From an optimization exercise on the open Yosys and OpenROAD flow, aimed at a short achievable clock period and few clock cycles; shortcuts taken in it are not production practice.
In this exercise RTL edits were held to simulation tests only and were not proved equivalent to the original.
The series may have gaps, and a smaller design here may also do less where the tests do not look.
No activity file was given, so power comes from the tool's default toggle rates.

**Run 1: PDN straps and rails**

Bar = 200 microns. Pins as bars on the die edge.
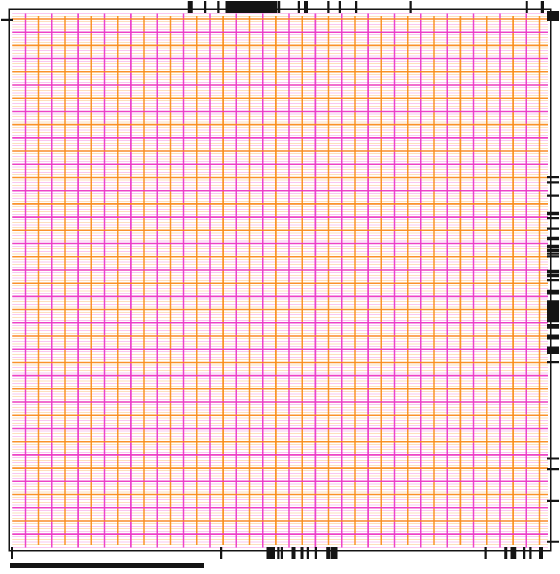
**Run 1: placement by cell class**

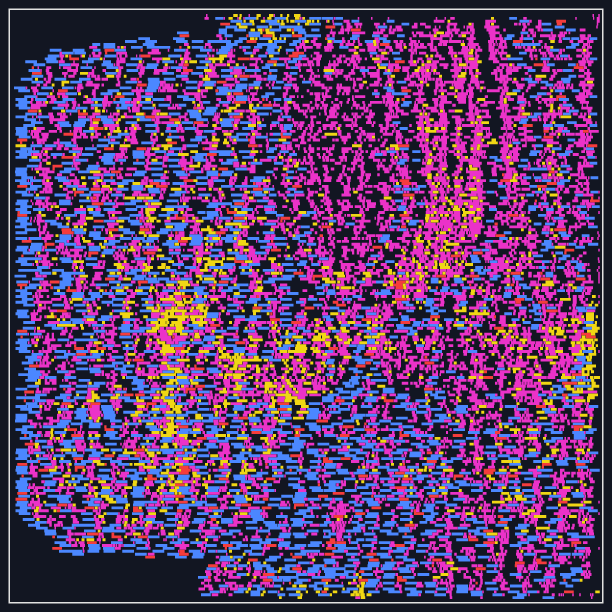
**Run 1: clock distribution**

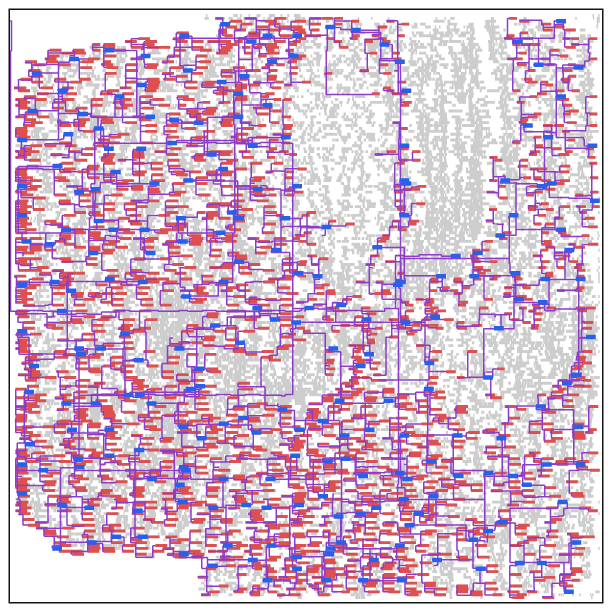
$ cat flow/design.v
module alu_module (
    input  [9:0]  alu_sel,      
    input         alu_arith,    
    input  [31:0] alu_input_a,  
    input  [31:0] alu_input_b,
    input  [31:0] alu_other_a,  
    input  [31:0] alu_other_b,
    input  [31:0] alu_link,     
    input         alu_lt,       
    input         alu_ltu,      
    input         alu_gate_a,   
    input         alu_gate_b,   
    output [31:0] alu_output_result,
    output [31:0] alu_result_a,
    output [31:0] alu_result_b
);
    wire [31:0] sum = alu_input_a + alu_input_b;
    wire [31:0] dif = alu_input_a - alu_input_b;
    wire [31:0] sll = alu_other_a << alu_other_b[4:0];
    wire [31:0] srl = $signed({alu_arith & alu_other_a[31], alu_other_a}) >>> alu_other_b[4:0];
    wire [9:0] sel_a = alu_sel & {10{alu_gate_a}};
    wire [9:0] sel_b = alu_sel & {10{alu_gate_b}};
    assign alu_result_a =
          ({32{sel_a[0]}} & sum)
        | ({32{sel_a[1]}} & sll)
        | ({32{sel_a[2]}} & srl)
        | ({32{sel_a[3]}} & (alu_other_a ^ alu_other_b))
        | ({32{sel_a[4]}} & (alu_other_a | alu_other_b))
        | ({32{sel_a[5]}} & (alu_other_a & alu_other_b))
        | {31'b0, sel_a[6] & alu_lt}
        | {31'b0, sel_a[7] & alu_ltu}
        | ({32{sel_a[8]}} & alu_link)
        | ({32{sel_a[9]}} & dif);
    assign alu_result_b =
          ({32{sel_b[0]}} & sum)
        | ({32{sel_b[1]}} & sll)
        | ({32{sel_b[2]}} & srl)
        | ({32{sel_b[3]}} & (alu_other_a ^ alu_other_b))
        | ({32{sel_b[4]}} & (alu_other_a | alu_other_b))
        | ({32{sel_b[5]}} & (alu_other_a & alu_other_b))
        | {31'b0, sel_b[6] & alu_lt}
        | {31'b0, sel_b[7] & alu_ltu}
        | ({32{sel_b[8]}} & alu_link)
        | ({32{sel_b[9]}} & dif);
    assign alu_output_result =
          ({32{alu_sel[0]}} & sum)
        | ({32{alu_sel[1]}} & sll)
        | ({32{alu_sel[2]}} & srl)
        | ({32{alu_sel[3]}} & (alu_other_a ^ alu_other_b))
        | ({32{alu_sel[4]}} & (alu_other_a | alu_other_b))
        | ({32{alu_sel[5]}} & (alu_other_a & alu_other_b))
        | {31'b0, alu_sel[6] & alu_lt}
        | {31'b0, alu_sel[7] & alu_ltu}
        | ({32{alu_sel[8]}} & alu_link)
        | ({32{alu_sel[9]}} & dif);
endmodule
module compare_unit (
    input  [31:0] a,
    input  [31:0] b,
    output        eq,
    output        lt,
    output        ltu
);
    wire [31:0] e0 = {1'b1, ~(a[30:0] ^ b[30:0])};
    wire [31:0] l0 = {1'b0, ~a[30:0] & b[30:0]};
    wire [15:0] e1, l1;
    wire [7:0]  e2, l2;
    wire [3:0]  e3, l3;
    wire [1:0]  e4, l4;
    genvar i;
    generate
        for (i = 0; i < 16; i = i + 1) begin : t1
            assign e1[i] = e0[2*i+1] & e0[2*i];
            assign l1[i] = l0[2*i+1] | (e0[2*i+1] & l0[2*i]);
        end
        for (i = 0; i < 8; i = i + 1) begin : t2
            assign e2[i] = e1[2*i+1] & e1[2*i];
            assign l2[i] = l1[2*i+1] | (e1[2*i+1] & l1[2*i]);
        end
        for (i = 0; i < 4; i = i + 1) begin : t3
            assign e3[i] = e2[2*i+1] & e2[2*i];
            assign l3[i] = l2[2*i+1] | (e2[2*i+1] & l2[2*i]);
        end
        for (i = 0; i < 2; i = i + 1) begin : t4
            assign e4[i] = e3[2*i+1] & e3[2*i];
            assign l4[i] = l3[2*i+1] | (e3[2*i+1] & l3[2*i]);
        end
    endgenerate
    wire e_lo = e4[1] & e4[0];                        
    wire l_lo = l4[1] | (e4[1] & l4[0]);             
    wire e_hi = ~(a[31] ^ b[31]);
    assign eq  = e_hi & e_lo;
    assign ltu = (~a[31] & b[31]) | (e_hi & l_lo);
    assign lt  = (a[31] & ~b[31]) | (e_hi & l_lo);
endmodule
module register_file (
    input clk,
    input wire [4:0] read_reg1,
    input wire [4:0] read_reg2,
    input wire [4:0] write_reg,
    input wire write_enable,
    input wire [31:0] write_data,
    output reg [31:0] read_data1,
    output reg [31:0] read_data2
);
    reg [31:0] registers [1:31];
    genvar g;
    generate
        for (g = 1; g < 32; g = g + 1) begin : gr
            always @(posedge clk)
                if (write_enable && write_reg == g)
                    registers[g] <= write_data;
        end
    endgenerate
    integer i;
    always @(*) begin
        read_data1 = 32'b0;
        read_data2 = 32'b0;
        for (i = 1; i < 32; i = i + 1) begin
            read_data1 = read_data1 | ({32{read_reg1 == i}} & registers[i]);
            read_data2 = read_data2 | ({32{read_reg2 == i}} & registers[i]);
        end
    end
endmodule
module cpu (
    input         clk,
    input         reset_n,
    input         mmu_mem_ready,
    input [31:0]  mmu_data_out,
    output        mmu_write_enable,
    output        mmu_read_enable,
    output        mmu_mem_signed_read,
    output [ 1:0] mmu_mem_data_width,
    output [31:0] mmu_address,
    output [31:0] mmu_data_in,
    output wire [31:0] uart_data,
    output        rf_write_enable,
    output [ 4:0] rf_write_reg,
    output [31:0] rf_write_data
);
    assign mmu_write_enable = 1'b0;
    assign mmu_read_enable = 1'b1;
    assign mmu_mem_signed_read = 1'b0;
    assign mmu_mem_data_width = 2'b11;
    assign mmu_data_in = 32'b0;
    localparam NB = 16;         
    reg  [7:0] f_idx;           
    reg        f_first;         
    reg  [7:0] o_addr;          
    reg        d_valid;
    reg  [7:0] d_idx;
    reg        d_hit;           
    reg  [1:0] d_ctr;
    reg        e_valid;
    reg        j_mis;           
    reg  [7:0] j_tgt;           
    reg  [7:0] e_idx;
    reg  [21:0] e_hi;           
    reg  [21:0] e_hi_inc;       
    reg         hq_v;           
    reg  [21:0] hq_jalr, hq_tgt, hq_seq;
    reg         hq_jr, hq_tk;
    reg  [31:0] e_a, e_b, e_imm;
    reg  [31:0] e_an, e_bn;     
    reg  [4:0] e_rd;
    reg        e_writes;
    reg        e_const;         
    reg  [9:0] e_cimm;          
    reg  [9:0] e_sel;
    reg        e_arith;
    reg        e_is_br, e_is_jal, e_is_jalr, e_ret;
    reg        e_c_eq, e_c_lt, e_c_ltu, e_inv;    
    reg        e_x1, e_x0;      
    reg  [7:0] e_tgt, e_r1, e_r0, e_pn, e_seq;
    reg        e_c10;           
    reg        e_cseq;          
    reg        e_hit;
    reg  [1:0] e_ctr;
    reg        w_we_n;
    reg  [4:0] w_rd_n;
    reg [31:0] w_res_n;
    reg        o_we;
    reg  [4:0] o_rd;
    reg [31:0] o_res;
    reg [31:0] uart_q;
    reg  [7:0] ras;             
    reg        u_v;             
    reg  [7:0] u_idx, u_tgt;
    reg        u_ret, u_br, u_hit, u_tk, u_back;
    reg  [1:0] u_ctr;
    reg  [NB-1:0] btb_v;
    reg  [7:0] btb_tag [0:NB-1];
    reg  [NB-1:0] btb_ret;
    reg  [1:0] btb_ctr [0:NB-1];
    reg  [3:0] btb_iter [0:NB-1];   
    reg  [3:0] btb_trip [0:NB-1];   
    reg  [7:0] btb_nxt [0:NB-1];    
    reg  [3:0] btb_ptr;             
    wire       w_we = ~w_we_n;
    wire [4:0] w_rd = ~w_rd_n;
    wire [31:0] w_res = ~w_res_n;
    assign mmu_address = {22'b0, o_addr, 2'b00};
    assign rf_write_enable = o_we;
    assign rf_write_reg = o_rd;
    assign rf_write_data = o_res;
    assign uart_data = uart_q;
    wire [NB-1:0] f_m;
    wire [NB-1:0] d_m;          
    reg  [NB-1:0] e_m;          
    reg  [NB-1:0] u_en;         
    reg        u_alloc;         
    reg  [7:0] f_nxt;
    reg  [1:0] f_ctr;
    genvar gi;
    generate
        for (gi = 0; gi < NB; gi = gi + 1) begin : bm
            assign f_m[gi] = btb_v[gi] && btb_tag[gi] == f_idx;
            assign d_m[gi] = btb_v[gi] && btb_tag[gi] == d_idx;
        end
    endgenerate
    integer k;
    always @(*) begin
        f_nxt = 8'd0;
        f_ctr = 2'd0;
        for (k = 0; k < NB; k = k + 1) begin
            f_nxt = f_nxt | ({8{f_m[k]}} & btb_nxt[k]);
            f_ctr = f_ctr | ({2{f_m[k]}} & btb_ctr[k]);
        end
    end
    wire f_hit = |f_m;
    wire f_ret = |(f_m & btb_ret);
    wire [7:0] f_pred = !f_hit ? f_idx + 8'd1 : f_ret ? ras : f_nxt;
    wire [31:0] ir = mmu_data_out;
    wire [6:0] opc = ir[6:0];
    wire [2:0] f3 = ir[14:12];
    wire d_is_op   = opc == 7'b0110011;
    wire d_is_opi  = opc == 7'b0010011;
    wire d_is_br   = opc == 7'b1100011;
    wire d_is_jal  = opc == 7'b1101111;
    wire d_is_jalr = opc == 7'b1100111;
    wire [4:0] d_rd  = ir[11:7];
    wire [4:0] d_rs1 = ir[19:15];
    wire [4:0] d_rs2 = ir[24:20];
    wire d_alu = d_is_op | d_is_opi;
    wire d_writes = (d_alu | d_is_jal | d_is_jalr) && d_rd != 5'd0;
    wire [31:0] imm_i = {{20{ir[31]}}, ir[31:20]};
    wire [31:0] imm_b = {{20{ir[31]}}, ir[7], ir[30:25], ir[11:8], 1'b0};
    wire [31:0] imm_j = {{12{ir[31]}}, ir[19:12], ir[20], ir[30:21], 1'b0};
    wire [31:0] res, res_a, res_b;
    wire ev = e_valid & !j_mis;     
    wire e_wr = ev & e_writes;
    wire [31:0] rf1, rf2;
    register_file regfile (
        .clk(clk),
        .read_reg1(d_rs1),
        .read_reg2(d_rs2),
        .write_reg(w_rd),
        .write_enable(w_we),
        .write_data(w_res),
        .read_data1(rf1),
        .read_data2(rf2)
    );
    wire byp1 = e_wr && e_rd == d_rs1;
    wire byp2 = e_wr && e_rd == d_rs2 && !d_is_opi;
    wire byp1_w = w_we && w_rd == d_rs1;
    wire byp2_w = w_we && w_rd == d_rs2;
    wire [31:0] rf1w = byp1_w ? w_res : rf1;
    wire [31:0] rf2w = byp2_w ? w_res : rf2;
    wire [31:0] d_a = res_a | ({32{!byp1}} & rf1w);
    wire [31:0] d_b = res_b | ({32{!byp2 && !d_is_opi}} & rf2w) | ({32{d_is_opi}} & imm_i);
    wire [7:0] d_seq = d_idx + 8'd1;
    wire [7:0] delta = f_idx - d_idx;
    wire [8:0] d_tgt_b = {1'b0, d_idx} + {1'b0, imm_b[9:2]};
    wire [8:0] d_tgt_j = {1'b0, d_idx} + {1'b0, imm_j[9:2]};
    wire [7:0] d_tgt = d_is_jal ? d_tgt_j[7:0] : d_tgt_b[7:0];
    wire [7:0] d_off = d_is_jal ? imm_j[9:2] : imm_b[9:2];
    wire d_ret = d_is_jalr && d_rs1 == 5'd1;
    wire d_redir_t = !d_hit && (d_is_jal || (d_is_br && ir[31]));
    wire [9:0] d_csum = e_cimm + imm_i[9:0];
    wire d_cj = !d_hit && d_is_jalr && !d_ret && ev && e_const && e_rd == d_rs1;
    wire [7:0] d_rtgt = d_ret ? ras : d_csum[9:2];
    wire d_redir_r = !d_hit && d_ret || d_cj;
    wire d_redir = d_valid && (d_redir_t || d_redir_r);
    wire d_tgt_ok = d_redir_t || (!d_redir_r && delta == d_off);
    wire d_seq_ok = d_redir_t ? (d_off == 8'd1) : d_redir_r ? (d_rtgt == d_seq) : (delta == 8'd1);
    wire [7:0] d_pn = d_redir_r ? d_rtgt : f_idx;    
    wire d_inv = f3[0];         
    wire [21:0] d_imm_hi = d_is_jal ? imm_j[31:10] : imm_b[31:10];
    wire d_c10 = d_is_jal ? d_tgt_j[8] : d_tgt_b[8];
    wire d_hi_t = !((d_imm_hi == 22'd0 && !d_c10) || (d_imm_hi == 22'h3fffff && d_c10));
    wire d_hi_s = d_idx == 8'hff;
    wire d_bad_t = !d_tgt_ok || d_hi_t;     
    wire d_bad_s = !d_seq_ok || d_hi_s;     
    wire [9:0] d_sel;
    assign d_sel[0] = (d_is_op && f3 == 3'b000 && !ir[30]) || (d_is_opi && f3 == 3'b000);
    assign d_sel[1] = d_alu && f3 == 3'b001;
    assign d_sel[2] = d_alu && f3 == 3'b101;
    assign d_sel[3] = d_alu && f3 == 3'b100;
    assign d_sel[4] = d_alu && f3 == 3'b110;
    assign d_sel[5] = d_alu && f3 == 3'b111;
    assign d_sel[6] = d_alu && f3 == 3'b010;
    assign d_sel[7] = d_alu && f3 == 3'b011;
    assign d_sel[8] = d_is_jal || d_is_jalr;
    assign d_sel[9] = d_is_op && f3 == 3'b000 && ir[30];
    wire eq, lt, ltu;
    compare_unit cmp (.a(e_a), .b(e_b), .eq(eq), .lt(lt), .ltu(ltu));
    wire [21:0] hi_seq = e_cseq ? e_hi_inc : e_hi;
    wire [21:0] hi_tgt = e_hi + e_imm[31:10] + {21'b0, e_c10};
    wire [31:0] link = {hi_seq, e_seq, 2'b00};
    alu_module alu (
        .alu_sel(e_sel),
        .alu_arith(e_arith),
        .alu_input_a(e_a),
        .alu_input_b(e_b),
        .alu_other_a(~e_an),
        .alu_other_b(~e_bn),
        .alu_link(link),
        .alu_lt(lt),
        .alu_ltu(ltu),
        .alu_gate_a(byp1),
        .alu_gate_b(byp2),
        .alu_output_result(res),
        .alu_result_a(res_a),
        .alu_result_b(res_b)
    );
    wire cond = (e_c_eq & eq) | (e_c_lt & lt) | (e_c_ltu & ltu);
    wire taken = (e_is_br & (cond ^ e_inv)) | e_is_jal;
    wire [31:0] jalr_t = e_a + e_imm;
    wire [7:0] jalr_idx = jalr_t[9:2];
    wire [9:0] ja = e_a[9:0], jb = e_imm[9:0];
    wire [9:0] jk = {e_pn, 2'b00};
    wire jc2 = (ja[1] & jb[1]) | ((ja[1] ^ jb[1]) & ja[0] & jb[0]);
    wire [9:3] jc = (ja[8:2] & jb[8:2]) | ((ja[8:2] ^ jb[8:2]) & ~jk[8:2]);
    wire jalr_ok_lo = ((ja[9:2] ^ jb[9:2] ^ jk[9:2]) == {jc, jc2});
    wire [31:10] ha_ = e_a[31:10], hb_ = e_imm[31:10], hk_ = e_hi;
    wire [31:11] hc = (ha_[30:10] & hb_[30:10]) | ((ha_[30:10] ^ hb_[30:10]) & ~hk_[30:10]);
    wire hi_rest = ((ha_[31:11] ^ hb_[31:11] ^ hk_[31:11]) == hc);
    wire [10:0] lo_sum = {1'b0, ja} + {1'b0, jb};
    wire hi_b10 = ha_[10] ^ hb_[10] ^ hk_[10];
    wire jalr_ok = jalr_ok_lo && hi_rest && (hi_b10 == lo_sum[10]);
    wire jm = ev && e_is_jalr && !jalr_ok;
    wire e_mis = ev && (cond ? e_x1 : e_x0);
    wire d_ok = d_valid && !e_mis && !j_mis;
    wire e_ctl = ev && (e_is_br || e_is_jal || e_is_jalr);    
    wire [1:0] ctr_inc = (u_ctr == 2'd3) ? 2'd3 : u_ctr + 2'd1;
    wire [1:0] ctr_dec = (u_ctr == 2'd0) ? 2'd0 : u_ctr - 2'd1;
    wire [1:0] ctr_new = !u_br ? 2'd3 : !u_hit ? (u_tk ? 2'd3 : 2'd1) : (u_tk ? ctr_inc : ctr_dec);
    reg  [3:0] d_iter_cur, d_trip_cur;      
    reg  [3:0] e_iter_cur, e_trip_cur;
    always @(*) begin
        d_iter_cur = 4'd0;
        d_trip_cur = 4'd0;
        for (k = 0; k < NB; k = k + 1) begin
            d_iter_cur = d_iter_cur | ({4{d_m[k]}} & btb_iter[k]);
            d_trip_cur = d_trip_cur | ({4{d_m[k]}} & btb_trip[k]);
        end
    end
    wire e_alloc = e_m == {NB{1'b0}};
    wire [3:0] e_iter_inc = (e_iter_cur == 4'hf) ? 4'hf : e_iter_cur + 4'd1;
    wire [3:0] e_iter_t = e_alloc ? 4'd1 : e_iter_inc;
    wire [3:0] e_trip_t = e_alloc ? 4'd0 : e_trip_cur;
    wire [3:0] e_trip_n = e_alloc ? 4'd1 : (e_iter_cur == 4'hf) ? 4'd0 : e_iter_inc;
    wire e_lv_t = e_imm[31] && e_trip_t != 4'd0;            
    wire e_lv_n = e_imm[31] && e_trip_n != 4'd0;
    wire e_lt_t = ({1'b0, e_iter_t} + 5'd1) < {1'b0, e_trip_t};    
    wire e_lt_n = 4'd1 < e_trip_n;
    reg  [3:0] u_iter_t, u_trip_t, u_trip_n;
    reg        u_lv_t, u_lv_n, u_lt_t, u_lt_n;
    reg  [7:0] u_seq;
    wire [3:0] iter_new = u_tk ? u_iter_t : 4'd0;
    wire [3:0] trip_new = u_tk ? u_trip_t : u_trip_n;
    wire lv = u_tk ? u_lv_t : u_lv_n;
    wire lt_ = u_tk ? u_lt_t : u_lt_n;
    wire pred_tk = !u_br || (lv ? lt_ : ctr_new[1]);
    wire [7:0] nxt_new = pred_tk ? u_tgt : u_seq;
    wire [7:0] f_other = (d_valid && d_redir_t) ? d_tgt : (d_valid && d_redir_r) ? d_rtgt : f_pred;
    wire mis1 = ev && e_x1, mis0 = ev && e_x0;
    wire m1 = mis1 || f_first || j_mis;
    wire m0 = mis0 || f_first || j_mis;
    wire [7:0] r1 = j_mis ? j_tgt : f_first ? 8'd1 : e_r1;
    wire [7:0] r0 = j_mis ? j_tgt : f_first ? 8'd1 : e_r0;
    wire [7:0] f1 = m1 ? r1 : f_other;
    wire [7:0] f0 = m0 ? r0 : f_other;
    wire [7:0] f_next = cond ? f1 : f0;
    wire dv1 = !mis1 && !d_redir && !j_mis, dv0 = !mis0 && !d_redir && !j_mis;
    wire d_valid_next = cond ? dv1 : dv0;
    wire e_valid_next = cond ? (!mis1 && !j_mis && d_valid) : (!mis0 && !j_mis && d_valid);
    always @(posedge clk, negedge reset_n) begin
        if (!reset_n) begin
            f_first <= 1'b1;
            o_addr <= 8'd0;
            d_valid <= 1'b0;
            e_valid <= 1'b0;
            j_mis <= 1'b0;
            o_we <= 1'b0;
            w_we_n <= 1'b1;
            e_hi <= 22'd0;
            e_hi_inc <= 22'd1;
            hq_v <= 1'b0;
            ras <= 8'd0;
            u_v <= 1'b0;
            btb_v <= {NB{1'b0}};
            btb_ptr <= 4'd0;
            u_en <= {NB{1'b0}};
        end else begin
            f_first <= 1'b0;
            o_addr <= f_next;
            d_valid <= d_valid_next;
            e_valid <= e_valid_next;
            j_mis <= jm;
            o_we <= e_wr;
            w_we_n <= ~e_wr;
            hq_v <= e_mis || jm;
            if (hq_v) begin
                e_hi <= hq_jr ? hq_jalr : hq_tk ? hq_tgt : hq_seq;
                e_hi_inc <= (hq_jr ? hq_jalr : hq_tk ? hq_tgt : hq_seq) + 22'd1;
            end
            if (d_valid && (d_is_jal || d_is_jalr) && d_rd == 5'd1)
                ras <= d_seq;
            u_v <= e_ctl;
            if (e_ctl && e_m == {NB{1'b0}})
                btb_ptr <= btb_ptr + 4'd1;
            for (k = 0; k < NB; k = k + 1)
                if (u_en[k])
                    btb_v[k] <= 1'b1;
            u_en <= {NB{e_ctl}} & ((e_m == {NB{1'b0}}) ? ({{(NB-1){1'b0}}, 1'b1} << btb_ptr) : e_m);
        end
    end
    always @(posedge clk) begin
        f_idx <= f_next;
        d_idx <= f_first ? 8'd0 : f_idx;
        d_hit <= f_hit;
        d_ctr <= f_ctr;
        e_idx <= d_idx;
        e_a <= d_a;
        e_b <= d_b;
        e_an <= ~d_a;
        e_bn <= ~d_b;
        e_imm <= d_is_jal ? imm_j : d_is_br ? imm_b : imm_i;
        e_rd <= d_rd;
        e_writes <= d_writes;
        e_const <= d_is_opi && f3 == 3'b000 && d_rs1 == 5'd0;
        e_cimm <= imm_i[9:0];
        e_sel <= d_sel;
        e_arith <= ir[30];
        e_is_br <= d_is_br;
        e_is_jal <= d_is_jal;
        e_is_jalr <= d_is_jalr;
        e_ret <= d_ret;
        e_c_eq <= d_is_br && f3[2:1] == 2'b00;
        e_c_lt <= d_is_br && f3[2:1] == 2'b10;
        e_c_ltu <= d_is_br && f3[2:1] == 2'b11;
        e_inv <= d_inv;
        if (d_is_br) begin
            e_x1 <= d_inv ? d_bad_s : d_bad_t;
            e_x0 <= d_inv ? d_bad_t : d_bad_s;
            e_r1 <= d_inv ? d_seq : d_tgt;
            e_r0 <= d_inv ? d_tgt : d_seq;
        end else begin
            e_x1 <= d_is_jal ? d_bad_t : !d_is_jalr && d_bad_s;
            e_x0 <= d_is_jal ? d_bad_t : !d_is_jalr && d_bad_s;
            e_r1 <= d_is_jal ? d_tgt : d_seq;
            e_r0 <= d_is_jal ? d_tgt : d_seq;
        end
        e_tgt <= d_tgt;
        e_c10 <= d_c10;
        hq_jalr <= jalr_t[31:10];
        hq_tgt <= hi_tgt;
        hq_seq <= hi_seq;
        hq_jr <= e_is_jalr;
        hq_tk <= taken;
        e_seq <= d_seq;
        e_cseq <= d_idx == 8'hff;
        e_pn <= d_pn;
        e_hit <= d_hit;
        e_ctr <= d_ctr;
        w_rd_n <= ~e_rd;
        w_res_n <= ~res;
        o_rd <= e_rd;
        o_res <= res;
        if (o_we && o_rd == 5'd5)
            uart_q <= o_res;
        u_idx <= e_idx;
        u_alloc <= e_m == {NB{1'b0}};
        e_m <= d_m;
        e_iter_cur <= d_iter_cur;
        e_trip_cur <= d_trip_cur;
        u_iter_t <= e_iter_t;
        u_trip_t <= e_trip_t;
        u_trip_n <= e_trip_n;
        u_lv_t <= e_lv_t;
        u_lv_n <= e_lv_n;
        u_lt_t <= e_lt_t;
        u_lt_n <= e_lt_n;
        u_seq <= e_seq;
        u_ret <= e_ret;
        u_ctr <= e_ctr;
        u_hit <= e_hit;
        u_br <= e_is_br;
        u_tk <= taken;
        u_back <= e_imm[31];
        u_tgt <= e_is_jalr ? jalr_idx : e_tgt;
        j_tgt <= jalr_idx;
        for (k = 0; k < NB; k = k + 1) begin
            if (u_en[k]) begin
                btb_tag[k] <= u_idx;
                btb_ret[k] <= u_ret;
                btb_ctr[k] <= ctr_new;
                btb_nxt[k] <= nxt_new;
                btb_iter[k] <= iter_new;
                btb_trip[k] <= trip_new;
            end
        end
    end
endmodule
$ cat flow/flow/run.sh
#!/bin/bash
# Layout flow: the standard flow (standard.sh) with two changes in
# synthesis, both after the register mapping, which stays the standard flow's own:
#  - ABC maps the logic with flow/abc_map.script (delay-oriented standard-cell
#    mapping) in place of ORFS's abc_speed.script;
#  - flow/upsize.tcl sets the combinational cells of drive strength 0 and 1
#    to drive strength 2 (same function and pins), so that the weakest cells
#    do not drive the longer wires.
# Every later step of the layout is the standard flow's own. Each tool's output goes to
# the ORFS logs under orfs/logs; make's own output goes to own_flow.log.
set -euo pipefail
W=$(pwd)
F=$W/flow
tail -n 1 "$W/synth_recipe.tcl" | grep -q '^write_verilog'
{
  echo 'proc abc {args} {'
  echo '  set i [lsearch $args -script]'
  echo "  if {\$i >= 0} { lset args [expr {\$i+1}] {$F/abc_map.script} }"
  echo '  yosys abc {*}$args'
  echo '}'
  head -n -1 "$W/synth_recipe.tcl"
  echo "source {$F/upsize.tcl}"
  tail -n 1 "$W/synth_recipe.tcl"
} > "$W/own_synth.tcl"
sed "s#SYNTH_SCRIPT=[^ ]*#SYNTH_SCRIPT=$W/own_synth.tcl#" "$W/standard.sh" > "$W/own_standard.sh"
grep -q "SYNTH_SCRIPT=$W/own_synth.tcl" "$W/own_standard.sh"
bash "$W/own_standard.sh" > "$W/own_flow.log" 2>&1
$ cat flow/flow/abc_map.script
strash
dch -f
map -B 0.9
topo
$ cat flow/flow/upsize.tcl
chtype -set sky130_fd_sc_hd__a2111o_2 t:sky130_fd_sc_hd__a2111o_1
chtype -set sky130_fd_sc_hd__a2111oi_2 t:sky130_fd_sc_hd__a2111oi_0
chtype -set sky130_fd_sc_hd__a2111oi_2 t:sky130_fd_sc_hd__a2111oi_1
chtype -set sky130_fd_sc_hd__a211o_2 t:sky130_fd_sc_hd__a211o_1
chtype -set sky130_fd_sc_hd__a211oi_2 t:sky130_fd_sc_hd__a211oi_1
chtype -set sky130_fd_sc_hd__a21bo_2 t:sky130_fd_sc_hd__a21bo_1
chtype -set sky130_fd_sc_hd__a21boi_2 t:sky130_fd_sc_hd__a21boi_0
chtype -set sky130_fd_sc_hd__a21boi_2 t:sky130_fd_sc_hd__a21boi_1
chtype -set sky130_fd_sc_hd__a21o_2 t:sky130_fd_sc_hd__a21o_1
chtype -set sky130_fd_sc_hd__a21oi_2 t:sky130_fd_sc_hd__a21oi_1
chtype -set sky130_fd_sc_hd__a221o_2 t:sky130_fd_sc_hd__a221o_1
chtype -set sky130_fd_sc_hd__a221oi_2 t:sky130_fd_sc_hd__a221oi_1
chtype -set sky130_fd_sc_hd__a22o_2 t:sky130_fd_sc_hd__a22o_1
chtype -set sky130_fd_sc_hd__a22oi_2 t:sky130_fd_sc_hd__a22oi_1
chtype -set sky130_fd_sc_hd__a2bb2o_2 t:sky130_fd_sc_hd__a2bb2o_1
chtype -set sky130_fd_sc_hd__a2bb2oi_2 t:sky130_fd_sc_hd__a2bb2oi_1
chtype -set sky130_fd_sc_hd__a311o_2 t:sky130_fd_sc_hd__a311o_1
chtype -set sky130_fd_sc_hd__a311oi_2 t:sky130_fd_sc_hd__a311oi_1
chtype -set sky130_fd_sc_hd__a31o_2 t:sky130_fd_sc_hd__a31o_1
chtype -set sky130_fd_sc_hd__a31oi_2 t:sky130_fd_sc_hd__a31oi_1
chtype -set sky130_fd_sc_hd__a32o_2 t:sky130_fd_sc_hd__a32o_1
chtype -set sky130_fd_sc_hd__a32oi_2 t:sky130_fd_sc_hd__a32oi_1
chtype -set sky130_fd_sc_hd__a41o_2 t:sky130_fd_sc_hd__a41o_1
chtype -set sky130_fd_sc_hd__a41oi_2 t:sky130_fd_sc_hd__a41oi_1
chtype -set sky130_fd_sc_hd__and2_2 t:sky130_fd_sc_hd__and2_0
chtype -set sky130_fd_sc_hd__and2_2 t:sky130_fd_sc_hd__and2_1
chtype -set sky130_fd_sc_hd__and2b_2 t:sky130_fd_sc_hd__and2b_1
chtype -set sky130_fd_sc_hd__and3_2 t:sky130_fd_sc_hd__and3_1
chtype -set sky130_fd_sc_hd__and3b_2 t:sky130_fd_sc_hd__and3b_1
chtype -set sky130_fd_sc_hd__and4_2 t:sky130_fd_sc_hd__and4_1
chtype -set sky130_fd_sc_hd__and4b_2 t:sky130_fd_sc_hd__and4b_1
chtype -set sky130_fd_sc_hd__and4bb_2 t:sky130_fd_sc_hd__and4bb_1
chtype -set sky130_fd_sc_hd__fa_2 t:sky130_fd_sc_hd__fa_1
chtype -set sky130_fd_sc_hd__ha_2 t:sky130_fd_sc_hd__ha_1
chtype -set sky130_fd_sc_hd__maj3_2 t:sky130_fd_sc_hd__maj3_1
chtype -set sky130_fd_sc_hd__mux2_2 t:sky130_fd_sc_hd__mux2_1
chtype -set sky130_fd_sc_hd__mux4_2 t:sky130_fd_sc_hd__mux4_1
chtype -set sky130_fd_sc_hd__nand2_2 t:sky130_fd_sc_hd__nand2_1
chtype -set sky130_fd_sc_hd__nand2b_2 t:sky130_fd_sc_hd__nand2b_1
chtype -set sky130_fd_sc_hd__nand3_2 t:sky130_fd_sc_hd__nand3_1
chtype -set sky130_fd_sc_hd__nand3b_2 t:sky130_fd_sc_hd__nand3b_1
chtype -set sky130_fd_sc_hd__nand4_2 t:sky130_fd_sc_hd__nand4_1
chtype -set sky130_fd_sc_hd__nand4b_2 t:sky130_fd_sc_hd__nand4b_1
chtype -set sky130_fd_sc_hd__nand4bb_2 t:sky130_fd_sc_hd__nand4bb_1
chtype -set sky130_fd_sc_hd__nor2_2 t:sky130_fd_sc_hd__nor2_1
chtype -set sky130_fd_sc_hd__nor2b_2 t:sky130_fd_sc_hd__nor2b_1
chtype -set sky130_fd_sc_hd__nor3_2 t:sky130_fd_sc_hd__nor3_1
chtype -set sky130_fd_sc_hd__nor3b_2 t:sky130_fd_sc_hd__nor3b_1
chtype -set sky130_fd_sc_hd__nor4_2 t:sky130_fd_sc_hd__nor4_1
chtype -set sky130_fd_sc_hd__nor4b_2 t:sky130_fd_sc_hd__nor4b_1
chtype -set sky130_fd_sc_hd__nor4bb_2 t:sky130_fd_sc_hd__nor4bb_1
chtype -set sky130_fd_sc_hd__o2111a_2 t:sky130_fd_sc_hd__o2111a_1
chtype -set sky130_fd_sc_hd__o2111ai_2 t:sky130_fd_sc_hd__o2111ai_1
chtype -set sky130_fd_sc_hd__o211a_2 t:sky130_fd_sc_hd__o211a_1
chtype -set sky130_fd_sc_hd__o211ai_2 t:sky130_fd_sc_hd__o211ai_1
chtype -set sky130_fd_sc_hd__o21a_2 t:sky130_fd_sc_hd__o21a_1
chtype -set sky130_fd_sc_hd__o21ai_2 t:sky130_fd_sc_hd__o21ai_0
chtype -set sky130_fd_sc_hd__o21ai_2 t:sky130_fd_sc_hd__o21ai_1
chtype -set sky130_fd_sc_hd__o21ba_2 t:sky130_fd_sc_hd__o21ba_1
chtype -set sky130_fd_sc_hd__o21bai_2 t:sky130_fd_sc_hd__o21bai_1
chtype -set sky130_fd_sc_hd__o221a_2 t:sky130_fd_sc_hd__o221a_1
chtype -set sky130_fd_sc_hd__o221ai_2 t:sky130_fd_sc_hd__o221ai_1
chtype -set sky130_fd_sc_hd__o22a_2 t:sky130_fd_sc_hd__o22a_1
chtype -set sky130_fd_sc_hd__o22ai_2 t:sky130_fd_sc_hd__o22ai_1
chtype -set sky130_fd_sc_hd__o2bb2a_2 t:sky130_fd_sc_hd__o2bb2a_1
chtype -set sky130_fd_sc_hd__o2bb2ai_2 t:sky130_fd_sc_hd__o2bb2ai_1
chtype -set sky130_fd_sc_hd__o311a_2 t:sky130_fd_sc_hd__o311a_1
chtype -set sky130_fd_sc_hd__o311ai_2 t:sky130_fd_sc_hd__o311ai_0
chtype -set sky130_fd_sc_hd__o311ai_2 t:sky130_fd_sc_hd__o311ai_1
chtype -set sky130_fd_sc_hd__o31a_2 t:sky130_fd_sc_hd__o31a_1
chtype -set sky130_fd_sc_hd__o31ai_2 t:sky130_fd_sc_hd__o31ai_1
chtype -set sky130_fd_sc_hd__o32a_2 t:sky130_fd_sc_hd__o32a_1
chtype -set sky130_fd_sc_hd__o32ai_2 t:sky130_fd_sc_hd__o32ai_1
chtype -set sky130_fd_sc_hd__o41a_2 t:sky130_fd_sc_hd__o41a_1
chtype -set sky130_fd_sc_hd__o41ai_2 t:sky130_fd_sc_hd__o41ai_1
chtype -set sky130_fd_sc_hd__or2_2 t:sky130_fd_sc_hd__or2_0
chtype -set sky130_fd_sc_hd__or2_2 t:sky130_fd_sc_hd__or2_1
chtype -set sky130_fd_sc_hd__or2b_2 t:sky130_fd_sc_hd__or2b_1
chtype -set sky130_fd_sc_hd__or3_2 t:sky130_fd_sc_hd__or3_1
chtype -set sky130_fd_sc_hd__or3b_2 t:sky130_fd_sc_hd__or3b_1
chtype -set sky130_fd_sc_hd__or4_2 t:sky130_fd_sc_hd__or4_1
chtype -set sky130_fd_sc_hd__or4b_2 t:sky130_fd_sc_hd__or4b_1
chtype -set sky130_fd_sc_hd__or4bb_2 t:sky130_fd_sc_hd__or4bb_1
chtype -set sky130_fd_sc_hd__sedfxbp_2 t:sky130_fd_sc_hd__sedfxbp_1
chtype -set sky130_fd_sc_hd__sedfxtp_2 t:sky130_fd_sc_hd__sedfxtp_1
chtype -set sky130_fd_sc_hd__xnor2_2 t:sky130_fd_sc_hd__xnor2_1
chtype -set sky130_fd_sc_hd__xnor3_2 t:sky130_fd_sc_hd__xnor3_1
chtype -set sky130_fd_sc_hd__xor2_2 t:sky130_fd_sc_hd__xor2_1
chtype -set sky130_fd_sc_hd__xor3_2 t:sky130_fd_sc_hd__xor3_1
$ cat flow/standard.sh
#!/bin/bash
# synth_recipe.tcl (not shown) runs the flow's synth.tcl, then flattens the netlist and writes it again
# the make line also repeats each setting of config.mk as NAME=value (left out here)
make -C /OpenROAD-flow-scripts/flow DESIGN_CONFIG=/design/flow/config.mk WORK_HOME=/design/flow/orfs CLKGATE_MAP_FILE= SYNTH_SCRIPT=/design/flow/synth_recipe.tcl "${@:-finish}"
$ cat flow/config.mk
export PLATFORM = sky130hd
export DESIGN_NAME = cpu
export DESIGN_NICKNAME = cpu
export VERILOG_FILES = /design/flow/design.v
export SDC_FILE = /design/flow/constraint.sdc
export NUM_CORES = 8
export LEC_CHECK = 0
export ABC_CLOCK_PERIOD_IN_PS = 2400
export CAP_MARGIN = 20
export CORE_MARGIN = 2
export CORE_UTILIZATION = 40
export PLACE_DENSITY = 0.5
export SETUP_SLACK_MARGIN = 4.3
export SLEW_MARGIN = 20
$ cat flow/constraint.sdc
create_clock -name core_clock -period 6.7 [get_ports {clk}]
set_input_delay 1.3400 -clock core_clock [delete_from_list [all_inputs] [get_ports {clk}]]
set_output_delay 1.3400 -clock core_clock [all_outputs]
set_load 0.01 [all_outputs]
==> summary.md, run 1 <==
| Metric | Value |
|---|---|
| Final Util | `between 50 and 60%` |
| Remaining DRCs | `0` |
| Antenna-violating nets left | `0` |
| IO Count | `about 170` |
| Worst Tran Pin Value | `1190 ps` |
| RSZ-0062 raised after global routing | `true` |
| Final non-filler cell area | `0.166 sq mm` |
| Final Hold Vio Count | `0` |
| Leak | `61.1 nW` |
| Status | `complete, no violations` |
| TritonCTS Buffers | `roughly 240` |
| Avg Inst Size Synth | `between 10 and 15 sq um` |
| Worst hold path class | `flip-flop to flip-flop` |
| Clk_skew | `between 100 and 150 ps` |
| DR vias | `92800` |
| Ys Warns | `8` |
| Critical Path RT | `roughly 7400 ps` |
| Worst reg2reg path endpoint | `e_b[18]` |
| Die area | `0.309 sq mm` |
| Fin worst setup slack | `between 3000 and 4000 ps` |
| Levels on crit path | `13` |
| Mapped cell area | `roughly 0.12 sq mm` |
| Switching Fraction | `around 36%` |
| Die Y | `roughly 560 microns` |
| Initial antenna violation count | `20` |
| VDD IR max | `between 0.0002 and 0.00025 V` |
| Final setup violation count | `0` |
| Max-cap violations | `0` |
| Routed length per instance | `34.6 microns` |
| TNS Setup | `0 ps` |
| Placed cells | `~15000` |
| Fraction of final layout cells with drive strength greater than 1 | `about three quarters` |
| Most frequent cells in the layout | `2181 x nand2_2, 1456 x edfxtp_1, 1118 x clkinv_1` |
| CP max-delay cell | `a211oi_4` |
| Reg2reg start | `e_a[0]` |
| First-pass GRT wire length | `roughly 770 mm` |
| DP Area | `roughly 0.13 sq mm` |
| R2r worst-path depth | `17` |
| Pre-CTS WS | `approximately 940 ps` |
| Number of cells produced by synthesis | `a little over 10000` |
| Gp weighted congestion | `approximately 0.95` |
| Max FFs per register | `992` |
| Buf/Inv on CP | `5` |
| Switch Pwr | `~16 mW` |
| End of the worst hold path | `u_hit` |
| Cell mode on critical path | `nand4_4` |
| Clock buffer depth | `4` |
| Port bufs | `111` |
| Width of the die | `~560 microns` |
| Clock Sinks | `between 2000 and 2500` |
| Final instance count without filler cells | `16400` |
| Global route total overflow | `0` |
| Combinational share of power | `between 30% and 40%` |
| Pwr Density | `approximately 270 mW/mm^2` |
| Top reg by flops | `regfile.registers` |
| Internal power | `~28 mW` |
| Worst Setup Start Kind | `input port` |
| Critical path class | `input port to flip-flop` |
| Hold depth | `0` |
| Starting Density | `about two fifths` |
| Final wirelength | `between 500 and 600 mm` |
| Max Slew Vio Count | `0` |
| Max Fclk | `approximately 330 MHz` |
| Relative slew slack | `between 20% and 30%` |
| Root Driver | `clkbuf_16` |
| Hold_buf cts | `0` |
| Reg power frac | `between 30% and 40%` |
| Gr usage total | `between 30% and 40%` |
| Largest net degree at the start of global routing | `66` |
| Crit. End Element | `flip-flop` |
| Largest regs | `regfile.registers: 992 flops, btb_nxt: 128 flops, btb_tag: 128 flops` |
| Max H-tree Level | `4` |
| PnR Total Power | `around 44 mW` |
| Worst skew pair latency | `1000 ps` |
| Critical path startpoint | `mmu_data_out[20]` |
| CTS tree | `yes` |
| Vias in the first global route | `91800` |
| Crit path capture | `e_b[12]` |
| HPWL Detailed | `356 mm` |
| Clock-pin slew of the registers on the worst-case setup and hold paths | `60 ps` |
| Via density | `roughly 5.6` |
| Max Fanout on Critical Path | `6` |
| Internal reg-to-reg setup slack | `~3900 ps` |
| Top Family by Delay on Critical Path | `compound AO/OA/AOI/OAI gates` |
| Final worst path period need | `3020 ps` |
| Hold slack | `311 ps` |
| Slowest Stage Delay on Critical Path | `approximately 530 ps` |
| Final #Nets | `12600` |
| Std cell rows | `between 200 and 250` |
| Core box area | `a little over 0.3 sq mm` |
| Commonest non-fill, non-tap cell in the layout | `nand2_2` |
| Pre-Repair DR Iteration Count | `6` |
| Critical path, cell by cell | `buf_6, buf_12, nor2_4, nand3_4, clkinv_4, buf_16, buf_4, nand2_2, o2111ai_4, a211oi_4, nand4_4, o21ai_4, nand4_4` |
| Clk pwr share | `a little under a third` |
| Fin crit share | `between 40% and 50%` |
| Hold Startpoint | `e_hit` |
| Crit path arrival time | `approximately 3700 ps` |
| Post-CTS resize count | `around 2500` |
| Area grow syn2layout | `36.6%` |
| Initial DRC count | `approximately 9000` |
| Postcts setup bufs | `973` |
Testbench counts for the RTL of run 1, summed over its fixed seeds: cycles 33,670.
About 'PDN straps and rails':
- VSS: magenta
- VDD: orange
- rows: 202
- met1 rails: 203
- met4 straps: 40
- met5 straps: 40

About 'placement by cell class':
- registers: blue (cells 2031; share of their area 35%)
- remaining logic cells: magenta (cells 8247; share of their area 48%)
- clock drivers and dummy loads: red (cells 445; share of their area 4.9%)
- remaining buffers and delay cells: yellow (cells 1740; share of their area 12%)

About 'clock distribution':
- clock-net drivers: blue (count 238)
- flip-flops: red (count 2031)
- clock wires: purple (length 30.1 mm)
- routed clock nets: 239
- flops lie: widely spread

## run 1: power by group through the flow
stage	registers (mW)	clock network [mW]	logic, mW
4_1_cts	15.1	13.5	14.9
5_1_grt	15.2	14.0	16.5
2_1_floorplan	15.3	0	8.07
3_5_place_dp	15.4	0	11.7
3_3_place_gp	15.4	0	11.6
6_report	15.2	13.4	15.7
## run 1: layer usage
| metal | part of all wire [%] | up-vias | global-route usage [%] | routed length (microns) |
|---|---|---|---|---|
| li1 | - | 39900 | - | - |
| met1 | 40 | 47400 | 46.8 | 228000 |
| met2 | 44 | 4207 | 55.6 | 251000 |
| met3 | 7.8 | 1328 | 6.27 | 44400 |
| met4 | 8.0 | 10 | 22.6 | 45500 |
| met5 | 0.014 | - | 0 | 78 |
## run 1: layout make-up
| type | count | area (sq um) |
|---|---|---|
| clock inverters | 107 | 1070 |
| inverters | 1453 | 7580 |
| well taps | 3978 | 4980 |
| multi-input cells | 6771 | 69500 |
| repair inverters | 23 | 419 |
| diodes | 3 | 7.51 |
| flip-flops and latches | 2031 | 56100 |
| fillers | 25600 | 137000 |
| clock buffers | 338 | 6810 |
| repair buffers | 1740 | 19900 |
**Run 1: wiring by layer**

Bar = 200 microns. Only two layers are drawn.
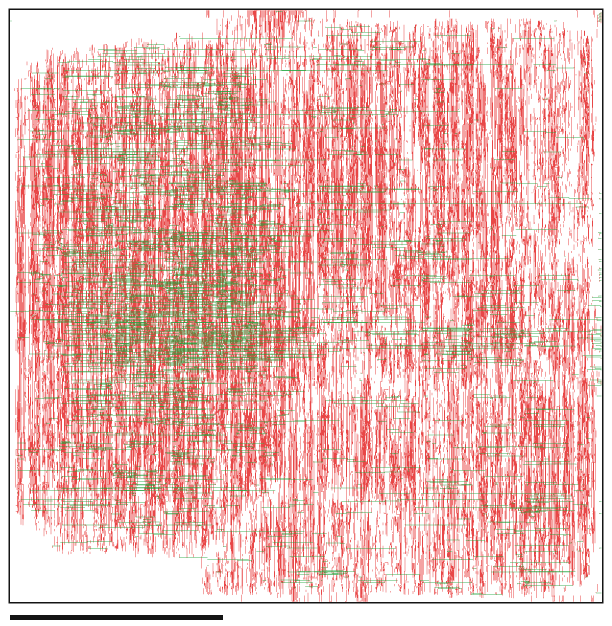

==> run 2, diff against run 1 <==
--- a/flow/config.mk
+++ b/flow/config.mk
@@ -11,3 +11,3 @@
 export CORE_UTILIZATION = 40
-export PLACE_DENSITY = 0.5
+export PLACE_DENSITY = 0.45
 export SETUP_SLACK_MARGIN = 4.3
**Run 2: wiring by layer**

Bar = 200 microns. Only two layers are drawn.
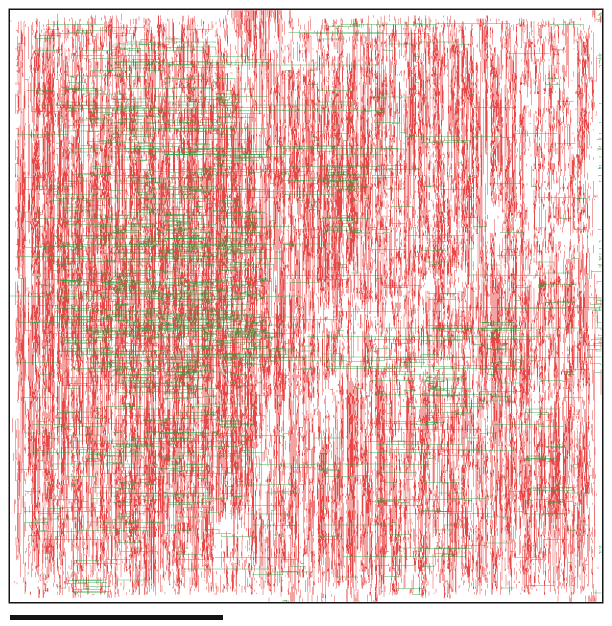
- M3: green (wire length 37.1 mm)
- M2: red (wire length 262 mm)

**Run 2: clock distribution**

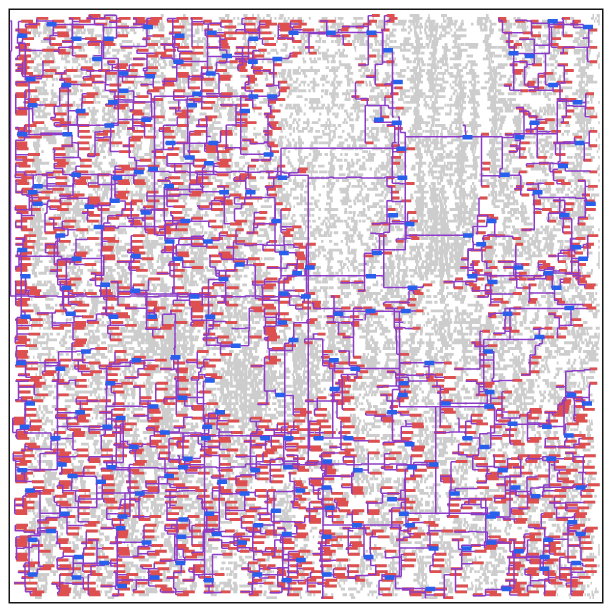
- clock-net drivers: blue (count 243)
- flip-flops: red (count 2031)
- clock wires: purple (length 30.5 mm)
- flops lie: widely spread

==> summary.md, run 2 <==
| Metric | Value |
|---|---|
| Top reg by flops | `regfile.registers (unchanged)` |
| Final Hold Vio Count | `0 (unchanged)` |
| Worst hold path class | `flip-flop to flip-flop (unchanged)` |
| Max-cap violations | `0 (unchanged)` |
| IO Count | `174 (unchanged)` |
| Starting Density | `40.2% (unchanged)` |
| Clock buffer depth | `4 (unchanged)` |
| CTS tree | `yes (unchanged)` |
| Top Family by Delay on Critical Path | `simple AND/OR/NAND/NOR gates (was compound AO/OA/AOI/OAI gates)` |
| Crit path arrival time | `4040 ps (was 3740 ps)` |
| Max FFs per register | `992 (unchanged)` |
| Final worst path period need | `3210 ps (was 3020 ps)` |
| Largest net degree at the start of global routing | `66 (unchanged)` |
| Avg Inst Size Synth | `11.9 sq um (unchanged)` |
| Initial DRC count | `8693 (was 9180)` |
| Fraction of final layout cells with drive strength greater than 1 | `74.5% (was 74.6%)` |
| Global route total overflow | `0 (unchanged)` |
| Vias in the first global route | `89900 (was 91800)` |
| Pwr Density | `270 mW/mm^2 (was 266 mW/mm^2)` |
| Leak | `60.8 nW (was 61.1 nW)` |
| Final instance count without filler cells | `16400 (about the same)` |
| Relative slew slack | `19.0% (was 20.7%)` |
| Mapped cell area | `0.122 sq mm (unchanged)` |
| Crit. End Element | `flip-flop (unchanged)` |
| Max Slew Vio Count | `0 (unchanged)` |
| Initial antenna violation count | `11 (was 20)` |
| Number of cells produced by synthesis | `10200 (unchanged)` |
| Max H-tree Level | `4 (unchanged)` |
| Antenna-violating nets left | `0 (unchanged)` |
| Width of the die | `556 microns (unchanged)` |
| Commonest non-fill, non-tap cell in the layout | `nand2_2 (unchanged)` |
| Fin worst setup slack | `3490 ps (was 3680 ps)` |
| Buf/Inv on CP | `4 (was 5)` |
| First-pass GRT wire length | `771 mm (was 766 mm)` |
| Worst Setup Start Kind | `input port (unchanged)` |
| DP Area | `0.132 sq mm (about the same)` |
| Status | `complete, no violations (unchanged)` |
| TNS Setup | `0 ps (unchanged)` |
| Max Fclk | `311 MHz (was 332 MHz)` |
| Clock Sinks | `2031 (unchanged)` |
| Final wirelength | `581 mm (was 569 mm)` |
| Gr usage total | `36.5% (was 36.0%)` |
| Pre-CTS WS | `849 ps (was 936 ps)` |
| Placed cells | `14700 (was 14600)` |
| HPWL Detailed | `370 mm (was 356 mm)` |
| Via density | `5.59 (was 5.65)` |
| Critical Path RT | `7520 ps (was 7420 ps)` |
| PnR Total Power | `44.9 mW (was 44.2 mW)` |
| Area grow syn2layout | `36.2% (was 36.6%)` |
| Final setup violation count | `0 (unchanged)` |
| Slowest Stage Delay on Critical Path | `1040 ps (was 530 ps)` |
| Levels on crit path | `14 (was 13)` |
| RSZ-0062 raised after global routing | `true (unchanged)` |
| Most frequent cells in the layout | `2211 x nand2_2, 1456 x edfxtp_1, 1157 x clkinv_1 (was 2181 x nand2_2, 1456 x edfxtp_1, 1118 x clkinv_1)` |
| TritonCTS Buffers | `243 (was 238)` |
| Post-CTS resize count | `2262 (was 2499)` |
| DR vias | `91800 (was 92800)` |
| R2r worst-path depth | `23 (was 17)` |
| Critical path, cell by cell | `buf_4, buf_12, nand2_8, nor2_4, nand2_4, clkinv_8, buf_12, nand2_4, o2111ai_4, nor4_4, nand4_4, nand2_4, nand2_2, a21oi_2 (was buf_6, buf_12, nor2_4, nand3_4, clkinv_4, buf_16, buf_4, nand2_2, o2111ai_4, a211oi_4, nand4_4, o21ai_4, nand4_4)` |
| Critical path class | `input port to flip-flop (unchanged)` |
| CP max-delay cell | `nor4_4 (was a211oi_4)` |
| Clk_skew | `101 ps (was 132 ps)` |
| Root Driver | `clkbuf_16 (unchanged)` |
| Final non-filler cell area | `0.166 sq mm (about the same)` |
| Fin crit share | `48.0% (was 45.0%)` |
| Cell mode on critical path | `nand2_4 (was nand4_4)` |
-- run 2: area by class of cell --
class	count	area, sq um	share of cell area (%)
Antenna cell	9	22.5	0.0136
Clock buffer	314	6780	4.09
Clock inverter	140	1560	0.941
Inverter	1453	7280	4.38
Multi-Input combinational cell	6774	69700	42.0
Sequential cell	2031	56100	33.8
Tap cell	3978	4980	3.00
Timing Repair Buffer	1702	19200	11.6
Timing Repair inverter	18	334	0.201
-- run 2: final timing paths --
| check | slack, ps | endpoint | startpoint |
|---|---|---|---|
| worst min register to register | 330 | u_idx[5] | e_idx[5] |
| min in group asynchronous | 410 | o_addr[6] | reset_n |
| worst max-delay path | 3490 | e_bn[28] | mmu_data_out[20] |
| worst max register to register | 3910 | o_addr[0] | f_idx[0] |
| max in group asynchronous | 4850 | o_we | reset_n |
| worst min-delay path | 330 | u_idx[5] | e_idx[5] |
-- run 2: metal layers --
metal  up-vias  track usage [%]  routed length (microns)
met2      3718             57.7                   262000
met3      1234             5.16                    37100
met1     46900             47.1                   235000
met5         -                0                       13
met4         2             22.7                    46300
li1      39900                -                        -
-- run 2: report_power, final --
group,switching (mW),internal [mW]
sequential,0.949,14.3
combinational,9.49,6.10
clock,5.79,8.28
total,16.2,28.7
**Run 2: PDN straps and rails**

Bar = 200 microns. Pins as bars on the die edge.
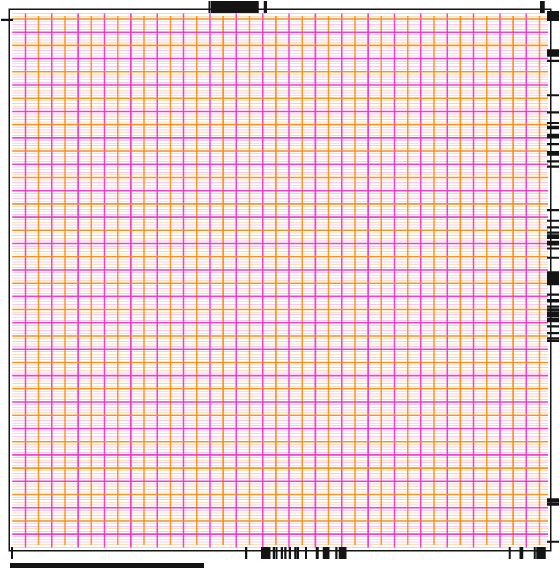

==> run 3, diff against run 2 <==
--- a/flow/config.mk
+++ b/flow/config.mk
@@ -10,4 +10,4 @@
 export CORE_MARGIN = 2
-export CORE_UTILIZATION = 40
-export PLACE_DENSITY = 0.45
+export CORE_UTILIZATION = 45
+export PLACE_DENSITY = 0.55
 export SETUP_SLACK_MARGIN = 4.3
**Run 3: PDN straps and rails**

Bar = 200 microns. Pins as bars on the die edge.
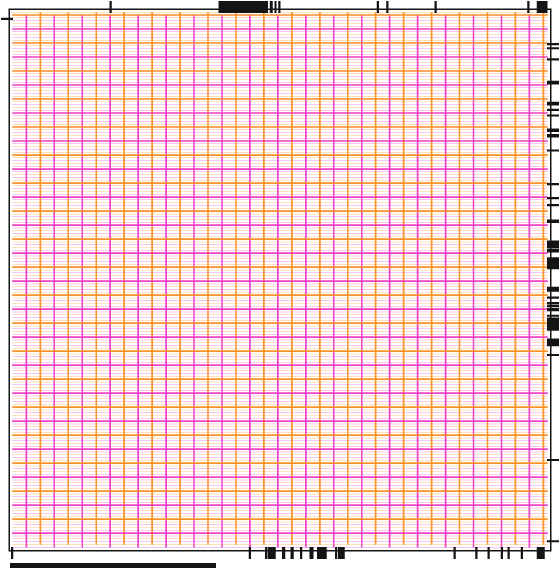
- VDD: orange
- VSS: magenta
- met1 rails: 192
- met4 straps: 38
- met5 straps: 38
- rows: 191
- signal pins: 174

**Run 3: clock distribution**

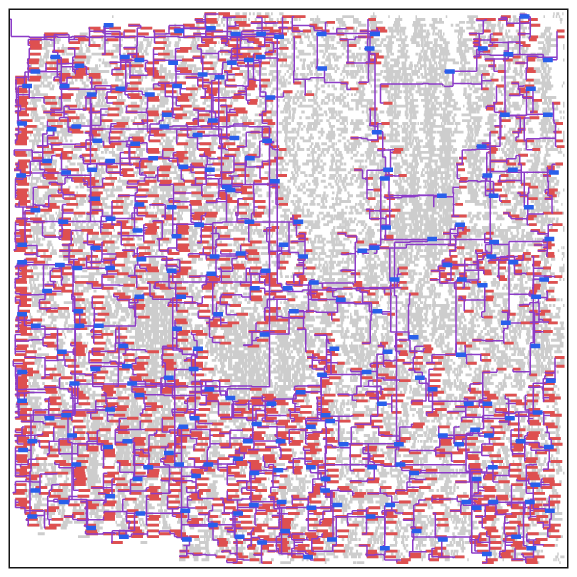
- flip-flops: red (count 2031)
- clock-net drivers: blue (count 234)
- clock wires: purple (length 29.2 mm)
- flops lie: widely spread

==> summary.md, run 3 <==
| Metric | Value |
|---|---|
| Clk_skew | `86.8 ps (was 101 ps)` |
| Post-CTS resize count | `2282 (was 2262)` |
| Pre-Repair DR Iteration Count | `6 (was 5)` |
| Critical path startpoint | `mmu_data_out[22] (was mmu_data_out[20])` |
| Filler cell count in the final layout | `21400 (was 25800)` |
| Die Y | `524 microns (was 556 microns)` |
| Gp weighted congestion | `0.966 (was 0.950)` |
| Max Fclk | `317 MHz (was 311 MHz)` |
| Max Fanout on Critical Path | `6 (was 4)` |
| Fin crit share | `47.1% (was 48.0%)` |
| Status | `complete, no violations (unchanged)` |
| Most frequent cells in the layout | `2217 x nand2_2, 1456 x edfxtp_1, 1137 x clkinv_1 (was 2211 x nand2_2, 1456 x edfxtp_1, 1157 x clkinv_1)` |
| Fraction of final layout cells with drive strength greater than 1 | `74.3% (was 74.5%)` |
| Area grow syn2layout | `34.0% (was 36.2%)` |
| Max FFs per register | `992 (unchanged)` |
| Root Driver | `clkbuf_16 (unchanged)` |
| Routed length per instance | `34.3 microns (was 35.4 microns)` |
| TNS Setup | `0 ps (unchanged)` |
| Vias in the first global route | `90000 (was 89900)` |
| Port bufs | `111 (unchanged)` |
| Initial DRC count | `9662 (was 8693)` |
| CTS tree | `yes (unchanged)` |
| Pwr Density | `269 mW/mm^2 (was 270 mW/mm^2)` |
| Hold_buf cts | `0 (unchanged)` |
| Top Family by Delay on Critical Path | `simple AND/OR/NAND/NOR gates (unchanged)` |
| R2r worst-path depth | `13 (was 23)` |
| Final worst path period need | `3150 ps (was 3210 ps)` |
| Relative slew slack | `14.9% (was 19.0%)` |
| Largest net degree at the start of global routing | `66 (unchanged)` |
| Gr usage total | `38.7% (was 36.5%)` |
| End of the worst hold path | `u_idx[1] (was u_idx[5])` |
| Max Slew Vio Count | `0 (unchanged)` |
| Pre-CTS WS | `445 ps (was 849 ps)` |
| Clock-pin slew of the registers on the worst-case setup and hold paths | `60 ps (about the same)` |
| Final instance count without filler cells | `15900 (was 16400)` |
| Commonest non-fill, non-tap cell in the layout | `nand2_2 (unchanged)` |
| Final Util | `60.5% (was 54.8%)` |
| Max H-tree Level | `4 (unchanged)` |
| Clock buffer depth | `4 (unchanged)` |
| Hold Startpoint | `e_idx[1] (was e_idx[5])` |
| Ys Warns | `8 (unchanged)` |
| Number of cells produced by synthesis | `10200 (unchanged)` |
| Antenna-violating nets left | `0 (unchanged)` |
| Core box area | `0.270 sq mm (was 0.303 sq mm)` |
| Initial antenna violation count | `18 (was 11)` |
| Final non-filler cell area | `0.163 sq mm (was 0.166 sq mm)` |
| TritonCTS Buffers | `234 (was 243)` |
| Remaining DRCs | `0 (unchanged)` |
| DR vias | `92500 (was 91800)` |
| RSZ-0062 raised after global routing | `true (unchanged)` |
| Postcts setup bufs | `851 (was 803)` |
| Starting Density | `45.1% (was 40.2%)` |
| Worst hold path class | `flip-flop to flip-flop (unchanged)` |
| Crit. End Element | `flip-flop (unchanged)` |
| Hold depth | `0 (unchanged)` |
| Width of the die | `524 microns (was 556 microns)` |
| Die area | `0.275 sq mm (was 0.309 sq mm)` |
| Top reg by flops | `regfile.registers (unchanged)` |
| First-pass GRT wire length | `734 mm (was 771 mm)` |
| IO Count | `174 (unchanged)` |
| Slowest Stage Delay on Critical Path | `470 ps (was 1040 ps)` |
| CP max-delay cell | `o21ai_4 (was nor4_4)` |
| Via density | `5.82 (was 5.59)` |
| Max-cap violations | `0 (unchanged)` |
| Avg Inst Size Synth | `11.9 sq um (unchanged)` |
| Critical Path RT | `7480 ps (was 7520 ps)` |
| Internal reg-to-reg setup slack | `3920 ps (was 3910 ps)` |
| Global route total overflow | `0 (unchanged)` |
| Mapped cell area | `0.122 sq mm (unchanged)` |
| Critical path class | `input port to flip-flop (unchanged)` |
| DP Area | `0.131 sq mm (was 0.132 sq mm)` |
==> run 3: area by class of cell <==
type	instances	area (sq um)	area share, %
Antenna cell	8	20.0	0.0123
Timing Repair inverter	18	313	0.192
Inverter	1453	7300	4.47
Sequential cell	2031	56100	34.4
Clock buffer	300	6430	3.94
Tap cell	3570	4470	2.74
Multi-Input combinational cell	6768	69000	42.2
Clock inverter	135	1430	0.875
Timing Repair Buffer	1610	18300	11.2
==> run 3: where the power goes <==
group / switching, mW / total (mW) / internal, mW / leakage, nW
clock: 5.63 / 13.4 / 7.80 / 3.86
combinational: 9.37 / 15.4 / 6.03 / 37.3
sequential: 0.794 / 15.1 / 14.3 / 18.8
total: 15.8 / 43.9 / 28.1 / 59.9
==> run 3: per-layer routing <==
metal | track usage [%] | vias up | routed length, microns
met5 | 0 | - | 23
met4 | 25.2 | 4 | 44000
met3 | 8.35 | 1400 | 45400
met2 | 59.2 | 4484 | 240000
met1 | 49.6 | 47000 | 215000
li1 | - | 39600 | -
==> run 3: worst register-to-register path, delay by kind of cell, from the launching register on <==
family          cells  cell delay (ps)
compound gates      3              350
buf+inv             4              590
flops               1              620
simple gates        6             1070
**Run 3: placement by cell class**

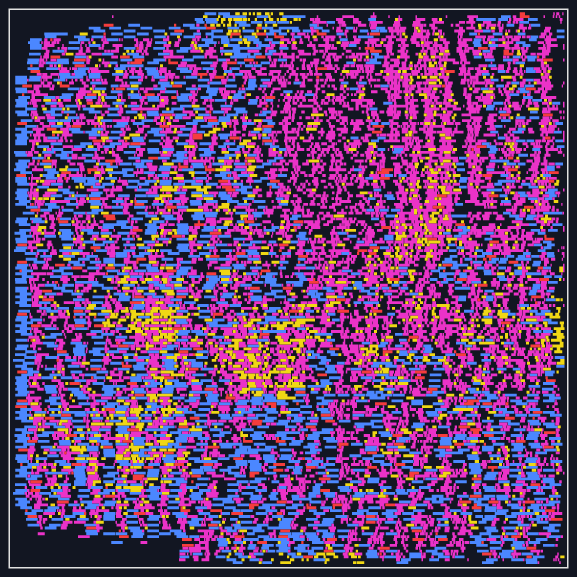

==> run 4, diff against run 3 <==
--- a/flow/config.mk
+++ b/flow/config.mk
@@ -10,5 +10,5 @@
 export CORE_MARGIN = 2
-export CORE_UTILIZATION = 45
-export PLACE_DENSITY = 0.55
-export SETUP_SLACK_MARGIN = 4.3
+export CORE_UTILIZATION = 40
+export PLACE_DENSITY = 0.5
+export SETUP_SLACK_MARGIN = 3.9
 export SLEW_MARGIN = 20
**Run 4: placement by cell class**

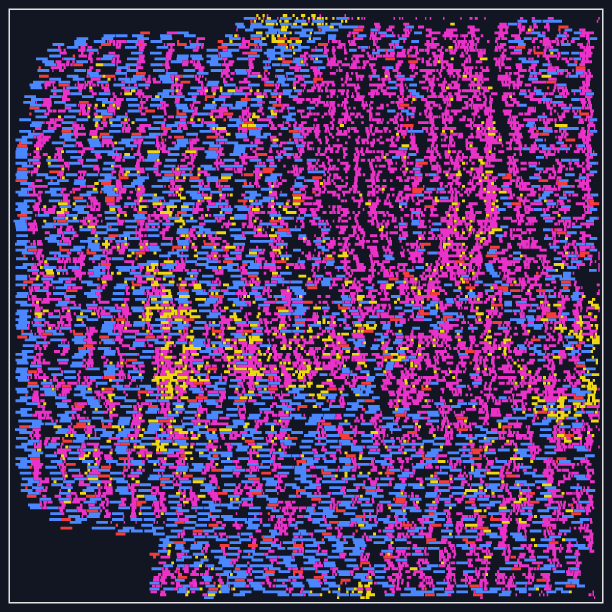
- registers: blue (cells 2031; share of their area 38%)
- remaining buffers and delay cells: yellow (cells 1093; share of their area 7.9%)
- remaining logic cells: magenta (cells 8231; share of their area 49%)
- clock drivers and dummy loads: red (cells 448; share of their area 5.2%)

**Run 4: congestion heat map**

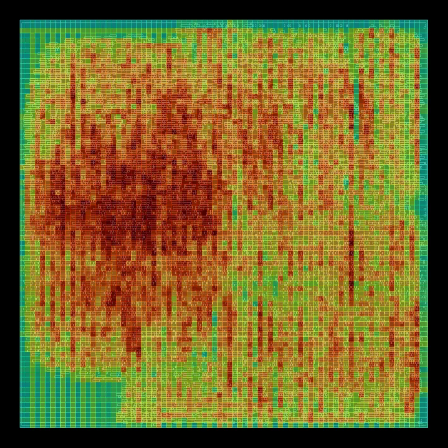
Final Util: 50.4%
gr usage total: 33.5%
GRT met1 Usage: 45.1%
most used routing layer: met2

==> summary.md, run 4 <==
| Metric | Value |
|---|---|
| Clock buffer depth | `4 (unchanged)` |
| Critical Path RT | `7440 ps (was 7480 ps)` |
| Most frequent cells in the layout | `2324 x nand2_2, 1456 x edfxtp_1, 1246 x clkinv_1 (was 2217 x nand2_2, 1456 x edfxtp_1, 1137 x clkinv_1)` |
| Levels on crit path | `16 (unchanged)` |
| Max Slew Vio Count | `0 (unchanged)` |
| Multi-input logic area | `0.0654 sq mm (was 0.0690 sq mm)` |
| Antenna-violating nets left | `0 (unchanged)` |
| Filler cell count in the final layout | `26800 (was 21400)` |
| Worst hold path class | `flip-flop to flip-flop (unchanged)` |
| IO Count | `174 (unchanged)` |
| Leak | `54.8 nW (was 59.9 nW)` |
| Status | `complete, no violations (unchanged)` |
| Worst Tran Pin Value | `1180 ps (was 1280 ps)` |
| Max Fclk | `323 MHz (was 317 MHz)` |
| Std cell rows | `202 (was 191)` |
| Max-cap violations | `0 (unchanged)` |
| R2r worst-path depth | `23 (was 13)` |
| Crit. End Element | `flip-flop (unchanged)` |
| Worst skew pair latency | `970 ps (about the same)` |
| Fin worst setup slack | `3600 ps (was 3550 ps)` |
| Max H-tree Level | `4 (unchanged)` |
| Routed wl met2 | `237 mm (was 240 mm)` |
| HPWL Detailed | `351 mm (was 341 mm)` |
| Clock Sinks | `2031 (unchanged)` |
| Top Family by Delay on Critical Path | `simple AND/OR/NAND/NOR gates (unchanged)` |
| Commonest non-fill, non-tap cell in the layout | `nand2_2 (unchanged)` |
| Fin crit share | `46.3% (was 47.1%)` |
| Routed length per instance | `34.0 microns (was 34.3 microns)` |
| Die Y | `556 microns (was 524 microns)` |
| TritonCTS Buffers | `239 (was 234)` |
| Die area | `0.309 sq mm (was 0.275 sq mm)` |
| Number of cells produced by synthesis | `10200 (unchanged)` |
| Max Fanout on Critical Path | `5 (was 6)` |
| Initial antenna violation count | `13 (was 18)` |
| Critical path, cell by cell | `buf_6, buf_12, clkinv_8, nand2_8, nor2_4, nand2_4, clkinv_4, buf_12, nand2_4, o211ai_4, nor3_4, nand4_4, o21ai_4, o211ai_2, nor2_2, nand2_2 (was buf_16, buf_12, nand2_8, nor2_4, nand2_2, inv_4, buf_12, nand2_4, o221ai_4, nor3_2, buf_4, nand4_4, o21ai_4, o211ai_2, nor2_2, nand2_2)` |
| Relative slew slack | `20.5% (was 14.9%)` |
| Final Hold Vio Count | `0 (unchanged)` |
| Initial DRC count | `8388 (was 9662)` |
| Slowest Stage Delay on Critical Path | `440 ps (was 470 ps)` |
| Placed cells | `14600 (was 14200)` |
| Width of the die | `556 microns (was 524 microns)` |
| Global route total overflow | `0 (unchanged)` |
| Mapped cell area | `0.122 sq mm (unchanged)` |
| Pre-Repair DR Iteration Count | `6 (unchanged)` |
| Final #Nets | `11900 (was 12400)` |
| Gp weighted congestion | `0.945 (was 0.966)` |
| Max FFs per register | `992 (unchanged)` |
| DR vias | `88900 (was 92500)` |
| Final setup violation count | `0 (unchanged)` |
| TNS Setup | `0 ps (unchanged)` |
| Ys Warns | `8 (unchanged)` |
| Port bufs | `111 (unchanged)` |
| Hold slack | `325 ps (was 324 ps)` |
| M1 WL | `224 mm (was 215 mm)` |
| Top reg by flops | `regfile.registers (unchanged)` |
| CP max-delay cell | `o21ai_4 (unchanged)` |
| Met2 Resource Use GR | `51.7% (was 59.2%)` |
| Final instance count without filler cells | `15800 (was 15900)` |
| Top sig layer | `met5 (unchanged)` |
| First-pass GRT wire length | `717 mm (was 734 mm)` |
| CTS tree | `yes (unchanged)` |
| PnR Total Power | `42.0 mW (was 43.9 mW)` |
| Root Driver | `clkbuf_16 (unchanged)` |
| Worst Setup Start Kind | `input port (unchanged)` |
| Clock-pin slew of the registers on the worst-case setup and hold paths | `60 ps (about the same)` |
| Met3 WL | `37.4 mm (was 45.4 mm)` |
| Core box area | `0.303 sq mm (was 0.270 sq mm)` |
| VDD IR max | `0.000259 V (was 0.000222 V)` |
| RSZ-0062 raised after global routing | `true (unchanged)` |
| Area grow syn2layout | `25.4% (was 34.0%)` |
| Crit path arrival time | `3840 ps (was 3940 ps)` |
| M3 GR Usage | `4.66% (was 8.35%)` |
| Pre-CTS WS | `1030 ps (was 445 ps)` |
| Largest net degree at the start of global routing | `66 (unchanged)` |
| Remaining DRCs | `0 (unchanged)` |
| Final worst path period need | `3100 ps (was 3150 ps)` |
| DP Area | `0.131 sq mm (about the same)` |
| Avg Inst Size Synth | `11.9 sq um (unchanged)` |
| Via density | `5.63 (was 5.82)` |
| Largest regs | `regfile.registers: 992 flops, btb_nxt: 128 flops, btb_tag: 128 flops (unchanged)` |
| Sequential Area | `0.0560 sq mm (was 0.0561 sq mm)` |
-- run 4: worst paths after layout --
kind / start / endpoint / slack [ps]
setup / recovery: mmu_data_out[21] / e_b[16] / 3600
hold / removal: e_idx[4] / u_idx[4] / 320
setup reg to reg: f_idx[1] / o_addr[6] / 3850
hold reg to reg: e_idx[4] / u_idx[4] / 320
max in group asynchronous: reset_n / w_we_n / 5300
min in group asynchronous: reset_n / u_en[9] / 330
-- run 4: what timing repair did --
action                                  in CTS  in global routing
gates resized for setup                   1313                502
pin swaps                                  202                245
setup buffers                              373                305
hold buffers                                 0                  0
gates cloned                                22                 17
endpoints found under the setup margin     403                235
-- run 4: layout make-up --
type	instances	area share, %
diodes	8	0.0131
clock buffers	329	4.36
clock inverters	119	0.710
inverters	1453	4.47
multi-input cells	6768	42.8
flip-flops and latches	2031	36.7
well taps	3978	3.26
repair buffers	1093	7.62
repair inverters	10	0.101
-- run 4: power by group --
part	internal, mW	switching [mW]	total [mW]
registers	14.3	0.790	15.1
clock network	7.49	5.68	13.2
logic	4.98	8.75	13.7
total	26.7	15.2	42.0
**Run 4: wiring by layer**

Bar = 200 microns. Only two layers are drawn.
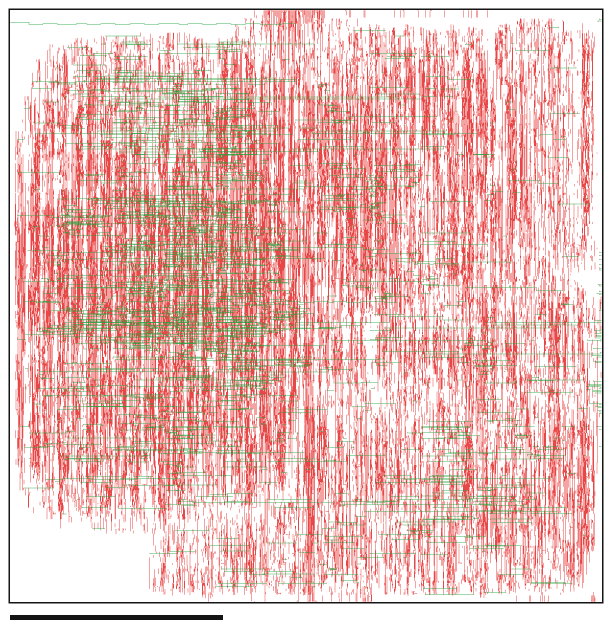

==> run 5, diff against run 4 <==
--- a/flow/design.v
+++ b/flow/design.v
@@ -480,4 +480,4 @@
         o_res <= res;
-        if (o_we && o_rd == 5'd5)
-            uart_q <= o_res;
+        if (w_we && w_rd == 5'd5)
+            uart_q <= w_res;
         u_idx <= e_idx;
--- a/flow/config.mk
+++ b/flow/config.mk
@@ -12,3 +12,3 @@
 export PLACE_DENSITY = 0.5
-export SETUP_SLACK_MARGIN = 3.9
+export SETUP_SLACK_MARGIN = 4.3
 export SLEW_MARGIN = 20
**Run 5: wiring by layer**

Bar = 200 microns. Only two layers are drawn.
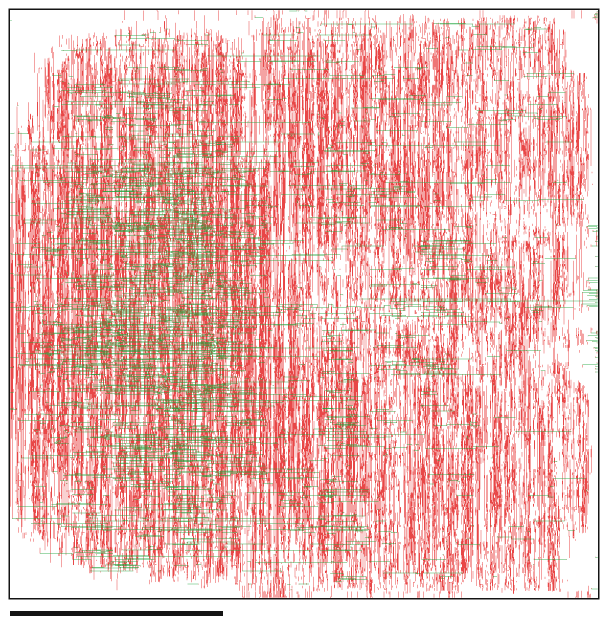
- M3: green (wire length 40.8 mm)
- M2: red (wire length 251 mm)

==> summary.md, run 5 <==
| Metric | Value |
|---|---|
| Max Fanout on Critical Path | `3 (was 5)` |
| Final Hold Vio Count | `0 (unchanged)` |
| Initial antenna violation count | `17 (was 13)` |
| Hold slack | `312 ps (was 325 ps)` |
| Max Slew Vio Count | `0 (unchanged)` |
| Met2 Resource Use GR | `55.6% (was 51.7%)` |
| Clock Sinks | `1999 (was 2031)` |
| CP max-delay cell | `edfxtp_1 (was o21ai_4)` |
| Largest regs | `regfile.registers: 992 flops, btb_nxt: 128 flops, btb_tag: 128 flops (unchanged)` |
| Avg Inst Size Synth | `11.9 sq um (about the same)` |
| Worst Setup Start Kind | `flip-flop (was input port)` |
| Root Driver | `clkbuf_16 (unchanged)` |
| Final setup violation count | `0 (unchanged)` |
| R2r worst-path depth | `17 (was 23)` |
| Initial DRC count | `9282 (was 8388)` |
| Final Util | `54.7% (was 50.4%)` |
| Top Family by Delay on Critical Path | `flip-flops (was simple AND/OR/NAND/NOR gates)` |
| Global route total overflow | `0 (unchanged)` |
| TritonCTS Buffers | `237 (was 239)` |
| IO Count | `174 (unchanged)` |
| Levels on crit path | `1 (was 16)` |
| Pwr Density | `270 mW/mm^2 (was 275 mW/mm^2)` |
| Final non-filler cell area | `0.164 sq mm (was 0.153 sq mm)` |
| Most frequent cells in the layout | `2156 x nand2_2, 1424 x edfxtp_1, 1112 x clkinv_1 (was 2324 x nand2_2, 1456 x edfxtp_1, 1246 x clkinv_1)` |
| Via density | `5.67 (was 5.63)` |
| Final instance count without filler cells | `16200 (was 15800)` |
| Clock buffer depth | `4 (unchanged)` |
| Port bufs | `111 (unchanged)` |
| Worst hold path class | `flip-flop to flip-flop (unchanged)` |
| Most used routing layer | `met2 (unchanged)` |
| Mapped cell area | `0.120 sq mm (was 0.122 sq mm)` |
| Pre-CTS WS | `1060 ps (was 1030 ps)` |
| Slowest Stage Delay on Critical Path | `560 ps (was 440 ps)` |
| Clock-pin slew of the registers on the worst-case setup and hold paths | `60 ps (about the same)` |
| HPWL Detailed | `358 mm (was 351 mm)` |
| Ys Warns | `8 (unchanged)` |
| M1 WL | `229 mm (was 224 mm)` |
| Clk_skew | `94.8 ps (was 129 ps)` |
| Pre-Repair DR Iteration Count | `7 (was 6)` |
| Commonest non-fill, non-tap cell in the layout | `nand2_2 (unchanged)` |
| Relative slew slack | `19.9% (was 20.5%)` |
| Die Y | `553 microns (was 556 microns)` |
| Max-cap violations | `0 (unchanged)` |
| Std cell rows | `201 (was 202)` |
| Critical Path RT | `5360 ps (was 7440 ps)` |
| Max H-tree Level | `4 (unchanged)` |
| Crit path arrival time | `1760 ps (was 3840 ps)` |
| VDD IR max | `0.000239 V (was 0.000259 V)` |
| Gr usage total | `36.3% (was 33.5%)` |
| Hold depth | `0 (unchanged)` |
| Vias in the first global route | `89900 (was 86700)` |
| Max Fclk | `323 MHz (about the same)` |
| Starting Density | `40.2% (about the same)` |
| Width of the die | `553 microns (was 556 microns)` |
| Largest net degree at the start of global routing | `59 (was 66)` |
| Area grow syn2layout | `36.1% (was 25.4%)` |
| Routed wl met2 | `251 mm (was 237 mm)` |
| CTS tree | `yes (unchanged)` |
| Antenna-violating nets left | `0 (unchanged)` |
| First-pass GRT wire length | `764 mm (was 717 mm)` |
| Buf/Inv on CP | `1 (was 5)` |
| TNS Setup | `0 ps (unchanged)` |
| Placed cells | `14400 (was 14600)` |
| RSZ-0062 raised after global routing | `true (unchanged)` |
| Fin crit share | `46.3% (about the same)` |
| Worst Tran Pin Value | `1200 ps (was 1180 ps)` |
| Top reg by flops | `regfile.registers (unchanged)` |
| Critical path, cell by cell | `buf_2 (was buf_6, buf_12, clkinv_8, nand2_8, nor2_4, nand2_4, clkinv_4, buf_12, nand2_4, o211ai_4, nor3_4, nand4_4, o21ai_4, o211ai_2, nor2_2, nand2_2)` |
| Final #Nets | `12400 (was 11900)` |
| Final wirelength | `570 mm (was 536 mm)` |
| Final worst path period need | `3100 ps (about the same)` |
| Die area | `0.306 sq mm (was 0.309 sq mm)` |
| Routed length per instance | `35.2 microns (was 34.0 microns)` |
| Fraction of final layout cells with drive strength greater than 1 | `74.6% (was 71.9%)` |
| Leak | `60.2 nW (was 54.8 nW)` |
| Status | `complete, no violations (unchanged)` |
| Top sig layer | `met5 (unchanged)` |
| Crit. End Element | `output pin (was flip-flop)` |
| Number of cells produced by synthesis | `10100 (was 10200)` |
| Core box area | `0.300 sq mm (was 0.303 sq mm)` |
| DP Area | `0.131 sq mm (about the same)` |
| Met3 WL | `40.8 mm (was 37.4 mm)` |
| PnR Total Power | `44.2 mW (was 42.0 mW)` |
| Fin worst setup slack | `3600 ps (about the same)` |
| Remaining DRCs | `0 (unchanged)` |
| DR vias | `92000 (was 88900)` |
| Worst skew pair latency | `980 ps (was 970 ps)` |
| Max FFs per register | `992 (unchanged)` |
| Critical path class | `flip-flop to output pin (was input port to flip-flop)` |
| Gp weighted congestion | `0.966 (was 0.945)` |
Testbench counts for the RTL of run 5, summed over its fixed seeds: cycles 33,670.
**Run 5: congestion heat map**

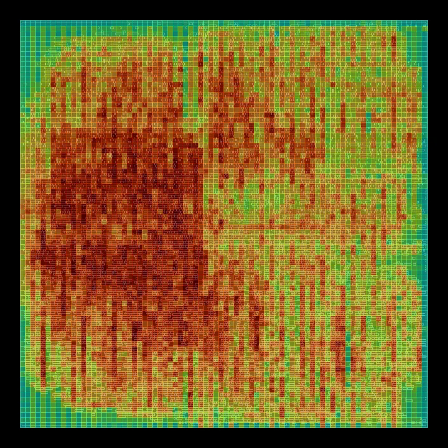
M3 GR Usage: 6.54%
GRT met1 Usage: 46.7%

run 5: worst paths after layout:
path | start | to | slack (ps)
max reg2reg | e_b[0] | e_a[14] | 3820
max in group asynchronous | reset_n | btb_v[4] | 5170
max | regfile.registers[5][30] | uart_data[30] | 3600
min reg2reg | e_idx[1] | u_idx[1] | 310
min | e_idx[1] | u_idx[1] | 310
min in group asynchronous | reset_n | e_hi_inc[17] | 430
run 5: power by group:
| group | total, mW | internal (mW) | switching, mW |
|---|---|---|---|
| clock network | 13.5 | 7.81 | 5.72 |
| registers | 14.9 | 14.1 | 0.813 |
| logic | 15.8 | 6.24 | 9.59 |
| total | 44.2 | 28.1 | 16.1 |
run 5: what timing repair did:
action                                   CTS  global route
hold buffers                               0             0
pin swaps                                629           553
cloned                                    63             7
endpoints found under the setup margin   733           707
resized for setup                       2184           562
setup buffers                            906           356
run 5: final cells by class:
cell class	count	area [sq um]
fill	25200	136000
multi-input combinational	6712	69300
sequential	1999	55100
timing repair buffer	1654	18300
inverter	1409	7670
clock buffer	309	6620
tap	3958	4950
clock inverter	133	1370
timing repair inverter	35	688
antenna	10	25.0
**Run 5: placement by cell class**

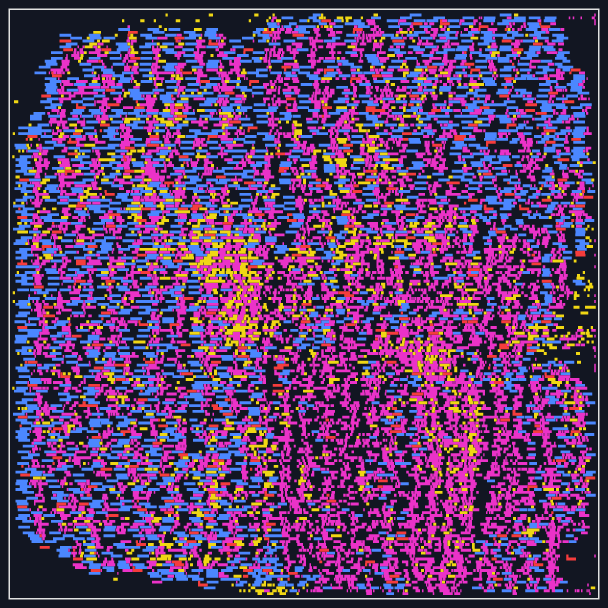

==> run 6, diff against run 5 <==
--- a/flow/design.v
+++ b/flow/design.v
@@ -167,2 +167,6 @@
     reg        e_const;         
+    reg        e_csmall;        
+    reg  [4:0] e_lreg;          
+    reg  [3:0] initv [1:31];    
+    reg  [31:1] initv_ok;
     reg  [9:0] e_cimm;          
@@ -360,3 +364,4 @@
     wire [3:0] e_iter_t = e_alloc ? 4'd1 : e_iter_inc;
-    wire [3:0] e_trip_t = e_alloc ? 4'd0 : e_trip_cur;
+    wire [3:0] e_seed = (e_lreg != 5'd0 && initv_ok[e_lreg]) ? initv[e_lreg] : 4'd0;
+    wire [3:0] e_trip_t = e_alloc ? e_seed : e_trip_cur;
     wire [3:0] e_trip_n = e_alloc ? 4'd1 : (e_iter_cur == 4'hf) ? 4'd0 : e_iter_inc;
@@ -403,2 +408,3 @@
             btb_ptr <= 4'd0;
+            initv_ok <= 31'd0;
             u_en <= {NB{1'b0}};
@@ -420,2 +426,4 @@
             u_v <= e_ctl;
+            if (e_wr && e_const)
+                initv_ok[e_rd] <= e_csmall;
             if (e_ctl && e_m == {NB{1'b0}})
@@ -443,2 +451,6 @@
         e_cimm <= imm_i[9:0];
+        e_csmall <= imm_i[11:4] == 8'd0 && imm_i[3:0] != 4'd0;
+        e_lreg <= (d_rs2 == 5'd0) ? d_rs1 : (d_rs1 == 5'd0) ? d_rs2 : 5'd0;
+        if (e_wr && e_const && e_csmall)
+            initv[e_rd] <= e_cimm[3:0];
         e_sel <= d_sel;
@@ -480,4 +492,4 @@
         o_res <= res;
-        if (w_we && w_rd == 5'd5)
-            uart_q <= w_res;
+        if (o_we && o_rd == 5'd5)
+            uart_q <= o_res;
         u_idx <= e_idx;
**Run 6: placement by cell class**

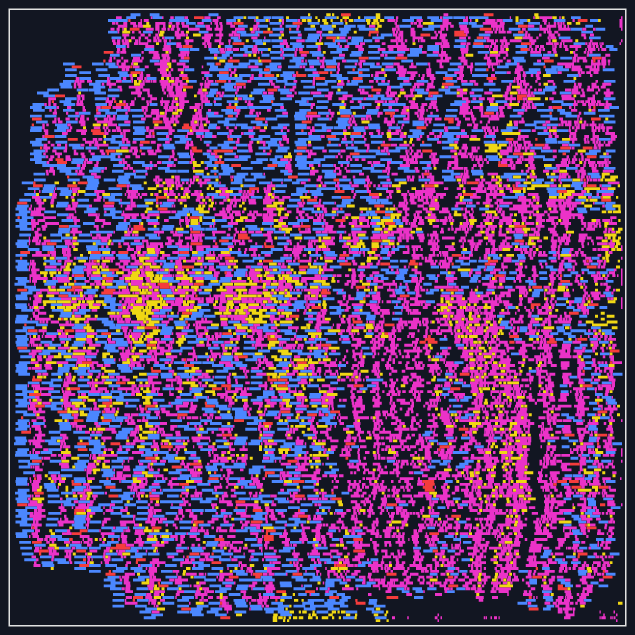
- registers: blue (cells 2192; share of their area 35%)
- remaining logic cells: magenta (cells 8890; share of their area 48%)
- clock drivers and dummy loads: red (cells 483; share of their area 5.1%)
- remaining buffers and delay cells: yellow (cells 1740; share of their area 11%)

**Run 6: PDN straps and rails**

Bar = 200 microns. Pins as bars on the die edge.
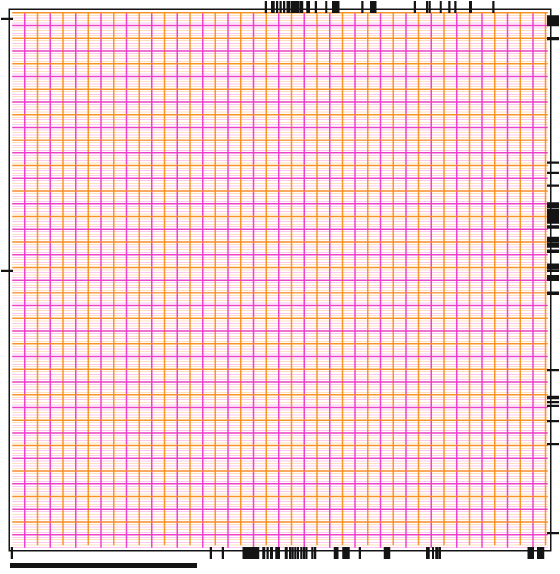
- VDD: orange
- VSS: magenta
- rows: 210
- met1 rails: 211

==> summary.md, run 6 <==
| Metric | Value |
|---|---|
| Crit. End Element | `flip-flop (was output pin)` |
| CP max-delay cell | `dfxtp_1 (was edfxtp_1)` |
| Global route total overflow | `0 (unchanged)` |
| Final instance count without filler cells | `17700 (was 16200)` |
| Buffers excl. clock | `1740 (was 1654)` |
| Final worst path period need | `3260 ps (was 3100 ps)` |
| Clock Sinks | `2192 (was 1999)` |
| Std cell rows | `210 (was 201)` |
| Relative slew slack | `28.4% (was 19.9%)` |
| Clock buffer depth | `4 (unchanged)` |
| Critical path class | `flip-flop to flip-flop (was flip-flop to output pin)` |
| Hold slack | `326 ps (was 312 ps)` |
| Mapped cell area | `0.131 sq mm (was 0.120 sq mm)` |
| Hold Startpoint | `d_ctr[1] (was e_idx[1])` |
| Core box area | `0.327 sq mm (was 0.300 sq mm)` |
| Seq area share | `34.1% (was 33.6%)` |
| Multi-input combinational area share | `42.0% (was 42.3%)` |
| Final non-filler cell area | `0.178 sq mm (was 0.164 sq mm)` |
| Final setup violation count | `0 (unchanged)` |
| Gr usage total | `34.4% (was 36.3%)` |
| Antenna-violating nets left | `0 (unchanged)` |
| Max Fclk | `307 MHz (was 323 MHz)` |
| Worst Setup Start Kind | `flip-flop (unchanged)` |
| Buf/Inv on CP | `5 (was 1)` |
| Pwr Density | `266 mW/mm^2 (was 270 mW/mm^2)` |
| RSZ-0062 raised after global routing | `true (unchanged)` |
| Filler cell count in the final layout | `27600 (was 25200)` |
| Die area | `0.333 sq mm (was 0.306 sq mm)` |
| Width of the die | `577 microns (was 553 microns)` |
| Fraction of final layout cells with drive strength greater than 1 | `75.3% (was 74.6%)` |
| Antenna cells | `7 (was 10)` |
| Vias in the first global route | `97000 (was 89900)` |
| Initial DRC count | `9772 (was 9282)` |
| Status | `complete, no violations (unchanged)` |
| Clk pwr share | `31.6% (was 30.6%)` |
| Combinational share of power | `34.2% (was 35.8%)` |
| Most frequent cells in the layout | `2407 x nand2_2, 1580 x edfxtp_1, 1097 x clkinv_1 (was 2156 x nand2_2, 1424 x edfxtp_1, 1112 x clkinv_1)` |
| Final Util | `54.6% (was 54.7%)` |
| Via density | `5.61 (was 5.67)` |
| Multi-input logic area | `0.0750 sq mm (was 0.0693 sq mm)` |
| Max H-tree Level | `5 (was 4)` |
| Max Slew Vio Count | `0 (unchanged)` |
| Multi-input gates | `7387 (was 6712)` |
| Top reg by flops | `regfile.registers (unchanged)` |
| Internal reg-to-reg setup slack | `3440 ps (was 3820 ps)` |
| CTS tree | `yes (unchanged)` |
| Final #Nets | `13400 (was 12400)` |
| Hold_buf cts | `0 (unchanged)` |
| Critical Path RT | `7570 ps (was 5360 ps)` |
| Initial antenna violation count | `22 (was 17)` |
| Max Fanout on Critical Path | `9 (was 3)` |
| Clock-pin slew of the registers on the worst-case setup and hold paths | `60 ps (about the same)` |
| Final Hold Vio Count | `0 (unchanged)` |
| Switch Pwr | `17.1 mW (was 16.1 mW)` |
| DR vias | `99100 (was 92000)` |
| PnR Total Power | `47.4 mW (was 44.2 mW)` |
| Fin worst setup slack | `3440 ps (was 3600 ps)` |
| Avg Inst Size Synth | `11.9 sq um (about the same)` |
| DP Area | `0.142 sq mm (was 0.131 sq mm)` |
| End of the worst hold path | `e_ctr[1] (was u_idx[1])` |
| Crit path arrival time | `4140 ps (was 1760 ps)` |
| Clock-cell share | `4.96% (was 4.87%)` |
| Commonest non-fill, non-tap cell in the layout | `nand2_2 (unchanged)` |
| Worst reg2reg path endpoint | `initv_ok[31] (was e_a[14])` |
| Port bufs | `111 (unchanged)` |
| IO Count | `174 (unchanged)` |
| Pre-Repair DR Iteration Count | `6 (was 7)` |
| Worst hold path class | `flip-flop to flip-flop (unchanged)` |
| Area grow syn2layout | `35.9% (was 36.1%)` |
| Leak | `65.4 nW (was 60.2 nW)` |
| N_taps | `4346 (was 3958)` |
| Pre-CTS WS | `749 ps (was 1060 ps)` |
| Largest regs | `regfile.registers: 992 flops, btb_nxt: 128 flops, btb_tag: 128 flops (unchanged)` |
| Sequential Area | `0.0608 sq mm (was 0.0551 sq mm)` |
| Ys Warns | `8 (unchanged)` |
| Reg power frac | `34.2% (was 33.6%)` |
| Clock buffers | `376 (was 309)` |
| Seq cells | `2192 (was 1999)` |
| Max-cap violations | `0 (unchanged)` |
| First-pass GRT wire length | `796 mm (was 764 mm)` |
| Final wirelength | `590 mm (was 570 mm)` |
| Slowest Stage Delay on Critical Path | `490 ps (was 560 ps)` |
| Worst Tran Pin Value | `1070 ps (was 1200 ps)` |
| Number of cells produced by synthesis | `11000 (was 10100)` |
| Switching Fraction | `36.0% (was 36.5%)` |
| Clk_skew | `92.9 ps (was 94.8 ps)` |
| TritonCTS Buffers | `270 (was 237)` |
| Hold depth | `0 (unchanged)` |
| Routed length per instance | `33.4 microns (was 35.2 microns)` |
| Non-clock buffering overhead | `11.1% (about the same)` |
| Largest net degree at the start of global routing | `73 (was 59)` |
| TNS Setup | `0 ps (unchanged)` |
| Remaining DRCs | `0 (unchanged)` |
| Max FFs per register | `992 (unchanged)` |
| Inverters, non-clock | `1503 (was 1444)` |
| Starting Density | `40.2% (about the same)` |
| Worst skew pair latency | `960 ps (was 980 ps)` |
| Fin crit share | `48.7% (was 46.3%)` |
| Critical path, cell by cell | `buf_6, nand2_2, nand2_2, nor2_4, buf_4, nand2_2, ha_2, inv_4, nor2_4, nand3_2, nor4_4, o21bai_2, nor3_4, nand2_4, buf_4, buf_4, nor4_4, nand3_2, a22oi_2 (was buf_2)` |
| Internal power | `30.3 mW (was 28.1 mW)` |
| HPWL Detailed | `372 mm (was 358 mm)` |
| Gp weighted congestion | `0.936 (was 0.966)` |
| Reg2reg start | `e_rd[3] (was e_b[0])` |
| Die Y | `577 microns (was 553 microns)` |
| Placed cells | `15800 (was 14400)` |
| Root Driver | `clkbuf_16 (unchanged)` |
| VDD IR max | `0.000191 V (was 0.000239 V)` |
| R2r worst-path depth | `19 (was 17)` |
| Area-dominant class | `multi-input combinational cells (unchanged)` |
| Top Family by Delay on Critical Path | `simple AND/OR/NAND/NOR gates (was flip-flops)` |
Testbench counts for the RTL of run 6, summed over its fixed seeds: cycles 32,674.
run 6: power by group through the flow:
stage	combinational, mW	clock (mW)	sequential (mW)
after global placement	12.3	0	16.4
after floorplan	8.50	0	16.5
final	16.2	15.0	16.2
after detailed placement	12.4	0	16.4
after global routing	17.0	15.7	16.2
after CTS	15.3	15.2	16.2
run 6: how the worst max path moves through the flow:
stage | depth (start not counted) | from | slack (ps) | to
after floorplan | 9 | mmu_data_out[21] | 2510 | e_b[15]
after global placement | 14 | mmu_data_out[23] | 740 | e_b[31]
after detailed placement | 14 | mmu_data_out[23] | 750 | e_b[31]
after CTS | 18 | e_rd[1] | 3330 | initv_ok[27]
after global routing | 17 | e_rd[0] | 3280 | initv_ok[10]
final | 19 | e_rd[3] | 3440 | initv_ok[31]
run 6: what timing repair did:
action / 4_1_cts / 5_1_grt
pin swaps: 662 / 559
setup buffers: 934 / 381
gates cloned: 69 / 9
resized for setup: 2559 / 630
setup endpoints to repair: 1455 / 547
run 6: routing by layer:
metal,GRT usage (%),part of all wire (%),vias to the layer above
li1,-,-,42800
met1,46.3,41,50800
met2,54.2,45,4315
met3,5.95,7.7,1240
met4,15.6,5.9,2
met5,0,0.0022,-
**Run 6: clock distribution**

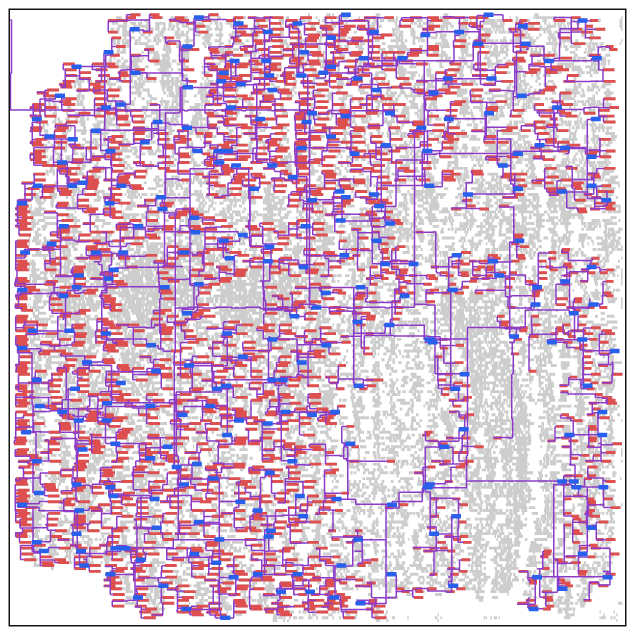

==> run 7, diff against run 6 <==
--- a/flow/design.v
+++ b/flow/design.v
@@ -171,2 +171,5 @@
     reg  [31:1] initv_ok;
+    reg        u_iw, u_ismall;  
+    reg  [4:0] u_ird;
+    reg  [3:0] u_ival;
     reg  [9:0] e_cimm;          
@@ -409,2 +412,3 @@
             initv_ok <= 31'd0;
+            u_iw <= 1'b0;
             u_en <= {NB{1'b0}};
@@ -426,4 +430,5 @@
             u_v <= e_ctl;
-            if (e_wr && e_const)
-                initv_ok[e_rd] <= e_csmall;
+            u_iw <= e_wr && e_const;
+            if (u_iw)
+                initv_ok[u_ird] <= u_ismall;
             if (e_ctl && e_m == {NB{1'b0}})
@@ -453,4 +458,7 @@
         e_lreg <= (d_rs2 == 5'd0) ? d_rs1 : (d_rs1 == 5'd0) ? d_rs2 : 5'd0;
-        if (e_wr && e_const && e_csmall)
-            initv[e_rd] <= e_cimm[3:0];
+        u_ird <= e_rd;
+        u_ival <= e_cimm[3:0];
+        u_ismall <= e_csmall;
+        if (u_iw && u_ismall)
+            initv[u_ird] <= u_ival;
         e_sel <= d_sel;
**Run 7: clock distribution**

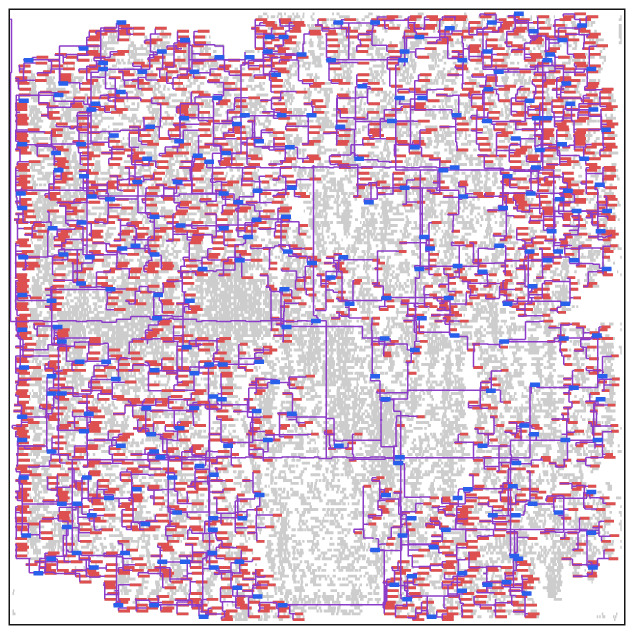
- flip-flops: red (count 2198)
- clock wires: purple (length 33.4 mm)
- clock-net drivers: blue (count 273)
- routed clock nets: 274

==> summary.md, run 7 <==
| Metric | Value |
|---|---|
| Status | `complete, no violations (unchanged)` |
| Most frequent cells in the layout | `2342 x nand2_2, 1580 x edfxtp_1, 1155 x clkinv_1 (was 2407 x nand2_2, 1580 x edfxtp_1, 1097 x clkinv_1)` |
| Width of the die | `576 microns (was 577 microns)` |
| Die area | `0.332 sq mm (was 0.333 sq mm)` |
| Number of cells produced by synthesis | `11000 (about the same)` |
| Sequential Power | `16.3 mW (was 16.2 mW)` |
| Final instance count without filler cells | `17600 (was 17700)` |
| Top reg by flops | `regfile.registers (unchanged)` |
| Final #Nets | `13300 (was 13400)` |
| Starting Density | `40.1% (was 40.2%)` |
| Remaining DRCs | `0 (unchanged)` |
| Power Clock | `15.1 mW (was 15.0 mW)` |
| Avg Inst Size Synth | `11.9 sq um (about the same)` |
| Final wirelength | `598 mm (was 590 mm)` |
| Worst hold path class | `flip-flop to flip-flop (unchanged)` |
| Slowest Stage Delay on Critical Path | `390 ps (was 490 ps)` |
| Initial DRC count | `8726 (was 9772)` |
| Core box area | `0.327 sq mm (about the same)` |
| Gp weighted congestion | `0.955 (was 0.936)` |
| Placed cells | `15700 (was 15800)` |
| Final non-filler cell area | `0.177 sq mm (was 0.178 sq mm)` |
| M1 WL | `237 mm (was 244 mm)` |
| Clock buffer depth | `4 (unchanged)` |
| CTS tree | `yes (unchanged)` |
| IO Count | `174 (unchanged)` |
| Global route total overflow | `0 (unchanged)` |
| First-pass GRT wire length | `802 mm (was 796 mm)` |
| VDD IR max | `0.000202 V (was 0.000191 V)` |
| Reg power frac | `34.5% (was 34.2%)` |
| Worst skew pair latency | `950 ps (was 960 ps)` |
| Worst Tran Pin Value | `1170 ps (was 1070 ps)` |
| Max Slew Vio Count | `0 (unchanged)` |
| Clock Sinks | `2198 (was 2192)` |
| DP Area | `0.141 sq mm (was 0.142 sq mm)` |
| Antenna-violating nets left | `0 (unchanged)` |
| Crit. End Element | `flip-flop (unchanged)` |
| Final worst path period need | `3110 ps (was 3260 ps)` |
| Vias in the first global route | `96800 (was 97000)` |
| Die Y | `576 microns (was 577 microns)` |
| Combinational share of power | `33.5% (was 34.2%)` |
| Critical path class | `flip-flop to flip-flop (unchanged)` |
| Leak | `64.6 nW (was 65.4 nW)` |
| Max-cap violations | `0 (unchanged)` |
| Relative slew slack | `21.8% (was 28.4%)` |
| Port bufs | `111 (unchanged)` |
| Internal power | `30.4 mW (was 30.3 mW)` |
| Clk_skew | `78.4 ps (was 92.9 ps)` |
| Fin worst setup slack | `3590 ps (was 3440 ps)` |
| DR vias | `97600 (was 99100)` |
| Top power group | `sequential cells (unchanged)` |
| Final setup violation count | `0 (unchanged)` |
| Met3 WL | `37.2 mm (was 45.3 mm)` |
| Pwr Density | `267 mW/mm^2 (was 266 mW/mm^2)` |
| Crit path arrival time | `3890 ps (was 4140 ps)` |
| Max Fclk | `322 MHz (was 307 MHz)` |
| HPWL Detailed | `390 mm (was 372 mm)` |
| TNS Setup | `0 ps (unchanged)` |
| Critical path, cell by cell | `clkinv_8, buf_4, nand3_4, xor2_4, nor2_4, buf_4, buf_4, nand2_2, ha_2, nand4_2, nor3_2, o21bai_2, nor3_4, nand2_2, nor2_4, buf_6, nand2_2, mux2i_1, clkinv_1 (was buf_6, nand2_2, nand2_2, nor2_4, buf_4, nand2_2, ha_2, inv_4, nor2_4, nand3_2, nor4_4, o21bai_2, nor3_4, nand2_4, buf_4, buf_4, nor4_4, nand3_2, a22oi_2)` |
| Max Fanout on Critical Path | `4 (was 9)` |
| Commonest non-fill, non-tap cell in the layout | `nand2_2 (unchanged)` |
| Pre-CTS WS | `921 ps (was 749 ps)` |
| Max FFs per register | `992 (unchanged)` |
| Fin crit share | `46.4% (was 48.7%)` |
| Gr usage total | `34.9% (was 34.4%)` |
| Most used routing layer | `met2 (unchanged)` |
| Root Driver | `clkbuf_16 (unchanged)` |
| Filler cell count in the final layout | `27700 (was 27600)` |
| Fraction of final layout cells with drive strength greater than 1 | `74.7% (was 75.3%)` |
| Hold slack | `322 ps (was 326 ps)` |
| Clock-pin slew of the registers on the worst-case setup and hold paths | `60 ps (about the same)` |
| Initial antenna violation count | `17 (was 22)` |
| Switching Fraction | `35.7% (was 36.0%)` |
| Critical Path RT | `7480 ps (was 7570 ps)` |
| Largest regs | `regfile.registers: 992 flops, btb_nxt: 128 flops, btb_tag: 128 flops (unchanged)` |
| CP max-delay cell | `dfxtp_4 (was dfxtp_1)` |
| Final Hold Vio Count | `0 (unchanged)` |
| Mapped cell area | `0.131 sq mm (about the same)` |
| Clk pwr share | `32.0% (was 31.6%)` |
| Pre-Repair DR Iteration Count | `6 (unchanged)` |
| Comb pwr | `15.9 mW (was 16.2 mW)` |
| TritonCTS Buffers | `273 (was 270)` |
| RSZ-0062 raised after global routing | `true (unchanged)` |
| Max H-tree Level | `5 (unchanged)` |
| PnR Total Power | `47.3 mW (was 47.4 mW)` |
| Switch Pwr | `16.9 mW (was 17.1 mW)` |
| Routed wl met2 | `274 mm (was 265 mm)` |
| Std cell rows | `210 (unchanged)` |
| Worst Setup Start Kind | `flip-flop (unchanged)` |
| Via density | `5.55 (was 5.61)` |
| Top sig layer | `met5 (unchanged)` |
| Largest net degree at the start of global routing | `75 (was 73)` |
| Ys Warns | `8 (unchanged)` |
| Area grow syn2layout | `35.2% (was 35.9%)` |
Testbench counts for the RTL of run 7, summed over its fixed seeds: cycles 32,674.
**Run 7: congestion heat map**

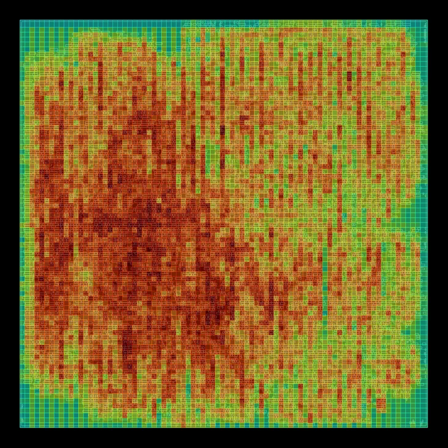
met2 Resource Use GR: 56.2%
Final Util: 54.2%
routed length per instance: 34.0 microns
M3 GR Usage: 5.41%
GRT met1 Usage: 43.7%

[run 7: repair_timing]
item                        CTS  global route
setup endpoints to repair  1516           862
pin swaps                   649           607
setup buffers               937           360
hold buffers                  0             0
cloned                       48            13
hold endpoints to repair      0             0
resized for setup          2480           654
[run 7: final timing paths]
kind,start,end,slack (ps),depth (start not counted)
max,o_rd[0],initv_ok[29],3590,19
min,e_idx[5],u_idx[5],320,0
max reg2reg,o_rd[0],initv_ok[29],3590,19
min reg2reg,e_idx[5],u_idx[5],320,0
max in group asynchronous,reset_n,btb_v[7],5170,2
min in group asynchronous,reset_n,hq_v,460,1
[run 7: cell type report]
type                       count  area (sq um)  share of cell area (%)
inverter                    1494          7880                    4.45
clock buffer                 372          7780                    4.39
antenna                        6          15.0                 0.00848
timing repair inverter        28           514                   0.290
sequential                  2198         60900                    34.4
tap                         4346          5440                    3.07
clock inverter               119          1200                   0.676
timing repair buffer        1717         19400                    11.0
multi-input combinational   7289         73900                    41.8
[run 7: critical path, delay by kind of cell, from the launching register on]
kind            cells  cell delay [ps]
fa+ha+maj           1              240
simple gates        9             1180
compound gates      1              110
xor+xnor            1              230
flops               1              390
buf+inv             6              700
mux                 1              170
**Run 7: wiring by layer**

Bar = 200 microns. Only two layers are drawn.
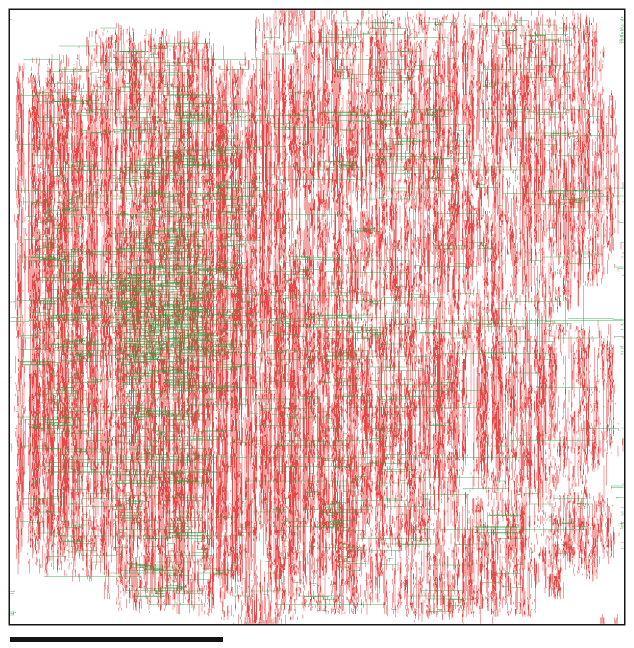

==> run 8, diff against run 7 <==
--- a/flow/design.v
+++ b/flow/design.v
@@ -172,3 +172,2 @@
     reg        u_iw, u_ismall;  
-    reg  [4:0] u_ird;
     reg  [3:0] u_ival;
@@ -368,3 +367,3 @@
     wire [3:0] e_seed = (e_lreg != 5'd0 && initv_ok[e_lreg]) ? initv[e_lreg] : 4'd0;
-    wire [3:0] e_trip_t = e_alloc ? e_seed : e_trip_cur;
+    wire [3:0] e_trip_t = e_alloc ? 4'd0 : e_trip_cur;    
     wire [3:0] e_trip_n = e_alloc ? 4'd1 : (e_iter_cur == 4'hf) ? 4'd0 : e_iter_inc;
@@ -376,7 +375,11 @@
     reg        u_lv_t, u_lv_n, u_lt_t, u_lt_n;
+    reg  [3:0] u_seed;
+    wire [3:0] trip_t = u_alloc ? u_seed : u_trip_t;
+    wire lv_t = u_alloc ? (u_back && u_seed != 4'd0) : u_lv_t;
+    wire lt_t = u_alloc ? (u_seed > 4'd2) : u_lt_t;
     reg  [7:0] u_seq;
     wire [3:0] iter_new = u_tk ? u_iter_t : 4'd0;
-    wire [3:0] trip_new = u_tk ? u_trip_t : u_trip_n;
-    wire lv = u_tk ? u_lv_t : u_lv_n;
-    wire lt_ = u_tk ? u_lt_t : u_lt_n;
+    wire [3:0] trip_new = u_tk ? trip_t : u_trip_n;
+    wire lv = u_tk ? lv_t : u_lv_n;
+    wire lt_ = u_tk ? lt_t : u_lt_n;
     wire pred_tk = !u_br || (lv ? lt_ : ctr_new[1]);
@@ -431,4 +434,5 @@
             u_iw <= e_wr && e_const;
-            if (u_iw)
-                initv_ok[u_ird] <= u_ismall;
+            for (k = 1; k < 32; k = k + 1)
+                if (u_iw && w_rd == k)
+                    initv_ok[k] <= u_ismall;
             if (e_ctl && e_m == {NB{1'b0}})
@@ -458,7 +462,7 @@
         e_lreg <= (d_rs2 == 5'd0) ? d_rs1 : (d_rs1 == 5'd0) ? d_rs2 : 5'd0;
-        u_ird <= e_rd;
-        u_ival <= e_cimm[3:0];
+        u_ival <= e_cimm[3:0];      
         u_ismall <= e_csmall;
-        if (u_iw && u_ismall)
-            initv[u_ird] <= u_ival;
+        for (k = 1; k < 32; k = k + 1)
+            if (u_iw && u_ismall && w_rd == k)
+                initv[k] <= u_ival;
         e_sel <= d_sel;
@@ -513,2 +517,3 @@
         u_lt_t <= e_lt_t;
+        u_seed <= e_seed;
         u_lt_n <= e_lt_n;
**Run 8: wiring by layer**

Bar = 200 microns. Only two layers are drawn.
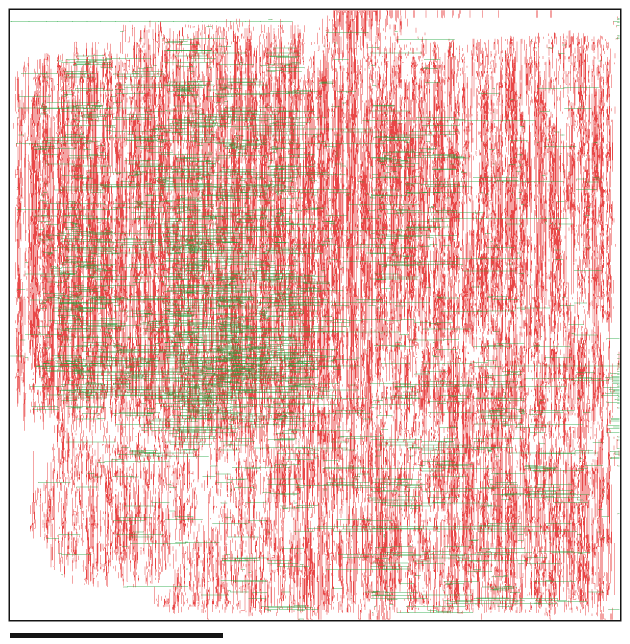
- M3: green (wire length 44.7 mm)
- M2: red (wire length 260 mm)

**Run 8: clock distribution**

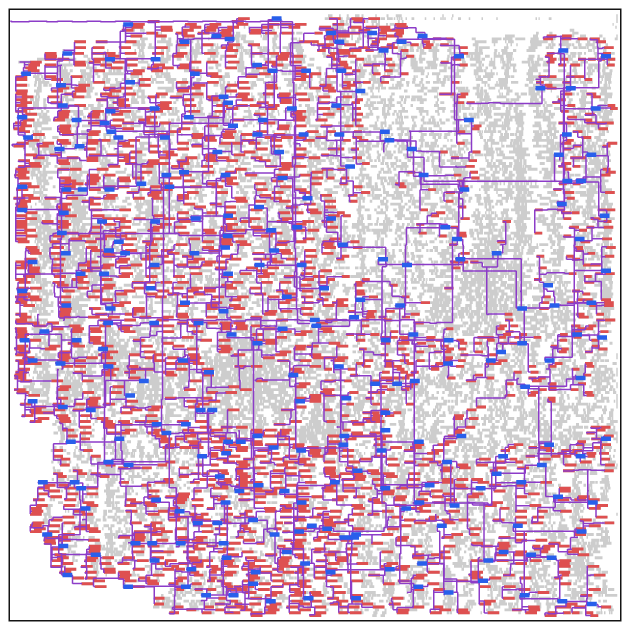
- flip-flops: red (count 2204)
- clock wires: purple (length 33.7 mm)
- clock-net drivers: blue (count 270)
- routed clock nets: 271

==> summary.md, run 8 <==
| Metric | Value |
|---|---|
| Hold depth | `0 (unchanged)` |
| Final worst path period need | `3060 ps (was 3110 ps)` |
| Max-cap violations | `0 (unchanged)` |
| Final setup violation count | `0 (unchanged)` |
| Antenna-violating nets left | `0 (unchanged)` |
| Clock buffer depth | `4 (unchanged)` |
| Levels on crit path | `1 (was 19)` |
| Clk pwr share | `32.0% (about the same)` |
| Switch Pwr | `16.9 mW (about the same)` |
| Width of the die | `572 microns (was 576 microns)` |
| Clock Sinks | `2204 (was 2198)` |
| Final #Nets | `12900 (was 13300)` |
| Slowest Stage Delay on Critical Path | `570 ps (was 390 ps)` |
| Clock-pin slew of the registers on the worst-case setup and hold paths | `60 ps (about the same)` |
| Via density | `5.66 (was 5.55)` |
| Switching Fraction | `35.7% (about the same)` |
| Number of cells produced by synthesis | `10500 (was 11000)` |
| Critical path startpoint | `uart_q[9] (was o_rd[0])` |
| Die area | `0.328 sq mm (was 0.332 sq mm)` |
| Fraction of final layout cells with drive strength greater than 1 | `74.4% (was 74.7%)` |
| Power Clock | `15.2 mW (was 15.1 mW)` |
| CP max-delay cell | `edfxtp_1 (was dfxtp_4)` |
| IO Count | `174 (unchanged)` |
| TritonCTS Buffers | `270 (was 273)` |
| Area grow syn2layout | `35.9% (was 35.2%)` |
| CTS tree | `yes (unchanged)` |
| Largest regs | `regfile.registers: 992 flops, btb_nxt: 128 flops, btb_tag: 128 flops (unchanged)` |
| Placed cells | `15200 (was 15700)` |
| Gr usage total | `34.6% (was 34.9%)` |
| Sequential Power | `16.3 mW (about the same)` |
| Commonest non-fill, non-tap cell in the layout | `nand2_2 (unchanged)` |
| Postcts setup bufs | `999 (was 937)` |
| Largest net degree at the start of global routing | `72 (was 75)` |
| Reg2reg start | `e_b[0] (was o_rd[0])` |
| R2r worst-path depth | `16 (was 19)` |
| Combinational share of power | `33.7% (was 33.5%)` |
| Crit. End Element | `output pin (was flip-flop)` |
| Final instance count without filler cells | `17100 (was 17600)` |
| Max Fanout on Critical Path | `1 (was 4)` |
| Worst reg2reg path endpoint | `o_res[14] (was initv_ok[29])` |
| Top reg by flops | `regfile.registers (unchanged)` |
| Max FFs per register | `992 (unchanged)` |
| Clk_skew | `70.8 ps (was 78.4 ps)` |
| Max H-tree Level | `5 (unchanged)` |
| Multi-input logic area | `0.0727 sq mm (was 0.0739 sq mm)` |
| Crit path capture | `uart_data[9] (was initv_ok[29])` |
| Critical path, cell by cell | `buf_6 (was clkinv_8, buf_4, nand3_4, xor2_4, nor2_4, buf_4, buf_4, nand2_2, ha_2, nand4_2, nor3_2, o21bai_2, nor3_4, nand2_2, nor2_4, buf_6, nand2_2, mux2i_1, clkinv_1)` |
| RSZ-0062 raised after global routing | `true (unchanged)` |
| Avg Inst Size Synth | `12.3 sq um (was 11.9 sq um)` |
| Internal reg-to-reg setup slack | `3740 ps (was 3590 ps)` |
| Pre-Repair DR Iteration Count | `5 (was 6)` |
| Top power group | `sequential cells (unchanged)` |
| Final non-filler cell area | `0.176 sq mm (was 0.177 sq mm)` |
| End of the worst hold path | `u_ctr[0] (was u_idx[5])` |
| Top Family by Delay on Critical Path | `flip-flops (was simple AND/OR/NAND/NOR gates)` |
| Comb pwr | `16.0 mW (was 15.9 mW)` |
| Fin crit share | `45.6% (was 46.4%)` |
| Worst skew pair latency | `970 ps (was 950 ps)` |
| Std cell rows | `208 (was 210)` |
| Pwr Density | `270 mW/mm^2 (was 267 mW/mm^2)` |
| Status | `complete, no violations (unchanged)` |
| Fin worst setup slack | `3640 ps (was 3590 ps)` |
| TNS Setup | `0 ps (unchanged)` |
| Post-CTS resize count | `2516 (was 2480)` |
| Mapped cell area | `0.129 sq mm (was 0.131 sq mm)` |
| Reg power frac | `34.3% (was 34.5%)` |
| Global route total overflow | `0 (unchanged)` |
| DP Area | `0.140 sq mm (was 0.141 sq mm)` |
| Hold Startpoint | `e_ctr[0] (was e_idx[5])` |
| Gp weighted congestion | `0.927 (was 0.955)` |
| Critical path class | `flip-flop to output pin (was flip-flop to flip-flop)` |
| Initial antenna violation count | `22 (was 17)` |
| Max Fclk | `327 MHz (was 322 MHz)` |
Testbench counts for the RTL of run 8, summed over its fixed seeds: cycles 32,674.
## run 8: changes by cell type in the layout (fill, tap and decap cells not counted), sizes merged, moves of 20 or more
cell	delta
nand2	-361
o21ai	+54
nand4	+36
xor2	+20
nor4	+32
clkinv	-79
nor2	-164
nand3	-59
a22o	+26
o221ai	+26
## run 8: through the flow
step	total power [mW]	utilization (%)	hold WS, ps
floorplan	24.6	-	310
global placement	28.1	43.4	310
detailed placement	28.3	43.4	312
CTS	46.6	53.0	312
global route	48.9	54.7	312
finish	47.5	54.7	312
## run 8: metal layers
metal / vias up / wire [microns] / share of wire, % / track usage (%)
met3: 1295 / 44700 / 7.7 / 6.10
li1: 41600 / - / - / -
met2: 4215 / 260000 / 45 / 54.1
met5: - / 39 / 0.0067 / 0
met4: 6 / 34300 / 5.9 / 16.7
met1: 49500 / 241000 / 42 / 46.4
## run 8: layout make-up
cell class	instances	share of cell area, %
clock buffers	369	4.32
inverters	1417	4.37
clock inverters	122	0.772
flip-flops and latches	2204	34.7
multi-input cells	6915	41.4
repair buffers	1716	11.2
repair inverters	19	0.203
well taps	4305	3.07
diodes	8	0.0114
**Run 8: PDN straps and rails**

Bar = 200 microns. Pins as bars on the die edge.
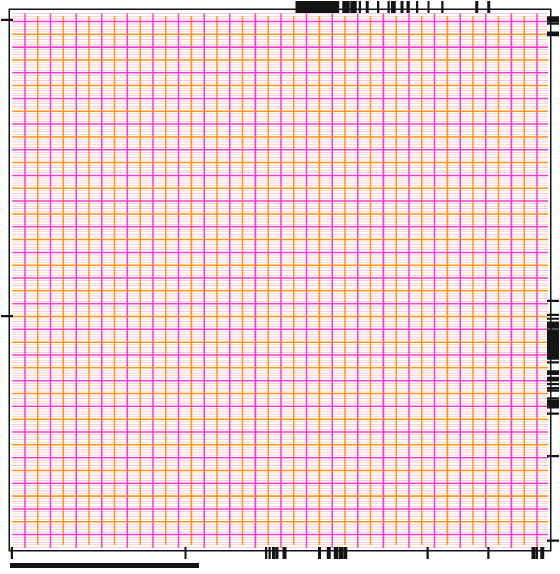

==> run 9, diff against run 8 <==
--- a/flow/design.v
+++ b/flow/design.v
@@ -191,2 +191,3 @@
     reg [31:0] uart_q;
+    reg [31:0] x5_n;            
     reg  [7:0] ras;             
@@ -504,4 +505,5 @@
         o_res <= res;
-        if (o_we && o_rd == 5'd5)
-            uart_q <= o_res;
+        uart_q <= (w_we && w_rd == 5'd5) ? w_res : ~x5_n;
+        if (w_we && w_rd == 5'd5)
+            x5_n <= ~w_res;
         u_idx <= e_idx;
**Run 9: PDN straps and rails**

Bar = 200 microns. Pins as bars on the die edge.
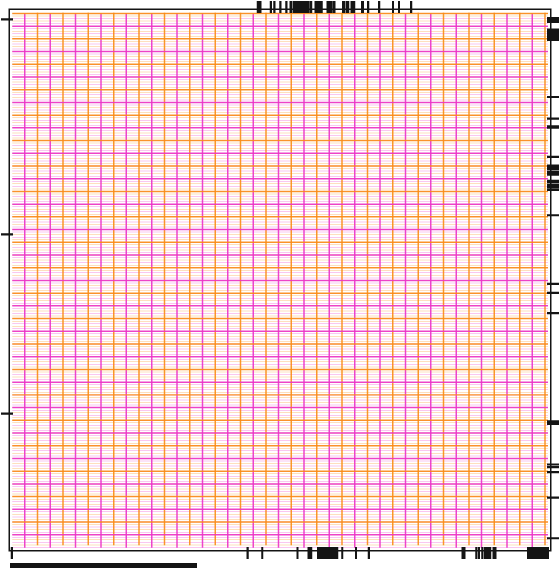
- VSS: magenta
- VDD: orange
- met5 straps: 42
- met1 rails: 211

==> summary.md, run 9 <==
| Metric | Value |
|---|---|
| Max Fclk | `331 MHz (was 327 MHz)` |
| Routed length per instance | `33.6 microns (was 34.0 microns)` |
| Root Driver | `clkbuf_16 (unchanged)` |
| Starting Density | `40.2% (about the same)` |
| Crit path arrival time | `3790 ps (was 1720 ps)` |
| Met3 WL | `39.4 mm (was 44.7 mm)` |
| Reg power frac | `34.6% (was 34.3%)` |
| Critical Path RT | `7470 ps (was 5360 ps)` |
| Antenna-violating nets left | `0 (unchanged)` |
| Global route total overflow | `0 (unchanged)` |
| Die area | `0.334 sq mm (was 0.328 sq mm)` |
| PnR Total Power | `47.9 mW (was 47.5 mW)` |
| Final #Nets | `13300 (was 12900)` |
| Switch Pwr | `17.3 mW (was 16.9 mW)` |
| First-pass GRT wire length | `798 mm (was 787 mm)` |
| Final Hold Vio Count | `0 (unchanged)` |
| M3 GR Usage | `4.64% (was 6.10%)` |
| Pre-Repair DR Iteration Count | `6 (was 5)` |
| Internal power | `30.6 mW (was 30.5 mW)` |
| Slowest Stage Delay on Critical Path | `300 ps (was 570 ps)` |
| Placed cells | `15800 (was 15200)` |
| Met2 Resource Use GR | `54.9% (was 54.1%)` |
| Hold slack | `321 ps (was 312 ps)` |
| Number of cells produced by synthesis | `11000 (was 10500)` |
| CTS tree | `yes (unchanged)` |
| Final setup violation count | `0 (unchanged)` |
| Final non-filler cell area | `0.177 sq mm (was 0.176 sq mm)` |
| Final wirelength | `590 mm (was 580 mm)` |
| Via density | `5.59 (was 5.66)` |
| Largest regs | `regfile.registers: 992 flops, btb_nxt: 128 flops, btb_tag: 128 flops (unchanged)` |
| Max Slew Vio Count | `0 (unchanged)` |
| Gp weighted congestion | `0.937 (was 0.927)` |
| Clock-pin slew of the registers on the worst-case setup and hold paths | `60 ps (about the same)` |
| Initial antenna violation count | `30 (was 22)` |
| Std cell rows | `210 (was 208)` |
| Fin crit share | `45.1% (was 45.6%)` |
| Clk pwr share | `31.6% (was 32.0%)` |
| Top sig layer | `met5 (unchanged)` |
| VDD IR max | `0.000232 V (was 0.000328 V)` |
| Relative slew slack | `14.7% (was 20.2%)` |
| Power Clock | `15.1 mW (was 15.2 mW)` |
| Mapped cell area | `0.132 sq mm (was 0.129 sq mm)` |
| Commonest non-fill, non-tap cell in the layout | `nand2_2 (unchanged)` |
| IO Count | `174 (unchanged)` |
| RSZ-0062 raised after global routing | `true (unchanged)` |
| Critical path class | `input port to flip-flop (was flip-flop to output pin)` |
| Switching Fraction | `36.1% (was 35.7%)` |
| Vias in the first global route | `97000 (was 95800)` |
| Sequential Power | `16.6 mW (was 16.3 mW)` |
| Cell mode on critical path | `buf_6` |
| Core box area | `0.327 sq mm (was 0.321 sq mm)` |
| Remaining DRCs | `0 (unchanged)` |
| Top power group | `sequential cells (unchanged)` |
| Clock buffer depth | `4 (unchanged)` |
| Die Y | `578 microns (was 572 microns)` |
| Final Util | `54.1% (was 54.7%)` |
| Most frequent cells in the layout | `2357 x nand2_2, 1580 x edfxtp_1, 1134 x clkinv_1 (was 1994 x nand2_2, 1580 x edfxtp_1, 1061 x clkinv_1)` |
| DR vias | `98200 (was 96600)` |
| Critical path, cell by cell | `buf_8, buf_16, buf_6, nor2_4, buf_6, nand3_4, buf_12, clkinv_16, buf_16, buf_6, buf_6, a221oi_4, nand4_4, o221ai_4, nand2_2 (was buf_6)` |
| CP max-delay cell | `o221ai_4 (was edfxtp_1)` |
| Max FFs per register | `992 (unchanged)` |
| Worst Setup Start Kind | `input port (was flip-flop)` |
| Most used routing layer | `met2 (unchanged)` |
| TNS Setup | `0 ps (unchanged)` |
| Area grow syn2layout | `34.6% (was 35.9%)` |
| Worst skew pair latency | `960 ps (was 970 ps)` |
| Combinational share of power | `33.8% (was 33.7%)` |
| Clk_skew | `71.1 ps (was 70.8 ps)` |
| GRT met1 Usage | `45.9% (was 46.4%)` |
| Crit. End Element | `flip-flop (was output pin)` |
| Status | `complete, no violations (unchanged)` |
| Worst Tran Pin Value | `1280 ps (was 1190 ps)` |
| Clock Sinks | `2236 (was 2204)` |
| Final worst path period need | `3020 ps (was 3060 ps)` |
| Routed wl met2 | `268 mm (was 260 mm)` |
| Port bufs | `111 (unchanged)` |
| Width of the die | `578 microns (was 572 microns)` |
| Max-cap violations | `0 (unchanged)` |
| Final instance count without filler cells | `17600 (was 17100)` |
| Gr usage total | `34.5% (was 34.6%)` |
| Ys Warns | `13 (unchanged)` |
| Fin worst setup slack | `3680 ps (was 3640 ps)` |
| Leak | `64.7 nW (was 64.1 nW)` |
| Worst hold path class | `flip-flop to flip-flop (unchanged)` |
Testbench counts for the RTL of run 9, summed over its fixed seeds: cycles 32,674.
**Run 9: placement by cell class**

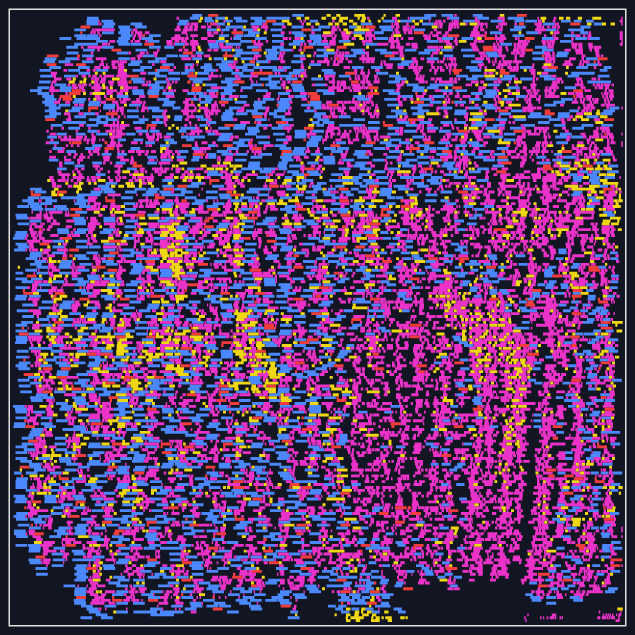
- remaining buffers and delay cells: yellow (cells 1708; share of their area 11%)
- remaining logic cells: magenta (cells 8768; share of their area 48%)
- registers: blue (cells 2236; share of their area 36%)
- clock drivers and dummy loads: red (cells 499; share of their area 5.2%)

run 9: path summary, 6_finish.rpt:
path                                       start           to  slack, ps  cells after the start
worst max-delay path            mmu_data_out[15]       e_a[2]       3680                     15
worst min-delay path                    e_idx[1]     u_idx[1]        320                      0
worst max register to register            e_a[0]     e_an[28]       3860                     19
worst min register to register          e_idx[1]     u_idx[1]        320                      0
max in group asynchronous                reset_n  initv_ok[8]       4700                      2
min in group asynchronous                reset_n     e_hi[17]        380                      1
run 9: cell type report:
cell class / count / area [sq um]
sequential: 2236 / 61700
fill: 28000 / 150000
inverter: 1456 / 7510
timing repair buffer: 1708 / 19300
antenna: 14 / 35.0
clock inverter: 126 / 1260
timing repair inverter: 19 / 374
multi-input combinational: 7293 / 73900
tap: 4346 / 5440
clock buffer: 373 / 7630
run 9: worst max-delay path, delay by kind of cell:
family | cells | cell delay, ps
buf+inv | 9 | 1220
simple gates | 4 | 520
compound gates | 2 | 580
run 9: what timing repair did:
action                                   CTS  global route
endpoints found under the setup margin  1727           727
gates resized for setup                 2483           593
cloned                                    67            12
setup buffers                            852           372
pin swaps                                579           535
hold buffers                               0             0
**Run 9: wiring by layer**

Bar = 200 microns. Only two layers are drawn.
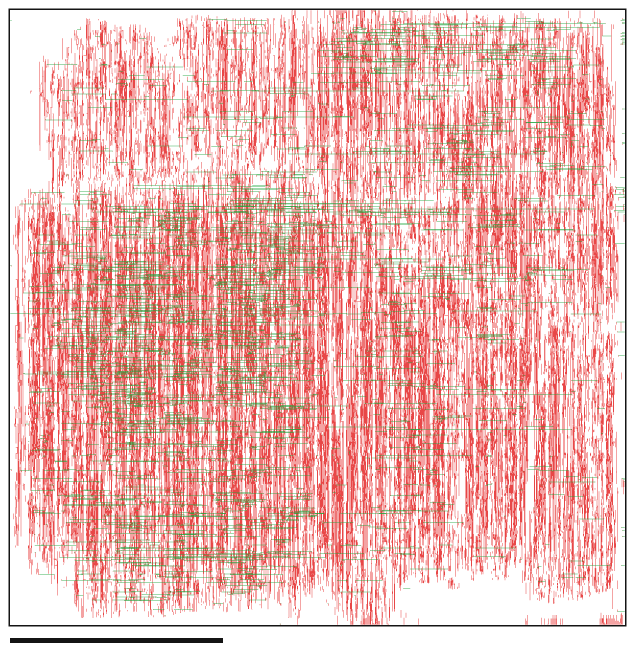

==> run 10, diff against run 9 <==
--- a/flow/design.v
+++ b/flow/design.v
@@ -273,6 +273,8 @@
     wire byp2_w = w_we && w_rd == d_rs2;
-    wire [31:0] rf1w = byp1_w ? w_res : rf1;
-    wire [31:0] rf2w = byp2_w ? w_res : rf2;
-    wire [31:0] d_a = res_a | ({32{!byp1}} & rf1w);
-    wire [31:0] d_b = res_b | ({32{!byp2 && !d_is_opi}} & rf2w) | ({32{d_is_opi}} & imm_i);
+    wire keep1 = !byp1 && !byp1_w;
+    wire wsel1 = !byp1 && byp1_w;
+    wire keep2 = !byp2 && !byp2_w && !d_is_opi;
+    wire wsel2 = !byp2 && byp2_w && !d_is_opi;
+    wire [31:0] d_a = res_a | ({32{keep1}} & rf1) | ({32{wsel1}} & w_res);
+    wire [31:0] d_b = res_b | ({32{keep2}} & rf2) | ({32{wsel2}} & w_res) | ({32{d_is_opi}} & imm_i);
     wire [7:0] d_seq = d_idx + 8'd1;
**Run 10: wiring by layer**

Bar = 200 microns. Only two layers are drawn.
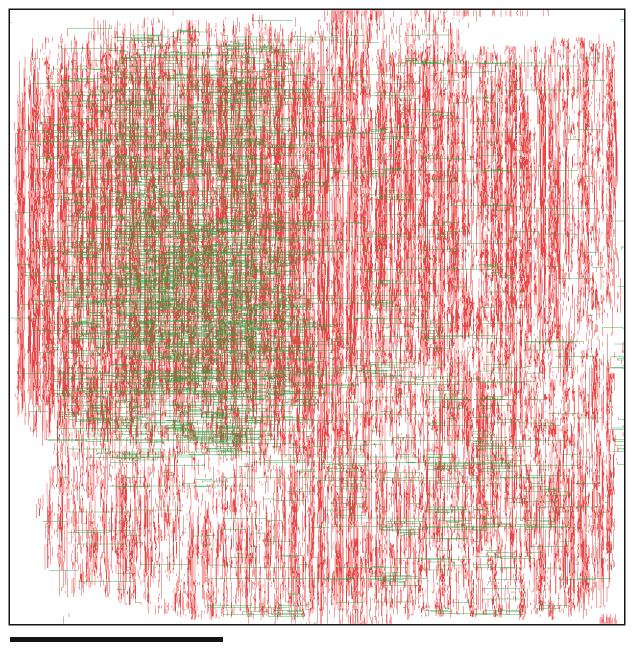
- M3: green (wire length 60.3 mm)
- M2: red (wire length 273 mm)

==> summary.md, run 10 <==
| Metric | Value |
|---|---|
| Final wirelength | `636 mm (was 590 mm)` |
| Switching Fraction | `35.8% (was 36.1%)` |
| CTS tree | `yes (unchanged)` |
| Reg2reg start | `e_b[2] (was e_a[0])` |
| Levels on crit path | `15 (unchanged)` |
| Crit. End Element | `flip-flop (unchanged)` |
| VDD IR max | `0.000215 V (was 0.000232 V)` |
| Mapped cell area | `0.131 sq mm (was 0.132 sq mm)` |
| Gp weighted congestion | `0.946 (was 0.937)` |
| Internal reg-to-reg setup slack | `3870 ps (was 3860 ps)` |
| Final setup violation count | `0 (unchanged)` |
| Top power group | `sequential cells (unchanged)` |
| Fin crit share | `44.2% (was 45.1%)` |
| Top Family by Delay on Critical Path | `simple AND/OR/NAND/NOR gates (was buffers and inverters)` |
| Clk pwr share | `31.9% (was 31.6%)` |
| Antenna-violating nets left | `0 (unchanged)` |
| Vias in the first global route | `98000 (was 97000)` |
| Worst Tran Pin Value | `1190 ps (was 1280 ps)` |
| Pwr Density | `270 mW/mm^2 (was 271 mW/mm^2)` |
| Number of cells produced by synthesis | `11000 (about the same)` |
| Commonest non-fill, non-tap cell in the layout | `nand2_2 (unchanged)` |
| Max-cap violations | `0 (unchanged)` |
| Fraction of final layout cells with drive strength greater than 1 | `74.5% (was 74.6%)` |
| Max H-tree Level | `5 (unchanged)` |
| Hold_buf cts | `0 (unchanged)` |
| Largest net degree at the start of global routing | `65 (was 66)` |
| Final #Nets | `13300 (about the same)` |
| Power Clock | `15.2 mW (was 15.1 mW)` |
| Worst skew pair latency | `970 ps (was 960 ps)` |
| Reg power frac | `34.6% (about the same)` |
| Root Driver | `clkbuf_16 (unchanged)` |
| Switch Pwr | `17.1 mW (was 17.3 mW)` |
| CP max-delay cell | `nor2_4 (was o221ai_4)` |
| Port bufs | `111 (unchanged)` |
| Max Fclk | `338 MHz (was 331 MHz)` |
| Clock Sinks | `2236 (unchanged)` |
| TritonCTS Buffers | `276 (was 275)` |
| Area grow syn2layout | `35.2% (was 34.6%)` |
| DR vias | `101000 (was 98200)` |
| Die area | `0.332 sq mm (was 0.334 sq mm)` |
| Critical Path RT | `7480 ps (was 7470 ps)` |
| Gr usage total | `37.2% (was 34.5%)` |
| Relative slew slack | `20.9% (was 14.7%)` |
| Top reg by flops | `regfile.registers (unchanged)` |
| Sequential Power | `16.5 mW (was 16.6 mW)` |
| Postcts setup bufs | `971 (was 852)` |
| Buf/Inv on CP | `5 (was 9)` |
| Global route total overflow | `0 (unchanged)` |
| Initial antenna violation count | `40 (was 30)` |
| IO Count | `174 (unchanged)` |
| Die Y | `577 microns (was 578 microns)` |
| Max Slew Vio Count | `0 (unchanged)` |
| Pre-Repair DR Iteration Count | `5 (was 6)` |
| First-pass GRT wire length | `846 mm (was 798 mm)` |
| Ys Warns | `13 (unchanged)` |
| Filler cell count in the final layout | `27700 (was 28000)` |
| Routed length per instance | `36.2 microns (was 33.6 microns)` |
| Worst hold path class | `flip-flop to flip-flop (unchanged)` |
| Worst reg2reg path endpoint | `e_a[26] (was e_an[28])` |
| Final Hold Vio Count | `0 (unchanged)` |
| Clock-pin slew of the registers on the worst-case setup and hold paths | `60 ps (about the same)` |
| Largest regs | `regfile.registers: 992 flops, btb_nxt: 128 flops, btb_tag: 128 flops (unchanged)` |
| Clk_skew | `85.4 ps (was 71.1 ps)` |
| Initial DRC count | `11000 (was 9174)` |
| Comb pwr | `16.0 mW (was 16.2 mW)` |
| R2r worst-path depth | `16 (was 19)` |
| Final worst path period need | `2960 ps (was 3020 ps)` |
| Critical path class | `input port to flip-flop (unchanged)` |
| Crit path arrival time | `3740 ps (was 3790 ps)` |
| Internal power | `30.7 mW (was 30.6 mW)` |
| Most frequent cells in the layout | `2383 x nand2_2, 1580 x edfxtp_1, 1150 x clkinv_1 (was 2357 x nand2_2, 1580 x edfxtp_1, 1134 x clkinv_1)` |
| Max Fanout on Critical Path | `13 (was 7)` |
| Sequential Area | `0.0617 sq mm (about the same)` |
| Pre-CTS WS | `995 ps (was 708 ps)` |
| Core box area | `0.327 sq mm (about the same)` |
| Slowest Stage Delay on Critical Path | `470 ps (was 300 ps)` |
| Std cell rows | `210 (unchanged)` |
| Fin worst setup slack | `3740 ps (was 3680 ps)` |
| Critical path startpoint | `mmu_data_out[20] (was mmu_data_out[15])` |
| HPWL Detailed | `390 mm (was 377 mm)` |
| Worst Setup Start Kind | `input port (unchanged)` |
| Leak | `64.9 nW (was 64.7 nW)` |
| Avg Inst Size Synth | `12.0 sq um (about the same)` |
| Hold slack | `308 ps (was 321 ps)` |
| Post-CTS resize count | `2533 (was 2483)` |
| Combinational share of power | `33.5% (was 33.8%)` |
| Via density | `5.74 (was 5.59)` |
| Starting Density | `40.1% (was 40.2%)` |
| Clock buffer depth | `4 (unchanged)` |
| Critical path, cell by cell | `buf_8, buf_12, nor2_4, nand3_4, buf_12, o21ai_2, nor2_2, o2111ai_2, clkinv_1, nand4_4, nand2_4, nand2_4, nor3_4, nand3_2, clkinv_2 (was buf_8, buf_16, buf_6, nor2_4, buf_6, nand3_4, buf_12, clkinv_16, buf_16, buf_6, buf_6, a221oi_4, nand4_4, o221ai_4, nand2_2)` |
| TNS Setup | `0 ps (unchanged)` |
| Remaining DRCs | `0 (unchanged)` |
| Status | `complete, no violations (unchanged)` |
| Crit path capture | `e_bn[26] (was e_a[2])` |
| Hold Startpoint | `e_idx[2] (was e_idx[1])` |
| Max FFs per register | `992 (unchanged)` |
| RSZ-0062 raised after global routing | `true (unchanged)` |
| Width of the die | `577 microns (was 578 microns)` |
| Multi-input logic area | `0.0726 sq mm (was 0.0739 sq mm)` |
Testbench counts for the RTL of run 10, summed over its fixed seeds: cycles 32,674.
**Run 10: clock distribution**

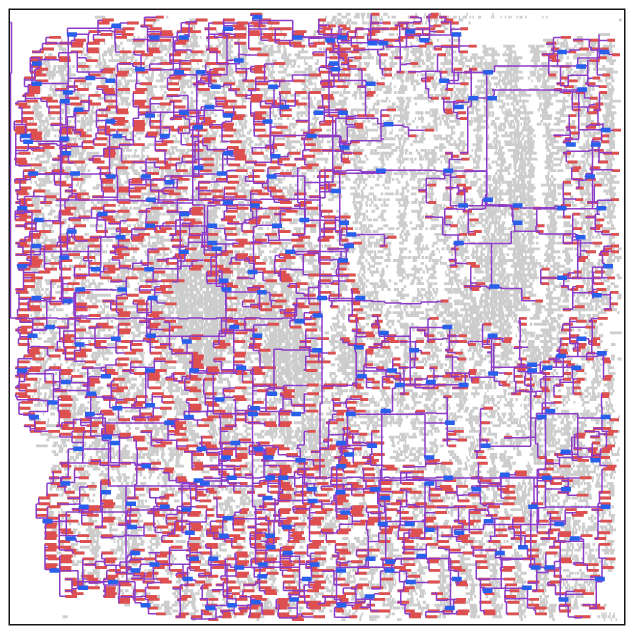
- clock wires: purple (length 34.0 mm)
- clock-net drivers: blue (count 276)
- flip-flops: red (count 2236)
- flops lie: widely spread
- routed clock nets: 277

run 10: cell type report:
class	count	share of cell area, %
timing repair buffer	1732	11.3
inverter	1509	4.55
sequential	2236	34.8
tap	4346	3.07
multi-input combinational	7229	40.9
timing repair inverter	24	0.253
clock inverter	117	0.689
antenna	16	0.0226
clock buffer	374	4.35
run 10: per-layer routing:
layer  track usage [%]  vias to the layer above  part of all wire, %
li1                  -                    42500                    -
met1              48.3                    51300                   40
met2              55.9                     5373                   43
met3              9.47                     1696                  9.5
met4              22.5                       14                  7.8
met5                 0                        -                0.024
run 10: per-stage QoR:
step                area [sq um]  std cells  utilization [%]  total power, mW
CTS                       171000      17200             52.3             46.8
floorplan                 133000      11000                -             25.0
global placement          142000      15700             43.3             28.6
global route              177000      17600             54.2             49.3
detailed placement        142000      15700             43.3             28.7
finish                    177000      17600             54.2             47.8
run 10: worst min-delay path by stage:
stage                    end  slack (ps)  cells after the start
global placement    u_idx[1]         310                      0
CTS                 u_idx[2]         310                      0
global route        u_idx[2]         310                      0
floorplan           e_ctr[0]         310                      0
detailed placement  u_idx[1]         310                      0
finish              u_idx[2]         310                      0
**Run 10: PDN straps and rails**

Bar = 200 microns. Pins as bars on the die edge.
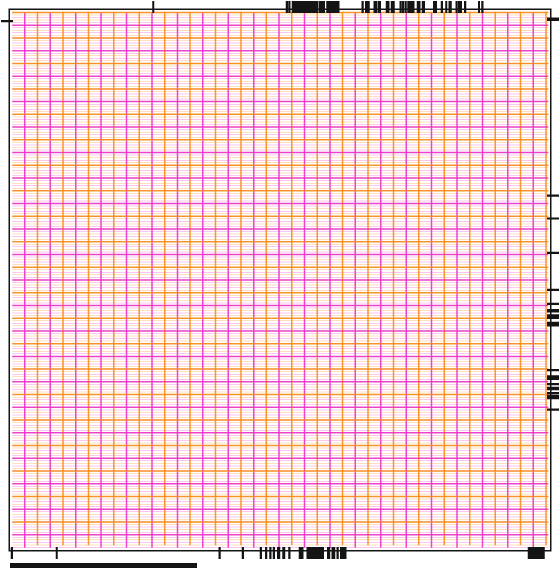

==> run 11, diff against run 10 <==
--- a/flow/config.mk
+++ b/flow/config.mk
@@ -11,3 +11,3 @@
 export CORE_UTILIZATION = 40
-export PLACE_DENSITY = 0.5
+export PLACE_DENSITY = 0.55
 export SETUP_SLACK_MARGIN = 4.3
**Run 11: PDN straps and rails**

Bar = 200 microns. Pins as bars on the die edge.
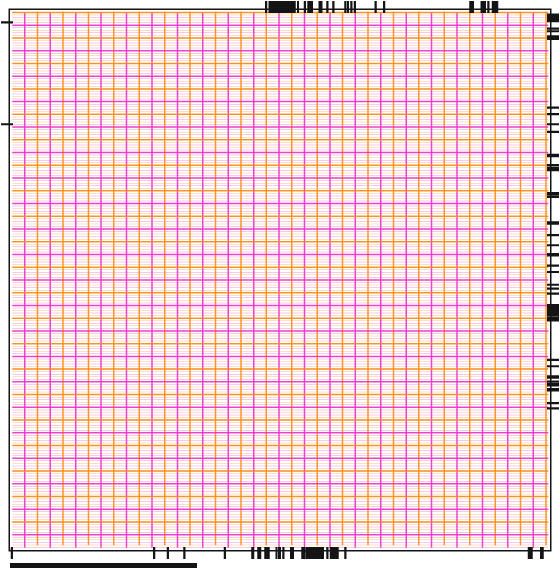
- VDD: orange
- VSS: magenta
- met5 straps: 42
- rows: 210

==> summary.md, run 11 <==
| Metric | Value |
|---|---|
| Ys Warns | `13 (unchanged)` |
| TNS Setup | `0 ps (unchanged)` |
| Postcts setup bufs | `981 (was 971)` |
| Status | `complete, no violations (unchanged)` |
| Inverters, non-clock | `1536 (was 1533)` |
| Buffers excl. clock | `1754 (was 1732)` |
| Top Family by Delay on Critical Path | `simple AND/OR/NAND/NOR gates (unchanged)` |
| Worst reg2reg path endpoint | `u_tk (was e_a[26])` |
| Final worst path period need | `3040 ps (was 2960 ps)` |
| Worst hold path class | `flip-flop to flip-flop (unchanged)` |
| Seq area share | `34.8% (about the same)` |
| Pre-Repair DR Iteration Count | `5 (unchanged)` |
| CTS tree | `yes (unchanged)` |
| HPWL Detailed | `372 mm (was 390 mm)` |
| Std cell rows | `210 (unchanged)` |
| Final wirelength | `617 mm (was 636 mm)` |
| Max-cap violations | `0 (unchanged)` |
| Area grow syn2layout | `35.1% (was 35.2%)` |
| Relative slew slack | `15.8% (was 20.9%)` |
| Critical path, cell by cell | `buf_16, clkinv_8, buf_12, nor2_4, nand3_4, buf_4, buf_6, o22ai_2, nor4_4, nand4_4, nand2_4, nand4_4, a21oi_4, clkinv_2 (was buf_8, buf_12, nor2_4, nand3_4, buf_12, o21ai_2, nor2_2, o2111ai_2, clkinv_1, nand4_4, nand2_4, nand2_4, nor3_4, nand3_2, clkinv_2)` |
| Multi-input combinational area share | `40.8% (was 40.9%)` |
| RSZ-0062 raised after global routing | `true (unchanged)` |
| Antenna cells | `9 (was 16)` |
| Vias in the first global route | `99500 (was 98000)` |
| IO Count | `174 (unchanged)` |
| DR vias | `102000 (was 101000)` |
| Filler cell count in the final layout | `27300 (was 27700)` |
| Levels on crit path | `14 (was 15)` |
| Slowest Stage Delay on Critical Path | `350 ps (was 470 ps)` |
| Avg Inst Size Synth | `12.0 sq um (unchanged)` |
| Hold_buf cts | `0 (unchanged)` |
| Mapped cell area | `0.131 sq mm (unchanged)` |
| Initial antenna violation count | `23 (was 40)` |
| Reg2reg start | `e_b[13] (was e_b[2])` |
| Multi-input logic area | `0.0723 sq mm (was 0.0726 sq mm)` |
| Gp weighted congestion | `0.933 (was 0.946)` |
| Critical Path RT | `7470 ps (was 7480 ps)` |
| Initial DRC count | `11700 (was 11000)` |
| Routed length per instance | `35.1 microns (was 36.2 microns)` |
| M1 WL | `236 mm (was 253 mm)` |
| Via density | `5.78 (was 5.74)` |
| Antenna-violating nets left | `0 (unchanged)` |
| Commonest non-fill, non-tap cell in the layout | `nand2_2 (unchanged)` |
| PnR Total Power | `48.1 mW (was 47.8 mW)` |
| Pwr Density | `272 mW/mm^2 (was 270 mW/mm^2)` |
| Leak | `64.7 nW (was 64.9 nW)` |
| Clock buffers | `353 (was 374)` |
| TritonCTS Buffers | `270 (was 276)` |
| Worst Tran Pin Value | `1260 ps (was 1190 ps)` |
| R2r worst-path depth | `19 (was 16)` |
| Port bufs | `111 (unchanged)` |
| Post-CTS resize count | `2604 (was 2533)` |
| Top reg by flops | `regfile.registers (unchanged)` |
| Remaining DRCs | `0 (unchanged)` |
| Max Slew Vio Count | `0 (unchanged)` |
| Clock-cell share | `5.05% (was 5.04%)` |
| Clock-pin slew of the registers on the worst-case setup and hold paths | `60 ps (about the same)` |
| Clock buffer depth | `4 (unchanged)` |
| Hold slack | `317 ps (was 308 ps)` |
| Largest regs | `regfile.registers: 992 flops, btb_nxt: 128 flops, btb_tag: 128 flops (unchanged)` |
| Crit path capture | `e_b[14] (was e_bn[26])` |
| Internal reg-to-reg setup slack | `3890 ps (was 3870 ps)` |
| CP max-delay cell | `nor4_4 (was nor2_4)` |
| Root Driver | `clkbuf_16 (unchanged)` |
| Largest net degree at the start of global routing | `77 (was 65)` |
| Seq cells | `2236 (unchanged)` |
| Fin crit share | `45.3% (was 44.2%)` |
| Width of the die | `577 microns (unchanged)` |
| Die Y | `577 microns (unchanged)` |
| Final setup violation count | `0 (unchanged)` |
| Top sig layer | `met5 (unchanged)` |
| Global route total overflow | `0 (unchanged)` |
| Fraction of final layout cells with drive strength greater than 1 | `74.7% (was 74.5%)` |
| Routed wl met2 | `267 mm (was 273 mm)` |
| Crit path arrival time | `3800 ps (was 3740 ps)` |
| Final instance count without filler cells | `17600 (about the same)` |
| Critical path startpoint | `mmu_data_out[23] (was mmu_data_out[20])` |
| Critical path class | `input port to flip-flop (unchanged)` |
| Area-dominant class | `multi-input combinational cells (unchanged)` |
| Starting Density | `40.1% (unchanged)` |
| Final #Nets | `13400 (was 13300)` |
| Crit. End Element | `flip-flop (unchanged)` |
| Sequential Area | `0.0617 sq mm (about the same)` |
| Cell mode on critical path | `nand4_4` |
| Non-clock buffering overhead | `11.4% (was 11.3%)` |
| Worst Setup Start Kind | `input port (unchanged)` |
| Final Hold Vio Count | `0 (unchanged)` |
| Multi-input gates | `7230 (was 7229)` |
| VDD IR max | `0.000240 V (was 0.000215 V)` |
| Max H-tree Level | `5 (unchanged)` |
| Clk_skew | `101 ps (was 85.4 ps)` |
| Worst skew pair latency | `970 ps (about the same)` |
| Max FFs per register | `992 (unchanged)` |
| Number of cells produced by synthesis | `11000 (unchanged)` |
| Die area | `0.332 sq mm (unchanged)` |
| Clock Sinks | `2236 (unchanged)` |
| Core box area | `0.327 sq mm (unchanged)` |
| Met3 WL | `63.6 mm (was 60.3 mm)` |
| N_taps | `4346 (unchanged)` |
| First-pass GRT wire length | `824 mm (was 846 mm)` |
| Buf/Inv on CP | `6 (was 5)` |
| Max Fanout on Critical Path | `7 (was 13)` |
| Max Fclk | `329 MHz (was 338 MHz)` |
| Most frequent cells in the layout | `2416 x nand2_2, 1580 x edfxtp_1, 1148 x clkinv_1 (was 2383 x nand2_2, 1580 x edfxtp_1, 1150 x clkinv_1)` |
| Gr usage total | `35.9% (was 37.2%)` |
| Placed cells | `15700 (about the same)` |
**Run 11: placement by cell class**

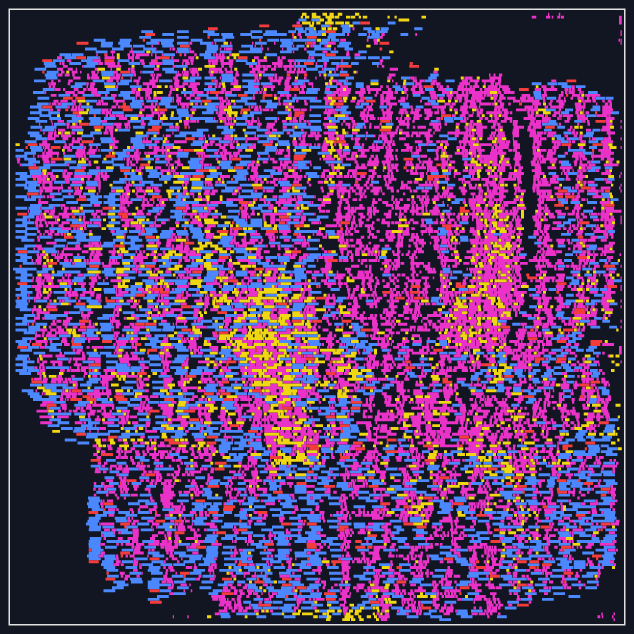
- registers: blue (cells 2236; share of their area 36%)
- clock drivers and dummy loads: red (cells 492; share of their area 5.2%)
- remaining buffers and delay cells: yellow (cells 1754; share of their area 12%)
- remaining logic cells: magenta (cells 8766; share of their area 47%)

## run 11: per-layer routing
layer	global-route usage (%)	vias up
li1	-	42500
met1	45.0	51600
met2	54.4	5799
met3	10.1	1926
met4	22.4	20
met5	0.258	-
## run 11: power breakdown
| part | internal [mW] | leakage, nW | switching [mW] |
|---|---|---|---|
| sequential | 15.6 | 21.5 | 0.908 |
| combinational | 6.51 | 38.8 | 9.89 |
| clock | 8.76 | 4.33 | 6.45 |
| total | 30.9 | 64.7 | 17.3 |
## run 11: worst min path at each step
stage               startpoint  endpoint  slack [ps]  cells past startpoint
global placement      e_idx[4]  u_idx[4]         310                      0
global route             e_hit     u_hit         320                      0
detailed placement    e_idx[0]  u_idx[0]         310                      0
finish                e_idx[2]  u_idx[2]         320                      0
CTS                   e_idx[0]  u_idx[0]         310                      0
floorplan             d_ctr[0]  e_ctr[0]         310                      0
## run 11: metrics by stage
stage	area [sq um]	worst slack (ps)	utilization, %
3_3_place_gp	141000	1170	43.3
4_1_cts	171000	3790	52.4
3_5_place_dp	141000	1170	43.3
2_1_floorplan	133000	2160	-
6_report	177000	3660	54.2
5_1_grt	177000	3710	54.2
**Run 11: clock distribution**

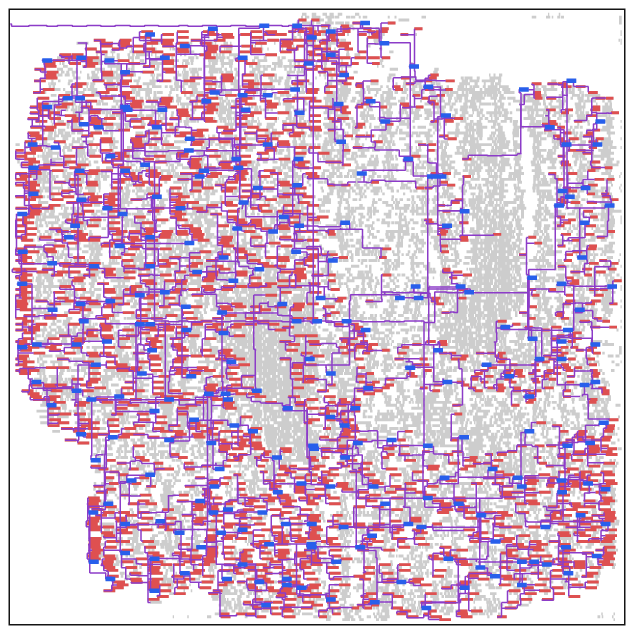

==> run 12, diff against run 11 <==
--- a/flow/design.v
+++ b/flow/design.v
@@ -163,3 +163,2 @@
     reg  [31:0] e_a, e_b, e_imm;
-    reg  [31:0] e_an, e_bn;     
     reg  [4:0] e_rd;
@@ -323,4 +322,4 @@
         .alu_input_b(e_b),
-        .alu_other_a(~e_an),
-        .alu_other_b(~e_bn),
+        .alu_other_a(e_a),
+        .alu_other_b(e_b),
         .alu_link(link),
@@ -456,4 +455,2 @@
         e_b <= d_b;
-        e_an <= ~d_a;
-        e_bn <= ~d_b;
         e_imm <= d_is_jal ? imm_j : d_is_br ? imm_b : imm_i;
--- a/flow/config.mk
+++ b/flow/config.mk
@@ -11,3 +11,3 @@
 export CORE_UTILIZATION = 40
-export PLACE_DENSITY = 0.55
+export PLACE_DENSITY = 0.5
 export SETUP_SLACK_MARGIN = 4.3
**Run 12: clock distribution**

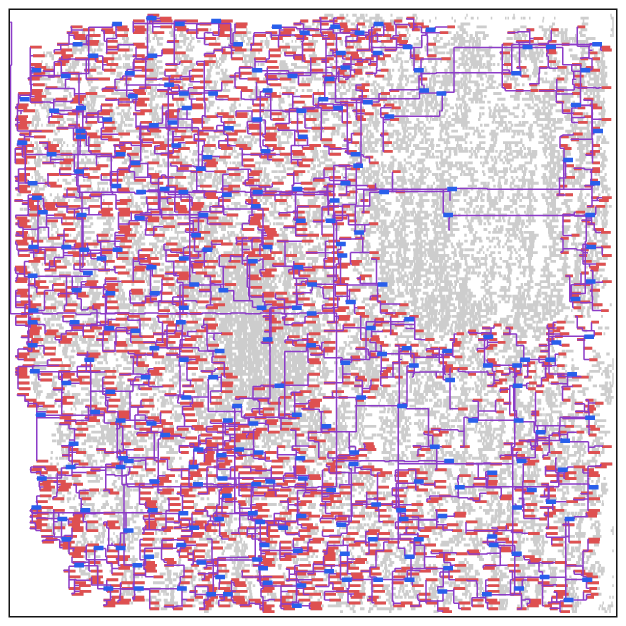
- clock-net drivers: blue (count 267)
- clock wires: purple (length 32.8 mm)
- flip-flops: red (count 2172)
- flops lie: widely spread
- routed clock nets: 268

==> summary.md, run 12 <==
| Metric | Value |
|---|---|
| M1 WL | `250 mm (was 236 mm)` |
| Buf/Inv on CP | `1 (was 6)` |
| Combinational share of power | `34.8% (was 34.1%)` |
| Max-cap violations | `0 (unchanged)` |
| GRT met1 Usage | `49.4% (was 45.0%)` |
| Largest net degree at the start of global routing | `59 (was 77)` |
| Worst hold path class | `flip-flop to flip-flop (unchanged)` |
| Die Y | `569 microns (was 577 microns)` |
| Std cell rows | `207 (was 210)` |
| Internal power | `29.8 mW (was 30.9 mW)` |
| Placed cells | `15100 (was 15700)` |
| Most used routing layer | `met2 (unchanged)` |
| HPWL Detailed | `383 mm (was 372 mm)` |
| Most frequent cells in the layout | `2437 x nand2_2, 1580 x edfxtp_1, 985 x clkinv_1 (was 2416 x nand2_2, 1580 x edfxtp_1, 1148 x clkinv_1)` |
| Leak | `62.6 nW (was 64.7 nW)` |
| Initial DRC count | `11800 (was 11700)` |
| Relative slew slack | `18.5% (was 15.8%)` |
| Final #Nets | `12900 (was 13400)` |
| Max Fclk | `340 MHz (was 329 MHz)` |
| Max Fanout on Critical Path | `1 (was 7)` |
| Clk pwr share | `31.1% (was 31.6%)` |
| Top reg by flops | `regfile.registers (unchanged)` |
| VDD IR max | `0.000302 V (was 0.000240 V)` |
| Max FFs per register | `992 (unchanged)` |
| Critical Path RT | `5360 ps (was 7470 ps)` |
| Critical path class | `flip-flop to output pin (was input port to flip-flop)` |
| IO Count | `174 (unchanged)` |
| Reg power frac | `34.1% (was 34.3%)` |
| Starting Density | `40.2% (was 40.1%)` |
| TNS Setup | `0 ps (unchanged)` |
| Root Driver | `clkbuf_16 (unchanged)` |
| Max Slew Vio Count | `0 (unchanged)` |
| Die area | `0.324 sq mm (was 0.332 sq mm)` |
| Gp weighted congestion | `0.938 (was 0.933)` |
| Fraction of final layout cells with drive strength greater than 1 | `75.5% (was 74.7%)` |
| Crit path arrival time | `1600 ps (was 3800 ps)` |
| Met2 Resource Use GR | `57.6% (was 54.4%)` |
| Hold_buf cts | `0 (unchanged)` |
| Status | `complete, no violations (unchanged)` |
| Ys Warns | `13 (unchanged)` |
| Top Family by Delay on Critical Path | `flip-flops (was simple AND/OR/NAND/NOR gates)` |
| Remaining DRCs | `0 (unchanged)` |
| M3 GR Usage | `11.2% (was 10.1%)` |
| Worst skew pair latency | `950 ps (was 970 ps)` |
| Final setup violation count | `0 (unchanged)` |
| Worst Setup Start Kind | `flip-flop (was input port)` |
| Max H-tree Level | `5 (unchanged)` |
| Vias in the first global route | `98000 (was 99500)` |
| Crit. End Element | `output pin (was flip-flop)` |
| Met3 WL | `68.0 mm (was 63.6 mm)` |
| Gr usage total | `38.7% (was 35.9%)` |
| Final wirelength | `644 mm (was 617 mm)` |
| DR vias | `101000 (was 102000)` |
| Routed wl met2 | `275 mm (was 267 mm)` |
| Slowest Stage Delay on Critical Path | `510 ps (was 350 ps)` |
| Top sig layer | `met5 (unchanged)` |
| Global route total overflow | `0 (unchanged)` |
| Area grow syn2layout | `34.7% (was 35.1%)` |
| First-pass GRT wire length | `854 mm (was 824 mm)` |
| Comb pwr | `16.3 mW (was 16.4 mW)` |
| Avg Inst Size Synth | `12.1 sq um (was 12.0 sq um)` |
| Clock Sinks | `2172 (was 2236)` |
| Post-CTS resize count | `2507 (was 2604)` |
| RSZ-0062 raised after global routing | `true (unchanged)` |
| CTS tree | `yes (unchanged)` |
| Via density | `5.94 (was 5.78)` |
| Clock-pin slew of the registers on the worst-case setup and hold paths | `70 ps (was 60 ps)` |
| Postcts setup bufs | `1011 (was 981)` |
| Port bufs | `111 (unchanged)` |
| Final instance count without filler cells | `17000 (was 17600)` |
| Routed length per instance | `37.9 microns (was 35.1 microns)` |
| Filler cell count in the final layout | `26900 (was 27300)` |
Testbench counts for the RTL of run 12, summed over its fixed seeds: cycles 32,674.
**Run 12: wiring by layer**

Bar = 200 microns. Only two layers are drawn.
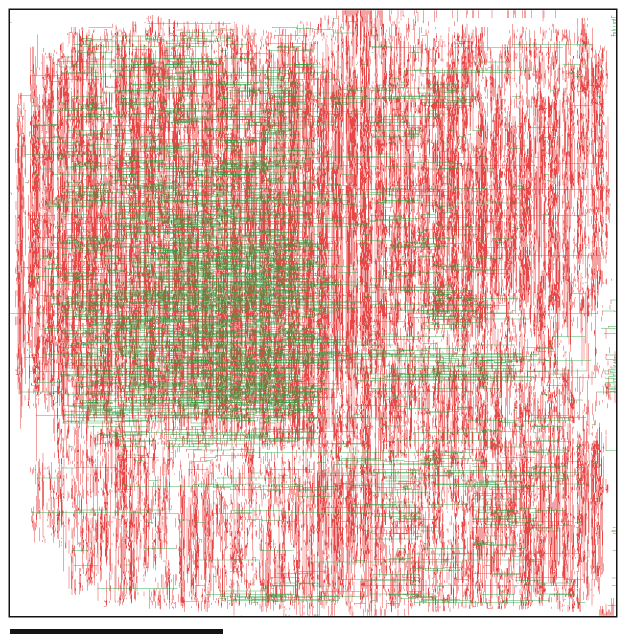
- M2: red (wire length 275 mm)
- M3: green (wire length 68.0 mm)

## run 12: path summary, 6_finish.rpt
path                                  end  slack [ps]       from  cells after the start
setup / recovery           mmu_address[9]        3760  o_addr[7]                      1
hold / removal                   u_idx[1]         330   e_idx[1]                      0
setup reg to reg                o_res[12]        3830     e_b[1]                     15
hold reg to reg                  u_idx[1]         330   e_idx[1]                      0
max in group asynchronous    initv_ok[29]        4940    reset_n                      2
min in group asynchronous        btb_v[9]         400    reset_n                      1
## run 12: stage by stage
step / worst slack [ps] / hold WS, ps / area (sq um)
floorplan: 2730 / 310 / 129000
global placement: 1110 / 310 / 137000
detailed placement: 1040 / 312 / 138000
CTS: 3720 / 325 / 167000
global route: 3740 / 331 / 172000
finish: 3760 / 325 / 172000
## run 12: layout make-up
type	instances	area (sq um)	share of cell area [%]
Clock inverter	122	1080	0.625
Timing Repair Buffer	1719	20200	11.7
Antenna cell	21	52.6	0.0305
Multi-Input combinational cell	7063	70000	40.6
Sequential cell	2172	60400	35.0
Clock buffer	355	7440	4.32
Inverter	1329	7300	4.24
Timing Repair inverter	35	622	0.361
Tap cell	4180	5230	3.04
**Run 12: placement by cell class**

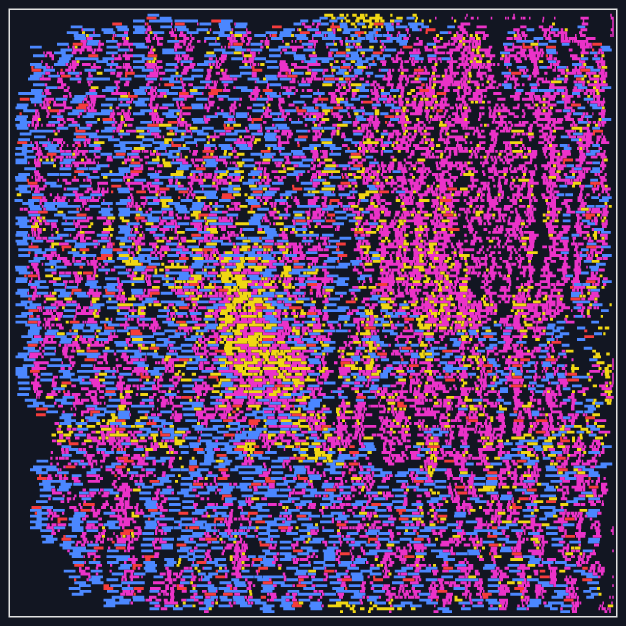

==> run 13, diff against run 12 <==
--- a/flow/flow/run.sh
+++ b/flow/flow/run.sh
@@ -7,3 +7,4 @@
 #    to drive strength 2 (same function and pins), so that the weakest cells
-#    do not drive the longer wires.
+#    do not drive the longer wires, and gives the registers that drive output
+#    ports (o_*, uart_q) drive strength 4.
 # Every later step of the layout is the standard flow's own. Each tool's output goes to
--- a/flow/flow/upsize.tcl
+++ b/flow/flow/upsize.tcl
@@ -89 +89,3 @@
 chtype -set sky130_fd_sc_hd__xor3_2 t:sky130_fd_sc_hd__xor3_1
+chtype -set sky130_fd_sc_hd__dfrtp_4 c:o_addr* c:o_we*
+chtype -set sky130_fd_sc_hd__dfxtp_4 c:o_rd* c:o_res* c:uart_q*
**Run 13: placement by cell class**

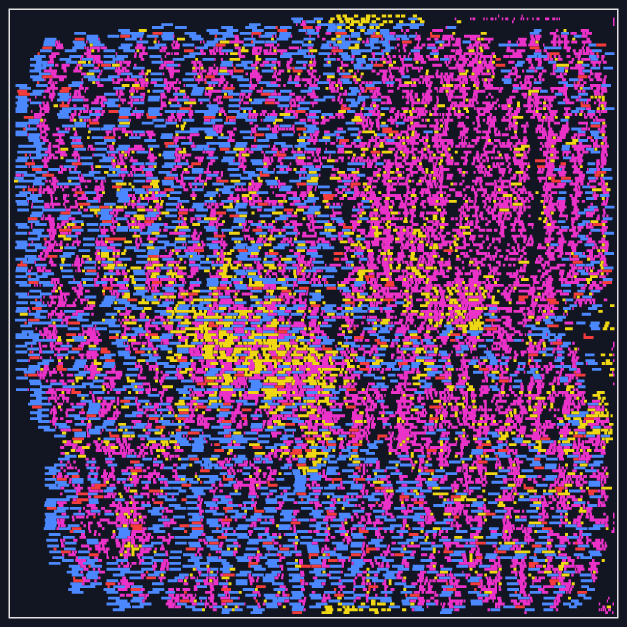
- remaining logic cells: magenta (cells 8419; share of their area 46%)
- clock drivers and dummy loads: red (cells 467; share of their area 5.1%)
- remaining buffers and delay cells: yellow (cells 1776; share of their area 13%)
- registers: blue (cells 2172; share of their area 36%)

==> summary.md, run 13 <==
| Metric | Value |
|---|---|
| Worst skew pair latency | `960 ps (was 950 ps)` |
| R2r worst-path depth | `17 (was 15)` |
| Area grow syn2layout | `35.1% (was 34.7%)` |
| Status | `complete, no violations (unchanged)` |
| CP max-delay cell | `dfrtp_4 (was dfrtp_2)` |
| Critical path startpoint | `o_addr[5] (was o_addr[7])` |
| Clock-pin slew of the registers on the worst-case setup and hold paths | `50 ps (was 70 ps)` |
| Final worst path period need | `2990 ps (was 2940 ps)` |
| Reg2reg start | `e_b[0] (was e_b[1])` |
| Relative slew slack | `19.8% (was 18.5%)` |
| Levels on crit path | `1 (unchanged)` |
| Critical path class | `flip-flop to output pin (unchanged)` |
| Hold depth | `0 (unchanged)` |
| Max-cap violations | `0 (unchanged)` |
| Initial antenna violation count | `35 (was 32)` |
| TNS Setup | `0 ps (unchanged)` |
| Max Slew Vio Count | `0 (unchanged)` |
| Comb pwr | `16.5 mW (was 16.3 mW)` |
| Worst hold path class | `flip-flop to flip-flop (unchanged)` |
| Final wirelength | `629 mm (was 644 mm)` |
| Global route total overflow | `0 (unchanged)` |
| Final setup violation count | `0 (unchanged)` |
| Remaining DRCs | `0 (unchanged)` |
| Crit. End Element | `output pin (unchanged)` |
| Root Driver | `clkbuf_16 (unchanged)` |
| Largest net degree at the start of global routing | `78 (was 59)` |
| Power Clock | `14.6 mW (about the same)` |
| Max FFs per register | `992 (unchanged)` |
| Switching Fraction | `36.2% (was 36.5%)` |
| Max Fanout on Critical Path | `1 (unchanged)` |
| Sequential Area | `0.0606 sq mm (was 0.0604 sq mm)` |
| Hold_buf cts | `0 (unchanged)` |
| Starting Density | `40.3% (was 40.2%)` |
| Gr usage total | `37.3% (was 38.7%)` |
| Initial DRC count | `12100 (was 11800)` |
| Width of the die | `570 microns (was 569 microns)` |
| Top power group | `combinational cells (unchanged)` |
| Ys Warns | `13 (unchanged)` |
| Filler cell count in the final layout | `26700 (was 26900)` |
| Worst Setup Start Kind | `flip-flop (unchanged)` |
| Switch Pwr | `17.0 mW (was 17.1 mW)` |
| Reg power frac | `34.0% (was 34.1%)` |
| Leak | `63.2 nW (was 62.6 nW)` |
| Clock buffer depth | `4 (unchanged)` |
| Die Y | `570 microns (was 569 microns)` |
| Slowest Stage Delay on Critical Path | `570 ps (was 510 ps)` |
| RSZ-0062 raised after global routing | `true (unchanged)` |
| Clock Sinks | `2172 (unchanged)` |
| End of the worst hold path | `u_idx[1] (unchanged)` |
| TritonCTS Buffers | `263 (was 267)` |
| Internal power | `30.0 mW (was 29.8 mW)` |
| Port bufs | `111 (unchanged)` |
| Largest regs | `regfile.registers: 992 flops, btb_nxt: 128 flops, btb_tag: 128 flops (unchanged)` |
| Most frequent cells in the layout | `2450 x nand2_2, 1580 x edfxtp_1, 970 x buf_4 (was 2437 x nand2_2, 1580 x edfxtp_1, 985 x clkinv_1)` |
| Max Fclk | `334 MHz (was 340 MHz)` |
| Pwr Density | `272 mW/mm^2 (about the same)` |
| Final Hold Vio Count | `0 (unchanged)` |
| DR vias | `99500 (was 101000)` |
| VDD IR max | `0.000266 V (was 0.000302 V)` |
| Via density | `5.85 (was 5.94)` |
| Sequential Power | `16.0 mW (about the same)` |
| Avg Inst Size Synth | `12.1 sq um (about the same)` |
| Buf/Inv on CP | `1 (unchanged)` |
| First-pass GRT wire length | `827 mm (was 854 mm)` |
| Hold Startpoint | `e_idx[1] (unchanged)` |
| Std cell rows | `207 (unchanged)` |
| Fin crit share | `44.6% (was 43.8%)` |
| Critical path, cell by cell | `buf_6 (unchanged)` |
| Fraction of final layout cells with drive strength greater than 1 | `75.9% (was 75.5%)` |
| Core box area | `0.318 sq mm (about the same)` |
| Combinational share of power | `35.0% (was 34.8%)` |
| Top Family by Delay on Critical Path | `flip-flops (unchanged)` |
| IO Count | `174 (unchanged)` |
| Mapped cell area | `0.128 sq mm (about the same)` |
| Crit path arrival time | `1650 ps (was 1600 ps)` |
| Number of cells produced by synthesis | `10600 (unchanged)` |
| CTS tree | `yes (unchanged)` |
| Final #Nets | `12900 (about the same)` |
| Clk pwr share | `31.0% (was 31.1%)` |
| Multi-input logic area | `0.0698 sq mm (was 0.0700 sq mm)` |
| Internal reg-to-reg setup slack | `3850 ps (was 3830 ps)` |
| Top reg by flops | `regfile.registers (unchanged)` |
| Clk_skew | `68.0 ps (was 57.0 ps)` |
| Vias in the first global route | `95700 (was 98000)` |
| Commonest non-fill, non-tap cell in the layout | `nand2_2 (unchanged)` |
| PnR Total Power | `47.1 mW (was 46.9 mW)` |
| Worst Tran Pin Value | `1200 ps (was 1220 ps)` |
| Max H-tree Level | `5 (unchanged)` |
| Critical Path RT | `5360 ps (about the same)` |
| HPWL Detailed | `382 mm (was 383 mm)` |
| Worst reg2reg path endpoint | `e_b[26] (was o_res[12])` |
| Die area | `0.325 sq mm (was 0.324 sq mm)` |
| Crit path capture | `mmu_address[7] (was mmu_address[9])` |
| Pre-Repair DR Iteration Count | `6 (was 7)` |
| Antenna-violating nets left | `0 (unchanged)` |
| Gp weighted congestion | `0.935 (was 0.938)` |
**Run 13: congestion heat map**

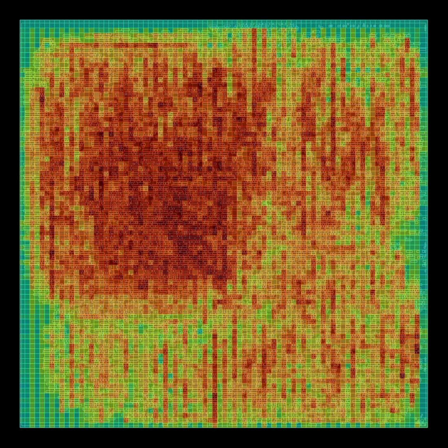
met2 Resource Use GR: 56.1%
M3 GR Usage: 8.83%
routed length per instance: 36.9 microns

run 13: stage by stage:
stage	hold WS [ps]	instances	util (%)	cell area [sq um]	worst slack [ps]
6_report	323	17000	54.4	173000	3710
5_1_grt	329	17000	54.4	173000	3700
4_1_cts	325	16600	52.5	167000	3670
3_5_place_dp	313	15100	43.3	138000	960
3_3_place_gp	310	15100	43.2	138000	971
2_1_floorplan	310	10600	-	129000	2730
run 13: layout make-up:
type	instances	area share (%)
diodes	8	0.0116
clock buffers	351	4.25
clock inverters	116	0.697
inverters	1329	4.32
multi-input cells	7059	40.3
flip-flops and latches	2172	35.0
well taps	4180	3.02
repair buffers	1776	12.1
repair inverters	31	0.281
run 13: layer usage:
metal	vias to the layer above	wire length, microns	global-route usage (%)	share of wire, %
li1	41500	-	-	-
met1	50500	247000	48.6	39
met2	5681	270000	56.1	43
met3	1828	61800	8.83	9.8
met4	32	48900	22.0	7.8
met5	-	608	0.506	0.097
run 13: what timing repair did:
item,4_1_cts,5_1_grt
pin swaps,466,441
hold endpoints to repair,0,0
buffers inserted,965,367
setup endpoints to repair,1666,572
resized for setup,2505,498
gates cloned,63,13

## port drivers added, routing unchanged
Ports are ideal in the flow. The routed layouts listed here were re-timed in OpenROAD. Step 1 assumes that a clkbuf_16 drives the clock port and a buf_2 every other input. Step 2 moves the port delays by t, midway between the first and last clock arrival at a register: inputs arrive t later, outputs are due t later. That takes back most of the time a late clock gives input paths. Slacks: ideal / step 1 / step 2; pairs: ideal / step 1.
run | shift t [ns] | setup WS [ns] | clock arrival spread, ns | worst register clock-pin slew, ns | worst slew at a driven data input, ns
run 1 | 1.042 | 3.684 / 3.654 / 2.692 | 0.133 / 0.133 | 0.07 / 0.07 | 0.20
run 2 | 1.019 | 3.486 / 3.446 / 2.427 | 0.108 / 0.108 | 0.07 / 0.07 | 0.24
run 3 | 1.032 | 3.546 / 3.578 / 2.546 | 0.088 / 0.088 | 0.07 / 0.07 | 0.19
run 4 | 1.016 | 3.600 / 3.542 / 2.526 | 0.129 / 0.129 | 0.07 / 0.07 | 0.21
run 5 | 1.051 | 3.601 / 3.486 / 2.545 | 0.095 / 0.095 | 0.07 / 0.07 | 0.33
run 6 | 1.023 | 3.439 / 3.439 / 2.510 | 0.095 / 0.095 | 0.07 / 0.07 | 0.38
run 7 | 1.022 | 3.593 / 3.509 / 2.649 | 0.079 / 0.080 | 0.07 / 0.07 | 0.29
run 8 | 1.029 | 3.643 / 3.545 / 2.593 | 0.086 / 0.086 | 0.07 / 0.07 | 0.25
run 9 | 1.028 | 3.679 / 3.675 / 2.647 | 0.078 / 0.078 | 0.07 / 0.07 | 0.41
run 10 | 1.039 | 3.739 / 3.715 / 2.676 | 0.088 / 0.088 | 0.07 / 0.07 | 0.21
run 11 | 1.027 | 3.665 / 3.652 / 2.624 | 0.107 / 0.107 | 0.07 / 0.07 | 0.35
run 12 | 1.020 | 3.763 / 3.653 / 2.819 | 0.071 / 0.072 | 0.07 / 0.07 | 0.19
run 13 | 1.035 | 3.709 / 3.599 / 2.803 | 0.071 / 0.071 | 0.07 / 0.07 | 0.21
After both steps every run listed still meets setup and hold. The setup slack of run 4, which loses most, moves by -0.058 ns with the drivers and by -1.074 ns with both steps.
